This design comes from an exercise in tuning for small area on the open sky130 flow, not from production work. Where RTL was checked, it was by simulation tests only, not by an equivalence proof against the original. The series may have gaps, and a smaller design here may also do less where the tests do not look. The RTL of run 11 was laid out without a check of its function. The flow treats the clock pin as an ideal source, which a real chip does not have.

<file path="flow/run.sh">
#!/bin/bash
# synth_recipe.tcl (not shown) runs the flow's synth.tcl, then flattens the netlist and writes it again
# the make line also repeats each setting of config.mk as NAME=value (left out here)
make -C /OpenROAD-flow-scripts/flow DESIGN_CONFIG=/design/flow/config.mk WORK_HOME=/design/flow/orfs CLKGATE_MAP_FILE= SYNTH_SCRIPT=/design/flow/synth_recipe.tcl finish
</file>
<file path="flow/design.v">
module ha_fa (input wire a, input wire b, input wire c, output wire s, output wire co);
  assign s = a ^ b ^ c;
  assign co = (a & b) | (a & c) | (b & c);
endmodule
module ha_ha (input wire a, input wire b, output wire s, output wire co);
  assign s = a ^ b;
  assign co = a & b;
endmodule
module ha_add #(parameter W = 16) (
  input wire [W-1:0] a,
  input wire [W-1:0] b,
  input wire ci,
  output wire [W-1:0] y,
  output wire co
);
  wire [W:0] c;
  assign c[0] = ci;
  genvar i;
  generate
    for (i = 0; i < W; i = i + 1) begin : g
      ha_fa u (.a(a[i]), .b(b[i]), .c(c[i]), .s(y[i]), .co(c[i+1]));
    end
  endgenerate
  assign co = c[W];
endmodule
module ha_inc #(parameter W = 8) (
  input wire [W-1:0] a,
  input wire ci,
  output wire [W-1:0] y,
  output wire co
);
  wire [W:0] c;
  assign c[0] = ci;
  genvar i;
  generate
    for (i = 0; i < W; i = i + 1) begin : g
      ha_ha u (.a(a[i]), .b(c[i]), .s(y[i]), .co(c[i+1]));
    end
  endgenerate
  assign co = c[W];
endmodule
module lms_mac (
  input wire [15:0] a,
  input wire [15:0] b,
  input wire [34:0] x,
  output wire [34:0] y
);
  wire m_pp0_0 = a[0] & b[0];
  wire m_pp0_1 = a[0] & b[1];
  wire m_pp0_2 = a[0] & b[2];
  wire m_pp0_3 = a[0] & b[3];
  wire m_pp0_4 = a[0] & b[4];
  wire m_pp0_5 = a[0] & b[5];
  wire m_pp0_6 = a[0] & b[6];
  wire m_pp0_7 = a[0] & b[7];
  wire m_pp0_8 = a[0] & b[8];
  wire m_pp0_9 = a[0] & b[9];
  wire m_pp0_10 = a[0] & b[10];
  wire m_pp0_11 = a[0] & b[11];
  wire m_pp0_12 = a[0] & b[12];
  wire m_pp0_13 = a[0] & b[13];
  wire m_pp0_14 = a[0] & b[14];
  wire m_pp0_15 = ~(a[0] & b[15]);
  wire m_pp1_0 = a[1] & b[0];
  wire m_pp1_1 = a[1] & b[1];
  wire m_pp1_2 = a[1] & b[2];
  wire m_pp1_3 = a[1] & b[3];
  wire m_pp1_4 = a[1] & b[4];
  wire m_pp1_5 = a[1] & b[5];
  wire m_pp1_6 = a[1] & b[6];
  wire m_pp1_7 = a[1] & b[7];
  wire m_pp1_8 = a[1] & b[8];
  wire m_pp1_9 = a[1] & b[9];
  wire m_pp1_10 = a[1] & b[10];
  wire m_pp1_11 = a[1] & b[11];
  wire m_pp1_12 = a[1] & b[12];
  wire m_pp1_13 = a[1] & b[13];
  wire m_pp1_14 = a[1] & b[14];
  wire m_pp1_15 = ~(a[1] & b[15]);
  wire m_pp2_0 = a[2] & b[0];
  wire m_pp2_1 = a[2] & b[1];
  wire m_pp2_2 = a[2] & b[2];
  wire m_pp2_3 = a[2] & b[3];
  wire m_pp2_4 = a[2] & b[4];
  wire m_pp2_5 = a[2] & b[5];
  wire m_pp2_6 = a[2] & b[6];
  wire m_pp2_7 = a[2] & b[7];
  wire m_pp2_8 = a[2] & b[8];
  wire m_pp2_9 = a[2] & b[9];
  wire m_pp2_10 = a[2] & b[10];
  wire m_pp2_11 = a[2] & b[11];
  wire m_pp2_12 = a[2] & b[12];
  wire m_pp2_13 = a[2] & b[13];
  wire m_pp2_14 = a[2] & b[14];
  wire m_pp2_15 = ~(a[2] & b[15]);
  wire m_pp3_0 = a[3] & b[0];
  wire m_pp3_1 = a[3] & b[1];
  wire m_pp3_2 = a[3] & b[2];
  wire m_pp3_3 = a[3] & b[3];
  wire m_pp3_4 = a[3] & b[4];
  wire m_pp3_5 = a[3] & b[5];
  wire m_pp3_6 = a[3] & b[6];
  wire m_pp3_7 = a[3] & b[7];
  wire m_pp3_8 = a[3] & b[8];
  wire m_pp3_9 = a[3] & b[9];
  wire m_pp3_10 = a[3] & b[10];
  wire m_pp3_11 = a[3] & b[11];
  wire m_pp3_12 = a[3] & b[12];
  wire m_pp3_13 = a[3] & b[13];
  wire m_pp3_14 = a[3] & b[14];
  wire m_pp3_15 = ~(a[3] & b[15]);
  wire m_pp4_0 = a[4] & b[0];
  wire m_pp4_1 = a[4] & b[1];
  wire m_pp4_2 = a[4] & b[2];
  wire m_pp4_3 = a[4] & b[3];
  wire m_pp4_4 = a[4] & b[4];
  wire m_pp4_5 = a[4] & b[5];
  wire m_pp4_6 = a[4] & b[6];
  wire m_pp4_7 = a[4] & b[7];
  wire m_pp4_8 = a[4] & b[8];
  wire m_pp4_9 = a[4] & b[9];
  wire m_pp4_10 = a[4] & b[10];
  wire m_pp4_11 = a[4] & b[11];
  wire m_pp4_12 = a[4] & b[12];
  wire m_pp4_13 = a[4] & b[13];
  wire m_pp4_14 = a[4] & b[14];
  wire m_pp4_15 = ~(a[4] & b[15]);
  wire m_pp5_0 = a[5] & b[0];
  wire m_pp5_1 = a[5] & b[1];
  wire m_pp5_2 = a[5] & b[2];
  wire m_pp5_3 = a[5] & b[3];
  wire m_pp5_4 = a[5] & b[4];
  wire m_pp5_5 = a[5] & b[5];
  wire m_pp5_6 = a[5] & b[6];
  wire m_pp5_7 = a[5] & b[7];
  wire m_pp5_8 = a[5] & b[8];
  wire m_pp5_9 = a[5] & b[9];
  wire m_pp5_10 = a[5] & b[10];
  wire m_pp5_11 = a[5] & b[11];
  wire m_pp5_12 = a[5] & b[12];
  wire m_pp5_13 = a[5] & b[13];
  wire m_pp5_14 = a[5] & b[14];
  wire m_pp5_15 = ~(a[5] & b[15]);
  wire m_pp6_0 = a[6] & b[0];
  wire m_pp6_1 = a[6] & b[1];
  wire m_pp6_2 = a[6] & b[2];
  wire m_pp6_3 = a[6] & b[3];
  wire m_pp6_4 = a[6] & b[4];
  wire m_pp6_5 = a[6] & b[5];
  wire m_pp6_6 = a[6] & b[6];
  wire m_pp6_7 = a[6] & b[7];
  wire m_pp6_8 = a[6] & b[8];
  wire m_pp6_9 = a[6] & b[9];
  wire m_pp6_10 = a[6] & b[10];
  wire m_pp6_11 = a[6] & b[11];
  wire m_pp6_12 = a[6] & b[12];
  wire m_pp6_13 = a[6] & b[13];
  wire m_pp6_14 = a[6] & b[14];
  wire m_pp6_15 = ~(a[6] & b[15]);
  wire m_pp7_0 = a[7] & b[0];
  wire m_pp7_1 = a[7] & b[1];
  wire m_pp7_2 = a[7] & b[2];
  wire m_pp7_3 = a[7] & b[3];
  wire m_pp7_4 = a[7] & b[4];
  wire m_pp7_5 = a[7] & b[5];
  wire m_pp7_6 = a[7] & b[6];
  wire m_pp7_7 = a[7] & b[7];
  wire m_pp7_8 = a[7] & b[8];
  wire m_pp7_9 = a[7] & b[9];
  wire m_pp7_10 = a[7] & b[10];
  wire m_pp7_11 = a[7] & b[11];
  wire m_pp7_12 = a[7] & b[12];
  wire m_pp7_13 = a[7] & b[13];
  wire m_pp7_14 = a[7] & b[14];
  wire m_pp7_15 = ~(a[7] & b[15]);
  wire m_pp8_0 = a[8] & b[0];
  wire m_pp8_1 = a[8] & b[1];
  wire m_pp8_2 = a[8] & b[2];
  wire m_pp8_3 = a[8] & b[3];
  wire m_pp8_4 = a[8] & b[4];
  wire m_pp8_5 = a[8] & b[5];
  wire m_pp8_6 = a[8] & b[6];
  wire m_pp8_7 = a[8] & b[7];
  wire m_pp8_8 = a[8] & b[8];
  wire m_pp8_9 = a[8] & b[9];
  wire m_pp8_10 = a[8] & b[10];
  wire m_pp8_11 = a[8] & b[11];
  wire m_pp8_12 = a[8] & b[12];
  wire m_pp8_13 = a[8] & b[13];
  wire m_pp8_14 = a[8] & b[14];
  wire m_pp8_15 = ~(a[8] & b[15]);
  wire m_pp9_0 = a[9] & b[0];
  wire m_pp9_1 = a[9] & b[1];
  wire m_pp9_2 = a[9] & b[2];
  wire m_pp9_3 = a[9] & b[3];
  wire m_pp9_4 = a[9] & b[4];
  wire m_pp9_5 = a[9] & b[5];
  wire m_pp9_6 = a[9] & b[6];
  wire m_pp9_7 = a[9] & b[7];
  wire m_pp9_8 = a[9] & b[8];
  wire m_pp9_9 = a[9] & b[9];
  wire m_pp9_10 = a[9] & b[10];
  wire m_pp9_11 = a[9] & b[11];
  wire m_pp9_12 = a[9] & b[12];
  wire m_pp9_13 = a[9] & b[13];
  wire m_pp9_14 = a[9] & b[14];
  wire m_pp9_15 = ~(a[9] & b[15]);
  wire m_pp10_0 = a[10] & b[0];
  wire m_pp10_1 = a[10] & b[1];
  wire m_pp10_2 = a[10] & b[2];
  wire m_pp10_3 = a[10] & b[3];
  wire m_pp10_4 = a[10] & b[4];
  wire m_pp10_5 = a[10] & b[5];
  wire m_pp10_6 = a[10] & b[6];
  wire m_pp10_7 = a[10] & b[7];
  wire m_pp10_8 = a[10] & b[8];
  wire m_pp10_9 = a[10] & b[9];
  wire m_pp10_10 = a[10] & b[10];
  wire m_pp10_11 = a[10] & b[11];
  wire m_pp10_12 = a[10] & b[12];
  wire m_pp10_13 = a[10] & b[13];
  wire m_pp10_14 = a[10] & b[14];
  wire m_pp10_15 = ~(a[10] & b[15]);
  wire m_pp11_0 = a[11] & b[0];
  wire m_pp11_1 = a[11] & b[1];
  wire m_pp11_2 = a[11] & b[2];
  wire m_pp11_3 = a[11] & b[3];
  wire m_pp11_4 = a[11] & b[4];
  wire m_pp11_5 = a[11] & b[5];
  wire m_pp11_6 = a[11] & b[6];
  wire m_pp11_7 = a[11] & b[7];
  wire m_pp11_8 = a[11] & b[8];
  wire m_pp11_9 = a[11] & b[9];
  wire m_pp11_10 = a[11] & b[10];
  wire m_pp11_11 = a[11] & b[11];
  wire m_pp11_12 = a[11] & b[12];
  wire m_pp11_13 = a[11] & b[13];
  wire m_pp11_14 = a[11] & b[14];
  wire m_pp11_15 = ~(a[11] & b[15]);
  wire m_pp12_0 = a[12] & b[0];
  wire m_pp12_1 = a[12] & b[1];
  wire m_pp12_2 = a[12] & b[2];
  wire m_pp12_3 = a[12] & b[3];
  wire m_pp12_4 = a[12] & b[4];
  wire m_pp12_5 = a[12] & b[5];
  wire m_pp12_6 = a[12] & b[6];
  wire m_pp12_7 = a[12] & b[7];
  wire m_pp12_8 = a[12] & b[8];
  wire m_pp12_9 = a[12] & b[9];
  wire m_pp12_10 = a[12] & b[10];
  wire m_pp12_11 = a[12] & b[11];
  wire m_pp12_12 = a[12] & b[12];
  wire m_pp12_13 = a[12] & b[13];
  wire m_pp12_14 = a[12] & b[14];
  wire m_pp12_15 = ~(a[12] & b[15]);
  wire m_pp13_0 = a[13] & b[0];
  wire m_pp13_1 = a[13] & b[1];
  wire m_pp13_2 = a[13] & b[2];
  wire m_pp13_3 = a[13] & b[3];
  wire m_pp13_4 = a[13] & b[4];
  wire m_pp13_5 = a[13] & b[5];
  wire m_pp13_6 = a[13] & b[6];
  wire m_pp13_7 = a[13] & b[7];
  wire m_pp13_8 = a[13] & b[8];
  wire m_pp13_9 = a[13] & b[9];
  wire m_pp13_10 = a[13] & b[10];
  wire m_pp13_11 = a[13] & b[11];
  wire m_pp13_12 = a[13] & b[12];
  wire m_pp13_13 = a[13] & b[13];
  wire m_pp13_14 = a[13] & b[14];
  wire m_pp13_15 = ~(a[13] & b[15]);
  wire m_pp14_0 = a[14] & b[0];
  wire m_pp14_1 = a[14] & b[1];
  wire m_pp14_2 = a[14] & b[2];
  wire m_pp14_3 = a[14] & b[3];
  wire m_pp14_4 = a[14] & b[4];
  wire m_pp14_5 = a[14] & b[5];
  wire m_pp14_6 = a[14] & b[6];
  wire m_pp14_7 = a[14] & b[7];
  wire m_pp14_8 = a[14] & b[8];
  wire m_pp14_9 = a[14] & b[9];
  wire m_pp14_10 = a[14] & b[10];
  wire m_pp14_11 = a[14] & b[11];
  wire m_pp14_12 = a[14] & b[12];
  wire m_pp14_13 = a[14] & b[13];
  wire m_pp14_14 = a[14] & b[14];
  wire m_pp14_15 = ~(a[14] & b[15]);
  wire m_pp15_0 = ~(a[15] & b[0]);
  wire m_pp15_1 = ~(a[15] & b[1]);
  wire m_pp15_2 = ~(a[15] & b[2]);
  wire m_pp15_3 = ~(a[15] & b[3]);
  wire m_pp15_4 = ~(a[15] & b[4]);
  wire m_pp15_5 = ~(a[15] & b[5]);
  wire m_pp15_6 = ~(a[15] & b[6]);
  wire m_pp15_7 = ~(a[15] & b[7]);
  wire m_pp15_8 = ~(a[15] & b[8]);
  wire m_pp15_9 = ~(a[15] & b[9]);
  wire m_pp15_10 = ~(a[15] & b[10]);
  wire m_pp15_11 = ~(a[15] & b[11]);
  wire m_pp15_12 = ~(a[15] & b[12]);
  wire m_pp15_13 = ~(a[15] & b[13]);
  wire m_pp15_14 = ~(a[15] & b[14]);
  wire m_pp15_15 = a[15] & b[15];
  wire m_ns_x = ~x[34];
  wire m_1, m_2;
  ha_ha u_m_1 (.a(m_pp0_12), .b(m_pp1_11), .s(m_1), .co(m_2));
  wire m_3, m_4;
  ha_fa u_m_3 (.a(m_pp0_13), .b(m_pp1_12), .c(m_pp2_11), .s(m_3), .co(m_4));
  wire m_5, m_6;
  ha_ha u_m_5 (.a(m_pp3_10), .b(m_pp4_9), .s(m_5), .co(m_6));
  wire m_7, m_8;
  ha_fa u_m_7 (.a(m_pp0_14), .b(m_pp1_13), .c(m_pp2_12), .s(m_7), .co(m_8));
  wire m_9, m_10;
  ha_fa u_m_9 (.a(m_pp3_11), .b(m_pp4_10), .c(m_pp5_9), .s(m_9), .co(m_10));
  wire m_11, m_12;
  ha_ha u_m_11 (.a(m_pp6_8), .b(m_pp7_7), .s(m_11), .co(m_12));
  wire m_13, m_14;
  ha_fa u_m_13 (.a(m_pp0_15), .b(m_pp1_14), .c(m_pp2_13), .s(m_13), .co(m_14));
  wire m_15, m_16;
  ha_fa u_m_15 (.a(m_pp3_12), .b(m_pp4_11), .c(m_pp5_10), .s(m_15), .co(m_16));
  wire m_17, m_18;
  ha_fa u_m_17 (.a(m_pp6_9), .b(m_pp7_8), .c(m_pp8_7), .s(m_17), .co(m_18));
  wire m_19, m_20;
  ha_ha u_m_19 (.a(m_pp9_6), .b(m_pp10_5), .s(m_19), .co(m_20));
  wire m_21, m_22;
  ha_fa u_m_21 (.a(m_pp1_15), .b(m_pp2_14), .c(m_pp3_13), .s(m_21), .co(m_22));
  wire m_23, m_24;
  ha_fa u_m_23 (.a(m_pp4_12), .b(m_pp5_11), .c(m_pp6_10), .s(m_23), .co(m_24));
  wire m_25, m_26;
  ha_fa u_m_25 (.a(m_pp7_9), .b(m_pp8_8), .c(m_pp9_7), .s(m_25), .co(m_26));
  wire m_27, m_28;
  ha_fa u_m_27 (.a(m_pp10_6), .b(m_pp11_5), .c(m_pp12_4), .s(m_27), .co(m_28));
  wire m_29, m_30;
  ha_fa u_m_29 (.a(m_pp2_15), .b(m_pp3_14), .c(m_pp4_13), .s(m_29), .co(m_30));
  wire m_31, m_32;
  ha_fa u_m_31 (.a(m_pp5_12), .b(m_pp6_11), .c(m_pp7_10), .s(m_31), .co(m_32));
  wire m_33, m_34;
  ha_fa u_m_33 (.a(m_pp8_9), .b(m_pp9_8), .c(m_pp10_7), .s(m_33), .co(m_34));
  wire m_35, m_36;
  ha_fa u_m_35 (.a(m_pp3_15), .b(m_pp4_14), .c(m_pp5_13), .s(m_35), .co(m_36));
  wire m_37, m_38;
  ha_fa u_m_37 (.a(m_pp6_12), .b(m_pp7_11), .c(m_pp8_10), .s(m_37), .co(m_38));
  wire m_39, m_40;
  ha_fa u_m_39 (.a(m_pp4_15), .b(m_pp5_14), .c(m_pp6_13), .s(m_39), .co(m_40));
  wire m_41, m_42;
  ha_ha u_m_41 (.a(m_pp0_8), .b(m_pp1_7), .s(m_41), .co(m_42));
  wire m_43, m_44;
  ha_fa u_m_43 (.a(m_pp0_9), .b(m_pp1_8), .c(m_pp2_7), .s(m_43), .co(m_44));
  wire m_45, m_46;
  ha_ha u_m_45 (.a(m_pp3_6), .b(m_pp4_5), .s(m_45), .co(m_46));
  wire m_47, m_48;
  ha_fa u_m_47 (.a(m_pp0_10), .b(m_pp1_9), .c(m_pp2_8), .s(m_47), .co(m_48));
  wire m_49, m_50;
  ha_fa u_m_49 (.a(m_pp3_7), .b(m_pp4_6), .c(m_pp5_5), .s(m_49), .co(m_50));
  wire m_51, m_52;
  ha_ha u_m_51 (.a(m_pp6_4), .b(m_pp7_3), .s(m_51), .co(m_52));
  wire m_53, m_54;
  ha_fa u_m_53 (.a(m_pp0_11), .b(m_pp1_10), .c(m_pp2_9), .s(m_53), .co(m_54));
  wire m_55, m_56;
  ha_fa u_m_55 (.a(m_pp3_8), .b(m_pp4_7), .c(m_pp5_6), .s(m_55), .co(m_56));
  wire m_57, m_58;
  ha_fa u_m_57 (.a(m_pp6_5), .b(m_pp7_4), .c(m_pp8_3), .s(m_57), .co(m_58));
  wire m_59, m_60;
  ha_ha u_m_59 (.a(m_pp9_2), .b(m_pp10_1), .s(m_59), .co(m_60));
  wire m_61, m_62;
  ha_fa u_m_61 (.a(m_1), .b(m_pp2_10), .c(m_pp3_9), .s(m_61), .co(m_62));
  wire m_63, m_64;
  ha_fa u_m_63 (.a(m_pp4_8), .b(m_pp5_7), .c(m_pp6_6), .s(m_63), .co(m_64));
  wire m_65, m_66;
  ha_fa u_m_65 (.a(m_pp7_5), .b(m_pp8_4), .c(m_pp9_3), .s(m_65), .co(m_66));
  wire m_67, m_68;
  ha_fa u_m_67 (.a(m_pp10_2), .b(m_pp11_1), .c(m_pp12_0), .s(m_67), .co(m_68));
  wire m_69, m_70;
  ha_fa u_m_69 (.a(m_2), .b(m_3), .c(m_5), .s(m_69), .co(m_70));
  wire m_71, m_72;
  ha_fa u_m_71 (.a(m_pp5_8), .b(m_pp6_7), .c(m_pp7_6), .s(m_71), .co(m_72));
  wire m_73, m_74;
  ha_fa u_m_73 (.a(m_pp8_5), .b(m_pp9_4), .c(m_pp10_3), .s(m_73), .co(m_74));
  wire m_75, m_76;
  ha_fa u_m_75 (.a(m_pp11_2), .b(m_pp12_1), .c(m_pp13_0), .s(m_75), .co(m_76));
  wire m_77, m_78;
  ha_fa u_m_77 (.a(m_4), .b(m_6), .c(m_7), .s(m_77), .co(m_78));
  wire m_79, m_80;
  ha_fa u_m_79 (.a(m_9), .b(m_11), .c(m_pp8_6), .s(m_79), .co(m_80));
  wire m_81, m_82;
  ha_fa u_m_81 (.a(m_pp9_5), .b(m_pp10_4), .c(m_pp11_3), .s(m_81), .co(m_82));
  wire m_83, m_84;
  ha_fa u_m_83 (.a(m_pp12_2), .b(m_pp13_1), .c(m_pp14_0), .s(m_83), .co(m_84));
  wire m_85, m_86;
  ha_fa u_m_85 (.a(m_8), .b(m_10), .c(m_12), .s(m_85), .co(m_86));
  wire m_87, m_88;
  ha_fa u_m_87 (.a(m_13), .b(m_15), .c(m_17), .s(m_87), .co(m_88));
  wire m_89, m_90;
  ha_fa u_m_89 (.a(m_19), .b(m_pp11_4), .c(m_pp12_3), .s(m_89), .co(m_90));
  wire m_91, m_92;
  ha_fa u_m_91 (.a(m_pp13_2), .b(m_pp14_1), .c(m_pp15_0), .s(m_91), .co(m_92));
  wire m_93, m_94;
  ha_fa u_m_93 (.a(m_14), .b(m_16), .c(m_18), .s(m_93), .co(m_94));
  wire m_95, m_96;
  ha_fa u_m_95 (.a(m_20), .b(m_21), .c(m_23), .s(m_95), .co(m_96));
  wire m_97, m_98;
  ha_fa u_m_97 (.a(m_25), .b(m_27), .c(m_pp13_3), .s(m_97), .co(m_98));
  wire m_99, m_100;
  ha_fa u_m_99 (.a(m_pp14_2), .b(m_pp15_1), .c(x[16]), .s(m_99), .co(m_100));
  wire m_101, m_102;
  ha_fa u_m_101 (.a(m_22), .b(m_24), .c(m_26), .s(m_101), .co(m_102));
  wire m_103, m_104;
  ha_fa u_m_103 (.a(m_28), .b(m_29), .c(m_31), .s(m_103), .co(m_104));
  wire m_105, m_106;
  ha_fa u_m_105 (.a(m_33), .b(m_pp11_6), .c(m_pp12_5), .s(m_105), .co(m_106));
  wire m_107, m_108;
  ha_fa u_m_107 (.a(m_pp13_4), .b(m_pp14_3), .c(m_pp15_2), .s(m_107), .co(m_108));
  wire m_109, m_110;
  ha_fa u_m_109 (.a(m_30), .b(m_32), .c(m_34), .s(m_109), .co(m_110));
  wire m_111, m_112;
  ha_fa u_m_111 (.a(m_35), .b(m_37), .c(m_pp9_9), .s(m_111), .co(m_112));
  wire m_113, m_114;
  ha_fa u_m_113 (.a(m_pp10_8), .b(m_pp11_7), .c(m_pp12_6), .s(m_113), .co(m_114));
  wire m_115, m_116;
  ha_fa u_m_115 (.a(m_pp13_5), .b(m_pp14_4), .c(m_pp15_3), .s(m_115), .co(m_116));
  wire m_117, m_118;
  ha_fa u_m_117 (.a(m_36), .b(m_38), .c(m_39), .s(m_117), .co(m_118));
  wire m_119, m_120;
  ha_fa u_m_119 (.a(m_pp7_12), .b(m_pp8_11), .c(m_pp9_10), .s(m_119), .co(m_120));
  wire m_121, m_122;
  ha_fa u_m_121 (.a(m_pp10_9), .b(m_pp11_8), .c(m_pp12_7), .s(m_121), .co(m_122));
  wire m_123, m_124;
  ha_fa u_m_123 (.a(m_pp13_6), .b(m_pp14_5), .c(m_pp15_4), .s(m_123), .co(m_124));
  wire m_125, m_126;
  ha_fa u_m_125 (.a(m_40), .b(m_pp5_15), .c(m_pp6_14), .s(m_125), .co(m_126));
  wire m_127, m_128;
  ha_fa u_m_127 (.a(m_pp7_13), .b(m_pp8_12), .c(m_pp9_11), .s(m_127), .co(m_128));
  wire m_129, m_130;
  ha_fa u_m_129 (.a(m_pp10_10), .b(m_pp11_9), .c(m_pp12_8), .s(m_129), .co(m_130));
  wire m_131, m_132;
  ha_fa u_m_131 (.a(m_pp13_7), .b(m_pp14_6), .c(m_pp15_5), .s(m_131), .co(m_132));
  wire m_133, m_134;
  ha_fa u_m_133 (.a(m_pp6_15), .b(m_pp7_14), .c(m_pp8_13), .s(m_133), .co(m_134));
  wire m_135, m_136;
  ha_fa u_m_135 (.a(m_pp9_12), .b(m_pp10_11), .c(m_pp11_10), .s(m_135), .co(m_136));
  wire m_137, m_138;
  ha_fa u_m_137 (.a(m_pp12_9), .b(m_pp13_8), .c(m_pp14_7), .s(m_137), .co(m_138));
  wire m_139, m_140;
  ha_fa u_m_139 (.a(m_pp7_15), .b(m_pp8_14), .c(m_pp9_13), .s(m_139), .co(m_140));
  wire m_141, m_142;
  ha_fa u_m_141 (.a(m_pp10_12), .b(m_pp11_11), .c(m_pp12_10), .s(m_141), .co(m_142));
  wire m_143, m_144;
  ha_fa u_m_143 (.a(m_pp8_15), .b(m_pp9_14), .c(m_pp10_13), .s(m_143), .co(m_144));
  wire m_145, m_146;
  ha_ha u_m_145 (.a(m_pp0_5), .b(m_pp1_4), .s(m_145), .co(m_146));
  wire m_147, m_148;
  ha_fa u_m_147 (.a(m_pp0_6), .b(m_pp1_5), .c(m_pp2_4), .s(m_147), .co(m_148));
  wire m_149, m_150;
  ha_ha u_m_149 (.a(m_pp3_3), .b(m_pp4_2), .s(m_149), .co(m_150));
  wire m_151, m_152;
  ha_fa u_m_151 (.a(m_pp0_7), .b(m_pp1_6), .c(m_pp2_5), .s(m_151), .co(m_152));
  wire m_153, m_154;
  ha_fa u_m_153 (.a(m_pp3_4), .b(m_pp4_3), .c(m_pp5_2), .s(m_153), .co(m_154));
  wire m_155, m_156;
  ha_ha u_m_155 (.a(m_pp6_1), .b(m_pp7_0), .s(m_155), .co(m_156));
  wire m_157, m_158;
  ha_fa u_m_157 (.a(m_41), .b(m_pp2_6), .c(m_pp3_5), .s(m_157), .co(m_158));
  wire m_159, m_160;
  ha_fa u_m_159 (.a(m_pp4_4), .b(m_pp5_3), .c(m_pp6_2), .s(m_159), .co(m_160));
  wire m_161, m_162;
  ha_fa u_m_161 (.a(m_pp7_1), .b(m_pp8_0), .c(x[8]), .s(m_161), .co(m_162));
  wire m_163, m_164;
  ha_fa u_m_163 (.a(m_42), .b(m_43), .c(m_45), .s(m_163), .co(m_164));
  wire m_165, m_166;
  ha_fa u_m_165 (.a(m_pp5_4), .b(m_pp6_3), .c(m_pp7_2), .s(m_165), .co(m_166));
  wire m_167, m_168;
  ha_fa u_m_167 (.a(m_pp8_1), .b(m_pp9_0), .c(x[9]), .s(m_167), .co(m_168));
  wire m_169, m_170;
  ha_fa u_m_169 (.a(m_44), .b(m_46), .c(m_47), .s(m_169), .co(m_170));
  wire m_171, m_172;
  ha_fa u_m_171 (.a(m_49), .b(m_51), .c(m_pp8_2), .s(m_171), .co(m_172));
  wire m_173, m_174;
  ha_fa u_m_173 (.a(m_pp9_1), .b(m_pp10_0), .c(x[10]), .s(m_173), .co(m_174));
  wire m_175, m_176;
  ha_fa u_m_175 (.a(m_48), .b(m_50), .c(m_52), .s(m_175), .co(m_176));
  wire m_177, m_178;
  ha_fa u_m_177 (.a(m_53), .b(m_55), .c(m_57), .s(m_177), .co(m_178));
  wire m_179, m_180;
  ha_fa u_m_179 (.a(m_59), .b(m_pp11_0), .c(x[11]), .s(m_179), .co(m_180));
  wire m_181, m_182;
  ha_fa u_m_181 (.a(m_54), .b(m_56), .c(m_58), .s(m_181), .co(m_182));
  wire m_183, m_184;
  ha_fa u_m_183 (.a(m_60), .b(m_61), .c(m_63), .s(m_183), .co(m_184));
  wire m_185, m_186;
  ha_fa u_m_185 (.a(m_65), .b(m_67), .c(x[12]), .s(m_185), .co(m_186));
  wire m_187, m_188;
  ha_fa u_m_187 (.a(m_62), .b(m_64), .c(m_66), .s(m_187), .co(m_188));
  wire m_189, m_190;
  ha_fa u_m_189 (.a(m_68), .b(m_69), .c(m_71), .s(m_189), .co(m_190));
  wire m_191, m_192;
  ha_fa u_m_191 (.a(m_73), .b(m_75), .c(x[13]), .s(m_191), .co(m_192));
  wire m_193, m_194;
  ha_fa u_m_193 (.a(m_70), .b(m_72), .c(m_74), .s(m_193), .co(m_194));
  wire m_195, m_196;
  ha_fa u_m_195 (.a(m_76), .b(m_77), .c(m_79), .s(m_195), .co(m_196));
  wire m_197, m_198;
  ha_fa u_m_197 (.a(m_81), .b(m_83), .c(x[14]), .s(m_197), .co(m_198));
  wire m_199, m_200;
  ha_fa u_m_199 (.a(m_78), .b(m_80), .c(m_82), .s(m_199), .co(m_200));
  wire m_201, m_202;
  ha_fa u_m_201 (.a(m_84), .b(m_85), .c(m_87), .s(m_201), .co(m_202));
  wire m_203, m_204;
  ha_fa u_m_203 (.a(m_89), .b(m_91), .c(x[15]), .s(m_203), .co(m_204));
  wire m_205, m_206;
  ha_fa u_m_205 (.a(m_86), .b(m_88), .c(m_90), .s(m_205), .co(m_206));
  wire m_207, m_208;
  ha_fa u_m_207 (.a(m_92), .b(m_93), .c(m_95), .s(m_207), .co(m_208));
  wire m_209, m_210;
  ha_fa u_m_209 (.a(m_97), .b(m_99), .c(1'b1), .s(m_209), .co(m_210));
  wire m_211, m_212;
  ha_fa u_m_211 (.a(m_94), .b(m_96), .c(m_98), .s(m_211), .co(m_212));
  wire m_213, m_214;
  ha_fa u_m_213 (.a(m_100), .b(m_101), .c(m_103), .s(m_213), .co(m_214));
  wire m_215, m_216;
  ha_fa u_m_215 (.a(m_105), .b(m_107), .c(x[17]), .s(m_215), .co(m_216));
  wire m_217, m_218;
  ha_fa u_m_217 (.a(m_102), .b(m_104), .c(m_106), .s(m_217), .co(m_218));
  wire m_219, m_220;
  ha_fa u_m_219 (.a(m_108), .b(m_109), .c(m_111), .s(m_219), .co(m_220));
  wire m_221, m_222;
  ha_fa u_m_221 (.a(m_113), .b(m_115), .c(x[18]), .s(m_221), .co(m_222));
  wire m_223, m_224;
  ha_fa u_m_223 (.a(m_110), .b(m_112), .c(m_114), .s(m_223), .co(m_224));
  wire m_225, m_226;
  ha_fa u_m_225 (.a(m_116), .b(m_117), .c(m_119), .s(m_225), .co(m_226));
  wire m_227, m_228;
  ha_fa u_m_227 (.a(m_121), .b(m_123), .c(x[19]), .s(m_227), .co(m_228));
  wire m_229, m_230;
  ha_fa u_m_229 (.a(m_118), .b(m_120), .c(m_122), .s(m_229), .co(m_230));
  wire m_231, m_232;
  ha_fa u_m_231 (.a(m_124), .b(m_125), .c(m_127), .s(m_231), .co(m_232));
  wire m_233, m_234;
  ha_fa u_m_233 (.a(m_129), .b(m_131), .c(x[20]), .s(m_233), .co(m_234));
  wire m_235, m_236;
  ha_fa u_m_235 (.a(m_126), .b(m_128), .c(m_130), .s(m_235), .co(m_236));
  wire m_237, m_238;
  ha_fa u_m_237 (.a(m_132), .b(m_133), .c(m_135), .s(m_237), .co(m_238));
  wire m_239, m_240;
  ha_fa u_m_239 (.a(m_137), .b(m_pp15_6), .c(x[21]), .s(m_239), .co(m_240));
  wire m_241, m_242;
  ha_fa u_m_241 (.a(m_134), .b(m_136), .c(m_138), .s(m_241), .co(m_242));
  wire m_243, m_244;
  ha_fa u_m_243 (.a(m_139), .b(m_141), .c(m_pp13_9), .s(m_243), .co(m_244));
  wire m_245, m_246;
  ha_fa u_m_245 (.a(m_pp14_8), .b(m_pp15_7), .c(x[22]), .s(m_245), .co(m_246));
  wire m_247, m_248;
  ha_fa u_m_247 (.a(m_140), .b(m_142), .c(m_143), .s(m_247), .co(m_248));
  wire m_249, m_250;
  ha_fa u_m_249 (.a(m_pp11_12), .b(m_pp12_11), .c(m_pp13_10), .s(m_249), .co(m_250));
  wire m_251, m_252;
  ha_fa u_m_251 (.a(m_pp14_9), .b(m_pp15_8), .c(x[23]), .s(m_251), .co(m_252));
  wire m_253, m_254;
  ha_fa u_m_253 (.a(m_144), .b(m_pp9_15), .c(m_pp10_14), .s(m_253), .co(m_254));
  wire m_255, m_256;
  ha_fa u_m_255 (.a(m_pp11_13), .b(m_pp12_12), .c(m_pp13_11), .s(m_255), .co(m_256));
  wire m_257, m_258;
  ha_fa u_m_257 (.a(m_pp14_10), .b(m_pp15_9), .c(x[24]), .s(m_257), .co(m_258));
  wire m_259, m_260;
  ha_fa u_m_259 (.a(m_pp10_15), .b(m_pp11_14), .c(m_pp12_13), .s(m_259), .co(m_260));
  wire m_261, m_262;
  ha_fa u_m_261 (.a(m_pp13_12), .b(m_pp14_11), .c(m_pp15_10), .s(m_261), .co(m_262));
  wire m_263, m_264;
  ha_fa u_m_263 (.a(m_pp11_15), .b(m_pp12_14), .c(m_pp13_13), .s(m_263), .co(m_264));
  wire m_265, m_266;
  ha_ha u_m_265 (.a(m_pp0_3), .b(m_pp1_2), .s(m_265), .co(m_266));
  wire m_267, m_268;
  ha_fa u_m_267 (.a(m_pp0_4), .b(m_pp1_3), .c(m_pp2_2), .s(m_267), .co(m_268));
  wire m_269, m_270;
  ha_ha u_m_269 (.a(m_pp3_1), .b(m_pp4_0), .s(m_269), .co(m_270));
  wire m_271, m_272;
  ha_fa u_m_271 (.a(m_145), .b(m_pp2_3), .c(m_pp3_2), .s(m_271), .co(m_272));
  wire m_273, m_274;
  ha_fa u_m_273 (.a(m_pp4_1), .b(m_pp5_0), .c(x[5]), .s(m_273), .co(m_274));
  wire m_275, m_276;
  ha_fa u_m_275 (.a(m_146), .b(m_147), .c(m_149), .s(m_275), .co(m_276));
  wire m_277, m_278;
  ha_fa u_m_277 (.a(m_pp5_1), .b(m_pp6_0), .c(x[6]), .s(m_277), .co(m_278));
  wire m_279, m_280;
  ha_fa u_m_279 (.a(m_148), .b(m_150), .c(m_151), .s(m_279), .co(m_280));
  wire m_281, m_282;
  ha_fa u_m_281 (.a(m_153), .b(m_155), .c(x[7]), .s(m_281), .co(m_282));
  wire m_283, m_284;
  ha_fa u_m_283 (.a(m_152), .b(m_154), .c(m_156), .s(m_283), .co(m_284));
  wire m_285, m_286;
  ha_fa u_m_285 (.a(m_157), .b(m_159), .c(m_161), .s(m_285), .co(m_286));
  wire m_287, m_288;
  ha_fa u_m_287 (.a(m_158), .b(m_160), .c(m_162), .s(m_287), .co(m_288));
  wire m_289, m_290;
  ha_fa u_m_289 (.a(m_163), .b(m_165), .c(m_167), .s(m_289), .co(m_290));
  wire m_291, m_292;
  ha_fa u_m_291 (.a(m_164), .b(m_166), .c(m_168), .s(m_291), .co(m_292));
  wire m_293, m_294;
  ha_fa u_m_293 (.a(m_169), .b(m_171), .c(m_173), .s(m_293), .co(m_294));
  wire m_295, m_296;
  ha_fa u_m_295 (.a(m_170), .b(m_172), .c(m_174), .s(m_295), .co(m_296));
  wire m_297, m_298;
  ha_fa u_m_297 (.a(m_175), .b(m_177), .c(m_179), .s(m_297), .co(m_298));
  wire m_299, m_300;
  ha_fa u_m_299 (.a(m_176), .b(m_178), .c(m_180), .s(m_299), .co(m_300));
  wire m_301, m_302;
  ha_fa u_m_301 (.a(m_181), .b(m_183), .c(m_185), .s(m_301), .co(m_302));
  wire m_303, m_304;
  ha_fa u_m_303 (.a(m_182), .b(m_184), .c(m_186), .s(m_303), .co(m_304));
  wire m_305, m_306;
  ha_fa u_m_305 (.a(m_187), .b(m_189), .c(m_191), .s(m_305), .co(m_306));
  wire m_307, m_308;
  ha_fa u_m_307 (.a(m_188), .b(m_190), .c(m_192), .s(m_307), .co(m_308));
  wire m_309, m_310;
  ha_fa u_m_309 (.a(m_193), .b(m_195), .c(m_197), .s(m_309), .co(m_310));
  wire m_311, m_312;
  ha_fa u_m_311 (.a(m_194), .b(m_196), .c(m_198), .s(m_311), .co(m_312));
  wire m_313, m_314;
  ha_fa u_m_313 (.a(m_199), .b(m_201), .c(m_203), .s(m_313), .co(m_314));
  wire m_315, m_316;
  ha_fa u_m_315 (.a(m_200), .b(m_202), .c(m_204), .s(m_315), .co(m_316));
  wire m_317, m_318;
  ha_fa u_m_317 (.a(m_205), .b(m_207), .c(m_209), .s(m_317), .co(m_318));
  wire m_319, m_320;
  ha_fa u_m_319 (.a(m_206), .b(m_208), .c(m_210), .s(m_319), .co(m_320));
  wire m_321, m_322;
  ha_fa u_m_321 (.a(m_211), .b(m_213), .c(m_215), .s(m_321), .co(m_322));
  wire m_323, m_324;
  ha_fa u_m_323 (.a(m_212), .b(m_214), .c(m_216), .s(m_323), .co(m_324));
  wire m_325, m_326;
  ha_fa u_m_325 (.a(m_217), .b(m_219), .c(m_221), .s(m_325), .co(m_326));
  wire m_327, m_328;
  ha_fa u_m_327 (.a(m_218), .b(m_220), .c(m_222), .s(m_327), .co(m_328));
  wire m_329, m_330;
  ha_fa u_m_329 (.a(m_223), .b(m_225), .c(m_227), .s(m_329), .co(m_330));
  wire m_331, m_332;
  ha_fa u_m_331 (.a(m_224), .b(m_226), .c(m_228), .s(m_331), .co(m_332));
  wire m_333, m_334;
  ha_fa u_m_333 (.a(m_229), .b(m_231), .c(m_233), .s(m_333), .co(m_334));
  wire m_335, m_336;
  ha_fa u_m_335 (.a(m_230), .b(m_232), .c(m_234), .s(m_335), .co(m_336));
  wire m_337, m_338;
  ha_fa u_m_337 (.a(m_235), .b(m_237), .c(m_239), .s(m_337), .co(m_338));
  wire m_339, m_340;
  ha_fa u_m_339 (.a(m_236), .b(m_238), .c(m_240), .s(m_339), .co(m_340));
  wire m_341, m_342;
  ha_fa u_m_341 (.a(m_241), .b(m_243), .c(m_245), .s(m_341), .co(m_342));
  wire m_343, m_344;
  ha_fa u_m_343 (.a(m_242), .b(m_244), .c(m_246), .s(m_343), .co(m_344));
  wire m_345, m_346;
  ha_fa u_m_345 (.a(m_247), .b(m_249), .c(m_251), .s(m_345), .co(m_346));
  wire m_347, m_348;
  ha_fa u_m_347 (.a(m_248), .b(m_250), .c(m_252), .s(m_347), .co(m_348));
  wire m_349, m_350;
  ha_fa u_m_349 (.a(m_253), .b(m_255), .c(m_257), .s(m_349), .co(m_350));
  wire m_351, m_352;
  ha_fa u_m_351 (.a(m_254), .b(m_256), .c(m_258), .s(m_351), .co(m_352));
  wire m_353, m_354;
  ha_fa u_m_353 (.a(m_259), .b(m_261), .c(x[25]), .s(m_353), .co(m_354));
  wire m_355, m_356;
  ha_fa u_m_355 (.a(m_260), .b(m_262), .c(m_263), .s(m_355), .co(m_356));
  wire m_357, m_358;
  ha_fa u_m_357 (.a(m_pp14_12), .b(m_pp15_11), .c(x[26]), .s(m_357), .co(m_358));
  wire m_359, m_360;
  ha_fa u_m_359 (.a(m_264), .b(m_pp12_15), .c(m_pp13_14), .s(m_359), .co(m_360));
  wire m_361, m_362;
  ha_fa u_m_361 (.a(m_pp14_13), .b(m_pp15_12), .c(x[27]), .s(m_361), .co(m_362));
  wire m_363, m_364;
  ha_fa u_m_363 (.a(m_pp13_15), .b(m_pp14_14), .c(m_pp15_13), .s(m_363), .co(m_364));
  wire m_365, m_366;
  ha_ha u_m_365 (.a(m_pp0_2), .b(m_pp1_1), .s(m_365), .co(m_366));
  wire m_367, m_368;
  ha_fa u_m_367 (.a(m_265), .b(m_pp2_1), .c(m_pp3_0), .s(m_367), .co(m_368));
  wire m_369, m_370;
  ha_fa u_m_369 (.a(m_266), .b(m_267), .c(m_269), .s(m_369), .co(m_370));
  wire m_371, m_372;
  ha_fa u_m_371 (.a(m_268), .b(m_270), .c(m_271), .s(m_371), .co(m_372));
  wire m_373, m_374;
  ha_fa u_m_373 (.a(m_272), .b(m_274), .c(m_275), .s(m_373), .co(m_374));
  wire m_375, m_376;
  ha_fa u_m_375 (.a(m_276), .b(m_278), .c(m_279), .s(m_375), .co(m_376));
  wire m_377, m_378;
  ha_fa u_m_377 (.a(m_280), .b(m_282), .c(m_283), .s(m_377), .co(m_378));
  wire m_379, m_380;
  ha_fa u_m_379 (.a(m_284), .b(m_286), .c(m_287), .s(m_379), .co(m_380));
  wire m_381, m_382;
  ha_fa u_m_381 (.a(m_288), .b(m_290), .c(m_291), .s(m_381), .co(m_382));
  wire m_383, m_384;
  ha_fa u_m_383 (.a(m_292), .b(m_294), .c(m_295), .s(m_383), .co(m_384));
  wire m_385, m_386;
  ha_fa u_m_385 (.a(m_296), .b(m_298), .c(m_299), .s(m_385), .co(m_386));
  wire m_387, m_388;
  ha_fa u_m_387 (.a(m_300), .b(m_302), .c(m_303), .s(m_387), .co(m_388));
  wire m_389, m_390;
  ha_fa u_m_389 (.a(m_304), .b(m_306), .c(m_307), .s(m_389), .co(m_390));
  wire m_391, m_392;
  ha_fa u_m_391 (.a(m_308), .b(m_310), .c(m_311), .s(m_391), .co(m_392));
  wire m_393, m_394;
  ha_fa u_m_393 (.a(m_312), .b(m_314), .c(m_315), .s(m_393), .co(m_394));
  wire m_395, m_396;
  ha_fa u_m_395 (.a(m_316), .b(m_318), .c(m_319), .s(m_395), .co(m_396));
  wire m_397, m_398;
  ha_fa u_m_397 (.a(m_320), .b(m_322), .c(m_323), .s(m_397), .co(m_398));
  wire m_399, m_400;
  ha_fa u_m_399 (.a(m_324), .b(m_326), .c(m_327), .s(m_399), .co(m_400));
  wire m_401, m_402;
  ha_fa u_m_401 (.a(m_328), .b(m_330), .c(m_331), .s(m_401), .co(m_402));
  wire m_403, m_404;
  ha_fa u_m_403 (.a(m_332), .b(m_334), .c(m_335), .s(m_403), .co(m_404));
  wire m_405, m_406;
  ha_fa u_m_405 (.a(m_336), .b(m_338), .c(m_339), .s(m_405), .co(m_406));
  wire m_407, m_408;
  ha_fa u_m_407 (.a(m_340), .b(m_342), .c(m_343), .s(m_407), .co(m_408));
  wire m_409, m_410;
  ha_fa u_m_409 (.a(m_344), .b(m_346), .c(m_347), .s(m_409), .co(m_410));
  wire m_411, m_412;
  ha_fa u_m_411 (.a(m_348), .b(m_350), .c(m_351), .s(m_411), .co(m_412));
  wire m_413, m_414;
  ha_fa u_m_413 (.a(m_352), .b(m_354), .c(m_355), .s(m_413), .co(m_414));
  wire m_415, m_416;
  ha_fa u_m_415 (.a(m_356), .b(m_358), .c(m_359), .s(m_415), .co(m_416));
  wire m_417, m_418;
  ha_fa u_m_417 (.a(m_360), .b(m_362), .c(m_363), .s(m_417), .co(m_418));
  wire m_419, m_420;
  ha_fa u_m_419 (.a(m_364), .b(m_pp14_15), .c(m_pp15_14), .s(m_419), .co(m_420));
  wire m_421, m_422;
  ha_ha u_m_421 (.a(m_pp0_1), .b(m_pp1_0), .s(m_421), .co(m_422));
  wire m_423, m_424;
  ha_fa u_m_423 (.a(m_365), .b(m_pp2_0), .c(x[2]), .s(m_423), .co(m_424));
  wire m_425, m_426;
  ha_fa u_m_425 (.a(m_366), .b(m_367), .c(x[3]), .s(m_425), .co(m_426));
  wire m_427, m_428;
  ha_fa u_m_427 (.a(m_368), .b(m_369), .c(x[4]), .s(m_427), .co(m_428));
  wire m_429, m_430;
  ha_fa u_m_429 (.a(m_370), .b(m_371), .c(m_273), .s(m_429), .co(m_430));
  wire m_431, m_432;
  ha_fa u_m_431 (.a(m_372), .b(m_373), .c(m_277), .s(m_431), .co(m_432));
  wire m_433, m_434;
  ha_fa u_m_433 (.a(m_374), .b(m_375), .c(m_281), .s(m_433), .co(m_434));
  wire m_435, m_436;
  ha_fa u_m_435 (.a(m_376), .b(m_377), .c(m_285), .s(m_435), .co(m_436));
  wire m_437, m_438;
  ha_fa u_m_437 (.a(m_378), .b(m_379), .c(m_289), .s(m_437), .co(m_438));
  wire m_439, m_440;
  ha_fa u_m_439 (.a(m_380), .b(m_381), .c(m_293), .s(m_439), .co(m_440));
  wire m_441, m_442;
  ha_fa u_m_441 (.a(m_382), .b(m_383), .c(m_297), .s(m_441), .co(m_442));
  wire m_443, m_444;
  ha_fa u_m_443 (.a(m_384), .b(m_385), .c(m_301), .s(m_443), .co(m_444));
  wire m_445, m_446;
  ha_fa u_m_445 (.a(m_386), .b(m_387), .c(m_305), .s(m_445), .co(m_446));
  wire m_447, m_448;
  ha_fa u_m_447 (.a(m_388), .b(m_389), .c(m_309), .s(m_447), .co(m_448));
  wire m_449, m_450;
  ha_fa u_m_449 (.a(m_390), .b(m_391), .c(m_313), .s(m_449), .co(m_450));
  wire m_451, m_452;
  ha_fa u_m_451 (.a(m_392), .b(m_393), .c(m_317), .s(m_451), .co(m_452));
  wire m_453, m_454;
  ha_fa u_m_453 (.a(m_394), .b(m_395), .c(m_321), .s(m_453), .co(m_454));
  wire m_455, m_456;
  ha_fa u_m_455 (.a(m_396), .b(m_397), .c(m_325), .s(m_455), .co(m_456));
  wire m_457, m_458;
  ha_fa u_m_457 (.a(m_398), .b(m_399), .c(m_329), .s(m_457), .co(m_458));
  wire m_459, m_460;
  ha_fa u_m_459 (.a(m_400), .b(m_401), .c(m_333), .s(m_459), .co(m_460));
  wire m_461, m_462;
  ha_fa u_m_461 (.a(m_402), .b(m_403), .c(m_337), .s(m_461), .co(m_462));
  wire m_463, m_464;
  ha_fa u_m_463 (.a(m_404), .b(m_405), .c(m_341), .s(m_463), .co(m_464));
  wire m_465, m_466;
  ha_fa u_m_465 (.a(m_406), .b(m_407), .c(m_345), .s(m_465), .co(m_466));
  wire m_467, m_468;
  ha_fa u_m_467 (.a(m_408), .b(m_409), .c(m_349), .s(m_467), .co(m_468));
  wire m_469, m_470;
  ha_fa u_m_469 (.a(m_410), .b(m_411), .c(m_353), .s(m_469), .co(m_470));
  wire m_471, m_472;
  ha_fa u_m_471 (.a(m_412), .b(m_413), .c(m_357), .s(m_471), .co(m_472));
  wire m_473, m_474;
  ha_fa u_m_473 (.a(m_414), .b(m_415), .c(m_361), .s(m_473), .co(m_474));
  wire m_475, m_476;
  ha_fa u_m_475 (.a(m_416), .b(m_417), .c(x[28]), .s(m_475), .co(m_476));
  wire m_477, m_478;
  ha_fa u_m_477 (.a(m_418), .b(m_419), .c(x[29]), .s(m_477), .co(m_478));
  wire m_479, m_480;
  ha_fa u_m_479 (.a(m_420), .b(m_pp15_15), .c(x[30]), .s(m_479), .co(m_480));
  wire m_481, m_482;
  ha_ha u_m_481 (.a(x[31]), .b(1'b1), .s(m_481), .co(m_482));
  wire m_483, m_484;
  ha_ha u_m_483 (.a(x[32]), .b(1'b1), .s(m_483), .co(m_484));
  wire m_485, m_486;
  ha_ha u_m_485 (.a(x[33]), .b(1'b1), .s(m_485), .co(m_486));
  wire m_487, m_488;
  ha_ha u_m_487 (.a(m_pp0_0), .b(x[0]), .s(m_487), .co(m_488));
  assign y[0] = m_487;
  wire m_489, m_490;
  ha_fa u_m_489 (.a(m_421), .b(x[1]), .c(m_488), .s(m_489), .co(m_490));
  assign y[1] = m_489;
  wire m_491, m_492;
  ha_fa u_m_491 (.a(m_422), .b(m_423), .c(m_490), .s(m_491), .co(m_492));
  assign y[2] = m_491;
  wire m_493, m_494;
  ha_fa u_m_493 (.a(m_424), .b(m_425), .c(m_492), .s(m_493), .co(m_494));
  assign y[3] = m_493;
  wire m_495, m_496;
  ha_fa u_m_495 (.a(m_426), .b(m_427), .c(m_494), .s(m_495), .co(m_496));
  assign y[4] = m_495;
  wire m_497, m_498;
  ha_fa u_m_497 (.a(m_428), .b(m_429), .c(m_496), .s(m_497), .co(m_498));
  assign y[5] = m_497;
  wire m_499, m_500;
  ha_fa u_m_499 (.a(m_430), .b(m_431), .c(m_498), .s(m_499), .co(m_500));
  assign y[6] = m_499;
  wire m_501, m_502;
  ha_fa u_m_501 (.a(m_432), .b(m_433), .c(m_500), .s(m_501), .co(m_502));
  assign y[7] = m_501;
  wire m_503, m_504;
  ha_fa u_m_503 (.a(m_434), .b(m_435), .c(m_502), .s(m_503), .co(m_504));
  assign y[8] = m_503;
  wire m_505, m_506;
  ha_fa u_m_505 (.a(m_436), .b(m_437), .c(m_504), .s(m_505), .co(m_506));
  assign y[9] = m_505;
  wire m_507, m_508;
  ha_fa u_m_507 (.a(m_438), .b(m_439), .c(m_506), .s(m_507), .co(m_508));
  assign y[10] = m_507;
  wire m_509, m_510;
  ha_fa u_m_509 (.a(m_440), .b(m_441), .c(m_508), .s(m_509), .co(m_510));
  assign y[11] = m_509;
  wire m_511, m_512;
  ha_fa u_m_511 (.a(m_442), .b(m_443), .c(m_510), .s(m_511), .co(m_512));
  assign y[12] = m_511;
  wire m_513, m_514;
  ha_fa u_m_513 (.a(m_444), .b(m_445), .c(m_512), .s(m_513), .co(m_514));
  assign y[13] = m_513;
  wire m_515, m_516;
  ha_fa u_m_515 (.a(m_446), .b(m_447), .c(m_514), .s(m_515), .co(m_516));
  assign y[14] = m_515;
  wire m_517, m_518;
  ha_fa u_m_517 (.a(m_448), .b(m_449), .c(m_516), .s(m_517), .co(m_518));
  assign y[15] = m_517;
  wire m_519, m_520;
  ha_fa u_m_519 (.a(m_450), .b(m_451), .c(m_518), .s(m_519), .co(m_520));
  assign y[16] = m_519;
  wire m_521, m_522;
  ha_fa u_m_521 (.a(m_452), .b(m_453), .c(m_520), .s(m_521), .co(m_522));
  assign y[17] = m_521;
  wire m_523, m_524;
  ha_fa u_m_523 (.a(m_454), .b(m_455), .c(m_522), .s(m_523), .co(m_524));
  assign y[18] = m_523;
  wire m_525, m_526;
  ha_fa u_m_525 (.a(m_456), .b(m_457), .c(m_524), .s(m_525), .co(m_526));
  assign y[19] = m_525;
  wire m_527, m_528;
  ha_fa u_m_527 (.a(m_458), .b(m_459), .c(m_526), .s(m_527), .co(m_528));
  assign y[20] = m_527;
  wire m_529, m_530;
  ha_fa u_m_529 (.a(m_460), .b(m_461), .c(m_528), .s(m_529), .co(m_530));
  assign y[21] = m_529;
  wire m_531, m_532;
  ha_fa u_m_531 (.a(m_462), .b(m_463), .c(m_530), .s(m_531), .co(m_532));
  assign y[22] = m_531;
  wire m_533, m_534;
  ha_fa u_m_533 (.a(m_464), .b(m_465), .c(m_532), .s(m_533), .co(m_534));
  assign y[23] = m_533;
  wire m_535, m_536;
  ha_fa u_m_535 (.a(m_466), .b(m_467), .c(m_534), .s(m_535), .co(m_536));
  assign y[24] = m_535;
  wire m_537, m_538;
  ha_fa u_m_537 (.a(m_468), .b(m_469), .c(m_536), .s(m_537), .co(m_538));
  assign y[25] = m_537;
  wire m_539, m_540;
  ha_fa u_m_539 (.a(m_470), .b(m_471), .c(m_538), .s(m_539), .co(m_540));
  assign y[26] = m_539;
  wire m_541, m_542;
  ha_fa u_m_541 (.a(m_472), .b(m_473), .c(m_540), .s(m_541), .co(m_542));
  assign y[27] = m_541;
  wire m_543, m_544;
  ha_fa u_m_543 (.a(m_474), .b(m_475), .c(m_542), .s(m_543), .co(m_544));
  assign y[28] = m_543;
  wire m_545, m_546;
  ha_fa u_m_545 (.a(m_476), .b(m_477), .c(m_544), .s(m_545), .co(m_546));
  assign y[29] = m_545;
  wire m_547, m_548;
  ha_fa u_m_547 (.a(m_478), .b(m_479), .c(m_546), .s(m_547), .co(m_548));
  assign y[30] = m_547;
  wire m_549, m_550;
  ha_fa u_m_549 (.a(m_480), .b(m_481), .c(m_548), .s(m_549), .co(m_550));
  assign y[31] = m_549;
  wire m_551, m_552;
  ha_fa u_m_551 (.a(m_482), .b(m_483), .c(m_550), .s(m_551), .co(m_552));
  assign y[32] = m_551;
  wire m_553, m_554;
  ha_fa u_m_553 (.a(m_484), .b(m_485), .c(m_552), .s(m_553), .co(m_554));
  assign y[33] = m_553;
  assign y[34] = m_486 ^ m_ns_x ^ m_554;
endmodule
module hearing_aid_processor (
    input  wire                 clk,
    input  wire                 rst_n,
    input  wire signed [15:0]   audio_in,
    input  wire                 audio_valid,
    output wire signed [15:0]   audio_out,
    output wire                 audio_ready
);
    reg  [3:0]  ph;           
    reg         nready;       
    reg  [7:0]  cnt;          
    reg  [22:0] nsum;         
    reg         pend;         
    reg         upd;          
    reg         mac;          
    reg         took;         
    reg         ready_q;
    reg  [255:0] wring;       
    reg  [255:0] dring;       
    reg  [34:0]  acc;         
    reg  [15:0]  s_q;         
    reg  [15:0]  e_q;         
    wire        take   = audio_valid & nready;    
    wire        ph15   = &ph;
    wire        ph0    = ~|ph;
    wire [14:0] noise = nsum[22:8];               
    wire        nz    = |noise;
    wire [15:0] x     = audio_in;
    wire        xneg  = x[15];
    wire [15:0] xabs1 = x ^ {16{xneg}};
    wire [22:0] nsum_nx;
    wire        nsum_c16;
    ha_add #(.W(16)) u_nadd (.a(nsum[15:0]), .b(xabs1), .ci(xneg), .y(nsum_nx[15:0]), .co(nsum_c16));
    ha_inc #(.W(7))  u_ninc (.a(nsum[22:16]), .ci(nsum_c16), .y(nsum_nx[22:16]), .co());
    wire [15:0] nop = {1'b0, noise} ^ {16{~xneg}};
    wire [15:0] t;
    ha_add #(.W(16)) u_tadd (.a(x), .b(nop), .ci(~xneg), .y(t), .co());
    wire        keep = xneg ? (t[15] & nz) : ~t[15];
    wire [15:0] s    = t & {16{keep}};
    wire        ovf = ~((&acc[34:30]) | ~(|acc[34:30]));
    wire [15:0] y   = ovf ? {acc[34], {15{~acc[34]}}} : acc[30:15];
    wire [15:0] e;
    ha_add #(.W(16)) u_esub (.a(s), .b(~y), .ci(1'b1), .y(e), .co());
    assign audio_out   = y;
    assign audio_ready = ready_q;
    wire [15:0] w0 = wring[15:0];
    wire [15:0] d0 = dring[15:0];
    wire [15:0] ma = ({16{upd}} & e_q) | ({16{mac}} & w0);
    wire        keep_acc = nready & ~upd & ~(mac & ph0);
    wire [34:0] mx = acc & {35{keep_acc}};
    wire [34:0] mt;
    lms_mac u_mac (.a(ma), .b(d0), .x(mx), .y(mt));
    wire [9:0]  dw = mt[31:22] & {10{upd}};
    wire [15:0] wsum;
    ha_add #(.W(16)) u_wadd (.a(w0), .b({{6{dw[9]}}, dw}), .ci(1'b0), .y(wsum), .co());
    wire        wovf = (w0[15] == dw[9]) & (wsum[15] != w0[15]);
    wire [15:0] wnew = wovf ? {w0[15], {15{~w0[15]}}} : wsum;
    wire start = ph15 & pend;
    wire [3:0] ph_nx;
    wire [7:0] cnt_nx;
    ha_inc #(.W(4)) u_phinc (.a(ph), .ci(1'b1), .y(ph_nx), .co());
    ha_inc #(.W(8)) u_cntinc (.a(cnt), .ci(1'b1), .y(cnt_nx), .co());
    always @(posedge clk or negedge rst_n) begin
        if (!rst_n) begin
            ph      <= 4'd0;
            nready  <= 1'b0;
            cnt     <= 8'd0;
            nsum    <= 23'd0;
            pend    <= 1'b0;
            upd     <= 1'b0;
            mac     <= 1'b0;
            took    <= 1'b0;
            ready_q <= 1'b0;
        end else begin
            ph      <= ph_nx;
            took    <= take;
            ready_q <= took;
            if (audio_valid & ~nready) begin
                cnt <= cnt_nx;
                if (&cnt)
                    nready <= 1'b1;
                else
                    nsum <= nsum_nx;
            end
            pend <= (pend | take) & ~start;
            if (ph15) begin
                upd <= pend;
                mac <= upd;
            end
        end
    end
    always @(posedge clk) begin
        if (take) begin
            s_q <= s;
            e_q <= e;
        end
        acc <= mt;
        wring <= {wnew & {16{nready}}, wring[255:16]};
        if (upd & ~ph0)
            dring[239:224] <= d0;
        else
            dring[239:224] <= dring[255:240];
        dring[223:0] <= dring[239:16];
        dring[255:240] <= (upd & ph15) ? s_q : (d0 & {16{nready}});
    end
endmodule
</file>
<file path="flow/constraint.sdc">
create_clock -name core_clock -period 40.0 [get_ports {clk}]
set_input_delay 8.0000 -clock core_clock [delete_from_list [all_inputs] [get_ports {clk}]]
set_output_delay 8.0000 -clock core_clock [all_outputs]
set_load 0.01 [all_outputs]
</file>
<file path="flow/config.mk">
export PLATFORM = sky130hd
export DESIGN_NAME = hearing_aid_processor
export DESIGN_NICKNAME = hearing_aid_processor
export VERILOG_FILES = /design/flow/design.v
export SDC_FILE = /design/flow/constraint.sdc
export NUM_CORES = 8
export LEC_CHECK = 0
export CAP_MARGIN = 20
export CORE_MARGIN = 2
export CORE_UTILIZATION = 40
export SLEW_MARGIN = 20
</file>
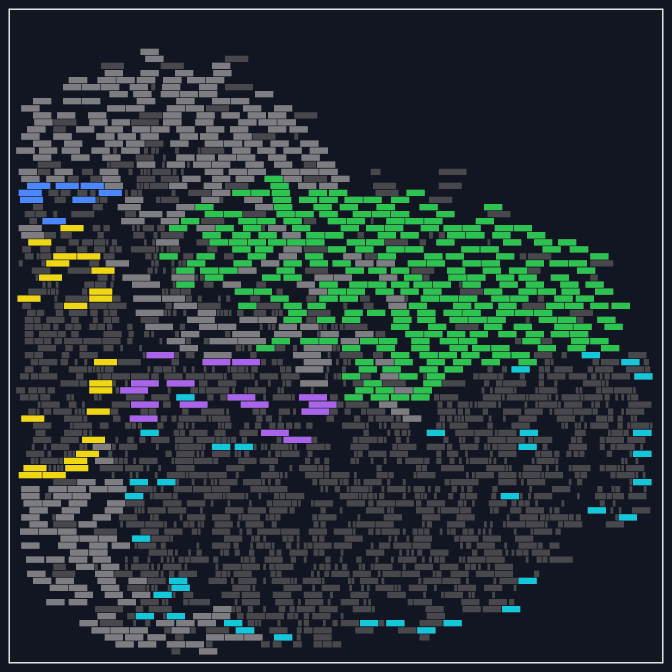
(run_1/ff_map.png)
legend:
  nsum:
    color: yellow
    flops: 23
    where: middle left
  dring:
    color: green
    flops: 256
  acc:
    color: cyan
    flops: 35
  cnt:
    color: blue
    flops: 8
    where: upper left
  e_q:
    color: purple
    flops: 16
not colored: 282

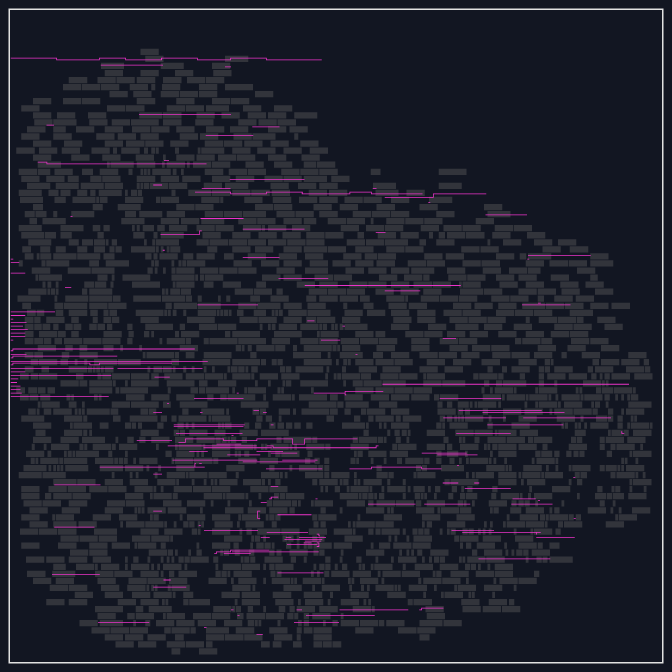
(run_1/m3.png)
nets with wire on the layer: 77
longest straight run: 94.8 µm
drt total wl: 47400 µm
via count: 12.5k
met3 Resource Use GR: 0.0360

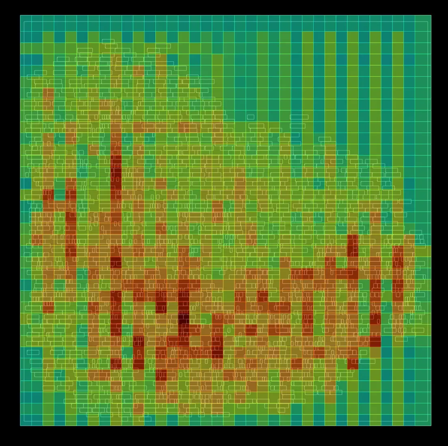
(run_1/congestion_map.png)
M1 GR Usage: 0.211
global route hottest layer: met2
Routed WL per cell: 17.0 µm
total track usage: 0.159

==> qor.txt, run 1 <==
Run status - no timing/DRC/antenna violations
Syn_nets - 2261
Post-detail-place hpwl - 32200 µm
Met3 routed WL - 2630 µm
Worst-path clk slew - 0.07 ns
Sink Count - 620
Yosys top cell by area - dfxtp_1
Cts hold-fix bufs - 0
Synth Area in XOR/XNOR - 0.0136
Worst-skew pair later-pin latency - 0.65 ns
Gr ovfl total - 0
Root Driver - clkbuf_16
Commonest non-fill, non-tap cell in the layout - dfxtp_1
Flops & latches, synth - 620
Post-cts resize count - 0
Post-route cell area - 27800 µm²
Final setup violation count - 0
CP endpoint kind - register
CP max stage cell - mux2_2
Global-route wire length before repair - 76900 µm
Sequential area share after synthesis - 0.528
CP bufs+invs - 3
Post-synth cell types - 37
Post-synth top area share - 0.447
Max_slew headroom - 0.222
Die W - 251 µm
Routed Antenna Nets - 0
Worst setup SP type - input pin
Area contributors post-synth - dfxtp_1 (45%), fa_1 (26%), inv_1 (4.6%)
Synth Area in Compound Gates - 0.0217
Top cells by count, synth - dfxtp_1 (547), fa_1 (313), inv_1 (303), nand2_1 (139), and2_1 (128)
Met1 Wirelength - 21000 µm
CTS Buf Count - 59
Area grow syn2layout - 13.5%
Regs by FF count - dring x256, wring x256, acc x35
CTS tree - built
Hold Startpoint - dring[146]
Largest net degree at the start of global routing - 42
Met2 Use GR - 0.259
Most frequent cell after synthesis - dfxtp_1
Slew @ Worst Pin - 1.17 ns
Max layer used - met4
Iter 0 DRT Violations - 562
Hold Crit Depth - 0
Initial Util - 0.405
Die height - 251 µm
Tcrit/Tclk final - 0.529
Simple-gate area share of the yosys netlist - 0.0881
Post-Synth Adder-Cell Area - 0.274
Post-synth EDFFs - 32
Core area - 60500 µm²
Initial antenna violation count - 4
Drt pass-1 iters - 5
Async set-or-reset flop fraction in the synthesized netlist - 0.0661
Ratio of cells with drive above 1 in the final layout - 0.0834
Shortest period the worst path allows - 21.15 ns
Hold Path Class - register to register
Maxcap violations - 0
Vias in the first global route - 13.8k
CP Depth - 38
I/O pins - 36
Worst reg-to-reg path cell count - 51
CP arrival - 21.54 ns
Clock Tree Buf Depth - 3
Syn Inst Count - 1894
I/O Buffers - 35
Main synth FF type - dfxtp_1
H-tree Lvls - 2
GP Congestion - 0.864
Number of max-slew violations in the final report - 0
DR DRC count - 0
Fmax - 0.0473 GHz
Die ar. - 63200 µm²
Largest family of logic cells by synthesized area - adder cells
Most frequent cells in the layout - dfxtp_1 (547), fa_1 (313), inv_1 (303)
Skew final - 0.0580 ns
Cell area after synthesis - 24500 µm²
Nets - 2323
Crit Path Class - input pin to register
Post-DR vias/cell - 4.47
RSZ-0062 raised after global routing - false
CP Launch Point - audio_in[15]
Setup TNS Final - 0 ns
Mean post-synth cell area - 12.9 µm²
==> run 1: path summary, 6_finish.rpt <==
kind,endpoint,slack (ns)
worst max-delay path,e_q[15],18.85
worst min-delay path,dring[130],0.30
worst max register to register,wring[243],21.89
worst min register to register,dring[130],0.30
max in group asynchronous,nsum[1],31.89
min in group asynchronous,nsum[13],7.50
==> run 1: area by class of cell <==
type                            instances  area (µm²)
Antenna cell                            2        5.00
Clock buffer                           82        1720
Clock inverter                         25         314
Fill cell                            5458       32700
Inverter                              303        1140
Multi-Input combinational cell        908       10100
Sequential cell                       620       12900
Tap cell                              782         978
Timing Repair Buffer                   64         563
==> run 1: metrics by stage <==
step | utilization | hold slack, ns | worst slack [ns] | std cells
after floorplan | - | 0.310 | 19.01 | 1894
after global placement | 0.426 | 0.310 | 18.49 | 2677
after detailed placement | 0.426 | 0.312 | 18.17 | 2677
after CTS | 0.460 | 0.302 | 18.85 | 2784
after global routing | 0.460 | 0.303 | 18.28 | 2784
final | 0.460 | 0.303 | 18.85 | 2786
==> run_1/pinout.png <==
Pins as bars across the die edge, other pins in gray.
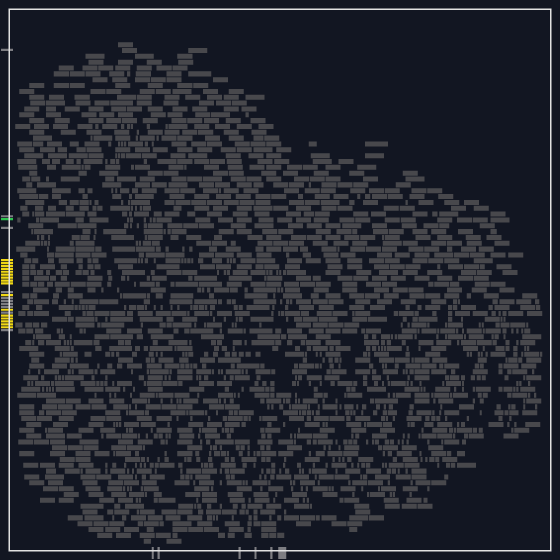

--- run 2 (diff from run 1) ---
--- a/flow/config.mk
+++ b/flow/config.mk
@@ -9,3 +9,4 @@
 export CORE_MARGIN = 2
 export CORE_UTILIZATION = 40
+export CTS_BUF_LIST = sky130_fd_sc_hd__clkbuf_8
 export SLEW_MARGIN = 20
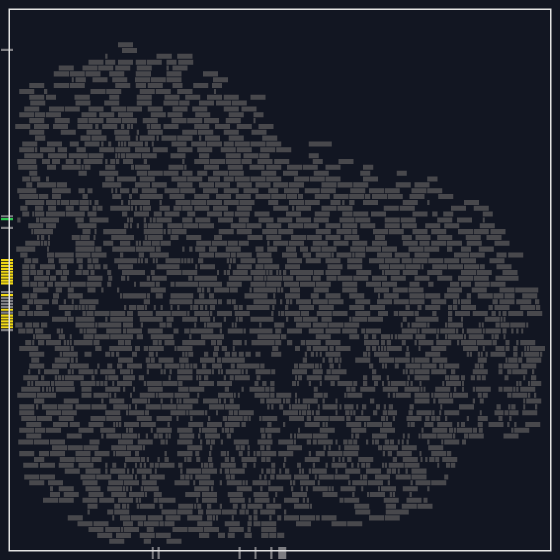
(run_2/pinout.png)
Pins as bars across the die edge, other pins in gray.
legend:
  audio_in:
    color: yellow
    pins: 16
    direction: input
    edge: left
  rst_n:
    color: green
    pins: 1
    direction: input
    edge: left
all pins by edge: 27 left, 9 bottom

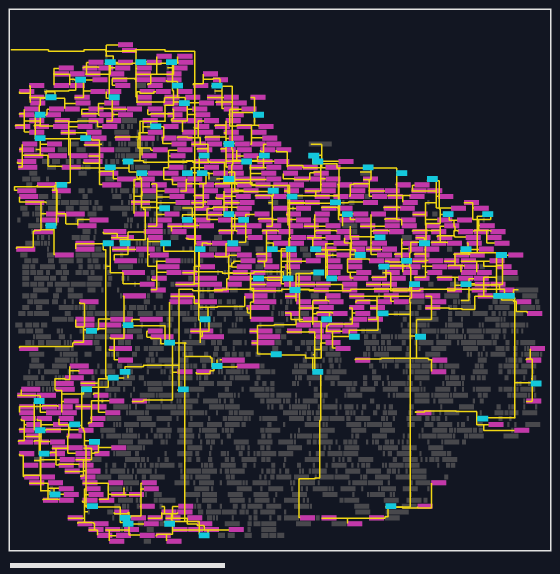
(run_2/clock_wires.png)
Bar = 100 µm.
legend:
  clock wires:
    color: yellow
    length: 7020 µm
  flip-flops:
    color: magenta
    count: 620
  clock-net drivers:
    color: cyan
    count: 94
routed clock nets: 95
flops lie: spread over the die

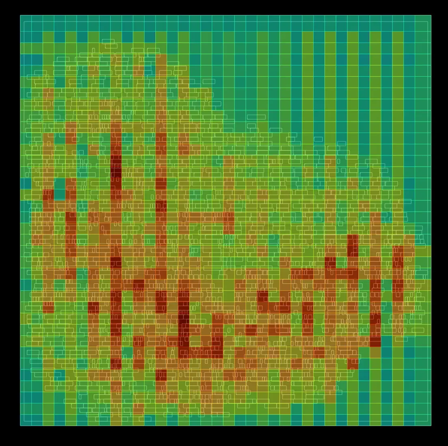
(run_2/congestion_map.png)
met2 Use GR: 0.261
met3 Resource Use GR: 0.0371

==> qor.txt, run 2 <==
Most frequent cell after synthesis - dfxtp_1
Core area - 60500 µm²
H-tree Lvls - 3
Data required time at the worst endpoint - 40.45 ns
Critical path fanouts, max - 32
Yosys top cell by area - dfxtp_1
Initial antenna violation count - 3
Commonest non-fill, non-tap cell in the layout - dfxtp_1
Via count - 12.7k
Post-cts resize count - 0
Post-synth top area share - 0.447
Initial Util - 0.405
DR WL met2 - 22700 µm
I/O Buffers - 35
RSZ-0062 raised after global routing - false
Die height - 251 µm
Gr ovfl total - 0
FF/Latch Area - 12900 µm²
Shortest period the worst path allows - 21.09 ns
Crit Path Class - input pin to register
Post-route cell area - 27700 µm²
Post-DP Area - 25800 µm²
Setup Buffers After CTS - 0
Root Driver - clkbuf_8
Placed cells - 2677
GP Congestion - 0.864
CP arrival - 21.54 ns
Tcrit/Tclk final - 0.527
DP Worst Slack - 18.17 ns
FP Rows - 90
Post-detail-place hpwl - 32200 µm
Syn_nets - 2261
Fill count - 5489
Regs by FF count - dring x256, wring x256, acc x35
Skew final - 0.0703 ns
Die ar. - 63200 µm²
DR DRC count - 0
CP endpoint kind - register
Setup ws final - 18.91 ns
Final hold slack - 0.282 ns
I/O pins - 36
Post-synth EDFFs - 32
Max layer used - met4
Post-synth cell types - 37
Largest net degree at the start of global routing - 42
Syn Inst Count - 1894
Util after Layout - 0.459
Met1 Wirelength - 21100 µm
Clock Tree Buf Depth - 3
Most frequent cells in the layout - dfxtp_1 (547), inv_1 (333), fa_1 (313)
Synth warn - 1
Most frequent CP cell - fa_1
CP max stage cell - mux2_2
CP top delay family - adder cells
Final setup violation count - 0
Nets - 2358
Cell area after synthesis - 24500 µm²
Run status - no timing/DRC/antenna violations
Vias in the first global route - 14.1k
Cts hold-fix bufs - 0
Post-DR vias/cell - 4.46
Area contributors post-synth - dfxtp_1 (45%), fa_1 (26%), inv_1 (4.6%)
Sequential area share after synthesis - 0.528
Area grow syn2layout - 13.3%
Global route hottest layer - met2
Slowest stage delay, CP - 0.48 ns
Global-route wire length before repair - 77600 µm
Iter 0 DRT Violations - 664
CTS Buf Count - 94
Top cells by count, synth - dfxtp_1 (547), fa_1 (313), inv_1 (303), nand2_1 (139), and2_1 (128)
Worst-skew pair later-pin latency - 0.70 ns
Worst setup SP type - input pin
Maxcap violations - 0
Fin. Hold Viols - 0
Sink Count - 620
Total track usage - 0.161
Area taken by multi-input logic gates - 10100 µm²
Layout Cells excl Fill - 2841
Ratio of cells with drive above 1 in the final layout - 0.0991
Met3 routed WL - 2340 µm
Worst-path clk slew - 0.07 ns
Max_slew headroom - 0.195
Routed WL per cell - 16.7 µm
Hold Path Class - register to register
M1 GR Usage - 0.212
Number of max-slew violations in the final report - 0
Die W - 251 µm
Drt total wl - 47600 µm
Slew @ Worst Pin - 1.21 ns
Drt pass-1 iters - 5
CTS tree - built
Routed Antenna Nets - 0
Fmax - 0.0474 GHz
CP bufs+invs - 3
Setup TNS Final - 0 ns
Main synth FF type - dfxtp_1
Async set-or-reset flop fraction in the synthesized netlist - 0.0661
Flops & latches, synth - 620
Mean post-synth cell area - 12.9 µm²
[run 2: cell counts after synthesis]
Identical to the previous run, type by type.
[run 2: worst paths after layout]
check,slack [ns],from,end,depth (start not counted)
max,18.91,audio_in[15],e_q[15],38
min,0.28,dring[176],dring[160],0
max reg2reg,21.85,nready,wring[243],51
min reg2reg,0.28,dring[176],dring[160],0
max in group asynchronous,31.94,rst_n,mac,1
min in group asynchronous,7.44,rst_n,nsum[13],1
[run 2: layout make-up]
| class | count | share of cell area |
|---|---|---|
| flip-flops and latches | 620 | 0.466 |
| multi-input cells | 908 | 0.366 |
| clock buffers | 108 | 0.0536 |
| inverters | 303 | 0.0410 |
| well taps | 782 | 0.0353 |
| repair buffers | 64 | 0.0203 |
| clock inverters | 55 | 0.0179 |
| diodes | 1 | 0.0000902 |
[run 2: cell families after synthesis]
group,after synthesis,synth area share
xor+xnor,38,0.0136
simple gates,402,0.0881
buf+inv,366,0.0579
compound gates,85,0.0217
fa+ha+maj,348,0.274
flops,620,0.528
mux,35,0.0166
==> run_2/m3.png <==
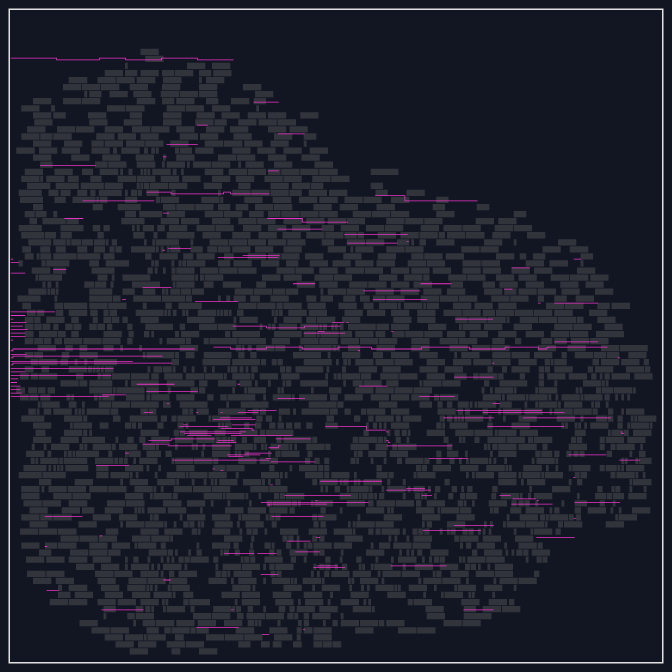

--- run 3 (diff from run 2) ---
--- a/flow/config.mk
+++ b/flow/config.mk
@@ -9,4 +9,4 @@
 export CORE_MARGIN = 2
 export CORE_UTILIZATION = 40
-export CTS_BUF_LIST = sky130_fd_sc_hd__clkbuf_8
+export CTS_BUF_LIST = sky130_fd_sc_hd__clkbuf_4
 export SLEW_MARGIN = 20
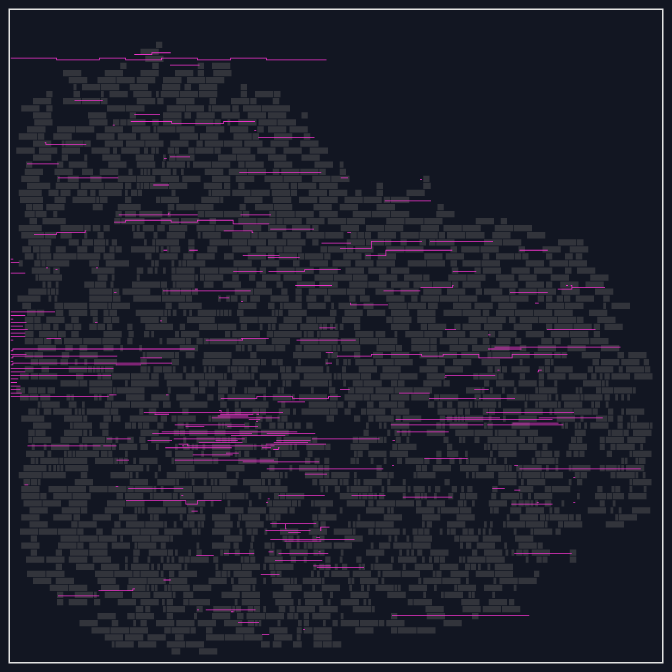
(run_3/m3.png)
met3 Resource Use GR: 0.0479
via count: 13.1k
drt total wl: 48400 µm

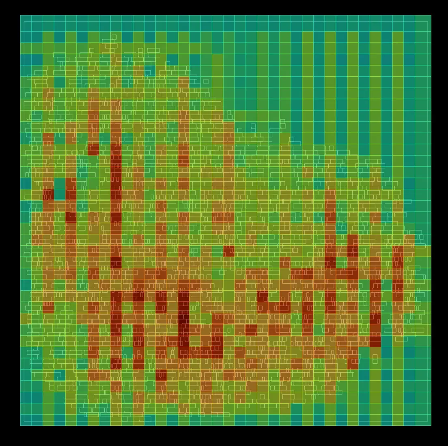
(run_3/congestion_map.png)
M1 GR Usage: 0.210
met2 Use GR: 0.261
Routed WL per cell: 16.4 µm

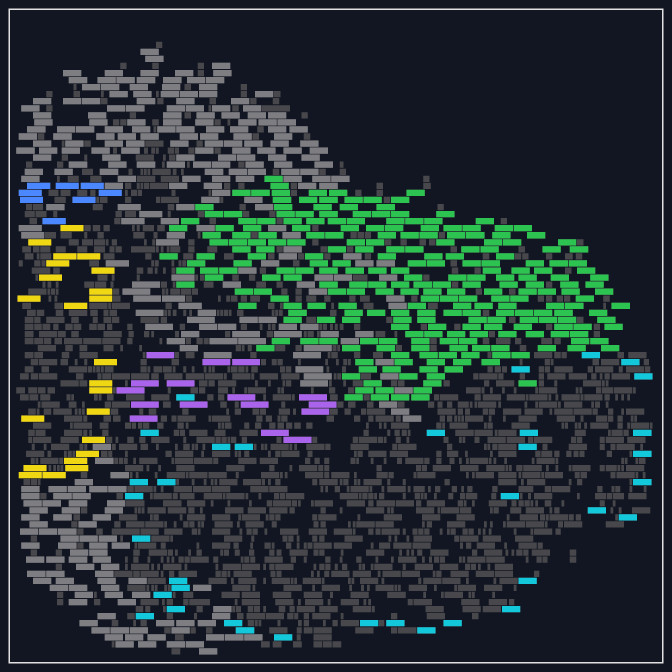
(run_3/ff_map.png)
legend:
  dring:
    color: green
    flops: 256
  cnt:
    color: blue
    flops: 8
    where: upper left
  e_q:
    color: purple
    flops: 16
  nsum:
    color: yellow
    flops: 23
    where: middle left
  acc:
    color: cyan
    flops: 35
not colored: 282

==> qor.txt, run 3 <==
Post-cts resize count - 0
Top cells by count, synth - dfxtp_1 (547), fa_1 (313), inv_1 (303), nand2_1 (139), and2_1 (128)
Syn_nets - 2261
Crit Path Class - input pin to register
Fill count - 5532
Syn Inst Count - 1894
Reg2reg start - nready
Post-Synth Adder-Cell Area - 0.274
Maxcap violations - 0
Synth Area in XOR/XNOR - 0.0136
DR DRC count - 0
Main synth FF type - dfxtp_1
Regs by FF count - dring x256, wring x256, acc x35
Most frequent cells in the layout - dfxtp_1 (547), fa_1 (313), inv_1 (303)
Yosys top cell by area - dfxtp_1
Slew @ Worst Pin - 1.19 ns
Root Driver - clkbuf_4
Final setup violation count - 0
Simple-gate area share of the yosys netlist - 0.0881
Most frequent cell after synthesis - dfxtp_1
Data required time at the worst endpoint - 40.68 ns
Setup ws final - 19.15 ns
Drt pass-1 iters - 5
Iter 0 DRT Violations - 654
Die height - 251 µm
Max_slew headroom - 0.208
Flops & latches, synth - 620
Largest net degree at the start of global routing - 42
Initial antenna violation count - 6
Final hold slack - 0.296 ns
Routed Antenna Nets - 0
Area contributors post-synth - dfxtp_1 (45%), fa_1 (26%), inv_1 (4.6%)
Synth warn - 1
Sink Count - 620
I/O Buffers - 35
Post-synth cell types - 37
Nets - 2416
Hold Path Class - register to register
Critical path fanouts, max - 32
Hold Startpoint - wring[46]
Commonest non-fill, non-tap cell in the layout - dfxtp_1
Mean post-synth cell area - 12.9 µm²
H-tree Lvls - 4
Worst reg-to-reg path cell count - 51
CP endpoint kind - register
Post-route cell area - 27700 µm²
Placed cells - 2677
CP arrival - 21.54 ns
CP max stage cell - mux2_2
Area grow syn2layout - 13.3%
Post-synth EDFFs - 32
Run status - no timing/DRC/antenna violations
Sequential area share after synthesis - 0.528
Gr ovfl total - 0
Async set-or-reset flop fraction in the synthesized netlist - 0.0661
Post-DR vias/cell - 4.45
Die ar. - 63200 µm²
Fmax - 0.0480 GHz
GP Congestion - 0.864
Clock Tree Buf Depth - 3
Ratio of cells with drive above 1 in the final layout - 0.141
Post-detail-place hpwl - 32200 µm
Cell area after synthesis - 24500 µm²
Worst setup SP type - input pin
Global-route wire length before repair - 79000 µm
Post-synth top area share - 0.447
Most frequent CP cell - fa_1
Util after Layout - 0.459
Setup TNS Final - 0 ns
Post-DP Area - 25800 µm²
Critical path endpoint - e_q[15]
Slowest stage delay, CP - 0.48 ns
Worst-path clk slew - 0.07 ns
Cts hold-fix bufs - 0
Tcrit/Tclk final - 0.521
Core area - 60500 µm²
==> run 3: cell count changes in the layout (fill, tap and decap cells not counted), sizes merged <==
cell,change
clkbuf,+104
bufinv,-3
inv,-28
diode,+4
clkinv,+30
==> run 3: area by class of cell <==
type	instances	area [µm²]	share of cell area
clock buffer	212	1590	0.0574
multi-input combinational	908	10100	0.366
timing repair buffer	64	563	0.0203
antenna	5	12.5	0.000451
clock inverter	54	369	0.0133
tap	782	978	0.0353
sequential	620	12900	0.466
inverter	303	1140	0.0410
==> run 3: worst max-delay path, delay by kind of cell <==
family / cells / cell delay (ns)
simple gates: 1 / 0.11
compound gates: 2 / 0.40
xor+xnor: 2 / 0.27
buf+inv: 3 / 0.95
mux: 1 / 0.48
fa+ha+maj: 29 / 11.29
==> run 3: worst min-delay path by stage <==
stage,end,slack [ns],cells after the start
detailed placement,dring[131],0.31,0
CTS,wring[25],0.29,0
floorplan,dring[0],0.31,0
global route,wring[25],0.30,0
global placement,dring[17],0.31,0
finish,wring[30],0.30,0
==> run 3: metal layers <==
metal  track usage  vias up  share of wire
li1              -     6036              -
met1         0.210     6659           0.43
met2         0.261      331           0.47
met3        0.0479       96          0.063
met4        0.0772        0          0.031
met5             0        -              0
==> run_3/clock_wires.png <==
Bar = 100 µm.
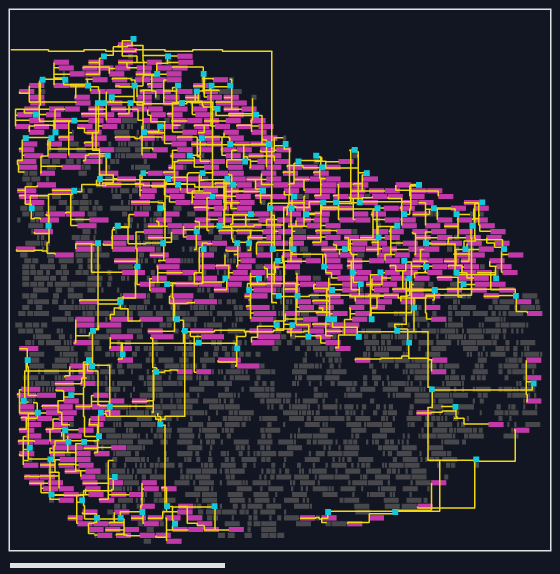

--- run 4 (changed files replaced; the others as in run 3) ---
==> flow/design.v <==
module ha_fa (input wire a, input wire b, input wire c, output wire s, output wire co);
  assign s = a ^ b ^ c;
  assign co = (a & b) | (a & c) | (b & c);
endmodule
module ha_ha (input wire a, input wire b, output wire s, output wire co);
  assign s = a ^ b;
  assign co = a & b;
endmodule
module ha_add #(parameter W = 16) (
  input wire [W-1:0] a,
  input wire [W-1:0] b,
  input wire ci,
  output wire [W-1:0] y,
  output wire co
);
  wire [W:0] c;
  assign c[0] = ci;
  genvar i;
  generate
    for (i = 0; i < W; i = i + 1) begin : g
      ha_fa u (.a(a[i]), .b(b[i]), .c(c[i]), .s(y[i]), .co(c[i+1]));
    end
  endgenerate
  assign co = c[W];
endmodule
module ha_inc #(parameter W = 8) (
  input wire [W-1:0] a,
  input wire ci,
  output wire [W-1:0] y,
  output wire co
);
  wire [W:0] c;
  assign c[0] = ci;
  genvar i;
  generate
    for (i = 0; i < W; i = i + 1) begin : g
      ha_ha u (.a(a[i]), .b(c[i]), .s(y[i]), .co(c[i+1]));
    end
  endgenerate
  assign co = c[W];
endmodule
module lms_mac (
  input wire [15:0] a,
  input wire [8:0] b,
  input wire [34:0] x,
  output wire [34:0] y
);
  wire m_pp0_0 = a[0] & b[0];
  wire m_pp0_1 = a[0] & b[1];
  wire m_pp0_2 = a[0] & b[2];
  wire m_pp0_3 = a[0] & b[3];
  wire m_pp0_4 = a[0] & b[4];
  wire m_pp0_5 = a[0] & b[5];
  wire m_pp0_6 = a[0] & b[6];
  wire m_pp0_7 = a[0] & b[7];
  wire m_pp0_8 = ~(a[0] & b[8]);
  wire m_pp1_0 = a[1] & b[0];
  wire m_pp1_1 = a[1] & b[1];
  wire m_pp1_2 = a[1] & b[2];
  wire m_pp1_3 = a[1] & b[3];
  wire m_pp1_4 = a[1] & b[4];
  wire m_pp1_5 = a[1] & b[5];
  wire m_pp1_6 = a[1] & b[6];
  wire m_pp1_7 = a[1] & b[7];
  wire m_pp1_8 = ~(a[1] & b[8]);
  wire m_pp2_0 = a[2] & b[0];
  wire m_pp2_1 = a[2] & b[1];
  wire m_pp2_2 = a[2] & b[2];
  wire m_pp2_3 = a[2] & b[3];
  wire m_pp2_4 = a[2] & b[4];
  wire m_pp2_5 = a[2] & b[5];
  wire m_pp2_6 = a[2] & b[6];
  wire m_pp2_7 = a[2] & b[7];
  wire m_pp2_8 = ~(a[2] & b[8]);
  wire m_pp3_0 = a[3] & b[0];
  wire m_pp3_1 = a[3] & b[1];
  wire m_pp3_2 = a[3] & b[2];
  wire m_pp3_3 = a[3] & b[3];
  wire m_pp3_4 = a[3] & b[4];
  wire m_pp3_5 = a[3] & b[5];
  wire m_pp3_6 = a[3] & b[6];
  wire m_pp3_7 = a[3] & b[7];
  wire m_pp3_8 = ~(a[3] & b[8]);
  wire m_pp4_0 = a[4] & b[0];
  wire m_pp4_1 = a[4] & b[1];
  wire m_pp4_2 = a[4] & b[2];
  wire m_pp4_3 = a[4] & b[3];
  wire m_pp4_4 = a[4] & b[4];
  wire m_pp4_5 = a[4] & b[5];
  wire m_pp4_6 = a[4] & b[6];
  wire m_pp4_7 = a[4] & b[7];
  wire m_pp4_8 = ~(a[4] & b[8]);
  wire m_pp5_0 = a[5] & b[0];
  wire m_pp5_1 = a[5] & b[1];
  wire m_pp5_2 = a[5] & b[2];
  wire m_pp5_3 = a[5] & b[3];
  wire m_pp5_4 = a[5] & b[4];
  wire m_pp5_5 = a[5] & b[5];
  wire m_pp5_6 = a[5] & b[6];
  wire m_pp5_7 = a[5] & b[7];
  wire m_pp5_8 = ~(a[5] & b[8]);
  wire m_pp6_0 = a[6] & b[0];
  wire m_pp6_1 = a[6] & b[1];
  wire m_pp6_2 = a[6] & b[2];
  wire m_pp6_3 = a[6] & b[3];
  wire m_pp6_4 = a[6] & b[4];
  wire m_pp6_5 = a[6] & b[5];
  wire m_pp6_6 = a[6] & b[6];
  wire m_pp6_7 = a[6] & b[7];
  wire m_pp6_8 = ~(a[6] & b[8]);
  wire m_pp7_0 = a[7] & b[0];
  wire m_pp7_1 = a[7] & b[1];
  wire m_pp7_2 = a[7] & b[2];
  wire m_pp7_3 = a[7] & b[3];
  wire m_pp7_4 = a[7] & b[4];
  wire m_pp7_5 = a[7] & b[5];
  wire m_pp7_6 = a[7] & b[6];
  wire m_pp7_7 = a[7] & b[7];
  wire m_pp7_8 = ~(a[7] & b[8]);
  wire m_pp8_0 = a[8] & b[0];
  wire m_pp8_1 = a[8] & b[1];
  wire m_pp8_2 = a[8] & b[2];
  wire m_pp8_3 = a[8] & b[3];
  wire m_pp8_4 = a[8] & b[4];
  wire m_pp8_5 = a[8] & b[5];
  wire m_pp8_6 = a[8] & b[6];
  wire m_pp8_7 = a[8] & b[7];
  wire m_pp8_8 = ~(a[8] & b[8]);
  wire m_pp9_0 = a[9] & b[0];
  wire m_pp9_1 = a[9] & b[1];
  wire m_pp9_2 = a[9] & b[2];
  wire m_pp9_3 = a[9] & b[3];
  wire m_pp9_4 = a[9] & b[4];
  wire m_pp9_5 = a[9] & b[5];
  wire m_pp9_6 = a[9] & b[6];
  wire m_pp9_7 = a[9] & b[7];
  wire m_pp9_8 = ~(a[9] & b[8]);
  wire m_pp10_0 = a[10] & b[0];
  wire m_pp10_1 = a[10] & b[1];
  wire m_pp10_2 = a[10] & b[2];
  wire m_pp10_3 = a[10] & b[3];
  wire m_pp10_4 = a[10] & b[4];
  wire m_pp10_5 = a[10] & b[5];
  wire m_pp10_6 = a[10] & b[6];
  wire m_pp10_7 = a[10] & b[7];
  wire m_pp10_8 = ~(a[10] & b[8]);
  wire m_pp11_0 = a[11] & b[0];
  wire m_pp11_1 = a[11] & b[1];
  wire m_pp11_2 = a[11] & b[2];
  wire m_pp11_3 = a[11] & b[3];
  wire m_pp11_4 = a[11] & b[4];
  wire m_pp11_5 = a[11] & b[5];
  wire m_pp11_6 = a[11] & b[6];
  wire m_pp11_7 = a[11] & b[7];
  wire m_pp11_8 = ~(a[11] & b[8]);
  wire m_pp12_0 = a[12] & b[0];
  wire m_pp12_1 = a[12] & b[1];
  wire m_pp12_2 = a[12] & b[2];
  wire m_pp12_3 = a[12] & b[3];
  wire m_pp12_4 = a[12] & b[4];
  wire m_pp12_5 = a[12] & b[5];
  wire m_pp12_6 = a[12] & b[6];
  wire m_pp12_7 = a[12] & b[7];
  wire m_pp12_8 = ~(a[12] & b[8]);
  wire m_pp13_0 = a[13] & b[0];
  wire m_pp13_1 = a[13] & b[1];
  wire m_pp13_2 = a[13] & b[2];
  wire m_pp13_3 = a[13] & b[3];
  wire m_pp13_4 = a[13] & b[4];
  wire m_pp13_5 = a[13] & b[5];
  wire m_pp13_6 = a[13] & b[6];
  wire m_pp13_7 = a[13] & b[7];
  wire m_pp13_8 = ~(a[13] & b[8]);
  wire m_pp14_0 = a[14] & b[0];
  wire m_pp14_1 = a[14] & b[1];
  wire m_pp14_2 = a[14] & b[2];
  wire m_pp14_3 = a[14] & b[3];
  wire m_pp14_4 = a[14] & b[4];
  wire m_pp14_5 = a[14] & b[5];
  wire m_pp14_6 = a[14] & b[6];
  wire m_pp14_7 = a[14] & b[7];
  wire m_pp14_8 = ~(a[14] & b[8]);
  wire m_pp15_0 = ~(a[15] & b[0]);
  wire m_pp15_1 = ~(a[15] & b[1]);
  wire m_pp15_2 = ~(a[15] & b[2]);
  wire m_pp15_3 = ~(a[15] & b[3]);
  wire m_pp15_4 = ~(a[15] & b[4]);
  wire m_pp15_5 = ~(a[15] & b[5]);
  wire m_pp15_6 = ~(a[15] & b[6]);
  wire m_pp15_7 = ~(a[15] & b[7]);
  wire m_pp15_8 = a[15] & b[8];
  wire m_ns_x = ~x[34];
  wire m_1, m_2;
  ha_fa u_m_1 (.a(m_pp0_8), .b(m_pp1_7), .c(m_pp2_6), .s(m_1), .co(m_2));
  wire m_3, m_4;
  ha_fa u_m_3 (.a(m_pp1_8), .b(m_pp2_7), .c(m_pp3_6), .s(m_3), .co(m_4));
  wire m_5, m_6;
  ha_fa u_m_5 (.a(m_pp2_8), .b(m_pp3_7), .c(m_pp4_6), .s(m_5), .co(m_6));
  wire m_7, m_8;
  ha_fa u_m_7 (.a(m_pp3_8), .b(m_pp4_7), .c(m_pp5_6), .s(m_7), .co(m_8));
  wire m_9, m_10;
  ha_fa u_m_9 (.a(m_pp4_8), .b(m_pp5_7), .c(m_pp6_6), .s(m_9), .co(m_10));
  wire m_11, m_12;
  ha_fa u_m_11 (.a(m_pp5_8), .b(m_pp6_7), .c(m_pp7_6), .s(m_11), .co(m_12));
  wire m_13, m_14;
  ha_fa u_m_13 (.a(m_pp6_8), .b(m_pp7_7), .c(m_pp8_6), .s(m_13), .co(m_14));
  wire m_15, m_16;
  ha_fa u_m_15 (.a(m_pp7_8), .b(m_pp8_7), .c(m_pp9_6), .s(m_15), .co(m_16));
  wire m_17, m_18;
  ha_ha u_m_17 (.a(m_pp10_5), .b(m_pp11_4), .s(m_17), .co(m_18));
  wire m_19, m_20;
  ha_fa u_m_19 (.a(m_pp8_8), .b(m_pp9_7), .c(m_pp10_6), .s(m_19), .co(m_20));
  wire m_21, m_22;
  ha_ha u_m_21 (.a(m_pp0_5), .b(m_pp1_4), .s(m_21), .co(m_22));
  wire m_23, m_24;
  ha_fa u_m_23 (.a(m_pp0_6), .b(m_pp1_5), .c(m_pp2_4), .s(m_23), .co(m_24));
  wire m_25, m_26;
  ha_ha u_m_25 (.a(m_pp3_3), .b(m_pp4_2), .s(m_25), .co(m_26));
  wire m_27, m_28;
  ha_fa u_m_27 (.a(m_pp0_7), .b(m_pp1_6), .c(m_pp2_5), .s(m_27), .co(m_28));
  wire m_29, m_30;
  ha_fa u_m_29 (.a(m_pp3_4), .b(m_pp4_3), .c(m_pp5_2), .s(m_29), .co(m_30));
  wire m_31, m_32;
  ha_ha u_m_31 (.a(m_pp6_1), .b(m_pp7_0), .s(m_31), .co(m_32));
  wire m_33, m_34;
  ha_fa u_m_33 (.a(m_1), .b(m_pp3_5), .c(m_pp4_4), .s(m_33), .co(m_34));
  wire m_35, m_36;
  ha_fa u_m_35 (.a(m_pp5_3), .b(m_pp6_2), .c(m_pp7_1), .s(m_35), .co(m_36));
  wire m_37, m_38;
  ha_fa u_m_37 (.a(m_pp8_0), .b(x[8]), .c(1'b1), .s(m_37), .co(m_38));
  wire m_39, m_40;
  ha_fa u_m_39 (.a(m_2), .b(m_3), .c(m_pp4_5), .s(m_39), .co(m_40));
  wire m_41, m_42;
  ha_fa u_m_41 (.a(m_pp5_4), .b(m_pp6_3), .c(m_pp7_2), .s(m_41), .co(m_42));
  wire m_43, m_44;
  ha_fa u_m_43 (.a(m_pp8_1), .b(m_pp9_0), .c(x[9]), .s(m_43), .co(m_44));
  wire m_45, m_46;
  ha_fa u_m_45 (.a(m_4), .b(m_5), .c(m_pp5_5), .s(m_45), .co(m_46));
  wire m_47, m_48;
  ha_fa u_m_47 (.a(m_pp6_4), .b(m_pp7_3), .c(m_pp8_2), .s(m_47), .co(m_48));
  wire m_49, m_50;
  ha_fa u_m_49 (.a(m_pp9_1), .b(m_pp10_0), .c(x[10]), .s(m_49), .co(m_50));
  wire m_51, m_52;
  ha_fa u_m_51 (.a(m_6), .b(m_7), .c(m_pp6_5), .s(m_51), .co(m_52));
  wire m_53, m_54;
  ha_fa u_m_53 (.a(m_pp7_4), .b(m_pp8_3), .c(m_pp9_2), .s(m_53), .co(m_54));
  wire m_55, m_56;
  ha_fa u_m_55 (.a(m_pp10_1), .b(m_pp11_0), .c(x[11]), .s(m_55), .co(m_56));
  wire m_57, m_58;
  ha_fa u_m_57 (.a(m_8), .b(m_9), .c(m_pp7_5), .s(m_57), .co(m_58));
  wire m_59, m_60;
  ha_fa u_m_59 (.a(m_pp8_4), .b(m_pp9_3), .c(m_pp10_2), .s(m_59), .co(m_60));
  wire m_61, m_62;
  ha_fa u_m_61 (.a(m_pp11_1), .b(m_pp12_0), .c(x[12]), .s(m_61), .co(m_62));
  wire m_63, m_64;
  ha_fa u_m_63 (.a(m_10), .b(m_11), .c(m_pp8_5), .s(m_63), .co(m_64));
  wire m_65, m_66;
  ha_fa u_m_65 (.a(m_pp9_4), .b(m_pp10_3), .c(m_pp11_2), .s(m_65), .co(m_66));
  wire m_67, m_68;
  ha_fa u_m_67 (.a(m_pp12_1), .b(m_pp13_0), .c(x[13]), .s(m_67), .co(m_68));
  wire m_69, m_70;
  ha_fa u_m_69 (.a(m_12), .b(m_13), .c(m_pp9_5), .s(m_69), .co(m_70));
  wire m_71, m_72;
  ha_fa u_m_71 (.a(m_pp10_4), .b(m_pp11_3), .c(m_pp12_2), .s(m_71), .co(m_72));
  wire m_73, m_74;
  ha_fa u_m_73 (.a(m_pp13_1), .b(m_pp14_0), .c(x[14]), .s(m_73), .co(m_74));
  wire m_75, m_76;
  ha_fa u_m_75 (.a(m_14), .b(m_15), .c(m_17), .s(m_75), .co(m_76));
  wire m_77, m_78;
  ha_fa u_m_77 (.a(m_pp12_3), .b(m_pp13_2), .c(m_pp14_1), .s(m_77), .co(m_78));
  wire m_79, m_80;
  ha_fa u_m_79 (.a(m_pp15_0), .b(x[15]), .c(1'b1), .s(m_79), .co(m_80));
  wire m_81, m_82;
  ha_fa u_m_81 (.a(m_16), .b(m_18), .c(m_19), .s(m_81), .co(m_82));
  wire m_83, m_84;
  ha_fa u_m_83 (.a(m_pp11_5), .b(m_pp12_4), .c(m_pp13_3), .s(m_83), .co(m_84));
  wire m_85, m_86;
  ha_fa u_m_85 (.a(m_pp14_2), .b(m_pp15_1), .c(x[16]), .s(m_85), .co(m_86));
  wire m_87, m_88;
  ha_fa u_m_87 (.a(m_20), .b(m_pp9_8), .c(m_pp10_7), .s(m_87), .co(m_88));
  wire m_89, m_90;
  ha_fa u_m_89 (.a(m_pp11_6), .b(m_pp12_5), .c(m_pp13_4), .s(m_89), .co(m_90));
  wire m_91, m_92;
  ha_fa u_m_91 (.a(m_pp14_3), .b(m_pp15_2), .c(x[17]), .s(m_91), .co(m_92));
  wire m_93, m_94;
  ha_fa u_m_93 (.a(m_pp10_8), .b(m_pp11_7), .c(m_pp12_6), .s(m_93), .co(m_94));
  wire m_95, m_96;
  ha_fa u_m_95 (.a(m_pp13_5), .b(m_pp14_4), .c(m_pp15_3), .s(m_95), .co(m_96));
  wire m_97, m_98;
  ha_fa u_m_97 (.a(m_pp11_8), .b(m_pp12_7), .c(m_pp13_6), .s(m_97), .co(m_98));
  wire m_99, m_100;
  ha_ha u_m_99 (.a(m_pp0_3), .b(m_pp1_2), .s(m_99), .co(m_100));
  wire m_101, m_102;
  ha_fa u_m_101 (.a(m_pp0_4), .b(m_pp1_3), .c(m_pp2_2), .s(m_101), .co(m_102));
  wire m_103, m_104;
  ha_ha u_m_103 (.a(m_pp3_1), .b(m_pp4_0), .s(m_103), .co(m_104));
  wire m_105, m_106;
  ha_fa u_m_105 (.a(m_21), .b(m_pp2_3), .c(m_pp3_2), .s(m_105), .co(m_106));
  wire m_107, m_108;
  ha_fa u_m_107 (.a(m_pp4_1), .b(m_pp5_0), .c(x[5]), .s(m_107), .co(m_108));
  wire m_109, m_110;
  ha_fa u_m_109 (.a(m_22), .b(m_23), .c(m_25), .s(m_109), .co(m_110));
  wire m_111, m_112;
  ha_fa u_m_111 (.a(m_pp5_1), .b(m_pp6_0), .c(x[6]), .s(m_111), .co(m_112));
  wire m_113, m_114;
  ha_fa u_m_113 (.a(m_24), .b(m_26), .c(m_27), .s(m_113), .co(m_114));
  wire m_115, m_116;
  ha_fa u_m_115 (.a(m_29), .b(m_31), .c(x[7]), .s(m_115), .co(m_116));
  wire m_117, m_118;
  ha_fa u_m_117 (.a(m_28), .b(m_30), .c(m_32), .s(m_117), .co(m_118));
  wire m_119, m_120;
  ha_fa u_m_119 (.a(m_33), .b(m_35), .c(m_37), .s(m_119), .co(m_120));
  wire m_121, m_122;
  ha_fa u_m_121 (.a(m_34), .b(m_36), .c(m_38), .s(m_121), .co(m_122));
  wire m_123, m_124;
  ha_fa u_m_123 (.a(m_39), .b(m_41), .c(m_43), .s(m_123), .co(m_124));
  wire m_125, m_126;
  ha_fa u_m_125 (.a(m_40), .b(m_42), .c(m_44), .s(m_125), .co(m_126));
  wire m_127, m_128;
  ha_fa u_m_127 (.a(m_45), .b(m_47), .c(m_49), .s(m_127), .co(m_128));
  wire m_129, m_130;
  ha_fa u_m_129 (.a(m_46), .b(m_48), .c(m_50), .s(m_129), .co(m_130));
  wire m_131, m_132;
  ha_fa u_m_131 (.a(m_51), .b(m_53), .c(m_55), .s(m_131), .co(m_132));
  wire m_133, m_134;
  ha_fa u_m_133 (.a(m_52), .b(m_54), .c(m_56), .s(m_133), .co(m_134));
  wire m_135, m_136;
  ha_fa u_m_135 (.a(m_57), .b(m_59), .c(m_61), .s(m_135), .co(m_136));
  wire m_137, m_138;
  ha_fa u_m_137 (.a(m_58), .b(m_60), .c(m_62), .s(m_137), .co(m_138));
  wire m_139, m_140;
  ha_fa u_m_139 (.a(m_63), .b(m_65), .c(m_67), .s(m_139), .co(m_140));
  wire m_141, m_142;
  ha_fa u_m_141 (.a(m_64), .b(m_66), .c(m_68), .s(m_141), .co(m_142));
  wire m_143, m_144;
  ha_fa u_m_143 (.a(m_69), .b(m_71), .c(m_73), .s(m_143), .co(m_144));
  wire m_145, m_146;
  ha_fa u_m_145 (.a(m_70), .b(m_72), .c(m_74), .s(m_145), .co(m_146));
  wire m_147, m_148;
  ha_fa u_m_147 (.a(m_75), .b(m_77), .c(m_79), .s(m_147), .co(m_148));
  wire m_149, m_150;
  ha_fa u_m_149 (.a(m_76), .b(m_78), .c(m_80), .s(m_149), .co(m_150));
  wire m_151, m_152;
  ha_fa u_m_151 (.a(m_81), .b(m_83), .c(m_85), .s(m_151), .co(m_152));
  wire m_153, m_154;
  ha_fa u_m_153 (.a(m_82), .b(m_84), .c(m_86), .s(m_153), .co(m_154));
  wire m_155, m_156;
  ha_fa u_m_155 (.a(m_87), .b(m_89), .c(m_91), .s(m_155), .co(m_156));
  wire m_157, m_158;
  ha_fa u_m_157 (.a(m_88), .b(m_90), .c(m_92), .s(m_157), .co(m_158));
  wire m_159, m_160;
  ha_fa u_m_159 (.a(m_93), .b(m_95), .c(x[18]), .s(m_159), .co(m_160));
  wire m_161, m_162;
  ha_fa u_m_161 (.a(m_94), .b(m_96), .c(m_97), .s(m_161), .co(m_162));
  wire m_163, m_164;
  ha_fa u_m_163 (.a(m_pp14_5), .b(m_pp15_4), .c(x[19]), .s(m_163), .co(m_164));
  wire m_165, m_166;
  ha_fa u_m_165 (.a(m_98), .b(m_pp12_8), .c(m_pp13_7), .s(m_165), .co(m_166));
  wire m_167, m_168;
  ha_fa u_m_167 (.a(m_pp14_6), .b(m_pp15_5), .c(x[20]), .s(m_167), .co(m_168));
  wire m_169, m_170;
  ha_fa u_m_169 (.a(m_pp13_8), .b(m_pp14_7), .c(m_pp15_6), .s(m_169), .co(m_170));
  wire m_171, m_172;
  ha_ha u_m_171 (.a(m_pp0_2), .b(m_pp1_1), .s(m_171), .co(m_172));
  wire m_173, m_174;
  ha_fa u_m_173 (.a(m_99), .b(m_pp2_1), .c(m_pp3_0), .s(m_173), .co(m_174));
  wire m_175, m_176;
  ha_fa u_m_175 (.a(m_100), .b(m_101), .c(m_103), .s(m_175), .co(m_176));
  wire m_177, m_178;
  ha_fa u_m_177 (.a(m_102), .b(m_104), .c(m_105), .s(m_177), .co(m_178));
  wire m_179, m_180;
  ha_fa u_m_179 (.a(m_106), .b(m_108), .c(m_109), .s(m_179), .co(m_180));
  wire m_181, m_182;
  ha_fa u_m_181 (.a(m_110), .b(m_112), .c(m_113), .s(m_181), .co(m_182));
  wire m_183, m_184;
  ha_fa u_m_183 (.a(m_114), .b(m_116), .c(m_117), .s(m_183), .co(m_184));
  wire m_185, m_186;
  ha_fa u_m_185 (.a(m_118), .b(m_120), .c(m_121), .s(m_185), .co(m_186));
  wire m_187, m_188;
  ha_fa u_m_187 (.a(m_122), .b(m_124), .c(m_125), .s(m_187), .co(m_188));
  wire m_189, m_190;
  ha_fa u_m_189 (.a(m_126), .b(m_128), .c(m_129), .s(m_189), .co(m_190));
  wire m_191, m_192;
  ha_fa u_m_191 (.a(m_130), .b(m_132), .c(m_133), .s(m_191), .co(m_192));
  wire m_193, m_194;
  ha_fa u_m_193 (.a(m_134), .b(m_136), .c(m_137), .s(m_193), .co(m_194));
  wire m_195, m_196;
  ha_fa u_m_195 (.a(m_138), .b(m_140), .c(m_141), .s(m_195), .co(m_196));
  wire m_197, m_198;
  ha_fa u_m_197 (.a(m_142), .b(m_144), .c(m_145), .s(m_197), .co(m_198));
  wire m_199, m_200;
  ha_fa u_m_199 (.a(m_146), .b(m_148), .c(m_149), .s(m_199), .co(m_200));
  wire m_201, m_202;
  ha_fa u_m_201 (.a(m_150), .b(m_152), .c(m_153), .s(m_201), .co(m_202));
  wire m_203, m_204;
  ha_fa u_m_203 (.a(m_154), .b(m_156), .c(m_157), .s(m_203), .co(m_204));
  wire m_205, m_206;
  ha_fa u_m_205 (.a(m_158), .b(m_160), .c(m_161), .s(m_205), .co(m_206));
  wire m_207, m_208;
  ha_fa u_m_207 (.a(m_162), .b(m_164), .c(m_165), .s(m_207), .co(m_208));
  wire m_209, m_210;
  ha_fa u_m_209 (.a(m_166), .b(m_168), .c(m_169), .s(m_209), .co(m_210));
  wire m_211, m_212;
  ha_fa u_m_211 (.a(m_170), .b(m_pp14_8), .c(m_pp15_7), .s(m_211), .co(m_212));
  wire m_213, m_214;
  ha_ha u_m_213 (.a(m_pp0_1), .b(m_pp1_0), .s(m_213), .co(m_214));
  wire m_215, m_216;
  ha_fa u_m_215 (.a(m_171), .b(m_pp2_0), .c(x[2]), .s(m_215), .co(m_216));
  wire m_217, m_218;
  ha_fa u_m_217 (.a(m_172), .b(m_173), .c(x[3]), .s(m_217), .co(m_218));
  wire m_219, m_220;
  ha_fa u_m_219 (.a(m_174), .b(m_175), .c(x[4]), .s(m_219), .co(m_220));
  wire m_221, m_222;
  ha_fa u_m_221 (.a(m_176), .b(m_177), .c(m_107), .s(m_221), .co(m_222));
  wire m_223, m_224;
  ha_fa u_m_223 (.a(m_178), .b(m_179), .c(m_111), .s(m_223), .co(m_224));
  wire m_225, m_226;
  ha_fa u_m_225 (.a(m_180), .b(m_181), .c(m_115), .s(m_225), .co(m_226));
  wire m_227, m_228;
  ha_fa u_m_227 (.a(m_182), .b(m_183), .c(m_119), .s(m_227), .co(m_228));
  wire m_229, m_230;
  ha_fa u_m_229 (.a(m_184), .b(m_185), .c(m_123), .s(m_229), .co(m_230));
  wire m_231, m_232;
  ha_fa u_m_231 (.a(m_186), .b(m_187), .c(m_127), .s(m_231), .co(m_232));
  wire m_233, m_234;
  ha_fa u_m_233 (.a(m_188), .b(m_189), .c(m_131), .s(m_233), .co(m_234));
  wire m_235, m_236;
  ha_fa u_m_235 (.a(m_190), .b(m_191), .c(m_135), .s(m_235), .co(m_236));
  wire m_237, m_238;
  ha_fa u_m_237 (.a(m_192), .b(m_193), .c(m_139), .s(m_237), .co(m_238));
  wire m_239, m_240;
  ha_fa u_m_239 (.a(m_194), .b(m_195), .c(m_143), .s(m_239), .co(m_240));
  wire m_241, m_242;
  ha_fa u_m_241 (.a(m_196), .b(m_197), .c(m_147), .s(m_241), .co(m_242));
  wire m_243, m_244;
  ha_fa u_m_243 (.a(m_198), .b(m_199), .c(m_151), .s(m_243), .co(m_244));
  wire m_245, m_246;
  ha_fa u_m_245 (.a(m_200), .b(m_201), .c(m_155), .s(m_245), .co(m_246));
  wire m_247, m_248;
  ha_fa u_m_247 (.a(m_202), .b(m_203), .c(m_159), .s(m_247), .co(m_248));
  wire m_249, m_250;
  ha_fa u_m_249 (.a(m_204), .b(m_205), .c(m_163), .s(m_249), .co(m_250));
  wire m_251, m_252;
  ha_fa u_m_251 (.a(m_206), .b(m_207), .c(m_167), .s(m_251), .co(m_252));
  wire m_253, m_254;
  ha_fa u_m_253 (.a(m_208), .b(m_209), .c(x[21]), .s(m_253), .co(m_254));
  wire m_255, m_256;
  ha_fa u_m_255 (.a(m_210), .b(m_211), .c(x[22]), .s(m_255), .co(m_256));
  wire m_257, m_258;
  ha_fa u_m_257 (.a(m_212), .b(m_pp15_8), .c(x[23]), .s(m_257), .co(m_258));
  wire m_259, m_260;
  ha_ha u_m_259 (.a(x[24]), .b(1'b1), .s(m_259), .co(m_260));
  wire m_261, m_262;
  ha_ha u_m_261 (.a(x[25]), .b(1'b1), .s(m_261), .co(m_262));
  wire m_263, m_264;
  ha_ha u_m_263 (.a(x[26]), .b(1'b1), .s(m_263), .co(m_264));
  wire m_265, m_266;
  ha_ha u_m_265 (.a(x[27]), .b(1'b1), .s(m_265), .co(m_266));
  wire m_267, m_268;
  ha_ha u_m_267 (.a(x[28]), .b(1'b1), .s(m_267), .co(m_268));
  wire m_269, m_270;
  ha_ha u_m_269 (.a(x[29]), .b(1'b1), .s(m_269), .co(m_270));
  wire m_271, m_272;
  ha_ha u_m_271 (.a(x[30]), .b(1'b1), .s(m_271), .co(m_272));
  wire m_273, m_274;
  ha_ha u_m_273 (.a(x[31]), .b(1'b1), .s(m_273), .co(m_274));
  wire m_275, m_276;
  ha_ha u_m_275 (.a(x[32]), .b(1'b1), .s(m_275), .co(m_276));
  wire m_277, m_278;
  ha_ha u_m_277 (.a(x[33]), .b(1'b1), .s(m_277), .co(m_278));
  wire m_279, m_280;
  ha_ha u_m_279 (.a(m_pp0_0), .b(x[0]), .s(m_279), .co(m_280));
  assign y[0] = m_279;
  wire m_281, m_282;
  ha_fa u_m_281 (.a(m_213), .b(x[1]), .c(m_280), .s(m_281), .co(m_282));
  assign y[1] = m_281;
  wire m_283, m_284;
  ha_fa u_m_283 (.a(m_214), .b(m_215), .c(m_282), .s(m_283), .co(m_284));
  assign y[2] = m_283;
  wire m_285, m_286;
  ha_fa u_m_285 (.a(m_216), .b(m_217), .c(m_284), .s(m_285), .co(m_286));
  assign y[3] = m_285;
  wire m_287, m_288;
  ha_fa u_m_287 (.a(m_218), .b(m_219), .c(m_286), .s(m_287), .co(m_288));
  assign y[4] = m_287;
  wire m_289, m_290;
  ha_fa u_m_289 (.a(m_220), .b(m_221), .c(m_288), .s(m_289), .co(m_290));
  assign y[5] = m_289;
  wire m_291, m_292;
  ha_fa u_m_291 (.a(m_222), .b(m_223), .c(m_290), .s(m_291), .co(m_292));
  assign y[6] = m_291;
  wire m_293, m_294;
  ha_fa u_m_293 (.a(m_224), .b(m_225), .c(m_292), .s(m_293), .co(m_294));
  assign y[7] = m_293;
  wire m_295, m_296;
  ha_fa u_m_295 (.a(m_226), .b(m_227), .c(m_294), .s(m_295), .co(m_296));
  assign y[8] = m_295;
  wire m_297, m_298;
  ha_fa u_m_297 (.a(m_228), .b(m_229), .c(m_296), .s(m_297), .co(m_298));
  assign y[9] = m_297;
  wire m_299, m_300;
  ha_fa u_m_299 (.a(m_230), .b(m_231), .c(m_298), .s(m_299), .co(m_300));
  assign y[10] = m_299;
  wire m_301, m_302;
  ha_fa u_m_301 (.a(m_232), .b(m_233), .c(m_300), .s(m_301), .co(m_302));
  assign y[11] = m_301;
  wire m_303, m_304;
  ha_fa u_m_303 (.a(m_234), .b(m_235), .c(m_302), .s(m_303), .co(m_304));
  assign y[12] = m_303;
  wire m_305, m_306;
  ha_fa u_m_305 (.a(m_236), .b(m_237), .c(m_304), .s(m_305), .co(m_306));
  assign y[13] = m_305;
  wire m_307, m_308;
  ha_fa u_m_307 (.a(m_238), .b(m_239), .c(m_306), .s(m_307), .co(m_308));
  assign y[14] = m_307;
  wire m_309, m_310;
  ha_fa u_m_309 (.a(m_240), .b(m_241), .c(m_308), .s(m_309), .co(m_310));
  assign y[15] = m_309;
  wire m_311, m_312;
  ha_fa u_m_311 (.a(m_242), .b(m_243), .c(m_310), .s(m_311), .co(m_312));
  assign y[16] = m_311;
  wire m_313, m_314;
  ha_fa u_m_313 (.a(m_244), .b(m_245), .c(m_312), .s(m_313), .co(m_314));
  assign y[17] = m_313;
  wire m_315, m_316;
  ha_fa u_m_315 (.a(m_246), .b(m_247), .c(m_314), .s(m_315), .co(m_316));
  assign y[18] = m_315;
  wire m_317, m_318;
  ha_fa u_m_317 (.a(m_248), .b(m_249), .c(m_316), .s(m_317), .co(m_318));
  assign y[19] = m_317;
  wire m_319, m_320;
  ha_fa u_m_319 (.a(m_250), .b(m_251), .c(m_318), .s(m_319), .co(m_320));
  assign y[20] = m_319;
  wire m_321, m_322;
  ha_fa u_m_321 (.a(m_252), .b(m_253), .c(m_320), .s(m_321), .co(m_322));
  assign y[21] = m_321;
  wire m_323, m_324;
  ha_fa u_m_323 (.a(m_254), .b(m_255), .c(m_322), .s(m_323), .co(m_324));
  assign y[22] = m_323;
  wire m_325, m_326;
  ha_fa u_m_325 (.a(m_256), .b(m_257), .c(m_324), .s(m_325), .co(m_326));
  assign y[23] = m_325;
  wire m_327, m_328;
  ha_fa u_m_327 (.a(m_258), .b(m_259), .c(m_326), .s(m_327), .co(m_328));
  assign y[24] = m_327;
  wire m_329, m_330;
  ha_fa u_m_329 (.a(m_260), .b(m_261), .c(m_328), .s(m_329), .co(m_330));
  assign y[25] = m_329;
  wire m_331, m_332;
  ha_fa u_m_331 (.a(m_262), .b(m_263), .c(m_330), .s(m_331), .co(m_332));
  assign y[26] = m_331;
  wire m_333, m_334;
  ha_fa u_m_333 (.a(m_264), .b(m_265), .c(m_332), .s(m_333), .co(m_334));
  assign y[27] = m_333;
  wire m_335, m_336;
  ha_fa u_m_335 (.a(m_266), .b(m_267), .c(m_334), .s(m_335), .co(m_336));
  assign y[28] = m_335;
  wire m_337, m_338;
  ha_fa u_m_337 (.a(m_268), .b(m_269), .c(m_336), .s(m_337), .co(m_338));
  assign y[29] = m_337;
  wire m_339, m_340;
  ha_fa u_m_339 (.a(m_270), .b(m_271), .c(m_338), .s(m_339), .co(m_340));
  assign y[30] = m_339;
  wire m_341, m_342;
  ha_fa u_m_341 (.a(m_272), .b(m_273), .c(m_340), .s(m_341), .co(m_342));
  assign y[31] = m_341;
  wire m_343, m_344;
  ha_fa u_m_343 (.a(m_274), .b(m_275), .c(m_342), .s(m_343), .co(m_344));
  assign y[32] = m_343;
  wire m_345, m_346;
  ha_fa u_m_345 (.a(m_276), .b(m_277), .c(m_344), .s(m_345), .co(m_346));
  assign y[33] = m_345;
  assign y[34] = m_278 ^ m_ns_x ^ m_346;
endmodule
module hearing_aid_processor (
    input  wire                 clk,
    input  wire                 rst_n,
    input  wire signed [15:0]   audio_in,
    input  wire                 audio_valid,
    output wire signed [15:0]   audio_out,
    output wire                 audio_ready
);
    reg  [4:0]  ph;           
    reg         nready;       
    reg  [7:0]  cnt;          
    reg  [22:0] nsum;         
    reg         pend;         
    reg         upd;          
    reg         mac;          
    reg         ready_q;
    reg  [255:0] wring;       
    reg  [255:0] dring;       
    reg  [34:0]  acc;         
    reg  [15:0]  s_q;         
    reg  [15:0]  e_q;         
    wire        take  = audio_valid & nready;     
    wire        ph31  = &ph;
    wire        ph0   = ~|ph;
    wire        hi    = ph[0];                    
    wire        start = ph31 & pend & ~upd;
    wire [14:0] noise = nsum[22:8];               
    wire        nz    = |noise;
    wire [15:0] x     = audio_in;
    wire        xneg  = x[15];
    wire [15:0] xabs1 = x ^ {16{xneg}};
    wire [22:0] nsum_nx;
    wire        nsum_c16;
    ha_add #(.W(16)) u_nadd (.a(nsum[15:0]), .b(xabs1), .ci(xneg), .y(nsum_nx[15:0]), .co(nsum_c16));
    ha_inc #(.W(7))  u_ninc (.a(nsum[22:16]), .ci(nsum_c16), .y(nsum_nx[22:16]), .co());
    wire [15:0] nop = {1'b0, noise} ^ {16{~xneg}};
    wire [15:0] t;
    ha_add #(.W(16)) u_tadd (.a(x), .b(nop), .ci(~xneg), .y(t), .co());
    wire        keep = xneg ? (t[15] & nz) : ~t[15];
    wire [15:0] s    = t & {16{keep}};
    wire [7:0]  w0  = wring[7:0];
    wire [7:0]  w1  = wring[15:8];
    wire [7:0]  w31 = wring[255:248];
    wire [7:0]  d0  = dring[7:0];
    wire        lo_mac = mac & ~hi;
    wire        hi_mac = mac & hi;
    wire [15:0] ma = ({16{upd}} & e_q)
                   | ({16{lo_mac}} & {w1, w0})
                   | ({16{hi_mac}} & {w0, w31});
    wire [8:0]  mb = {hi & d0[7], d0};
    wire        x_full  = lo_mac & ~ph0;
    wire        x_shift = nready & (hi | ~(upd | mac));
    wire [34:0] acc_sh  = {{8{acc[34]}}, acc[34:8]};
    wire [34:0] mx = ({35{x_full}} & acc) | ({35{x_shift}} & acc_sh);
    wire [34:0] mt;
    lms_mac u_mac (.a(ma), .b(mb), .x(mx), .y(mt));
    wire        full_wr = (upd | mac) & ~hi;      
    wire        ovf = ~((&acc[34:30]) | ~(|acc[34:30]));
    assign audio_out   = ovf ? {acc[34], {15{~acc[34]}}} : acc[30:15];
    assign audio_ready = ready_q;
    wire        yovf = ~((&mt[26:22]) | ~(|mt[26:22]));
    wire [15:0] ynx  = yovf ? {mt[26], {15{~mt[26]}}} : mt[22:7];
    wire [15:0] e;
    ha_add #(.W(16)) u_esub (.a(s_q), .b(~ynx), .ci(1'b1), .y(e), .co());
    wire [9:0]  dw = mt[23:14] & {10{upd & hi}};
    wire [15:0] wcur = {w0, w31};
    wire [15:0] wsum;
    ha_add #(.W(16)) u_wadd (.a(wcur), .b({{6{dw[9]}}, dw}), .ci(1'b0), .y(wsum), .co());
    wire        wovf = (wcur[15] == dw[9]) & (wsum[15] != wcur[15]);
    wire [15:0] wnew = wovf ? {wcur[15], {15{~wcur[15]}}} : wsum;
    wire [4:0] ph_nx;
    wire [7:0] cnt_nx;
    ha_inc #(.W(5)) u_phinc (.a(ph), .ci(1'b1), .y(ph_nx), .co());
    ha_inc #(.W(8)) u_cntinc (.a(cnt), .ci(1'b1), .y(cnt_nx), .co());
    always @(posedge clk or negedge rst_n) begin
        if (!rst_n) begin
            ph      <= 5'd0;
            nready  <= 1'b0;
            cnt     <= 8'd0;
            nsum    <= 23'd0;
            pend    <= 1'b0;
            upd     <= 1'b0;
            mac     <= 1'b0;
            ready_q <= 1'b0;
        end else begin
            ph      <= ph_nx;
            ready_q <= start;
            if (audio_valid & ~nready) begin
                cnt <= cnt_nx;
                if (&cnt)
                    nready <= 1'b1;
                else
                    nsum <= nsum_nx;
            end
            pend <= (pend | take) & ~start;
            if (ph31) begin
                upd <= start;
                mac <= upd;
            end
        end
    end
    always @(posedge clk) begin
        if (take)
            s_q <= s;
        if (start)
            e_q <= e;
        acc[34:8] <= full_wr ? mt[34:8] : mt[26:0];
        if (full_wr)
            acc[7:0] <= mt[7:0];
        wring <= {wnew[15:8] & {8{nready}}, wnew[7:0], wring[247:8]};
        dring[231:0]   <= dring[239:8];
        dring[239:232] <= (upd & (ph[4:1] != 4'd0)) ? d0 : dring[247:240];
        dring[247:240] <= dring[255:248];
        dring[255:248] <= (upd & ph[4:1] == 4'd15) ? (hi ? s_q[15:8] : s_q[7:0])
                                                  : (d0 & {8{nready}});
    end
endmodule
==> flow/config.mk <==
export PLATFORM = sky130hd
export DESIGN_NAME = hearing_aid_processor
export DESIGN_NICKNAME = hearing_aid_processor
export VERILOG_FILES = /design/flow/design.v
export SDC_FILE = /design/flow/constraint.sdc
export NUM_CORES = 8
export LEC_CHECK = 0
export CAP_MARGIN = 20
export CORE_MARGIN = 2
export CORE_UTILIZATION = 40
export CTS_CLUSTER_DIAMETER = 100
export CTS_CLUSTER_SIZE = 25
export SLEW_MARGIN = 20
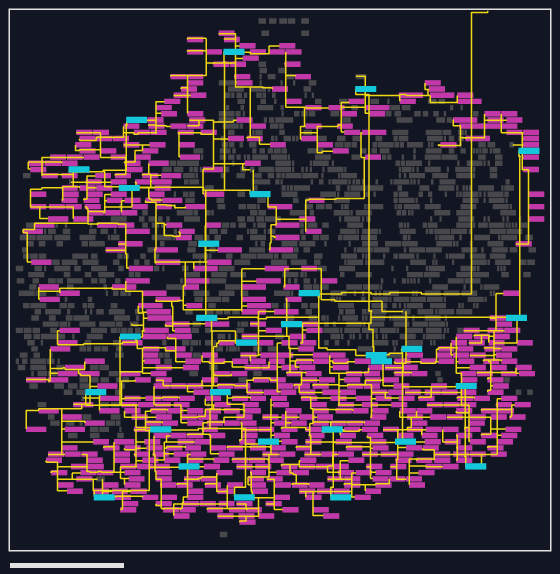
(run_4/clock_wires.png)
Bar = 50 µm.
legend:
  flip-flops:
    color: magenta
    count: 620
  clock-net drivers:
    color: cyan
    count: 29
  clock wires:
    color: yellow
    length: 5980 µm
routed clock nets: 30
skew final: 0.0176 ns
worst-skew pair later-pin latency: 0.61 ns

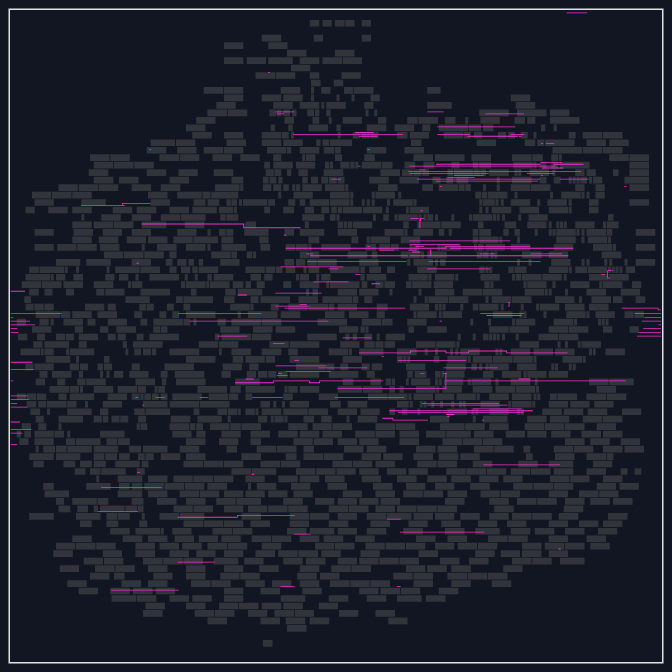
(run_4/m3.png)
share of all routed wire: 5.6%
nets with wire on the layer: 98
main direction: horizontal
met3 Resource Use GR: 0.0243
via count: 10.6k
drt total wl: 39300 µm

==> qor.txt, run 4 <==
Run status - no timing/DRC/antenna violations
Worst reg-to-reg path cell count - 60
Die W - 237 µm
Reg2reg start - ph[0]
Hold Path Class - register to register
Cell area after synthesis - 21800 µm²
Post-Synth Adder-Cell Area - 0.209
Maxcap violations - 0
Initial Util - 0.405
DR DRC count - 0
Most frequent cell after synthesis - dfxtp_1
Max layer used - met4
Drt pass-1 iters - 5
Async set-or-reset flop fraction in the synthesized netlist - 0.0661
GP Congestion - 0.892
Data required time at the worst endpoint - 40.38 ns
Synth Area in Compound Gates - 0.0326
Synth Area in XOR/XNOR - 0.0153
Most frequent cells in the layout - dfxtp_1 (539), fa_1 (208), inv_1 (135)
Shortest period the worst path allows - 19.70 ns
Gr ovfl total - 0
Worst setup SP type - register
Tcrit/Tclk final - 0.493
Met3 routed WL - 2200 µm
Area contributors post-synth - dfxtp_1 (50%), fa_1 (19%), edfxtp_1 (5.5%)
Sink Count - 620
Critical path fanouts, max - 54
Worst-path clk slew - 0.11 ns
Slew @ Worst Pin - 1.01 ns
Top cells by count, synth - dfxtp_1 (539), fa_1 (208), inv_1 (135), nand2_1 (119), mux2i_1 (60)
Simple-gate area share of the yosys netlist - 0.0517
Main synth FF type - dfxtp_1
CP endpoint kind - register
Crit Path Class - register to register
Final setup violation count - 0
Ratio of cells with drive above 1 in the final layout - 0.0768
CP max stage cell - fa_1
Number of max-slew violations in the final report - 0
Nets - 1807
Setup Buffers After CTS - 0
Post-synthesis mux area share - 0.0582
Regs by FF count - dring x256, wring x256, acc x35
Die ar. - 56300 µm²
RSZ-0062 raised after global routing - false
Global route hottest layer - met2
Fmax - 0.0508 GHz
Syn_nets - 1789
Iter 0 DRT Violations - 660
DP Worst Slack - 19.87 ns
Area grow syn2layout - 8.73%
H-tree Lvls - 1
Setup TNS Final - 0 ns
I/O Buffers - 35
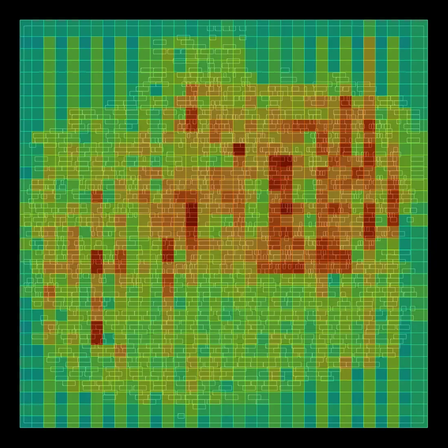
(run_4/congestion_map.png)
M1 GR Usage: 0.207
Util after Layout: 0.440
met2 Use GR: 0.231
Routed WL per cell: 17.4 µm
total track usage: 0.146

-- run 4: final cells by class --
type / count / share of cell area
Clock inverter: 5 / 0.00232
Timing Repair Buffer: 50 / 0.0192
Inverter: 135 / 0.0214
Antenna cell: 1 / 0.000106
Clock buffer: 38 / 0.0325
Sequential cell: 620 / 0.550
Tap cell: 696 / 0.0368
Multi-Input combinational cell: 714 / 0.338
-- run 4: worst max-delay path by stage --
stage                     endpoint  depth (start not counted)
after floorplan            e_q[15]                         62
after global placement     e_q[15]                         60
after detailed placement   e_q[15]                         60
after CTS                  e_q[15]                         60
after global routing       e_q[15]                         60
final                      e_q[15]                         60
-- run 4: stage by stage --
stage | hold WS [ns] | instance area (µm²) | std cells
floorplan | 0.310 | 21800 | 1532
global placement | 0.311 | 22800 | 2215
detailed placement | 0.312 | 22800 | 2215
CTS | 0.317 | 23700 | 2258
global route | 0.329 | 23700 | 2258
finish | 0.318 | 23700 | 2259
==> run_4/ff_map.png <==
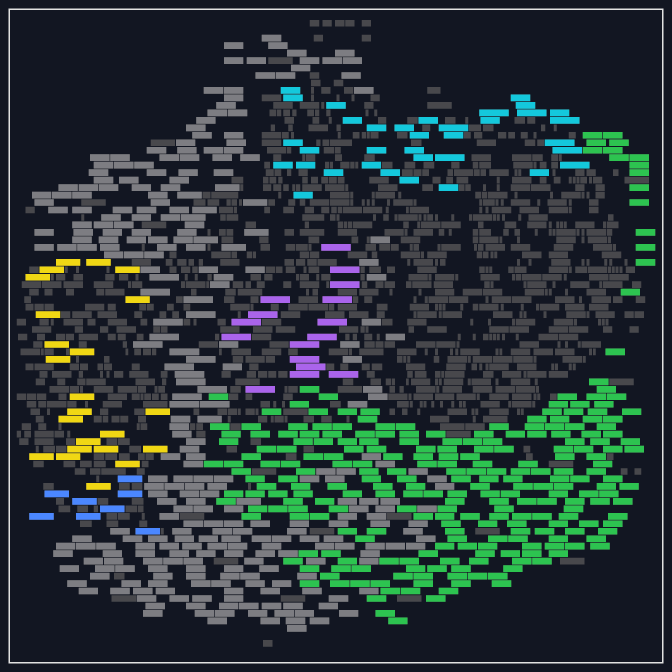

--- run 5 (diff from run 4) ---
--- a/flow/config.mk
+++ b/flow/config.mk
@@ -9,5 +9,3 @@
 export CORE_MARGIN = 2
 export CORE_UTILIZATION = 40
-export CTS_CLUSTER_DIAMETER = 100
-export CTS_CLUSTER_SIZE = 25
 export SLEW_MARGIN = 20
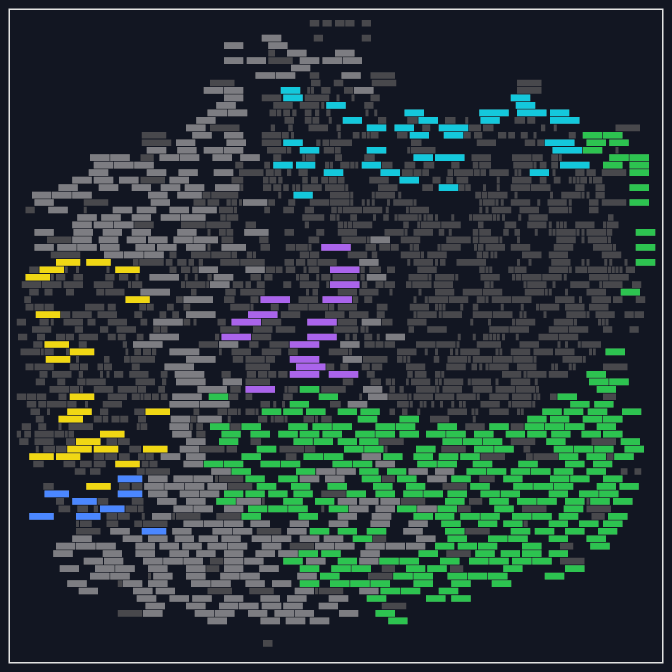
(run_5/ff_map.png)
legend:
  cnt:
    color: blue
    flops: 8
    where: lower left
  acc:
    color: cyan
    flops: 35
  e_q:
    color: purple
    flops: 16
    where: center
  dring:
    color: green
    flops: 256
  nsum:
    color: yellow
    flops: 23
Util after Layout: 0.463
FF/Latch Area: 13000 µm²
Seq/total area: 0.522

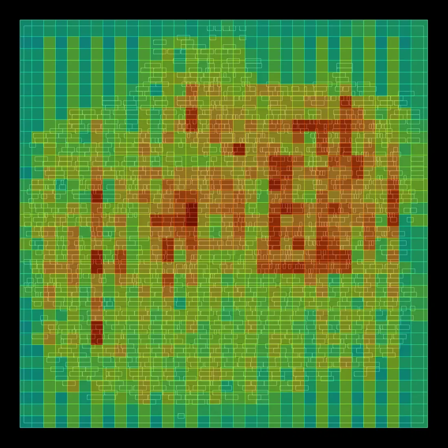
(run_5/congestion_map.png)
met3 Resource Use GR: 0.0305
M1 GR Usage: 0.208
total track usage: 0.151
Routed WL per cell: 17.4 µm

==> qor.txt, run 5 <==
Run status - no timing/DRC/antenna violations
Post-synth cell types - 53
Hold Startpoint - dring[149]
Most frequent CP cell - fa_1
Initial Util - 0.405
Min-Delay Endpoint - dring[141]
Async set-or-reset flop fraction in the synthesized netlist - 0.0661
Synth warn - 1
Sequential area share after synthesis - 0.598
Non-CTS buffers - 50
Placed cells - 2215
Final hold slack - 0.319 ns
Sink Count - 620
Nets - 1836
Post-detail-place hpwl - 28200 µm
CP max stage cell - fa_1
Routed Antenna Nets - 0
Setup Buffers After CTS - 0
Met2 Use GR - 0.235
Post-synth EDFFs - 40
Skew final - 0.0348 ns
Die ar. - 56300 µm²
Setup TNS Final - 0 ns
CP top delay family - adder cells
Global route hottest layer - met2
Core area - 53800 µm²
CTS tree - built
Count of flip-flops and latches - 620
Tcrit/Tclk final - 0.494
FP Rows - 85
Buffering overhead - 0.0183
Global-route wire length before repair - 65300 µm
I/O pins - 36
Setup ws final - 20.25 ns
Area contributors post-synth - dfxtp_1 (50%), fa_1 (19%), edfxtp_1 (5.5%)
Slowest stage delay, CP - 0.66 ns
DR WL met2 - 18400 µm
Drt pass-1 iters - 6
Most frequent cell after synthesis - dfxtp_1
Clock-cell share of area - 0.0828
Met1 Wirelength - 18400 µm
Max layer used - met4
Area-dominant class - sequential cells
Main synth FF type - dfxtp_1
Ratio of cells with drive above 1 in the final layout - 0.109
Shortest period the worst path allows - 19.75 ns
Multi-input gates - 714
GP Congestion - 0.892
Number of inserted diodes - 0
Regs by FF count - dring x256, wring x256, acc x35
Cts hold-fix bufs - 0
Area taken by multi-input logic gates - 8010 µm²
Flops & latches, synth - 620
Fin. Hold Viols - 0
Worst-path clk slew - 0.07 ns
Yosys top cell by area - dfxtp_1
Worst-skew pair later-pin latency - 0.63 ns
RSZ-0062 raised after global routing - false
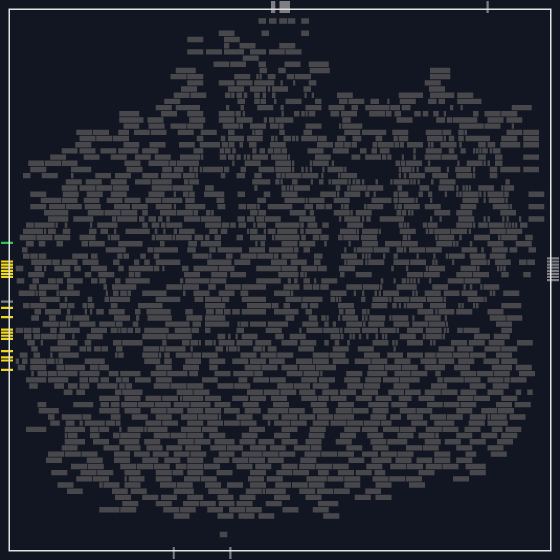
(run_5/pinout.png)
Pins as bars across the die edge, other pins in gray.
legend:
  rst_n:
    color: green
    pins: 1
    direction: input
    edge: left
  audio_in:
    color: yellow
    pins: 16
    direction: input
    edge: left
all pins by edge: 18 left, 8 right, 8 top, 2 bottom
I/O Buffers: 35
die height: 237 µm

run 5: worst max-delay path by stage:
stage	from	end	slack, ns	depth (start not counted)
after CTS	ph[0]	e_q[15]	19.92	60
after detailed placement	ph[0]	e_q[15]	19.87	60
after global routing	ph[0]	e_q[15]	19.44	60
after floorplan	ph[0]	e_q[15]	21.56	62
after global placement	ph[0]	e_q[15]	20.19	60
final	ph[0]	e_q[15]	20.25	60
run 5: logic make-up (layout without fill, tap and decap cells):
group                    Yosys count  after routing  synth area share
AO/OA/AOI/OAI                     95             95            0.0326
adder cells (fa/ha/maj)          239            239             0.209
buffers and inverters            198            293            0.0359
XOR/XNOR                          38             38            0.0153
flip-flops                       620            620             0.598
multiplexers                     118            118            0.0582
AND/OR/NAND/NOR                  224            224            0.0517
==> run_5/m3.png <==
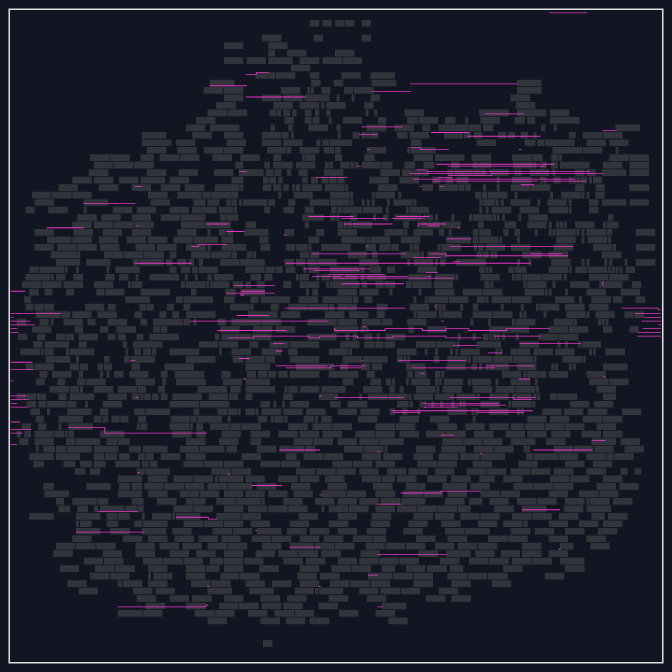

--- run 6 (diff from run 5) ---
--- a/flow/design.v
+++ b/flow/design.v
@@ -584,5 +584,5 @@
     reg         nready;       
     reg  [7:0]  cnt;          
-    reg  [22:0] nsum;         
+    reg  [14:0] noise;        
     reg         pend;         
     reg         upd;          
@@ -599,13 +599,10 @@
     wire        hi    = ph[0];                    
     wire        start = ph31 & pend & ~upd;
-    wire [14:0] noise = nsum[22:8];               
     wire        nz    = |noise;
     wire [15:0] x     = audio_in;
     wire        xneg  = x[15];
-    wire [15:0] xabs1 = x ^ {16{xneg}};
-    wire [22:0] nsum_nx;
-    wire        nsum_c16;
-    ha_add #(.W(16)) u_nadd (.a(nsum[15:0]), .b(xabs1), .ci(xneg), .y(nsum_nx[15:0]), .co(nsum_c16));
-    ha_inc #(.W(7))  u_ninc (.a(nsum[22:16]), .ci(nsum_c16), .y(nsum_nx[22:16]), .co());
+    wire        nsamp = audio_valid & ~nready;    
+    wire        nlast = nsamp & (&cnt);           
+    wire        nacc  = nsamp & ~(&cnt);
     wire [15:0] nop = {1'b0, noise} ^ {16{~xneg}};
     wire [15:0] t;
@@ -621,13 +618,14 @@
     wire [15:0] ma = ({16{upd}} & e_q)
                    | ({16{lo_mac}} & {w1, w0})
-                   | ({16{hi_mac}} & {w0, w31});
-    wire [8:0]  mb = {hi & d0[7], d0};
-    wire        x_full  = lo_mac & ~ph0;
-    wire        x_shift = nready & (hi | ~(upd | mac));
+                   | ({16{hi_mac}} & {w0, w31})
+                   | ({16{nacc}} & x);
+    wire [8:0]  mb = nacc ? {{8{xneg}}, 1'b1} : {hi & d0[7], d0};
+    wire        x_full  = (lo_mac & ~ph0) | (nacc & (|cnt));
+    wire        x_shift = ~nsamp & (hi | ~(upd | mac));
     wire [34:0] acc_sh  = {{8{acc[34]}}, acc[34:8]};
     wire [34:0] mx = ({35{x_full}} & acc) | ({35{x_shift}} & acc_sh);
     wire [34:0] mt;
     lms_mac u_mac (.a(ma), .b(mb), .x(mx), .y(mt));
-    wire        full_wr = (upd | mac) & ~hi;      
+    wire        full_wr = ((upd | mac) & ~hi) | nsamp;    
     wire        ovf = ~((&acc[34:30]) | ~(|acc[34:30]));
     assign audio_out   = ovf ? {acc[34], {15{~acc[34]}}} : acc[30:15];
@@ -646,5 +644,5 @@
     wire [7:0] cnt_nx;
     ha_inc #(.W(5)) u_phinc (.a(ph), .ci(1'b1), .y(ph_nx), .co());
-    ha_inc #(.W(8)) u_cntinc (.a(cnt), .ci(1'b1), .y(cnt_nx), .co());
+    ha_inc #(.W(8)) u_cntinc (.a(cnt), .ci(nsamp), .y(cnt_nx), .co());
     always @(posedge clk or negedge rst_n) begin
         if (!rst_n) begin
@@ -652,5 +650,4 @@
             nready  <= 1'b0;
             cnt     <= 8'd0;
-            nsum    <= 23'd0;
             pend    <= 1'b0;
             upd     <= 1'b0;
@@ -660,11 +657,7 @@
             ph      <= ph_nx;
             ready_q <= start;
-            if (audio_valid & ~nready) begin
-                cnt <= cnt_nx;
-                if (&cnt)
-                    nready <= 1'b1;
-                else
-                    nsum <= nsum_nx;
-            end
+            cnt     <= cnt_nx;
+            if (nlast)
+                nready <= 1'b1;
             pend <= (pend | take) & ~start;
             if (ph31) begin
@@ -677,4 +670,6 @@
         if (take)
             s_q <= s;
+        if (nlast)
+            noise <= acc[22:8];
         if (start)
             e_q <= e;
--- a/flow/config.mk
+++ b/flow/config.mk
@@ -9,3 +9,5 @@
 export CORE_MARGIN = 2
 export CORE_UTILIZATION = 40
+export CTS_CLUSTER_DIAMETER = 100
+export CTS_CLUSTER_SIZE = 25
 export SLEW_MARGIN = 20
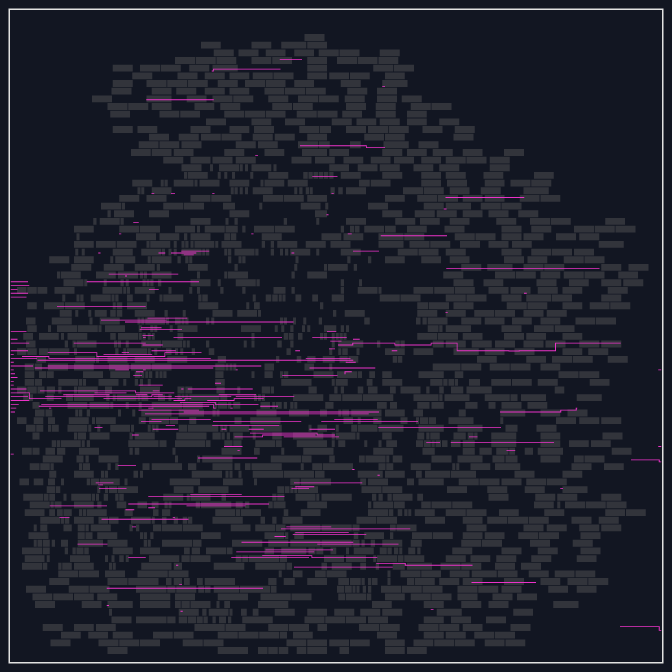
(run_6/m3.png)
main direction: horizontal
longest straight run: 112 µm
share of all routed wire: 6.9%
nets with wire on the layer: 128
wire length on this layer: 2990 µm
via count: 10.5k
drt total wl: 43200 µm
met3 Resource Use GR: 0.0388

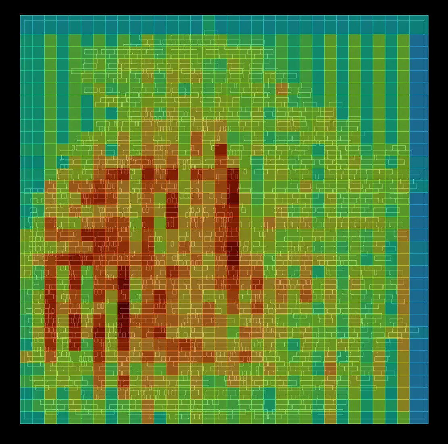
(run_6/congestion_map.png)
Util after Layout: 0.441
M1 GR Usage: 0.225
total track usage: 0.170

==> qor.txt, run 6 <==
Met1 Wirelength - 18800 µm
Area taken by multi-input logic gates - 7140 µm²
CP top delay family - adder cells
CP bufs+invs - 11
CP arrival - 27.44 ns
Critical path fanouts, max - 24
Final hold slack - 0.303 ns
Placed cells - 2196
Setup Buffers After CTS - 0
Sink Count - 612
Main synth FF type - dfxtp_1
Max_slew headroom - 0.388
Met3 routed WL - 2990 µm
Tcrit/Tclk final - 0.677
Mean post-synth cell area - 13.7 µm²
FP Rows - 83
Fmax - 0.0369 GHz
Cell area after synthesis - 20700 µm²
Fin. Hold Viols - 0
Global route hottest layer - met2
CTS Buf Count - 28
Post-DR vias/cell - 4.71
Shortest period the worst path allows - 27.09 ns
Met2 Use GR - 0.264
Routed WL per cell - 19.4 µm
RSZ-0062 raised after global routing - false
Ratio of cells with drive above 1 in the final layout - 0.0476
Die W - 231 µm
Die ar. - 53600 µm²
Sequential area share after synthesis - 0.623
Die height - 231 µm
CP max stage cell - o21a_1
Syn_nets - 1750
Max layer used - met4
GP Congestion - 0.940
Number of inserted diodes - 0
Nets - 1783
Post-route cell area - 22600 µm²
Post-synth EDFFs - 55
Setup ws final - 12.91 ns
Post-synth cell types - 47
FF/Latch Area - 12900 µm²
Yosys top cell by area - dfxtp_1
DR WL met2 - 19300 µm
CP endpoint kind - register
Reg2reg setup slack - 19.99 ns
Post-DP Area - 21800 µm²
Cts hold-fix bufs - 0
Worst-path clk slew - 0.10 ns
Final setup violation count - 0
Vias in the first global route - 11.2k
Most frequent cell after synthesis - dfxtp_1
CTS tree - built
Syn Inst Count - 1513
Post-detail-place hpwl - 32900 µm
Gr ovfl total - 0
Post-synth top area share - 0.521
Fill count - 4691
Layout Cells excl Fill - 2234
Run status - no timing/DRC/antenna violations
Post-cts resize count - 0
Slowest stage delay, CP - 0.70 ns
Slew @ Worst Pin - 0.918 ns
Async set-or-reset flop fraction in the synthesized netlist - 0.0294
Commonest non-fill, non-tap cell in the layout - dfxtp_1
Most frequent CP cell - fa_1
Largest net degree at the start of global routing - 45
CP Launch Point - audio_valid
Core area - 51200 µm²
Number of max-slew violations in the final report - 0
DR DRC count - 0
Drt pass-1 iters - 6
Routed Antenna Nets - 0
Clock Tree Buf Depth - 3
Root Driver - clkbuf_16
Hold Path Class - register to register
Reg2reg start - nready
I/O pins - 36
DP Worst Slack - 12.25 ns
Maxcap violations - 0
Setup TNS Final - 0 ns
Top cells by count, synth - dfxtp_1 (539), fa_1 (194), nand2_1 (168), inv_1 (127), nor2_1 (59)
Initial Util - 0.404
Most frequent cells in the layout - dfxtp_1 (539), fa_1 (194), nand2_1 (168)
Initial antenna violation count - 0
Data required time at the worst endpoint - 40.35 ns
Regs by FF count - dring x256, wring x256, acc x35
Iter 0 DRT Violations - 848
Skew final - 0.0419 ns
Worst setup SP type - input pin
Global-route wire length before repair - 67900 µm
Worst-skew pair later-pin latency - 0.60 ns
Synth warn - 1
I/O Buffers - 35
Flops & latches, synth - 612
Area contributors post-synth - dfxtp_1 (52%), fa_1 (19%), edfxtp_1 (8.0%)
Hold Startpoint - dring[137]
H-tree Lvls - 1
Area grow syn2layout - 9.13%
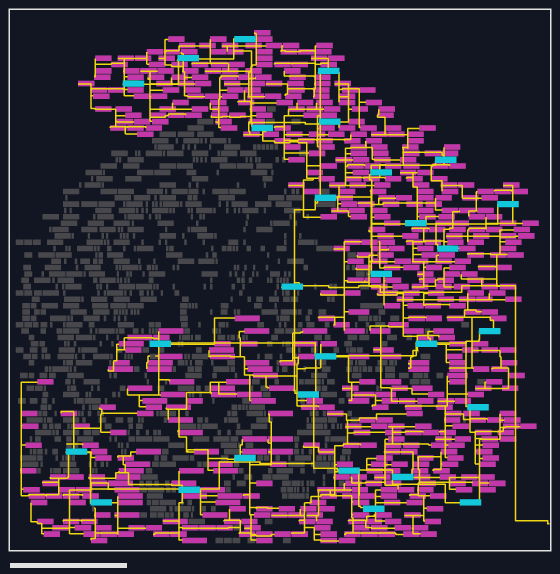
(run_6/clock_wires.png)
Bar = 50 µm.
legend:
  flip-flops:
    color: magenta
    count: 612
  clock-net drivers:
    color: cyan
    count: 28
  clock wires:
    color: yellow
    length: 5570 µm
routed clock nets: 29
flops lie: spread over the die

## run 6: layout make-up
class / count / area share
multi-input cells: 728 / 0.316
well taps: 680 / 0.0377
clock inverters: 2 / 0.000720
clock buffers: 36 / 0.0333
flip-flops and latches: 612 / 0.571
inverters: 128 / 0.0213
repair buffers: 48 / 0.0198
## run 6: kinds of logic (layout without fill, tap and decap cells)
family          Yosys count  after routing  synth area share
buf+inv                 173            214            0.0328
compound gates          136            136            0.0461
xor+xnor                 20             20           0.00846
flops                   612            612             0.623
fa+ha+maj               218            218             0.202
simple gates            317            317            0.0686
mux                      37             37            0.0189
## run 6: path summary, 6_finish.rpt
check / to / cells past startpoint
min reg2reg: dring[129] / 0
min in group asynchronous: pend / 1
max reg2reg: e_q[15] / 60
min: dring[129] / 0
max: e_q[15] / 61
max in group asynchronous: ph[2] / 1
==> run_6/ff_map.png <==
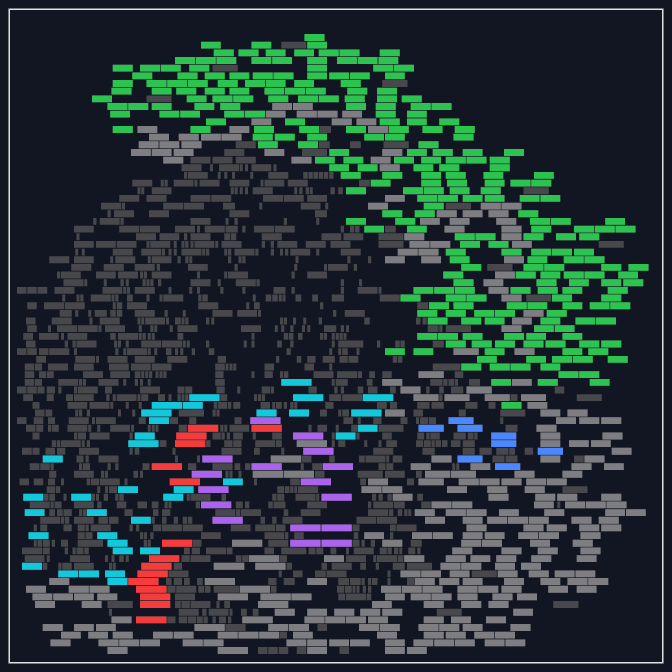

--- run 7 (diff from run 6) ---
==> flow/flow/run.sh (new file) <==
#!/bin/bash
# Own layout flow: the standard flow (standard.sh, which runs ORFS from
# synthesis to the final layout and writes out/final.def), with two changes:
#  - the port buffers use the smallest buffer cell;
#  - the clock tree uses larger sink clusters and no dummy loads.
# ORFS writes each step's full log under orfs/logs; make's own output goes to
# flow.log in this folder.
set -euo pipefail
export BUFFER_PORTS_ARGS="-buffer_cell sky130_fd_sc_hd__buf_1"
export CTS_ARGS="-sink_clustering_enable -repair_clock_nets -sink_clustering_size 25 -sink_clustering_max_diameter 100 -dont_use_dummy_load"
bash standard.sh > flow.log 2>&1
==> flow/standard.sh (new file) <==
#!/bin/bash
# synth_recipe.tcl (not shown) runs the flow's synth.tcl, then flattens the netlist and writes it again
# the make line also repeats each setting of config.mk as NAME=value (left out here)
make -C /OpenROAD-flow-scripts/flow DESIGN_CONFIG=/design/flow/config.mk WORK_HOME=/design/flow/orfs CLKGATE_MAP_FILE= SYNTH_SCRIPT=/design/flow/synth_recipe.tcl "${@:-finish}"
--- a/flow/config.mk
+++ b/flow/config.mk
@@ -9,5 +9,3 @@
 export CORE_MARGIN = 2
 export CORE_UTILIZATION = 40
-export CTS_CLUSTER_DIAMETER = 100
-export CTS_CLUSTER_SIZE = 25
 export SLEW_MARGIN = 20
removed: flow/run.sh
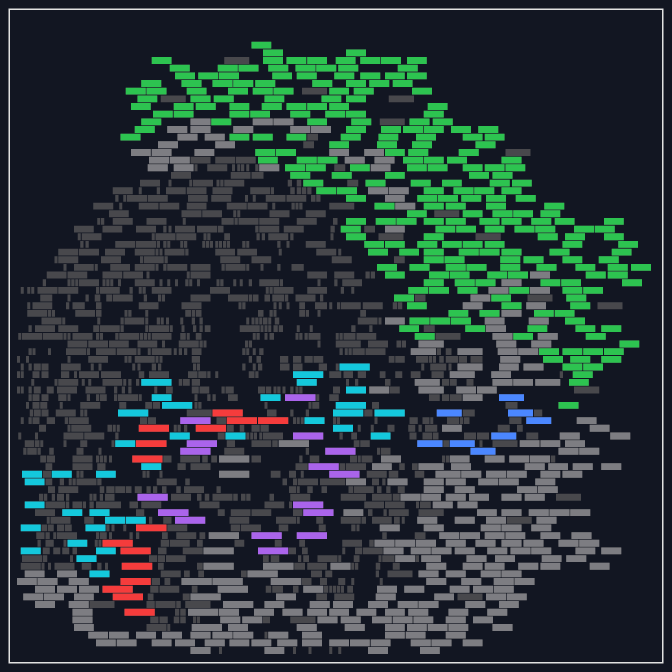
(run_7/ff_map.png)
legend:
  cnt:
    color: blue
    flops: 8
  noise:
    color: red
    flops: 15
    where: lower left
  e_q:
    color: purple
    flops: 16
    where: bottom center
  dring:
    color: green
    flops: 256
  acc:
    color: cyan
    flops: 35

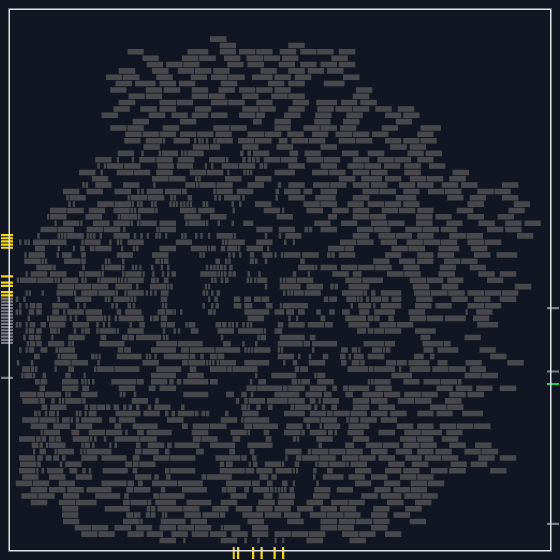
(run_7/pinout.png)
Pins as bars across the die edge, other pins in gray.
legend:
  audio_in:
    color: yellow
    pins: 16
    direction: input
    edge: 10 left, 6 bottom
  rst_n:
    color: green
    pins: 1
    direction: input
    edge: right
all pins by edge: 26 left, 6 bottom, 4 right

==> qor.txt, run 7 <==
Skew final - 0.0431 ns
Vias in the first global route - 10.8k
Regs by FF count - dring x256, wring x256, acc x35
Initial antenna violation count - 0
Area contributors post-synth - dfxtp_1 (52%), fa_1 (19%), edfxtp_1 (8.0%)
Fmax - 0.0376 GHz
Async set-or-reset flop fraction in the synthesized netlist - 0.0294
CTS tree - built
FP Rows - 83
Gr ovfl total - 0
Fill count - 4666
Worst reg2reg path endpoint - e_q[15]
Most frequent cell after synthesis - dfxtp_1
CP endpoint kind - register
Seq/total area - 0.578
I/O Buffers - 35
Post-detail-place hpwl - 32000 µm
Run status - no timing/DRC/antenna violations
Setup ws final - 13.43 ns
Largest net degree at the start of global routing - 46
Commonest non-fill, non-tap cell in the layout - dfxtp_1
Buffering overhead - 0.0102
Post-synth cell types - 47
Nets - 1783
Hold Crit Depth - 0
Drt total wl - 42300 µm
Area-dominant class - sequential cells
Setup Buffers After CTS - 0
Non-CTS buffers - 48
Main synth FF type - dfxtp_1
Most frequent CP cell - fa_1
Sequential area share after synthesis - 0.623
Top cells by count, synth - dfxtp_1 (539), fa_1 (194), nand2_1 (168), inv_1 (127), nor2_1 (59)
Data required time at the worst endpoint - 40.34 ns
Slowest stage delay, CP - 0.69 ns
Number of inserted diodes - 1
Die height - 231 µm
Iter 0 DRT Violations - 713
Cell area after synthesis - 20700 µm²
Multi-input gates - 728
Shortest period the worst path allows - 26.57 ns
Final hold slack - 0.317 ns
Yosys top cell by area - dfxtp_1
Worst setup SP type - input pin
RSZ-0062 raised after global routing - false
Worst reg-to-reg path cell count - 60
Mean post-synth cell area - 13.7 µm²
Area taken by multi-input logic gates - 7130 µm²
Routed Antenna Nets - 0
Via count - 10.4k
Tcrit/Tclk final - 0.664
Cts hold-fix bufs - 0
Die ar. - 53600 µm²
GP Congestion - 0.957
Number of max-slew violations in the final report - 0
Post-route cell area - 22300 µm²
Post-DP Area - 21600 µm²
Synth warn - 1
Post-synth top area share - 0.521
H-tree Lvls - 1
DP Worst Slack - 12.66 ns
Hold Path Class - register to register
Root Driver - clkbuf_16
Clock buffers - 28
Sink Count - 612
CP max stage cell - o21a_1
Util after Layout - 0.435
Global route hottest layer - met2
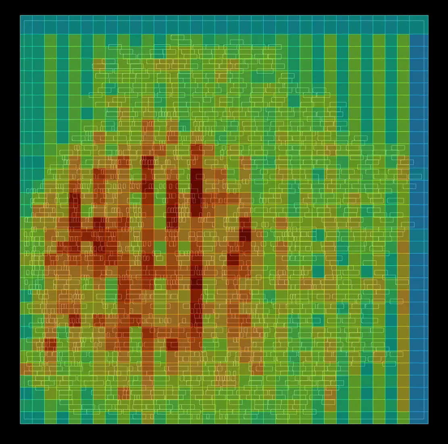
(run_7/congestion_map.png)
M1 GR Usage: 0.223
met2 Use GR: 0.254
Routed WL per cell: 19.0 µm

run 7: cell counts after synthesis:
No cell type changed its count.
run 7: worst max-delay path by stage:
| stage | from | to | slack, ns |
|---|---|---|---|
| after floorplan | audio_valid | e_q[15] | 14.20 |
| after global placement | audio_valid | e_q[15] | 12.82 |
| after detailed placement | audio_valid | e_q[15] | 12.66 |
| after CTS | audio_valid | e_q[15] | 13.29 |
| after global routing | audio_valid | e_q[15] | 12.44 |
| final | audio_valid | e_q[15] | 13.43 |
run 7: cell families (layout without fill, tap and decap cells):
group                      Yosys count  count (layout)  share of synthesized area
DFF                                612             612                      0.623
and+or+nand+nor                    317             317                     0.0686
adders and majority gates          218             218                      0.202
buffers and inverters              173             204                     0.0328
AOI/OAI and AO/OA                  136             136                     0.0461
muxes                               37              37                     0.0189
xor gates and xnor gates            20              20                    0.00846
other                                0               1                          0
run 7: layer usage:
metal  routed length, µm  part of all wire
met3                3070             0.072
met1               18600              0.44
met4                1910             0.045
met5                   0                 0
met2               18800              0.44
run 7: critical path: cells and delay by family:
family	cells	cell delay [ns]
compound gates	2	0.86
xor+xnor	2	0.28
fa+ha+maj	40	15.12
buf+inv	11	0.78
simple gates	6	1.83
==> run_7/clock_wires.png <==
Bar = 50 µm.
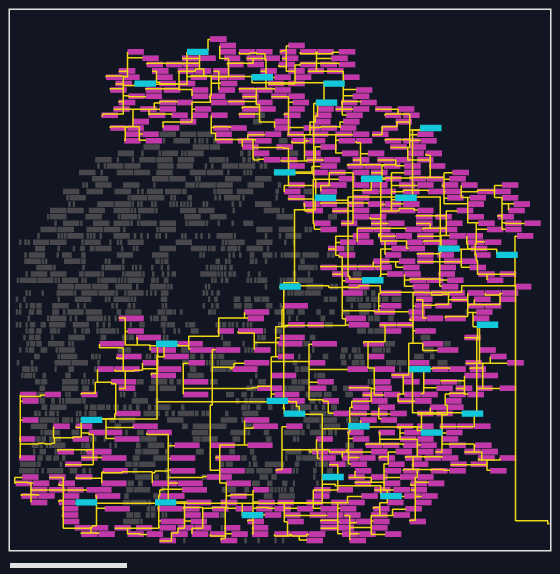

--- run 8 (diff from run 7) ---
--- a/flow/flow/run.sh
+++ b/flow/flow/run.sh
@@ -8,4 +8,4 @@
 set -euo pipefail
 export BUFFER_PORTS_ARGS="-buffer_cell sky130_fd_sc_hd__buf_1"
-export CTS_ARGS="-sink_clustering_enable -repair_clock_nets -sink_clustering_size 25 -sink_clustering_max_diameter 100 -dont_use_dummy_load"
+export CTS_ARGS="-sink_clustering_enable -repair_clock_nets -sink_clustering_size 30 -sink_clustering_max_diameter 100 -dont_use_dummy_load"
 bash standard.sh > flow.log 2>&1
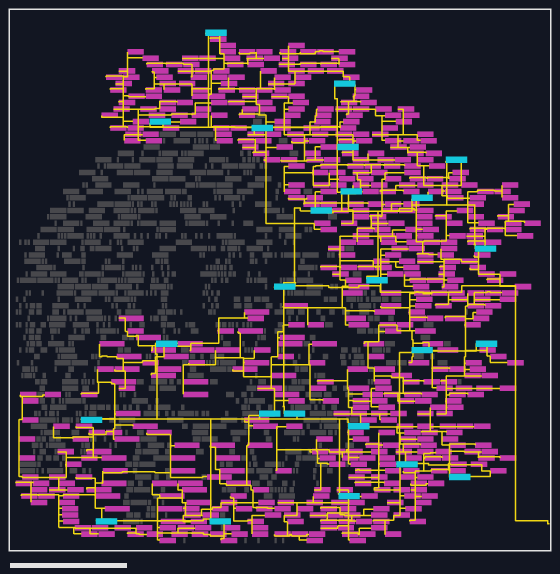
(run_8/clock_wires.png)
Bar = 50 µm.
legend:
  clock wires:
    color: yellow
    length: 5500 µm
  flip-flops:
    color: magenta
    count: 612
  clock-net drivers:
    color: cyan
    count: 24
flops lie: spread over the die
worst-skew pair later-pin latency: 0.58 ns
skew final: 0.0460 ns

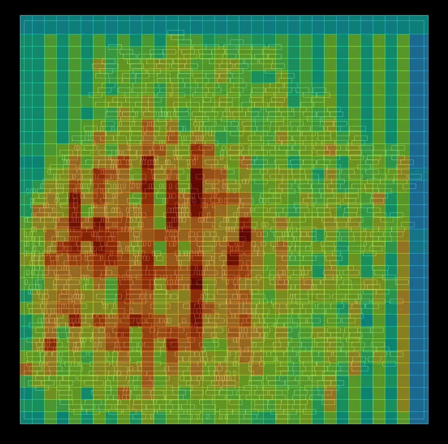
(run_8/congestion_map.png)
M1 GR Usage: 0.223
total track usage: 0.165
Util after Layout: 0.433

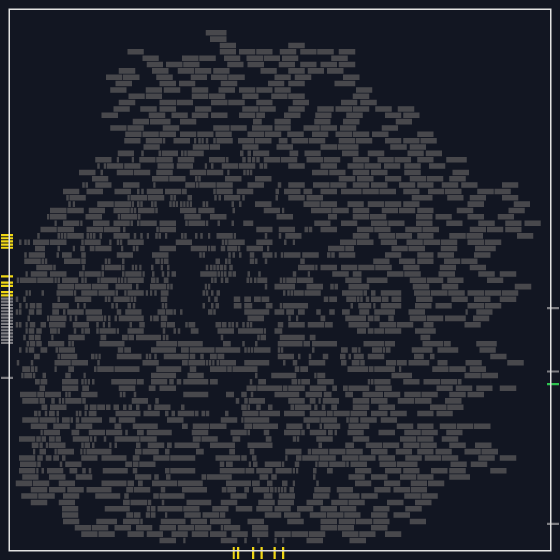
(run_8/pinout.png)
Pins as bars across the die edge, other pins in gray.
Die W: 231 µm
die height: 231 µm

==> qor.txt, run 8 <==
Cell area after synthesis - 20700 µm²
CP endpoint kind - register
CP arrival - 26.90 ns
Shortest period the worst path allows - 26.57 ns
Fin. Hold Viols - 0
DP Worst Slack - 12.66 ns
Gr ovfl total - 0
Post-synth cell types - 47
Area grow syn2layout - 7.20%
Clock Tree Buf Depth - 3
H-tree Lvls - 1
Max layer used - met4
Met2 Use GR - 0.255
DR WL met2 - 18800 µm
Core area - 51200 µm²
DR DRC count - 0
RSZ-0062 raised after global routing - false
Layout Cells excl Fill - 2220
Final setup violation count - 0
CP bufs+invs - 11
Post-DR vias/cell - 4.71
Sink Count - 612
Most frequent CP cell - fa_1
Setup Buffers After CTS - 0
Routed WL per cell - 19.0 µm
Drt pass-1 iters - 5
Global route hottest layer - met2
Root Driver - clkbuf_16
Syn Inst Count - 1513
Syn_nets - 1750
Mean post-synth cell area - 13.7 µm²
Critical path fanouts, max - 24
CTS Buf Count - 24
CTS tree - built
Main synth FF type - dfxtp_1
Fmax - 0.0376 GHz
Slowest stage delay, CP - 0.70 ns
Die ar. - 53600 µm²
Crit Path Class - input pin to register
Slew @ Worst Pin - 1.05 ns
Post-DP Area - 21600 µm²
Ratio of cells with drive above 1 in the final layout - 0.0442
Commonest non-fill, non-tap cell in the layout - dfxtp_1
Sequential area share after synthesis - 0.623
FP Rows - 83
Nets - 1779
Most frequent cell after synthesis - dfxtp_1
GP Congestion - 0.957
Async set-or-reset flop fraction in the synthesized netlist - 0.0294
Number of max-slew violations in the final report - 0
Initial antenna violation count - 0
Area contributors post-synth - dfxtp_1 (52%), fa_1 (19%), edfxtp_1 (8.0%)
Setup TNS Final - 0 ns
Post-route cell area - 22200 µm²
Post-synth top area share - 0.521
Synth warn - 1
Number of inserted diodes - 0
Initial Util - 0.404
Placed cells - 2195
Setup ws final - 13.43 ns
Top cells by count, synth - dfxtp_1 (539), fa_1 (194), nand2_1 (168), inv_1 (127), nor2_1 (59)
Met3 Resource Use GR - 0.0381
Cts hold-fix bufs - 0
Worst setup SP type - input pin
Flops & latches, synth - 612
CP top delay family - adder cells
Post-synth EDFFs - 55
Run status - no timing/DRC/antenna violations
Met3 routed WL - 2970 µm
Global-route wire length before repair - 66100 µm
Met1 Wirelength - 18600 µm
Routed Antenna Nets - 0
CP max stage cell - o21a_1
Most frequent cells in the layout - dfxtp_1 (539), fa_1 (194), nand2_1 (168)
Data required time at the worst endpoint - 40.33 ns
Fill count - 4671
I/O pins - 36
Worst-path clk slew - 0.10 ns
Vias in the first global route - 10.8k
Iter 0 DRT Violations - 770
Yosys top cell by area - dfxtp_1
Largest net degree at the start of global routing - 46
## run 8: cell types whose count changed in the layout (fill, tap and decap cells not counted), sizes merged
cell / change
clkbuf: -4
diode: -1
## run 8: kinds of logic after synthesis
logic type	share of synthesized area
buffers and inverters	0.0328
adders and majority gates	0.202
and+or+nand+nor	0.0686
xor gates and xnor gates	0.00846
muxes	0.0189
DFF	0.623
AOI/OAI and AO/OA	0.0461
## run 8: path summary, 6_finish.rpt
check,startpoint,end,slack [ns],depth (start not counted)
max,audio_valid,e_q[15],13.43,61
min,wring[36],wring[28],0.32,0
max reg2reg,nready,e_q[15],20.17,60
min reg2reg,wring[36],wring[28],0.32,0
max in group asynchronous,rst_n,ph[3],32.28,1
min in group asynchronous,rst_n,cnt[3],7.37,1
## run 8: layout make-up
| class | instances | area (µm²) | share of cell area |
|---|---|---|---|
| sequential | 612 | 12900 | 0.581 |
| timing repair buffer | 48 | 228 | 0.0103 |
| clock buffer | 24 | 601 | 0.0271 |
| inverter | 128 | 480 | 0.0217 |
| tap | 680 | 851 | 0.0384 |
| multi-input combinational | 728 | 7130 | 0.321 |
==> run_8/ff_map.png <==
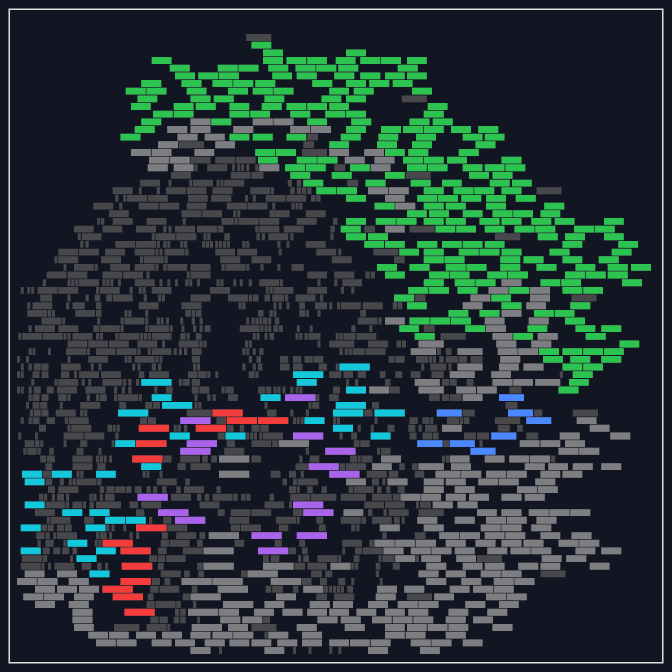

--- run 9 (diff from run 8) ---
--- a/flow/flow/run.sh
+++ b/flow/flow/run.sh
@@ -8,4 +8,4 @@
 set -euo pipefail
 export BUFFER_PORTS_ARGS="-buffer_cell sky130_fd_sc_hd__buf_1"
-export CTS_ARGS="-sink_clustering_enable -repair_clock_nets -sink_clustering_size 30 -sink_clustering_max_diameter 100 -dont_use_dummy_load"
+export CTS_ARGS="-sink_clustering_enable -repair_clock_nets -sink_clustering_size 40 -sink_clustering_max_diameter 70 -dont_use_dummy_load"
 bash standard.sh > flow.log 2>&1
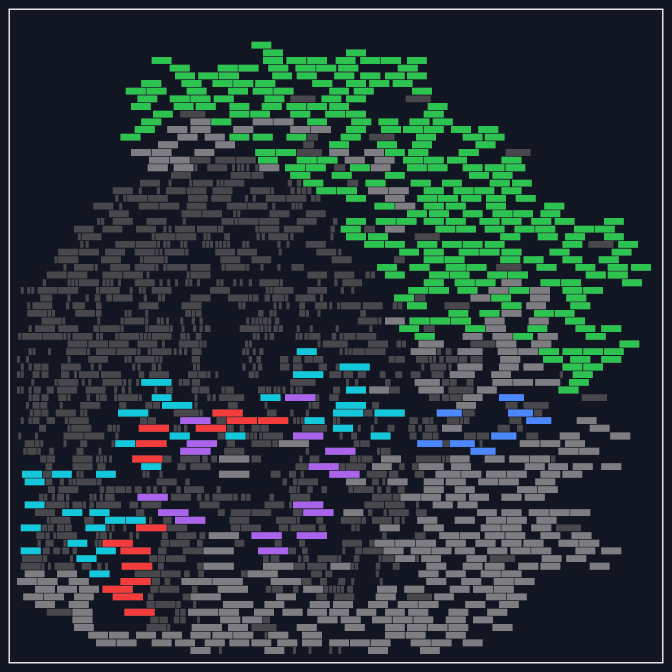
(run_9/ff_map.png)
legend:
  acc:
    color: cyan
    flops: 35
  dring:
    color: green
    flops: 256
  e_q:
    color: purple
    flops: 16
    where: bottom center
  noise:
    color: red
    flops: 15
    where: lower left
  cnt:
    color: blue
    flops: 8
FF/Latch Area: 12900 µm²
Util after Layout: 0.435

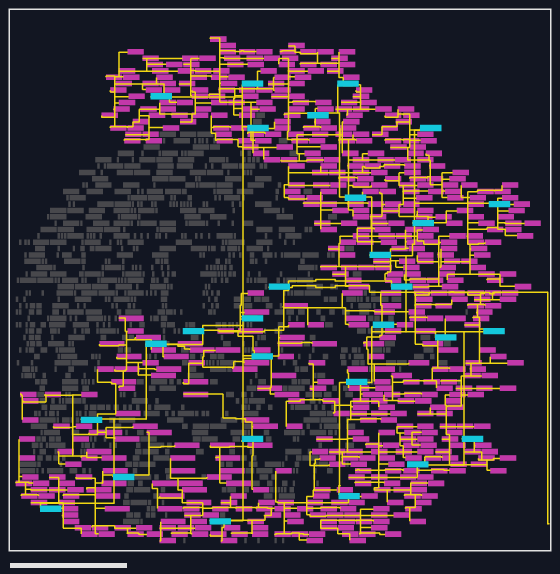
(run_9/clock_wires.png)
Bar = 50 µm.
legend:
  clock-net drivers:
    color: cyan
    count: 28
  clock wires:
    color: yellow
    length: 5640 µm
  flip-flops:
    color: magenta
    count: 612
flops lie: spread over the die

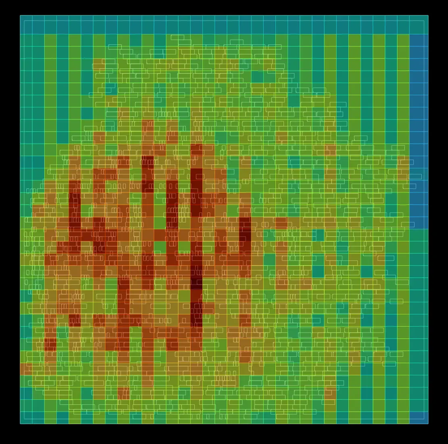
(run_9/congestion_map.png)
M1 GR Usage: 0.222
total track usage: 0.165
met3 Resource Use GR: 0.0413
met2 Use GR: 0.253
Routed WL per cell: 19.1 µm

==> qor.txt, run 9 <==
Fmax - 0.0376 GHz
Nets - 1783
Critical path fanouts, max - 24
Root Driver - clkbuf_16
Worst setup SP type - input pin
Ratio of cells with drive above 1 in the final layout - 0.0466
Post-detail-place hpwl - 32000 µm
Synth warn - 1
CTS tree - built
Async set-or-reset flop fraction in the synthesized netlist - 0.0294
GP Congestion - 0.957
Routed Antenna Nets - 0
Drt pass-1 iters - 6
Commonest non-fill, non-tap cell in the layout - dfxtp_1
Placed cells - 2195
DP Worst Slack - 12.66 ns
Regs by FF count - dring x256, wring x256, acc x35
Shortest period the worst path allows - 26.60 ns
DR WL met2 - 18700 µm
Crit Path Class - input pin to register
Worst-skew pair later-pin latency - 0.61 ns
Fin. Hold Viols - 0
Iter 0 DRT Violations - 645
Fill count - 4667
Vias in the first global route - 10.8k
RSZ-0062 raised after global routing - false
Slew @ Worst Pin - 1.04 ns
Global route hottest layer - met2
Number of max-slew violations in the final report - 0
Post-cts resize count - 0
Post-synth EDFFs - 55
Setup ws final - 13.40 ns
Syn_nets - 1750
Drt total wl - 42400 µm
Layout Cells excl Fill - 2224
Max_slew headroom - 0.298
CP endpoint kind - register
CP max stage cell - o21a_1
Post-synth top area share - 0.521
Run status - no timing/DRC/antenna violations
Reg2reg setup slack - 20.13 ns
Tcrit/Tclk final - 0.665
Area grow syn2layout - 7.69%
Syn Inst Count - 1513
CP top delay family - adder cells
Skew final - 0.0894 ns
Sink Count - 612
Slowest stage delay, CP - 0.69 ns
Most frequent CP cell - fa_1
Final hold slack - 0.256 ns
Die W - 231 µm
Met3 routed WL - 3100 µm
FP Rows - 83
Initial antenna violation count - 0
I/O Buffers - 35
Largest net degree at the start of global routing - 46
Die ar. - 53600 µm²
Gr ovfl total - 0
Cell area after synthesis - 20700 µm²
Main synth FF type - dfxtp_1
Top cells by count, synth - dfxtp_1 (539), fa_1 (194), nand2_1 (168), inv_1 (127), nor2_1 (59)
CP bufs+invs - 11
Initial Util - 0.404
Max layer used - met4
Setup TNS Final - 0 ns
Post-DP Area - 21600 µm²
Die height - 231 µm
Sequential area share after synthesis - 0.623
Worst-path clk slew - 0.12 ns
Number of inserted diodes - 0
Post-route cell area - 22300 µm²
Via count - 10.5k
Most frequent cell after synthesis - dfxtp_1
Final setup violation count - 0
Post-DR vias/cell - 4.71
DR DRC count - 0
Flops & latches, synth - 612
Cts hold-fix bufs - 0
CTS Buf Count - 28
Post-synth cell types - 47
Data required time at the worst endpoint - 40.32 ns
H-tree Lvls - 1
Yosys top cell by area - dfxtp_1
Most frequent cells in the layout - dfxtp_1 (539), fa_1 (194), nand2_1 (168)
Setup Buffers After CTS - 0
Met1 Wirelength - 18500 µm
Mean post-synth cell area - 13.7 µm²
Global-route wire length before repair - 66200 µm
Clock Tree Buf Depth - 3
CP arrival - 26.92 ns
Core area - 51200 µm²
I/O pins - 36
Hold Path Class - register to register
Area contributors post-synth - dfxtp_1 (52%), fa_1 (19%), edfxtp_1 (8.0%)
Maxcap violations - 0
run 9: layout make-up:
type                    count  area (µm²)  area share
flip-flops and latches    612       12900       0.579
well taps                 680         851      0.0382
repair buffers             48         228      0.0102
inverters                 128         480      0.0216
clock buffers              28         701      0.0314
multi-input cells         728        7130       0.320
run 9: worst paths after layout:
path	from	to	depth (start not counted)
max in group asynchronous	rst_n	ph[3]	1
worst min-delay path	dring[251]	dring[243]	0
worst min register to register	dring[251]	dring[243]	0
worst max-delay path	audio_valid	e_q[15]	61
min in group asynchronous	rst_n	pend	1
worst max register to register	nready	e_q[15]	60
run 9: logic make-up (layout without fill, tap and decap cells):
logic type | count (synthesis) | after routing | synth area share
buffers and inverters | 173 | 204 | 0.0328
AOI/OAI and AO/OA | 136 | 136 | 0.0461
xor gates and xnor gates | 20 | 20 | 0.00846
adders and majority gates | 218 | 218 | 0.202
muxes | 37 | 37 | 0.0189
DFF | 612 | 612 | 0.623
and+or+nand+nor | 317 | 317 | 0.0686
==> run_9/pinout.png <==
Pins as bars across the die edge, other pins in gray.
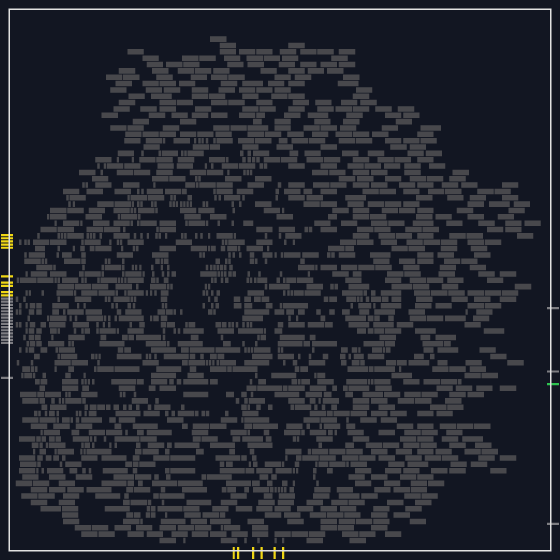

--- run 10 (diff from run 9) ---
--- a/flow/flow/run.sh
+++ b/flow/flow/run.sh
@@ -8,4 +8,4 @@
 set -euo pipefail
 export BUFFER_PORTS_ARGS="-buffer_cell sky130_fd_sc_hd__buf_1"
-export CTS_ARGS="-sink_clustering_enable -repair_clock_nets -sink_clustering_size 40 -sink_clustering_max_diameter 70 -dont_use_dummy_load"
+export CTS_ARGS="-sink_clustering_enable -repair_clock_nets -sink_clustering_size 35 -sink_clustering_max_diameter 90 -dont_use_dummy_load"
 bash standard.sh > flow.log 2>&1
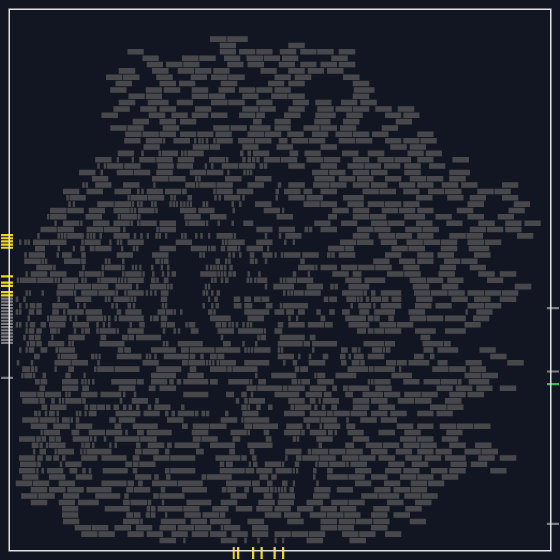
(run_10/pinout.png)
Pins as bars across the die edge, other pins in gray.
legend:
  rst_n:
    color: green
    pins: 1
    direction: input
    edge: right
  audio_in:
    color: yellow
    pins: 16
    direction: input
    edge: 10 left, 6 bottom

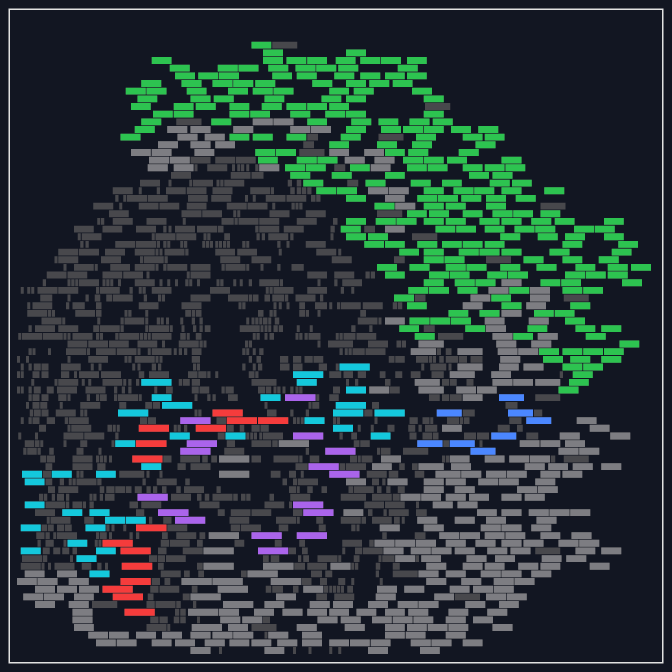
(run_10/ff_map.png)
legend:
  e_q:
    color: purple
    flops: 16
    where: bottom center
  cnt:
    color: blue
    flops: 8
  noise:
    color: red
    flops: 15
    where: lower left
  dring:
    color: green
    flops: 256
  acc:
    color: cyan
    flops: 35
Seq/total area: 0.581
Util after Layout: 0.433

==> qor.txt, run 10 <==
Area contributors post-synth - dfxtp_1 (52%), fa_1 (19%), edfxtp_1 (8.0%)
Data required time at the worst endpoint - 40.35 ns
Post-Synth Adder-Cell Area - 0.202
Post-DR vias/cell - 4.69
Commonest non-fill, non-tap cell in the layout - dfxtp_1
Number of max-slew violations in the final report - 0
Clock buffers - 24
Post-cts resize count - 0
Global-route wire length before repair - 66100 µm
Top cells by count, synth - dfxtp_1 (539), fa_1 (194), nand2_1 (168), inv_1 (127), nor2_1 (59)
Die W - 231 µm
Main synth FF type - dfxtp_1
Multi-input combinational area share - 0.321
Routed WL per cell - 19.1 µm
Final hold slack - 0.286 ns
Simple-gate area share of the yosys netlist - 0.0686
CP max stage cell - o21a_1
Max_slew headroom - 0.294
Setup TNS Final - 0 ns
Core area - 51200 µm²
Iter 0 DRT Violations - 658
Area-dominant class - sequential cells
Die height - 231 µm
Most frequent cell after synthesis - dfxtp_1
Area taken by multi-input logic gates - 7130 µm²
Layout Cells excl Fill - 2220
Root Driver - clkbuf_16
Regs by FF count - dring x256, wring x256, acc x35
Most frequent cells in the layout - dfxtp_1 (539), fa_1 (194), nand2_1 (168)
Post-synth top area share - 0.521
Count of flip-flops and latches - 612
Post-synthesis mux area share - 0.0189
Tapcells - 680
RSZ-0062 raised after global routing - false
Post-DP Area - 21600 µm²
Syn_nets - 1750
Yosys top cell by area - dfxtp_1
Ratio of cells with drive above 1 in the final layout - 0.0442
Area grow syn2layout - 7.20%
GP Congestion - 0.957
Drt pass-1 iters - 6
Slowest stage delay, CP - 0.69 ns
Inverter count - 128
Async set-or-reset flop fraction in the synthesized netlist - 0.0294
Cts hold-fix bufs - 0
CP arrival - 26.91 ns
Run status - no timing/DRC/antenna violations
Cell area after synthesis - 20700 µm²
Number of inserted diodes - 0
Worst-path clk slew - 0.11 ns
DP Worst Slack - 12.66 ns
I/O pins - 36
CTS tree - built
FF/Latch Area - 12900 µm²
Multi-input gates - 728
Post-route cell area - 22200 µm²
Total track usage - 0.165
Die ar. - 53600 µm²
Skew final - 0.0799 ns
Post-synth EDFFs - 55
H-tree Lvls - 1
Fill count - 4676
Setup ws final - 13.44 ns
Fmax - 0.0377 GHz
Synth warn - 1
Initial Util - 0.404
Hold Crit Depth - 0
Hold Path Class - register to register
Flops & latches, synth - 612
Crit Path Class - input pin to register
Setup Buffers After CTS - 0
Nets - 1779
Clock Tree Buf Depth - 3
Largest family of logic cells by synthesized area - adder cells
Tcrit/Tclk final - 0.664
Post-synth cell types - 47
Fin. Hold Viols - 0
Synth Area in Compound Gates - 0.0461
DR DRC count - 0
Sequential area share after synthesis - 0.623
Maxcap violations - 0
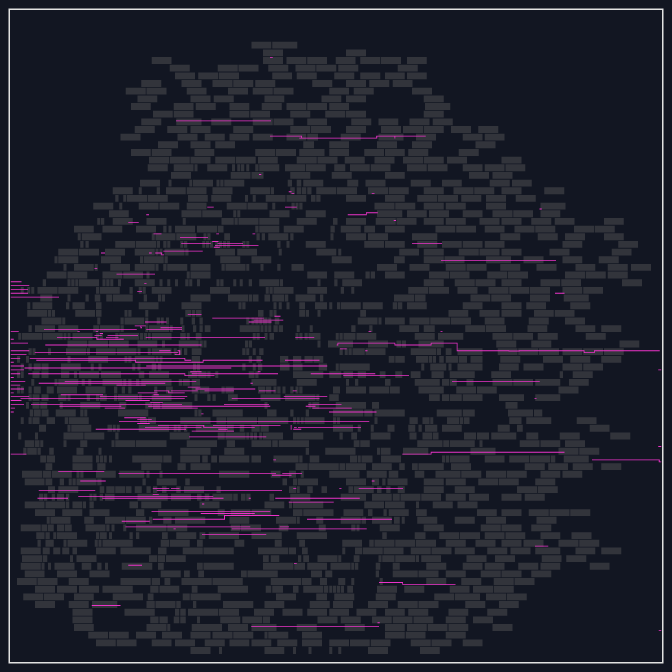
(run_10/m3.png)
met3 Resource Use GR: 0.0362
drt total wl: 42300 µm
via count: 10.4k

-- run 10: cell types whose count changed in the layout (fill, tap and decap cells not counted) --
cell / delta
clkbuf_16: -4
-- run 10: cell families after synthesis --
family                   Yosys count
multiplexers                      37
buffers and inverters            173
AO/OA/AOI/OAI                    136
adder cells (fa/ha/maj)          218
XOR/XNOR                          20
flip-flops                       612
AND/OR/NAND/NOR                  317
-- run 10: path summary, 6_finish.rpt --
check,start,end
min in group asynchronous,rst_n,cnt[3]
setup / recovery,audio_valid,e_q[15]
hold / removal,wring[67],wring[59]
setup reg to reg,nready,e_q[15]
max in group asynchronous,rst_n,ph[3]
hold reg to reg,wring[67],wring[59]
-- run 10: worst max-delay path, delay by kind of cell --
kind                       cells  cell delay (ns)
and+or+nand+nor                6             1.84
xor gates and xnor gates       2             0.28
AOI/OAI and AO/OA              2             0.86
adders and majority gates     40            15.13
buffers and inverters         11             0.78
-- run 10: layer usage --
metal | part of all wire | vias up | global-route usage
li1 | - | 4817 | -
met1 | 0.44 | 5188 | 0.223
met2 | 0.44 | 313 | 0.255
met3 | 0.068 | 84 | 0.0362
met4 | 0.045 | 0 | 0.0698
met5 | 0 | - | 0
==> run_10/congestion_map.png <==
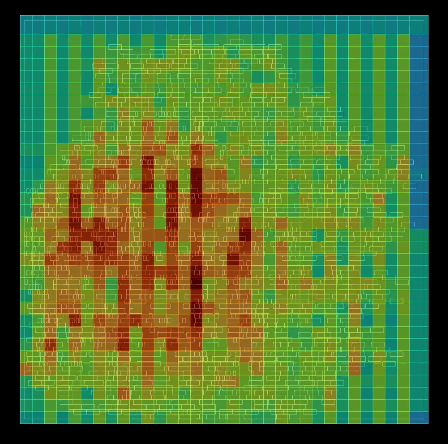

--- run 11 (changed files replaced; the others as in run 10) ---
==> flow/design.v <==
module ha_fa (input wire a, input wire b, input wire c, output wire s, output wire co);
  assign s = a ^ b ^ c;
  assign co = (a & b) | (a & c) | (b & c);
endmodule
module ha_ha (input wire a, input wire b, output wire s, output wire co);
  assign s = a ^ b;
  assign co = a & b;
endmodule
module ha_add #(parameter W = 16, parameter CI = -1) (
  input wire [W-1:0] a,
  input wire [W-1:0] b,
  input wire ci,
  output wire [W-1:0] y,
  output wire co
);
  wire [W:0] c;
  genvar i;
  generate
    if (CI == 0) begin : c0
      ha_ha u0 (.a(a[0]), .b(b[0]), .s(y[0]), .co(c[1]));
    end else if (CI == 1) begin : c1
      assign y[0] = ~(a[0] ^ b[0]);
      assign c[1] = a[0] | b[0];
    end else begin : cv
      ha_fa u0 (.a(a[0]), .b(b[0]), .c(ci), .s(y[0]), .co(c[1]));
    end
    for (i = 1; i < W; i = i + 1) begin : g
      ha_fa u (.a(a[i]), .b(b[i]), .c(c[i]), .s(y[i]), .co(c[i+1]));
    end
  endgenerate
  assign c[0] = 1'b0;
  assign co = c[W];
endmodule
module ha_inc #(parameter W = 8, parameter CI = -1) (
  input wire [W-1:0] a,
  input wire ci,
  output wire [W-1:0] y,
  output wire co
);
  wire [W:0] c;
  genvar i;
  generate
    if (CI == 1) begin : c1
      assign y[0] = ~a[0];
      assign c[1] = a[0];
    end else begin : cv
      ha_ha u0 (.a(a[0]), .b(ci), .s(y[0]), .co(c[1]));
    end
    for (i = 1; i < W; i = i + 1) begin : g
      ha_ha u (.a(a[i]), .b(c[i]), .s(y[i]), .co(c[i+1]));
    end
  endgenerate
  assign c[0] = 1'b0;
  assign co = c[W];
endmodule
module lms_mac (
  input wire [15:0] a,
  input wire [8:0] b,
  input wire [34:0] x,
  input wire k,
  output wire [34:0] y
);
  wire m_pp0_0 = a[0] & b[0];
  wire m_pp0_1 = a[0] & b[1];
  wire m_pp0_2 = a[0] & b[2];
  wire m_pp0_3 = a[0] & b[3];
  wire m_pp0_4 = a[0] & b[4];
  wire m_pp0_5 = a[0] & b[5];
  wire m_pp0_6 = a[0] & b[6];
  wire m_pp0_7 = a[0] & b[7];
  wire m_pp0_8 = ~(a[0] & b[8]);
  wire m_pp1_0 = a[1] & b[0];
  wire m_pp1_1 = a[1] & b[1];
  wire m_pp1_2 = a[1] & b[2];
  wire m_pp1_3 = a[1] & b[3];
  wire m_pp1_4 = a[1] & b[4];
  wire m_pp1_5 = a[1] & b[5];
  wire m_pp1_6 = a[1] & b[6];
  wire m_pp1_7 = a[1] & b[7];
  wire m_pp1_8 = ~(a[1] & b[8]);
  wire m_pp2_0 = a[2] & b[0];
  wire m_pp2_1 = a[2] & b[1];
  wire m_pp2_2 = a[2] & b[2];
  wire m_pp2_3 = a[2] & b[3];
  wire m_pp2_4 = a[2] & b[4];
  wire m_pp2_5 = a[2] & b[5];
  wire m_pp2_6 = a[2] & b[6];
  wire m_pp2_7 = a[2] & b[7];
  wire m_pp2_8 = ~(a[2] & b[8]);
  wire m_pp3_0 = a[3] & b[0];
  wire m_pp3_1 = a[3] & b[1];
  wire m_pp3_2 = a[3] & b[2];
  wire m_pp3_3 = a[3] & b[3];
  wire m_pp3_4 = a[3] & b[4];
  wire m_pp3_5 = a[3] & b[5];
  wire m_pp3_6 = a[3] & b[6];
  wire m_pp3_7 = a[3] & b[7];
  wire m_pp3_8 = ~(a[3] & b[8]);
  wire m_pp4_0 = a[4] & b[0];
  wire m_pp4_1 = a[4] & b[1];
  wire m_pp4_2 = a[4] & b[2];
  wire m_pp4_3 = a[4] & b[3];
  wire m_pp4_4 = a[4] & b[4];
  wire m_pp4_5 = a[4] & b[5];
  wire m_pp4_6 = a[4] & b[6];
  wire m_pp4_7 = a[4] & b[7];
  wire m_pp4_8 = ~(a[4] & b[8]);
  wire m_pp5_0 = a[5] & b[0];
  wire m_pp5_1 = a[5] & b[1];
  wire m_pp5_2 = a[5] & b[2];
  wire m_pp5_3 = a[5] & b[3];
  wire m_pp5_4 = a[5] & b[4];
  wire m_pp5_5 = a[5] & b[5];
  wire m_pp5_6 = a[5] & b[6];
  wire m_pp5_7 = a[5] & b[7];
  wire m_pp5_8 = ~(a[5] & b[8]);
  wire m_pp6_0 = a[6] & b[0];
  wire m_pp6_1 = a[6] & b[1];
  wire m_pp6_2 = a[6] & b[2];
  wire m_pp6_3 = a[6] & b[3];
  wire m_pp6_4 = a[6] & b[4];
  wire m_pp6_5 = a[6] & b[5];
  wire m_pp6_6 = a[6] & b[6];
  wire m_pp6_7 = a[6] & b[7];
  wire m_pp6_8 = ~(a[6] & b[8]);
  wire m_pp7_0 = a[7] & b[0];
  wire m_pp7_1 = a[7] & b[1];
  wire m_pp7_2 = a[7] & b[2];
  wire m_pp7_3 = a[7] & b[3];
  wire m_pp7_4 = a[7] & b[4];
  wire m_pp7_5 = a[7] & b[5];
  wire m_pp7_6 = a[7] & b[6];
  wire m_pp7_7 = a[7] & b[7];
  wire m_pp7_8 = ~(a[7] & b[8]);
  wire m_pp8_0 = a[8] & b[0];
  wire m_pp8_1 = a[8] & b[1];
  wire m_pp8_2 = a[8] & b[2];
  wire m_pp8_3 = a[8] & b[3];
  wire m_pp8_4 = a[8] & b[4];
  wire m_pp8_5 = a[8] & b[5];
  wire m_pp8_6 = a[8] & b[6];
  wire m_pp8_7 = a[8] & b[7];
  wire m_pp8_8 = ~(a[8] & b[8]);
  wire m_pp9_0 = a[9] & b[0];
  wire m_pp9_1 = a[9] & b[1];
  wire m_pp9_2 = a[9] & b[2];
  wire m_pp9_3 = a[9] & b[3];
  wire m_pp9_4 = a[9] & b[4];
  wire m_pp9_5 = a[9] & b[5];
  wire m_pp9_6 = a[9] & b[6];
  wire m_pp9_7 = a[9] & b[7];
  wire m_pp9_8 = ~(a[9] & b[8]);
  wire m_pp10_0 = a[10] & b[0];
  wire m_pp10_1 = a[10] & b[1];
  wire m_pp10_2 = a[10] & b[2];
  wire m_pp10_3 = a[10] & b[3];
  wire m_pp10_4 = a[10] & b[4];
  wire m_pp10_5 = a[10] & b[5];
  wire m_pp10_6 = a[10] & b[6];
  wire m_pp10_7 = a[10] & b[7];
  wire m_pp10_8 = ~(a[10] & b[8]);
  wire m_pp11_0 = a[11] & b[0];
  wire m_pp11_1 = a[11] & b[1];
  wire m_pp11_2 = a[11] & b[2];
  wire m_pp11_3 = a[11] & b[3];
  wire m_pp11_4 = a[11] & b[4];
  wire m_pp11_5 = a[11] & b[5];
  wire m_pp11_6 = a[11] & b[6];
  wire m_pp11_7 = a[11] & b[7];
  wire m_pp11_8 = ~(a[11] & b[8]);
  wire m_pp12_0 = a[12] & b[0];
  wire m_pp12_1 = a[12] & b[1];
  wire m_pp12_2 = a[12] & b[2];
  wire m_pp12_3 = a[12] & b[3];
  wire m_pp12_4 = a[12] & b[4];
  wire m_pp12_5 = a[12] & b[5];
  wire m_pp12_6 = a[12] & b[6];
  wire m_pp12_7 = a[12] & b[7];
  wire m_pp12_8 = ~(a[12] & b[8]);
  wire m_pp13_0 = a[13] & b[0];
  wire m_pp13_1 = a[13] & b[1];
  wire m_pp13_2 = a[13] & b[2];
  wire m_pp13_3 = a[13] & b[3];
  wire m_pp13_4 = a[13] & b[4];
  wire m_pp13_5 = a[13] & b[5];
  wire m_pp13_6 = a[13] & b[6];
  wire m_pp13_7 = a[13] & b[7];
  wire m_pp13_8 = ~(a[13] & b[8]);
  wire m_pp14_0 = a[14] & b[0];
  wire m_pp14_1 = a[14] & b[1];
  wire m_pp14_2 = a[14] & b[2];
  wire m_pp14_3 = a[14] & b[3];
  wire m_pp14_4 = a[14] & b[4];
  wire m_pp14_5 = a[14] & b[5];
  wire m_pp14_6 = a[14] & b[6];
  wire m_pp14_7 = a[14] & b[7];
  wire m_pp14_8 = ~(a[14] & b[8]);
  wire m_pp15_0 = ~(a[15] & b[0]);
  wire m_pp15_1 = ~(a[15] & b[1]);
  wire m_pp15_2 = ~(a[15] & b[2]);
  wire m_pp15_3 = ~(a[15] & b[3]);
  wire m_pp15_4 = ~(a[15] & b[4]);
  wire m_pp15_5 = ~(a[15] & b[5]);
  wire m_pp15_6 = ~(a[15] & b[6]);
  wire m_pp15_7 = ~(a[15] & b[7]);
  wire m_pp15_8 = a[15] & b[8];
  wire m_ns_x = ~x[34];
  wire m_1, m_2;
  ha_fa u_m_1 (.a(m_pp0_8), .b(m_pp1_7), .c(m_pp2_6), .s(m_1), .co(m_2));
  wire m_3, m_4;
  ha_fa u_m_3 (.a(m_pp1_8), .b(m_pp2_7), .c(m_pp3_6), .s(m_3), .co(m_4));
  wire m_5, m_6;
  ha_fa u_m_5 (.a(m_pp2_8), .b(m_pp3_7), .c(m_pp4_6), .s(m_5), .co(m_6));
  wire m_7, m_8;
  ha_fa u_m_7 (.a(m_pp3_8), .b(m_pp4_7), .c(m_pp5_6), .s(m_7), .co(m_8));
  wire m_9, m_10;
  ha_fa u_m_9 (.a(m_pp4_8), .b(m_pp5_7), .c(m_pp6_6), .s(m_9), .co(m_10));
  wire m_11, m_12;
  ha_fa u_m_11 (.a(m_pp5_8), .b(m_pp6_7), .c(m_pp7_6), .s(m_11), .co(m_12));
  wire m_13, m_14;
  ha_fa u_m_13 (.a(m_pp6_8), .b(m_pp7_7), .c(m_pp8_6), .s(m_13), .co(m_14));
  wire m_15, m_16;
  ha_fa u_m_15 (.a(m_pp7_8), .b(m_pp8_7), .c(m_pp9_6), .s(m_15), .co(m_16));
  wire m_17, m_18;
  ha_ha u_m_17 (.a(m_pp10_5), .b(m_pp11_4), .s(m_17), .co(m_18));
  wire m_19, m_20;
  ha_fa u_m_19 (.a(m_pp8_8), .b(m_pp9_7), .c(m_pp10_6), .s(m_19), .co(m_20));
  wire m_21, m_22;
  ha_ha u_m_21 (.a(m_pp0_5), .b(m_pp1_4), .s(m_21), .co(m_22));
  wire m_23, m_24;
  ha_fa u_m_23 (.a(m_pp0_6), .b(m_pp1_5), .c(m_pp2_4), .s(m_23), .co(m_24));
  wire m_25, m_26;
  ha_ha u_m_25 (.a(m_pp3_3), .b(m_pp4_2), .s(m_25), .co(m_26));
  wire m_27, m_28;
  ha_fa u_m_27 (.a(m_pp0_7), .b(m_pp1_6), .c(m_pp2_5), .s(m_27), .co(m_28));
  wire m_29, m_30;
  ha_fa u_m_29 (.a(m_pp3_4), .b(m_pp4_3), .c(m_pp5_2), .s(m_29), .co(m_30));
  wire m_31, m_32;
  ha_ha u_m_31 (.a(m_pp6_1), .b(m_pp7_0), .s(m_31), .co(m_32));
  wire m_33, m_34;
  ha_fa u_m_33 (.a(m_1), .b(m_pp3_5), .c(m_pp4_4), .s(m_33), .co(m_34));
  wire m_35, m_36;
  ha_fa u_m_35 (.a(m_pp5_3), .b(m_pp6_2), .c(m_pp7_1), .s(m_35), .co(m_36));
  wire m_37 = ~(m_pp8_0 ^ x[8]);
  wire m_38 = m_pp8_0 | x[8];
  wire m_39, m_40;
  ha_fa u_m_39 (.a(m_2), .b(m_3), .c(m_pp4_5), .s(m_39), .co(m_40));
  wire m_41, m_42;
  ha_fa u_m_41 (.a(m_pp5_4), .b(m_pp6_3), .c(m_pp7_2), .s(m_41), .co(m_42));
  wire m_43, m_44;
  ha_fa u_m_43 (.a(m_pp8_1), .b(m_pp9_0), .c(x[9]), .s(m_43), .co(m_44));
  wire m_45, m_46;
  ha_fa u_m_45 (.a(m_4), .b(m_5), .c(m_pp5_5), .s(m_45), .co(m_46));
  wire m_47, m_48;
  ha_fa u_m_47 (.a(m_pp6_4), .b(m_pp7_3), .c(m_pp8_2), .s(m_47), .co(m_48));
  wire m_49, m_50;
  ha_fa u_m_49 (.a(m_pp9_1), .b(m_pp10_0), .c(x[10]), .s(m_49), .co(m_50));
  wire m_51, m_52;
  ha_fa u_m_51 (.a(m_6), .b(m_7), .c(m_pp6_5), .s(m_51), .co(m_52));
  wire m_53, m_54;
  ha_fa u_m_53 (.a(m_pp7_4), .b(m_pp8_3), .c(m_pp9_2), .s(m_53), .co(m_54));
  wire m_55, m_56;
  ha_fa u_m_55 (.a(m_pp10_1), .b(m_pp11_0), .c(x[11]), .s(m_55), .co(m_56));
  wire m_57, m_58;
  ha_fa u_m_57 (.a(m_8), .b(m_9), .c(m_pp7_5), .s(m_57), .co(m_58));
  wire m_59, m_60;
  ha_fa u_m_59 (.a(m_pp8_4), .b(m_pp9_3), .c(m_pp10_2), .s(m_59), .co(m_60));
  wire m_61, m_62;
  ha_fa u_m_61 (.a(m_pp11_1), .b(m_pp12_0), .c(x[12]), .s(m_61), .co(m_62));
  wire m_63, m_64;
  ha_fa u_m_63 (.a(m_10), .b(m_11), .c(m_pp8_5), .s(m_63), .co(m_64));
  wire m_65, m_66;
  ha_fa u_m_65 (.a(m_pp9_4), .b(m_pp10_3), .c(m_pp11_2), .s(m_65), .co(m_66));
  wire m_67, m_68;
  ha_fa u_m_67 (.a(m_pp12_1), .b(m_pp13_0), .c(x[13]), .s(m_67), .co(m_68));
  wire m_69, m_70;
  ha_fa u_m_69 (.a(m_12), .b(m_13), .c(m_pp9_5), .s(m_69), .co(m_70));
  wire m_71, m_72;
  ha_fa u_m_71 (.a(m_pp10_4), .b(m_pp11_3), .c(m_pp12_2), .s(m_71), .co(m_72));
  wire m_73, m_74;
  ha_fa u_m_73 (.a(m_pp13_1), .b(m_pp14_0), .c(x[14]), .s(m_73), .co(m_74));
  wire m_75, m_76;
  ha_fa u_m_75 (.a(m_14), .b(m_15), .c(m_17), .s(m_75), .co(m_76));
  wire m_77, m_78;
  ha_fa u_m_77 (.a(m_pp12_3), .b(m_pp13_2), .c(m_pp14_1), .s(m_77), .co(m_78));
  wire m_79 = ~(m_pp15_0 ^ x[15]);
  wire m_80 = m_pp15_0 | x[15];
  wire m_81, m_82;
  ha_fa u_m_81 (.a(m_16), .b(m_18), .c(m_19), .s(m_81), .co(m_82));
  wire m_83, m_84;
  ha_fa u_m_83 (.a(m_pp11_5), .b(m_pp12_4), .c(m_pp13_3), .s(m_83), .co(m_84));
  wire m_85, m_86;
  ha_fa u_m_85 (.a(m_pp14_2), .b(m_pp15_1), .c(x[16]), .s(m_85), .co(m_86));
  wire m_87, m_88;
  ha_fa u_m_87 (.a(m_20), .b(m_pp9_8), .c(m_pp10_7), .s(m_87), .co(m_88));
  wire m_89, m_90;
  ha_fa u_m_89 (.a(m_pp11_6), .b(m_pp12_5), .c(m_pp13_4), .s(m_89), .co(m_90));
  wire m_91, m_92;
  ha_fa u_m_91 (.a(m_pp14_3), .b(m_pp15_2), .c(x[17]), .s(m_91), .co(m_92));
  wire m_93, m_94;
  ha_fa u_m_93 (.a(m_pp10_8), .b(m_pp11_7), .c(m_pp12_6), .s(m_93), .co(m_94));
  wire m_95, m_96;
  ha_fa u_m_95 (.a(m_pp13_5), .b(m_pp14_4), .c(m_pp15_3), .s(m_95), .co(m_96));
  wire m_97, m_98;
  ha_fa u_m_97 (.a(m_pp11_8), .b(m_pp12_7), .c(m_pp13_6), .s(m_97), .co(m_98));
  wire m_99, m_100;
  ha_ha u_m_99 (.a(m_pp0_3), .b(m_pp1_2), .s(m_99), .co(m_100));
  wire m_101, m_102;
  ha_fa u_m_101 (.a(m_pp0_4), .b(m_pp1_3), .c(m_pp2_2), .s(m_101), .co(m_102));
  wire m_103, m_104;
  ha_ha u_m_103 (.a(m_pp3_1), .b(m_pp4_0), .s(m_103), .co(m_104));
  wire m_105, m_106;
  ha_fa u_m_105 (.a(m_21), .b(m_pp2_3), .c(m_pp3_2), .s(m_105), .co(m_106));
  wire m_107, m_108;
  ha_fa u_m_107 (.a(m_pp4_1), .b(m_pp5_0), .c(x[5]), .s(m_107), .co(m_108));
  wire m_109, m_110;
  ha_fa u_m_109 (.a(m_22), .b(m_23), .c(m_25), .s(m_109), .co(m_110));
  wire m_111, m_112;
  ha_fa u_m_111 (.a(m_pp5_1), .b(m_pp6_0), .c(x[6]), .s(m_111), .co(m_112));
  wire m_113, m_114;
  ha_fa u_m_113 (.a(m_24), .b(m_26), .c(m_27), .s(m_113), .co(m_114));
  wire m_115, m_116;
  ha_fa u_m_115 (.a(m_29), .b(m_31), .c(x[7]), .s(m_115), .co(m_116));
  wire m_117, m_118;
  ha_fa u_m_117 (.a(m_28), .b(m_30), .c(m_32), .s(m_117), .co(m_118));
  wire m_119, m_120;
  ha_fa u_m_119 (.a(m_33), .b(m_35), .c(m_37), .s(m_119), .co(m_120));
  wire m_121, m_122;
  ha_fa u_m_121 (.a(m_34), .b(m_36), .c(m_38), .s(m_121), .co(m_122));
  wire m_123, m_124;
  ha_fa u_m_123 (.a(m_39), .b(m_41), .c(m_43), .s(m_123), .co(m_124));
  wire m_125, m_126;
  ha_fa u_m_125 (.a(m_40), .b(m_42), .c(m_44), .s(m_125), .co(m_126));
  wire m_127, m_128;
  ha_fa u_m_127 (.a(m_45), .b(m_47), .c(m_49), .s(m_127), .co(m_128));
  wire m_129, m_130;
  ha_fa u_m_129 (.a(m_46), .b(m_48), .c(m_50), .s(m_129), .co(m_130));
  wire m_131, m_132;
  ha_fa u_m_131 (.a(m_51), .b(m_53), .c(m_55), .s(m_131), .co(m_132));
  wire m_133, m_134;
  ha_fa u_m_133 (.a(m_52), .b(m_54), .c(m_56), .s(m_133), .co(m_134));
  wire m_135, m_136;
  ha_fa u_m_135 (.a(m_57), .b(m_59), .c(m_61), .s(m_135), .co(m_136));
  wire m_137, m_138;
  ha_fa u_m_137 (.a(m_58), .b(m_60), .c(m_62), .s(m_137), .co(m_138));
  wire m_139, m_140;
  ha_fa u_m_139 (.a(m_63), .b(m_65), .c(m_67), .s(m_139), .co(m_140));
  wire m_141, m_142;
  ha_fa u_m_141 (.a(m_64), .b(m_66), .c(m_68), .s(m_141), .co(m_142));
  wire m_143, m_144;
  ha_fa u_m_143 (.a(m_69), .b(m_71), .c(m_73), .s(m_143), .co(m_144));
  wire m_145, m_146;
  ha_fa u_m_145 (.a(m_70), .b(m_72), .c(m_74), .s(m_145), .co(m_146));
  wire m_147, m_148;
  ha_fa u_m_147 (.a(m_75), .b(m_77), .c(m_79), .s(m_147), .co(m_148));
  wire m_149, m_150;
  ha_fa u_m_149 (.a(m_76), .b(m_78), .c(m_80), .s(m_149), .co(m_150));
  wire m_151, m_152;
  ha_fa u_m_151 (.a(m_81), .b(m_83), .c(m_85), .s(m_151), .co(m_152));
  wire m_153, m_154;
  ha_fa u_m_153 (.a(m_82), .b(m_84), .c(m_86), .s(m_153), .co(m_154));
  wire m_155, m_156;
  ha_fa u_m_155 (.a(m_87), .b(m_89), .c(m_91), .s(m_155), .co(m_156));
  wire m_157, m_158;
  ha_fa u_m_157 (.a(m_88), .b(m_90), .c(m_92), .s(m_157), .co(m_158));
  wire m_159, m_160;
  ha_fa u_m_159 (.a(m_93), .b(m_95), .c(x[18]), .s(m_159), .co(m_160));
  wire m_161, m_162;
  ha_fa u_m_161 (.a(m_94), .b(m_96), .c(m_97), .s(m_161), .co(m_162));
  wire m_163, m_164;
  ha_fa u_m_163 (.a(m_pp14_5), .b(m_pp15_4), .c(x[19]), .s(m_163), .co(m_164));
  wire m_165, m_166;
  ha_fa u_m_165 (.a(m_98), .b(m_pp12_8), .c(m_pp13_7), .s(m_165), .co(m_166));
  wire m_167, m_168;
  ha_fa u_m_167 (.a(m_pp14_6), .b(m_pp15_5), .c(x[20]), .s(m_167), .co(m_168));
  wire m_169, m_170;
  ha_fa u_m_169 (.a(m_pp13_8), .b(m_pp14_7), .c(m_pp15_6), .s(m_169), .co(m_170));
  wire m_171, m_172;
  ha_ha u_m_171 (.a(m_pp0_2), .b(m_pp1_1), .s(m_171), .co(m_172));
  wire m_173, m_174;
  ha_fa u_m_173 (.a(m_99), .b(m_pp2_1), .c(m_pp3_0), .s(m_173), .co(m_174));
  wire m_175, m_176;
  ha_fa u_m_175 (.a(m_100), .b(m_101), .c(m_103), .s(m_175), .co(m_176));
  wire m_177, m_178;
  ha_fa u_m_177 (.a(m_102), .b(m_104), .c(m_105), .s(m_177), .co(m_178));
  wire m_179, m_180;
  ha_fa u_m_179 (.a(m_106), .b(m_108), .c(m_109), .s(m_179), .co(m_180));
  wire m_181, m_182;
  ha_fa u_m_181 (.a(m_110), .b(m_112), .c(m_113), .s(m_181), .co(m_182));
  wire m_183, m_184;
  ha_fa u_m_183 (.a(m_114), .b(m_116), .c(m_117), .s(m_183), .co(m_184));
  wire m_185, m_186;
  ha_fa u_m_185 (.a(m_118), .b(m_120), .c(m_121), .s(m_185), .co(m_186));
  wire m_187, m_188;
  ha_fa u_m_187 (.a(m_122), .b(m_124), .c(m_125), .s(m_187), .co(m_188));
  wire m_189, m_190;
  ha_fa u_m_189 (.a(m_126), .b(m_128), .c(m_129), .s(m_189), .co(m_190));
  wire m_191, m_192;
  ha_fa u_m_191 (.a(m_130), .b(m_132), .c(m_133), .s(m_191), .co(m_192));
  wire m_193, m_194;
  ha_fa u_m_193 (.a(m_134), .b(m_136), .c(m_137), .s(m_193), .co(m_194));
  wire m_195, m_196;
  ha_fa u_m_195 (.a(m_138), .b(m_140), .c(m_141), .s(m_195), .co(m_196));
  wire m_197, m_198;
  ha_fa u_m_197 (.a(m_142), .b(m_144), .c(m_145), .s(m_197), .co(m_198));
  wire m_199, m_200;
  ha_fa u_m_199 (.a(m_146), .b(m_148), .c(m_149), .s(m_199), .co(m_200));
  wire m_201, m_202;
  ha_fa u_m_201 (.a(m_150), .b(m_152), .c(m_153), .s(m_201), .co(m_202));
  wire m_203, m_204;
  ha_fa u_m_203 (.a(m_154), .b(m_156), .c(m_157), .s(m_203), .co(m_204));
  wire m_205, m_206;
  ha_fa u_m_205 (.a(m_158), .b(m_160), .c(m_161), .s(m_205), .co(m_206));
  wire m_207, m_208;
  ha_fa u_m_207 (.a(m_162), .b(m_164), .c(m_165), .s(m_207), .co(m_208));
  wire m_209, m_210;
  ha_fa u_m_209 (.a(m_166), .b(m_168), .c(m_169), .s(m_209), .co(m_210));
  wire m_211, m_212;
  ha_fa u_m_211 (.a(m_170), .b(m_pp14_8), .c(m_pp15_7), .s(m_211), .co(m_212));
  wire m_213, m_214;
  ha_ha u_m_213 (.a(m_pp15_8), .b(x[23]), .s(m_213), .co(m_214));
  wire m_215, m_216;
  ha_ha u_m_215 (.a(m_pp0_1), .b(m_pp1_0), .s(m_215), .co(m_216));
  wire m_217, m_218;
  ha_fa u_m_217 (.a(m_171), .b(m_pp2_0), .c(x[2]), .s(m_217), .co(m_218));
  wire m_219, m_220;
  ha_fa u_m_219 (.a(m_172), .b(m_173), .c(x[3]), .s(m_219), .co(m_220));
  wire m_221, m_222;
  ha_fa u_m_221 (.a(m_174), .b(m_175), .c(x[4]), .s(m_221), .co(m_222));
  wire m_223, m_224;
  ha_fa u_m_223 (.a(m_176), .b(m_177), .c(m_107), .s(m_223), .co(m_224));
  wire m_225, m_226;
  ha_fa u_m_225 (.a(m_178), .b(m_179), .c(m_111), .s(m_225), .co(m_226));
  wire m_227, m_228;
  ha_fa u_m_227 (.a(m_180), .b(m_181), .c(m_115), .s(m_227), .co(m_228));
  wire m_229, m_230;
  ha_fa u_m_229 (.a(m_182), .b(m_183), .c(m_119), .s(m_229), .co(m_230));
  wire m_231, m_232;
  ha_fa u_m_231 (.a(m_184), .b(m_185), .c(m_123), .s(m_231), .co(m_232));
  wire m_233, m_234;
  ha_fa u_m_233 (.a(m_186), .b(m_187), .c(m_127), .s(m_233), .co(m_234));
  wire m_235, m_236;
  ha_fa u_m_235 (.a(m_188), .b(m_189), .c(m_131), .s(m_235), .co(m_236));
  wire m_237, m_238;
  ha_fa u_m_237 (.a(m_190), .b(m_191), .c(m_135), .s(m_237), .co(m_238));
  wire m_239, m_240;
  ha_fa u_m_239 (.a(m_192), .b(m_193), .c(m_139), .s(m_239), .co(m_240));
  wire m_241, m_242;
  ha_fa u_m_241 (.a(m_194), .b(m_195), .c(m_143), .s(m_241), .co(m_242));
  wire m_243, m_244;
  ha_fa u_m_243 (.a(m_196), .b(m_197), .c(m_147), .s(m_243), .co(m_244));
  wire m_245, m_246;
  ha_fa u_m_245 (.a(m_198), .b(m_199), .c(m_151), .s(m_245), .co(m_246));
  wire m_247, m_248;
  ha_fa u_m_247 (.a(m_200), .b(m_201), .c(m_155), .s(m_247), .co(m_248));
  wire m_249, m_250;
  ha_fa u_m_249 (.a(m_202), .b(m_203), .c(m_159), .s(m_249), .co(m_250));
  wire m_251, m_252;
  ha_fa u_m_251 (.a(m_204), .b(m_205), .c(m_163), .s(m_251), .co(m_252));
  wire m_253, m_254;
  ha_fa u_m_253 (.a(m_206), .b(m_207), .c(m_167), .s(m_253), .co(m_254));
  wire m_255, m_256;
  ha_fa u_m_255 (.a(m_208), .b(m_209), .c(x[21]), .s(m_255), .co(m_256));
  wire m_257, m_258;
  ha_fa u_m_257 (.a(m_210), .b(m_211), .c(x[22]), .s(m_257), .co(m_258));
  wire m_259, m_260;
  ha_fa u_m_259 (.a(m_212), .b(m_213), .c(k), .s(m_259), .co(m_260));
  wire m_261 = ~(m_214 ^ x[24]);
  wire m_262 = m_214 | x[24];
  wire m_263 = ~x[25];
  wire m_264 = ~x[26];
  wire m_265 = ~x[27];
  wire m_266 = ~x[28];
  wire m_267 = ~x[29];
  wire m_268 = ~x[30];
  wire m_269 = ~x[31];
  wire m_270 = ~x[32];
  wire m_271 = ~x[33];
  wire m_272, m_273;
  ha_ha u_m_272 (.a(m_pp0_0), .b(x[0]), .s(m_272), .co(m_273));
  assign y[0] = m_272;
  wire m_274, m_275;
  ha_fa u_m_274 (.a(m_215), .b(x[1]), .c(m_273), .s(m_274), .co(m_275));
  assign y[1] = m_274;
  wire m_276, m_277;
  ha_fa u_m_276 (.a(m_216), .b(m_217), .c(m_275), .s(m_276), .co(m_277));
  assign y[2] = m_276;
  wire m_278, m_279;
  ha_fa u_m_278 (.a(m_218), .b(m_219), .c(m_277), .s(m_278), .co(m_279));
  assign y[3] = m_278;
  wire m_280, m_281;
  ha_fa u_m_280 (.a(m_220), .b(m_221), .c(m_279), .s(m_280), .co(m_281));
  assign y[4] = m_280;
  wire m_282, m_283;
  ha_fa u_m_282 (.a(m_222), .b(m_223), .c(m_281), .s(m_282), .co(m_283));
  assign y[5] = m_282;
  wire m_284, m_285;
  ha_fa u_m_284 (.a(m_224), .b(m_225), .c(m_283), .s(m_284), .co(m_285));
  assign y[6] = m_284;
  wire m_286, m_287;
  ha_fa u_m_286 (.a(m_226), .b(m_227), .c(m_285), .s(m_286), .co(m_287));
  assign y[7] = m_286;
  wire m_288, m_289;
  ha_fa u_m_288 (.a(m_228), .b(m_229), .c(m_287), .s(m_288), .co(m_289));
  assign y[8] = m_288;
  wire m_290, m_291;
  ha_fa u_m_290 (.a(m_230), .b(m_231), .c(m_289), .s(m_290), .co(m_291));
  assign y[9] = m_290;
  wire m_292, m_293;
  ha_fa u_m_292 (.a(m_232), .b(m_233), .c(m_291), .s(m_292), .co(m_293));
  assign y[10] = m_292;
  wire m_294, m_295;
  ha_fa u_m_294 (.a(m_234), .b(m_235), .c(m_293), .s(m_294), .co(m_295));
  assign y[11] = m_294;
  wire m_296, m_297;
  ha_fa u_m_296 (.a(m_236), .b(m_237), .c(m_295), .s(m_296), .co(m_297));
  assign y[12] = m_296;
  wire m_298, m_299;
  ha_fa u_m_298 (.a(m_238), .b(m_239), .c(m_297), .s(m_298), .co(m_299));
  assign y[13] = m_298;
  wire m_300, m_301;
  ha_fa u_m_300 (.a(m_240), .b(m_241), .c(m_299), .s(m_300), .co(m_301));
  assign y[14] = m_300;
  wire m_302, m_303;
  ha_fa u_m_302 (.a(m_242), .b(m_243), .c(m_301), .s(m_302), .co(m_303));
  assign y[15] = m_302;
  wire m_304, m_305;
  ha_fa u_m_304 (.a(m_244), .b(m_245), .c(m_303), .s(m_304), .co(m_305));
  assign y[16] = m_304;
  wire m_306, m_307;
  ha_fa u_m_306 (.a(m_246), .b(m_247), .c(m_305), .s(m_306), .co(m_307));
  assign y[17] = m_306;
  wire m_308, m_309;
  ha_fa u_m_308 (.a(m_248), .b(m_249), .c(m_307), .s(m_308), .co(m_309));
  assign y[18] = m_308;
  wire m_310, m_311;
  ha_fa u_m_310 (.a(m_250), .b(m_251), .c(m_309), .s(m_310), .co(m_311));
  assign y[19] = m_310;
  wire m_312, m_313;
  ha_fa u_m_312 (.a(m_252), .b(m_253), .c(m_311), .s(m_312), .co(m_313));
  assign y[20] = m_312;
  wire m_314, m_315;
  ha_fa u_m_314 (.a(m_254), .b(m_255), .c(m_313), .s(m_314), .co(m_315));
  assign y[21] = m_314;
  wire m_316, m_317;
  ha_fa u_m_316 (.a(m_256), .b(m_257), .c(m_315), .s(m_316), .co(m_317));
  assign y[22] = m_316;
  wire m_318, m_319;
  ha_fa u_m_318 (.a(m_258), .b(m_259), .c(m_317), .s(m_318), .co(m_319));
  assign y[23] = m_318;
  wire m_320, m_321;
  ha_fa u_m_320 (.a(m_260), .b(m_261), .c(m_319), .s(m_320), .co(m_321));
  assign y[24] = m_320;
  wire m_322, m_323;
  ha_fa u_m_322 (.a(m_262), .b(m_263), .c(m_321), .s(m_322), .co(m_323));
  assign y[25] = m_322;
  wire m_324, m_325;
  ha_fa u_m_324 (.a(x[25]), .b(m_264), .c(m_323), .s(m_324), .co(m_325));
  assign y[26] = m_324;
  wire m_326, m_327;
  ha_fa u_m_326 (.a(x[26]), .b(m_265), .c(m_325), .s(m_326), .co(m_327));
  assign y[27] = m_326;
  wire m_328, m_329;
  ha_fa u_m_328 (.a(x[27]), .b(m_266), .c(m_327), .s(m_328), .co(m_329));
  assign y[28] = m_328;
  wire m_330, m_331;
  ha_fa u_m_330 (.a(x[28]), .b(m_267), .c(m_329), .s(m_330), .co(m_331));
  assign y[29] = m_330;
  wire m_332, m_333;
  ha_fa u_m_332 (.a(x[29]), .b(m_268), .c(m_331), .s(m_332), .co(m_333));
  assign y[30] = m_332;
  wire m_334, m_335;
  ha_fa u_m_334 (.a(x[30]), .b(m_269), .c(m_333), .s(m_334), .co(m_335));
  assign y[31] = m_334;
  wire m_336, m_337;
  ha_fa u_m_336 (.a(x[31]), .b(m_270), .c(m_335), .s(m_336), .co(m_337));
  assign y[32] = m_336;
  wire m_338, m_339;
  ha_fa u_m_338 (.a(x[32]), .b(m_271), .c(m_337), .s(m_338), .co(m_339));
  assign y[33] = m_338;
  assign y[34] = x[33] ^ m_ns_x ^ m_339;
endmodule
module hearing_aid_processor (
    input  wire                 clk,
    input  wire                 rst_n,
    input  wire signed [15:0]   audio_in,
    input  wire                 audio_valid,
    output wire signed [15:0]   audio_out,
    output wire                 audio_ready
);
    reg  [4:0]  ph;           
    reg         nready;       
    reg         nstart;       
    reg  [14:0] noise;        
    reg         pend;         
    reg         upd;          
    reg         mac;          
    reg         ready_q;
    reg  [255:0] wring;       
    reg  [255:0] dring;       
    reg  [34:0]  acc;         
    reg  [15:0]  s_q;         
    reg  [15:0]  e_q;         
    wire        take  = audio_valid & nready;     
    wire        ph31  = &ph;
    wire        ph0   = ~|ph;
    wire        hi    = ph[0];                    
    wire        start = ph31 & pend & ~upd;
    wire        nz    = |noise;
    wire [15:0] x     = audio_in;
    wire        xneg  = x[15];
    wire        nsamp = audio_valid & ~nready;    
    wire        nfull = nstart & (&acc[30:23]);   
    wire        nlast = nsamp & nfull;            
    wire        nacc  = nsamp & ~nfull;
    wire [15:0] nop = {1'b0, noise} ^ {16{~xneg}};
    wire [15:0] t;
    ha_add #(.W(16)) u_tadd (.a(x), .b(nop), .ci(~xneg), .y(t), .co());
    wire        keep = xneg ? (t[15] & nz) : ~t[15];
    wire [15:0] s    = t & {16{keep}};
    wire [7:0]  w0  = wring[7:0];
    wire [7:0]  w1  = wring[15:8];
    wire [7:0]  w31 = wring[255:248];
    wire [7:0]  d0  = dring[7:0];
    wire        lo_mac = mac & ~hi;
    wire        hi_mac = mac & hi;
    wire [15:0] ma = ({16{upd}} & e_q)
                   | ({16{lo_mac}} & {w1, w0})
                   | ({16{hi_mac}} & {w0, w31})
                   | ({16{nacc}} & x);
    wire [8:0]  mb = nacc ? {{8{xneg}}, 1'b1} : {hi & d0[7], d0};
    wire        x_full  = (lo_mac & ~ph0) | (nacc & nstart);
    wire        x_shift = ~nsamp & (hi | ~(upd | mac));
    wire [34:0] acc_sh  = {{8{acc[34]}}, acc[34:8]};
    wire [34:0] mx = ({35{x_full}} & acc) | ({35{x_shift}} & acc_sh);
    wire [34:0] mt;
    lms_mac u_mac (.a(ma), .b(mb), .x(mx), .k(nacc), .y(mt));
    wire        full_wr = ((upd | mac) & ~hi) | nsamp;    
    wire        ovf = ~((&acc[34:30]) | ~(|acc[34:30]));
    assign audio_out   = ovf ? {acc[34], {15{~acc[34]}}} : acc[30:15];
    assign audio_ready = ready_q;
    wire        yovf = ~((&mt[26:22]) | ~(|mt[26:22]));
    wire [15:0] ynx  = yovf ? {mt[26], {15{~mt[26]}}} : mt[22:7];
    wire [15:0] e;
    ha_add #(.W(16), .CI(1)) u_esub (.a(s_q), .b(~ynx), .ci(1'b1), .y(e), .co());
    wire [9:0]  dw = mt[23:14] & {10{upd & hi}};
    wire [15:0] wcur = {w0, w31};
    wire [15:0] wsum;
    ha_add #(.W(16), .CI(0)) u_wadd (.a(wcur), .b({{6{dw[9]}}, dw}), .ci(1'b0), .y(wsum), .co());
    wire        wovf = (wcur[15] == dw[9]) & (wsum[15] != wcur[15]);
    wire [15:0] wnew = wovf ? {wcur[15], {15{~wcur[15]}}} : wsum;
    wire [4:0] ph_nx;
    ha_inc #(.W(5), .CI(1)) u_phinc (.a(ph), .ci(1'b1), .y(ph_nx), .co());
    always @(posedge clk or negedge rst_n) begin
        if (!rst_n) begin
            ph      <= 5'd0;
            nready  <= 1'b0;
            nstart  <= 1'b0;
            pend    <= 1'b0;
            upd     <= 1'b0;
            mac     <= 1'b0;
            ready_q <= 1'b0;
        end else begin
            ph      <= ph_nx;
            ready_q <= start;
            if (nsamp)
                nstart <= 1'b1;
            if (nlast)
                nready <= 1'b1;
            pend <= (pend | take) & ~start;
            if (ph31) begin
                upd <= start;
                mac <= upd;
            end
        end
    end
    always @(posedge clk) begin
        if (take)
            s_q <= s;
        if (nlast)
            noise <= acc[22:8];
        if (start)
            e_q <= e;
        acc[34:8] <= full_wr ? mt[34:8] : mt[26:0];
        if (full_wr)
            acc[7:0] <= mt[7:0];
        wring <= {wnew[15:8] & {8{nready}}, wnew[7:0], wring[247:8]};
        dring[231:0]   <= dring[239:8];
        dring[239:232] <= (upd & (ph[4:1] != 4'd0)) ? d0 : dring[247:240];
        dring[247:240] <= dring[255:248];
        dring[255:248] <= (upd & ph[4:1] == 4'd15) ? (hi ? s_q[15:8] : s_q[7:0])
                                                  : (d0 & {8{nready}});
    end
endmodule
==> flow/flow/run.sh <==
#!/bin/bash
set -euo pipefail
here=$(pwd)

# synthesis script: ORFS's synth.tcl with the adder mapping after its first
# hierarchy pass, run from a copy of synth_recipe.tcl
sed "s|^hierarchy -check -top \$::env(DESIGN_NAME)\$|&\ntechmap -map $here/flow/fa_map.v\nhierarchy -check -top \$::env(DESIGN_NAME)|" \
  "$FLOW_HOME/scripts/synth.tcl" > own_synth_body.tcl
sed "s|source \$::env(SCRIPTS_DIR)/synth.tcl|source $here/own_synth_body.tcl|" \
  synth_recipe.tcl > own_synth.tcl
grep -q "fa_map.v" own_synth_body.tcl
grep -q "own_synth_body.tcl" own_synth.tcl

# standard.sh with the synthesis script swapped
sed "s|SYNTH_SCRIPT=$here/synth_recipe.tcl|SYNTH_SCRIPT=$here/own_synth.tcl|" standard.sh > own.sh
grep -q "SYNTH_SCRIPT=$here/own_synth.tcl" own.sh

export BUFFER_PORTS_ARGS="-buffer_cell sky130_fd_sc_hd__buf_1"
export CTS_ARGS="-sink_clustering_enable -repair_clock_nets -sink_clustering_size 35 -sink_clustering_max_diameter 90 -dont_use_dummy_load"
bash own.sh > flow.log 2>&1
==> flow/flow/fa_map.v <==
// Maps the design's full and half adder cells to the library's adder cells.
module ha_fa (input wire a, input wire b, input wire c, output wire s, output wire co);
  sky130_fd_sc_hd__fa_1 _TECHMAP_REPLACE_ (.A(a), .B(b), .CIN(c), .COUT(co), .SUM(s));
endmodule
module ha_ha (input wire a, input wire b, output wire s, output wire co);
  sky130_fd_sc_hd__ha_1 _TECHMAP_REPLACE_ (.A(a), .B(b), .COUT(co), .SUM(s));
endmodule
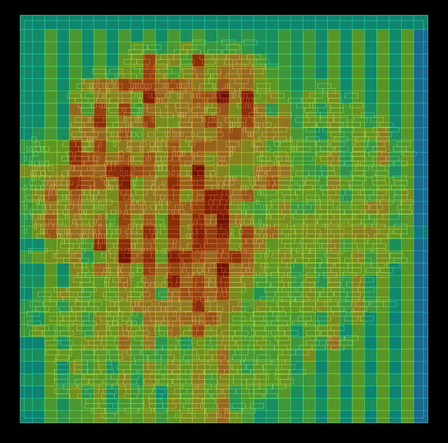
(run_11/congestion_map.png)
Util after Layout: 0.433
M1 GR Usage: 0.214
met2 Use GR: 0.239

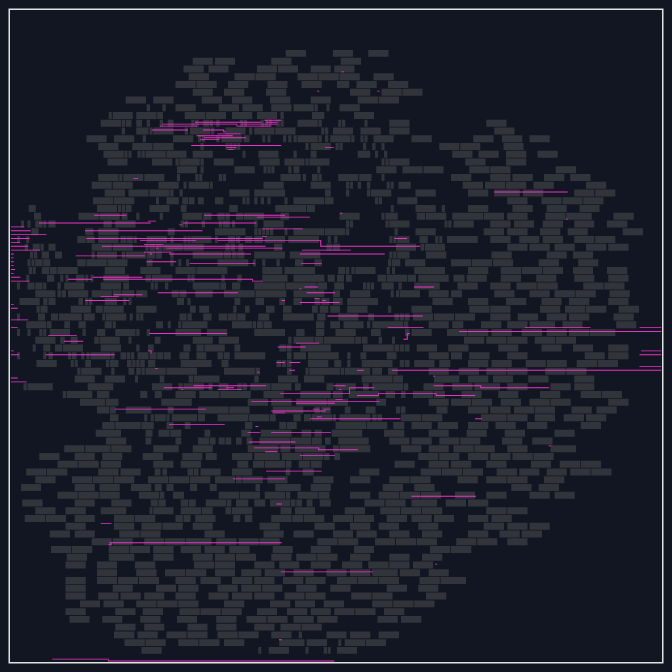
(run_11/m3.png)
drt total wl: 38500 µm
met3 Resource Use GR: 0.0293
via count: 9878

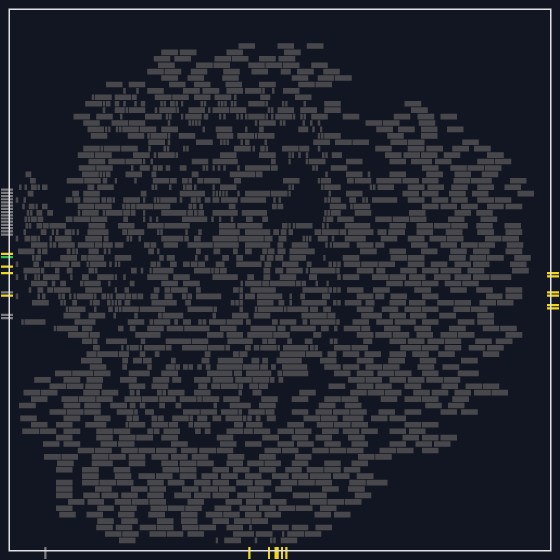
(run_11/pinout.png)
Pins as bars across the die edge, other pins in gray.
legend:
  rst_n:
    color: green
    pins: 1
    direction: input
    edge: left
  audio_in:
    color: yellow
    pins: 16
    direction: input
    edge: 6 right, 6 bottom, 4 left
Die W: 229 µm
die height: 229 µm

==> qor.txt, run 11 <==
Most frequent cell after synthesis - dfxtp_1
Synth Area in Compound Gates - 0.0481
Initial antenna violation count - 2
FP Rows - 82
CP arrival - 27.74 ns
Post-cts resize count - 0
Async set-or-reset flop fraction in the synthesized netlist - 0.0182
Fmax - 0.0365 GHz
Worst reg-to-reg path cell count - 53
Post-synth cell types - 53
Synth warn - 1
Most frequent cells in the layout - dfxtp_1 (539), fa_1 (198), nor2_1 (125)
CP Depth - 54
Tcrit/Tclk final - 0.686
Fin. Hold Viols - 0
Fill count - 4528
Crit Path Class - input pin to register
Maxcap violations - 0
Gr ovfl total - 0
Cell area after synthesis - 20200 µm²
Root Driver - clkbuf_16
Data required time at the worst endpoint - 40.31 ns
Slew @ Worst Pin - 0.992 ns
Synth Area in XOR/XNOR - 0.00694
DR DRC count - 0
Worst reg2reg path endpoint - e_q[15]
Flops & latches, synth - 605
CP max stage cell - o21ai_1
Regs by FF count - dring x256, wring x256, acc x35
Clock Tree Buf Depth - 3
Vias in the first global route - 10.3k
Post-Synth Adder-Cell Area - 0.208
Routed WL per cell - 18.5 µm
Area contributors post-synth - dfxtp_1 (53%), fa_1 (20%), edfxtp_1 (8.2%)
FF/Latch Area - 12700 µm²
Critical path endpoint - e_q[15]
Number of max-slew violations in the final report - 0
Iter 0 DRT Violations - 901
Final setup violation count - 0
Cts hold-fix bufs - 0
Drt pass-1 iters - 6
Post-detail-place hpwl - 28100 µm
Max_slew headroom - 0.334
Mean post-synth cell area - 14.6 µm²
Die ar. - 52300 µm²
Area taken by multi-input logic gates - 7080 µm²
Post-synthesis mux area share - 0.0201
Nets - 1649
Hold Crit Depth - 0
Ratio of cells with drive above 1 in the final layout - 0.0652
Routed Antenna Nets - 0
CTS Buf Count - 23
Main synth FF type - dfxtp_1
Area grow syn2layout - 7.14%
Post-DR vias/cell - 4.74
Syn Inst Count - 1388
Worst-path clk slew - 0.12 ns
Setup TNS Final - 0 ns
Commonest non-fill, non-tap cell in the layout - dfxtp_1
GP Congestion - 0.880
Setup Buffers After CTS - 0
Largest family of logic cells by synthesized area - adder cells
I/O pins - 36
RSZ-0062 raised after global routing - false
Largest net degree at the start of global routing - 43
Reg2reg setup slack - 19.29 ns
Layout Cells excl Fill - 2084
I/O Buffers - 35
Global-route wire length before repair - 61100 µm
Post-synth EDFFs - 55
CTS tree - built
Core area - 50000 µm²
Placed cells - 2060
Run status - no timing/DRC/antenna violations
Worst-skew pair later-pin latency - 0.57 ns
Top cells by count, synth - dfxtp_1 (539), fa_1 (198), nor2_1 (127), nand2_1 (82), edfxtp_1 (55)
CP bufs+invs - 6
Simple-gate area share of the yosys netlist - 0.0670
Worst setup SP type - input pin
Post-route cell area - 21600 µm²
run 11: cell type report:
class / instances / share of cell area
multi-input cells: 700 / 0.327
inverters: 18 / 0.00324
diodes: 1 / 0.000116
clock buffers: 23 / 0.0266
well taps: 672 / 0.0388
flip-flops and latches: 605 / 0.587
repair buffers: 65 / 0.0165
run 11: worst min-delay path by stage:
stage	start	endpoint	slack, ns
after floorplan	dring[8]	dring[0]	0.31
after global placement	dring[249]	dring[241]	0.31
after detailed placement	dring[32]	dring[24]	0.31
after CTS	dring[128]	dring[120]	0.29
after global routing	dring[15]	dring[7]	0.28
final	wring[81]	wring[73]	0.28
run 11: metrics by stage:
step,setup slack [ns],util,hold slack (ns)
6_report,12.57,0.433,0.279
5_1_grt,11.80,0.433,0.279
4_1_cts,12.48,0.433,0.286
3_5_place_dp,11.89,0.422,0.312
3_3_place_gp,12.19,0.422,0.310
2_1_floorplan,13.60,-,0.310
run 11: routing by layer:
metal,up-vias,track usage,wire length [µm]
li1,4529,-,-
met1,5037,0.214,17800
met2,248,0.239,17600
met3,62,0.0293,2140
met4,2,0.0396,922
met5,-,0,12

## re-timing with driven ports
The results above use ideal ports. As a check the final layouts listed here were re-extracted and re-timed, cells and wires unchanged.
Step 1: set_driving_cell puts a clkbuf_16 on clk and a buf_2 on each other input, an assumption about the parent block.
Step 2 times the ports against the registers' clock, not the clock port: input delays grow and output delays shrink by t, the midpoint of the rising clock arrivals with the driver on.
Slacks: no drivers / after step 1 / after step 2; pairs: no drivers / after step 1.
| run | shift t [ns] | slack for setup (ns) | latest minus earliest clock arrival (ns) | worst register clock-pin slew, ns | cell pins on the clock port's net |
|---|---|---|---|---|---|
| run 1 | 0.679 | 18.846 / 18.874 / 18.195 | 0.058 / 0.058 | 0.07 / 0.07 | 1 |
| run 2 | 0.724 | 18.910 / 18.937 / 18.213 | 0.072 / 0.072 | 0.07 / 0.07 | 1 |
| run 3 | 0.980 | 19.148 / 19.173 / 18.194 | 0.087 / 0.087 | 0.07 / 0.07 | 1 |
| run 4 | 0.659 | 20.298 / 20.298 / 20.298 | 0.022 / 0.022 | 0.11 / 0.11 | 1 |
| run 5 | 0.673 | 20.255 / 20.255 / 20.255 | 0.035 / 0.035 | 0.07 / 0.07 | 1 |
| run 6 | 0.629 | 12.908 / 12.877 / 12.248 | 0.044 / 0.044 | 0.10 / 0.10 | 1 |
| run 7 | 0.625 | 13.432 / 13.408 / 12.783 | 0.046 / 0.046 | 0.11 / 0.11 | 1 |
| run 8 | 0.615 | 13.430 / 13.406 / 12.791 | 0.048 / 0.048 | 0.12 / 0.12 | 1 |
| run 9 | 0.621 | 13.401 / 13.375 / 12.753 | 0.093 / 0.093 | 0.13 / 0.13 | 1 |
| run 10 | 0.609 | 13.444 / 13.418 / 12.808 | 0.081 / 0.081 | 0.12 / 0.12 | 1 |
| run 11 | 0.590 | 12.571 / 12.596 / 12.006 | 0.063 / 0.063 | 0.12 / 0.12 | 1 |
After both steps setup and hold are still met in every run listed. For run 3, which loses most, drivers alone change the setup slack by +0.025 ns; drivers and shift together by -0.954 ns.
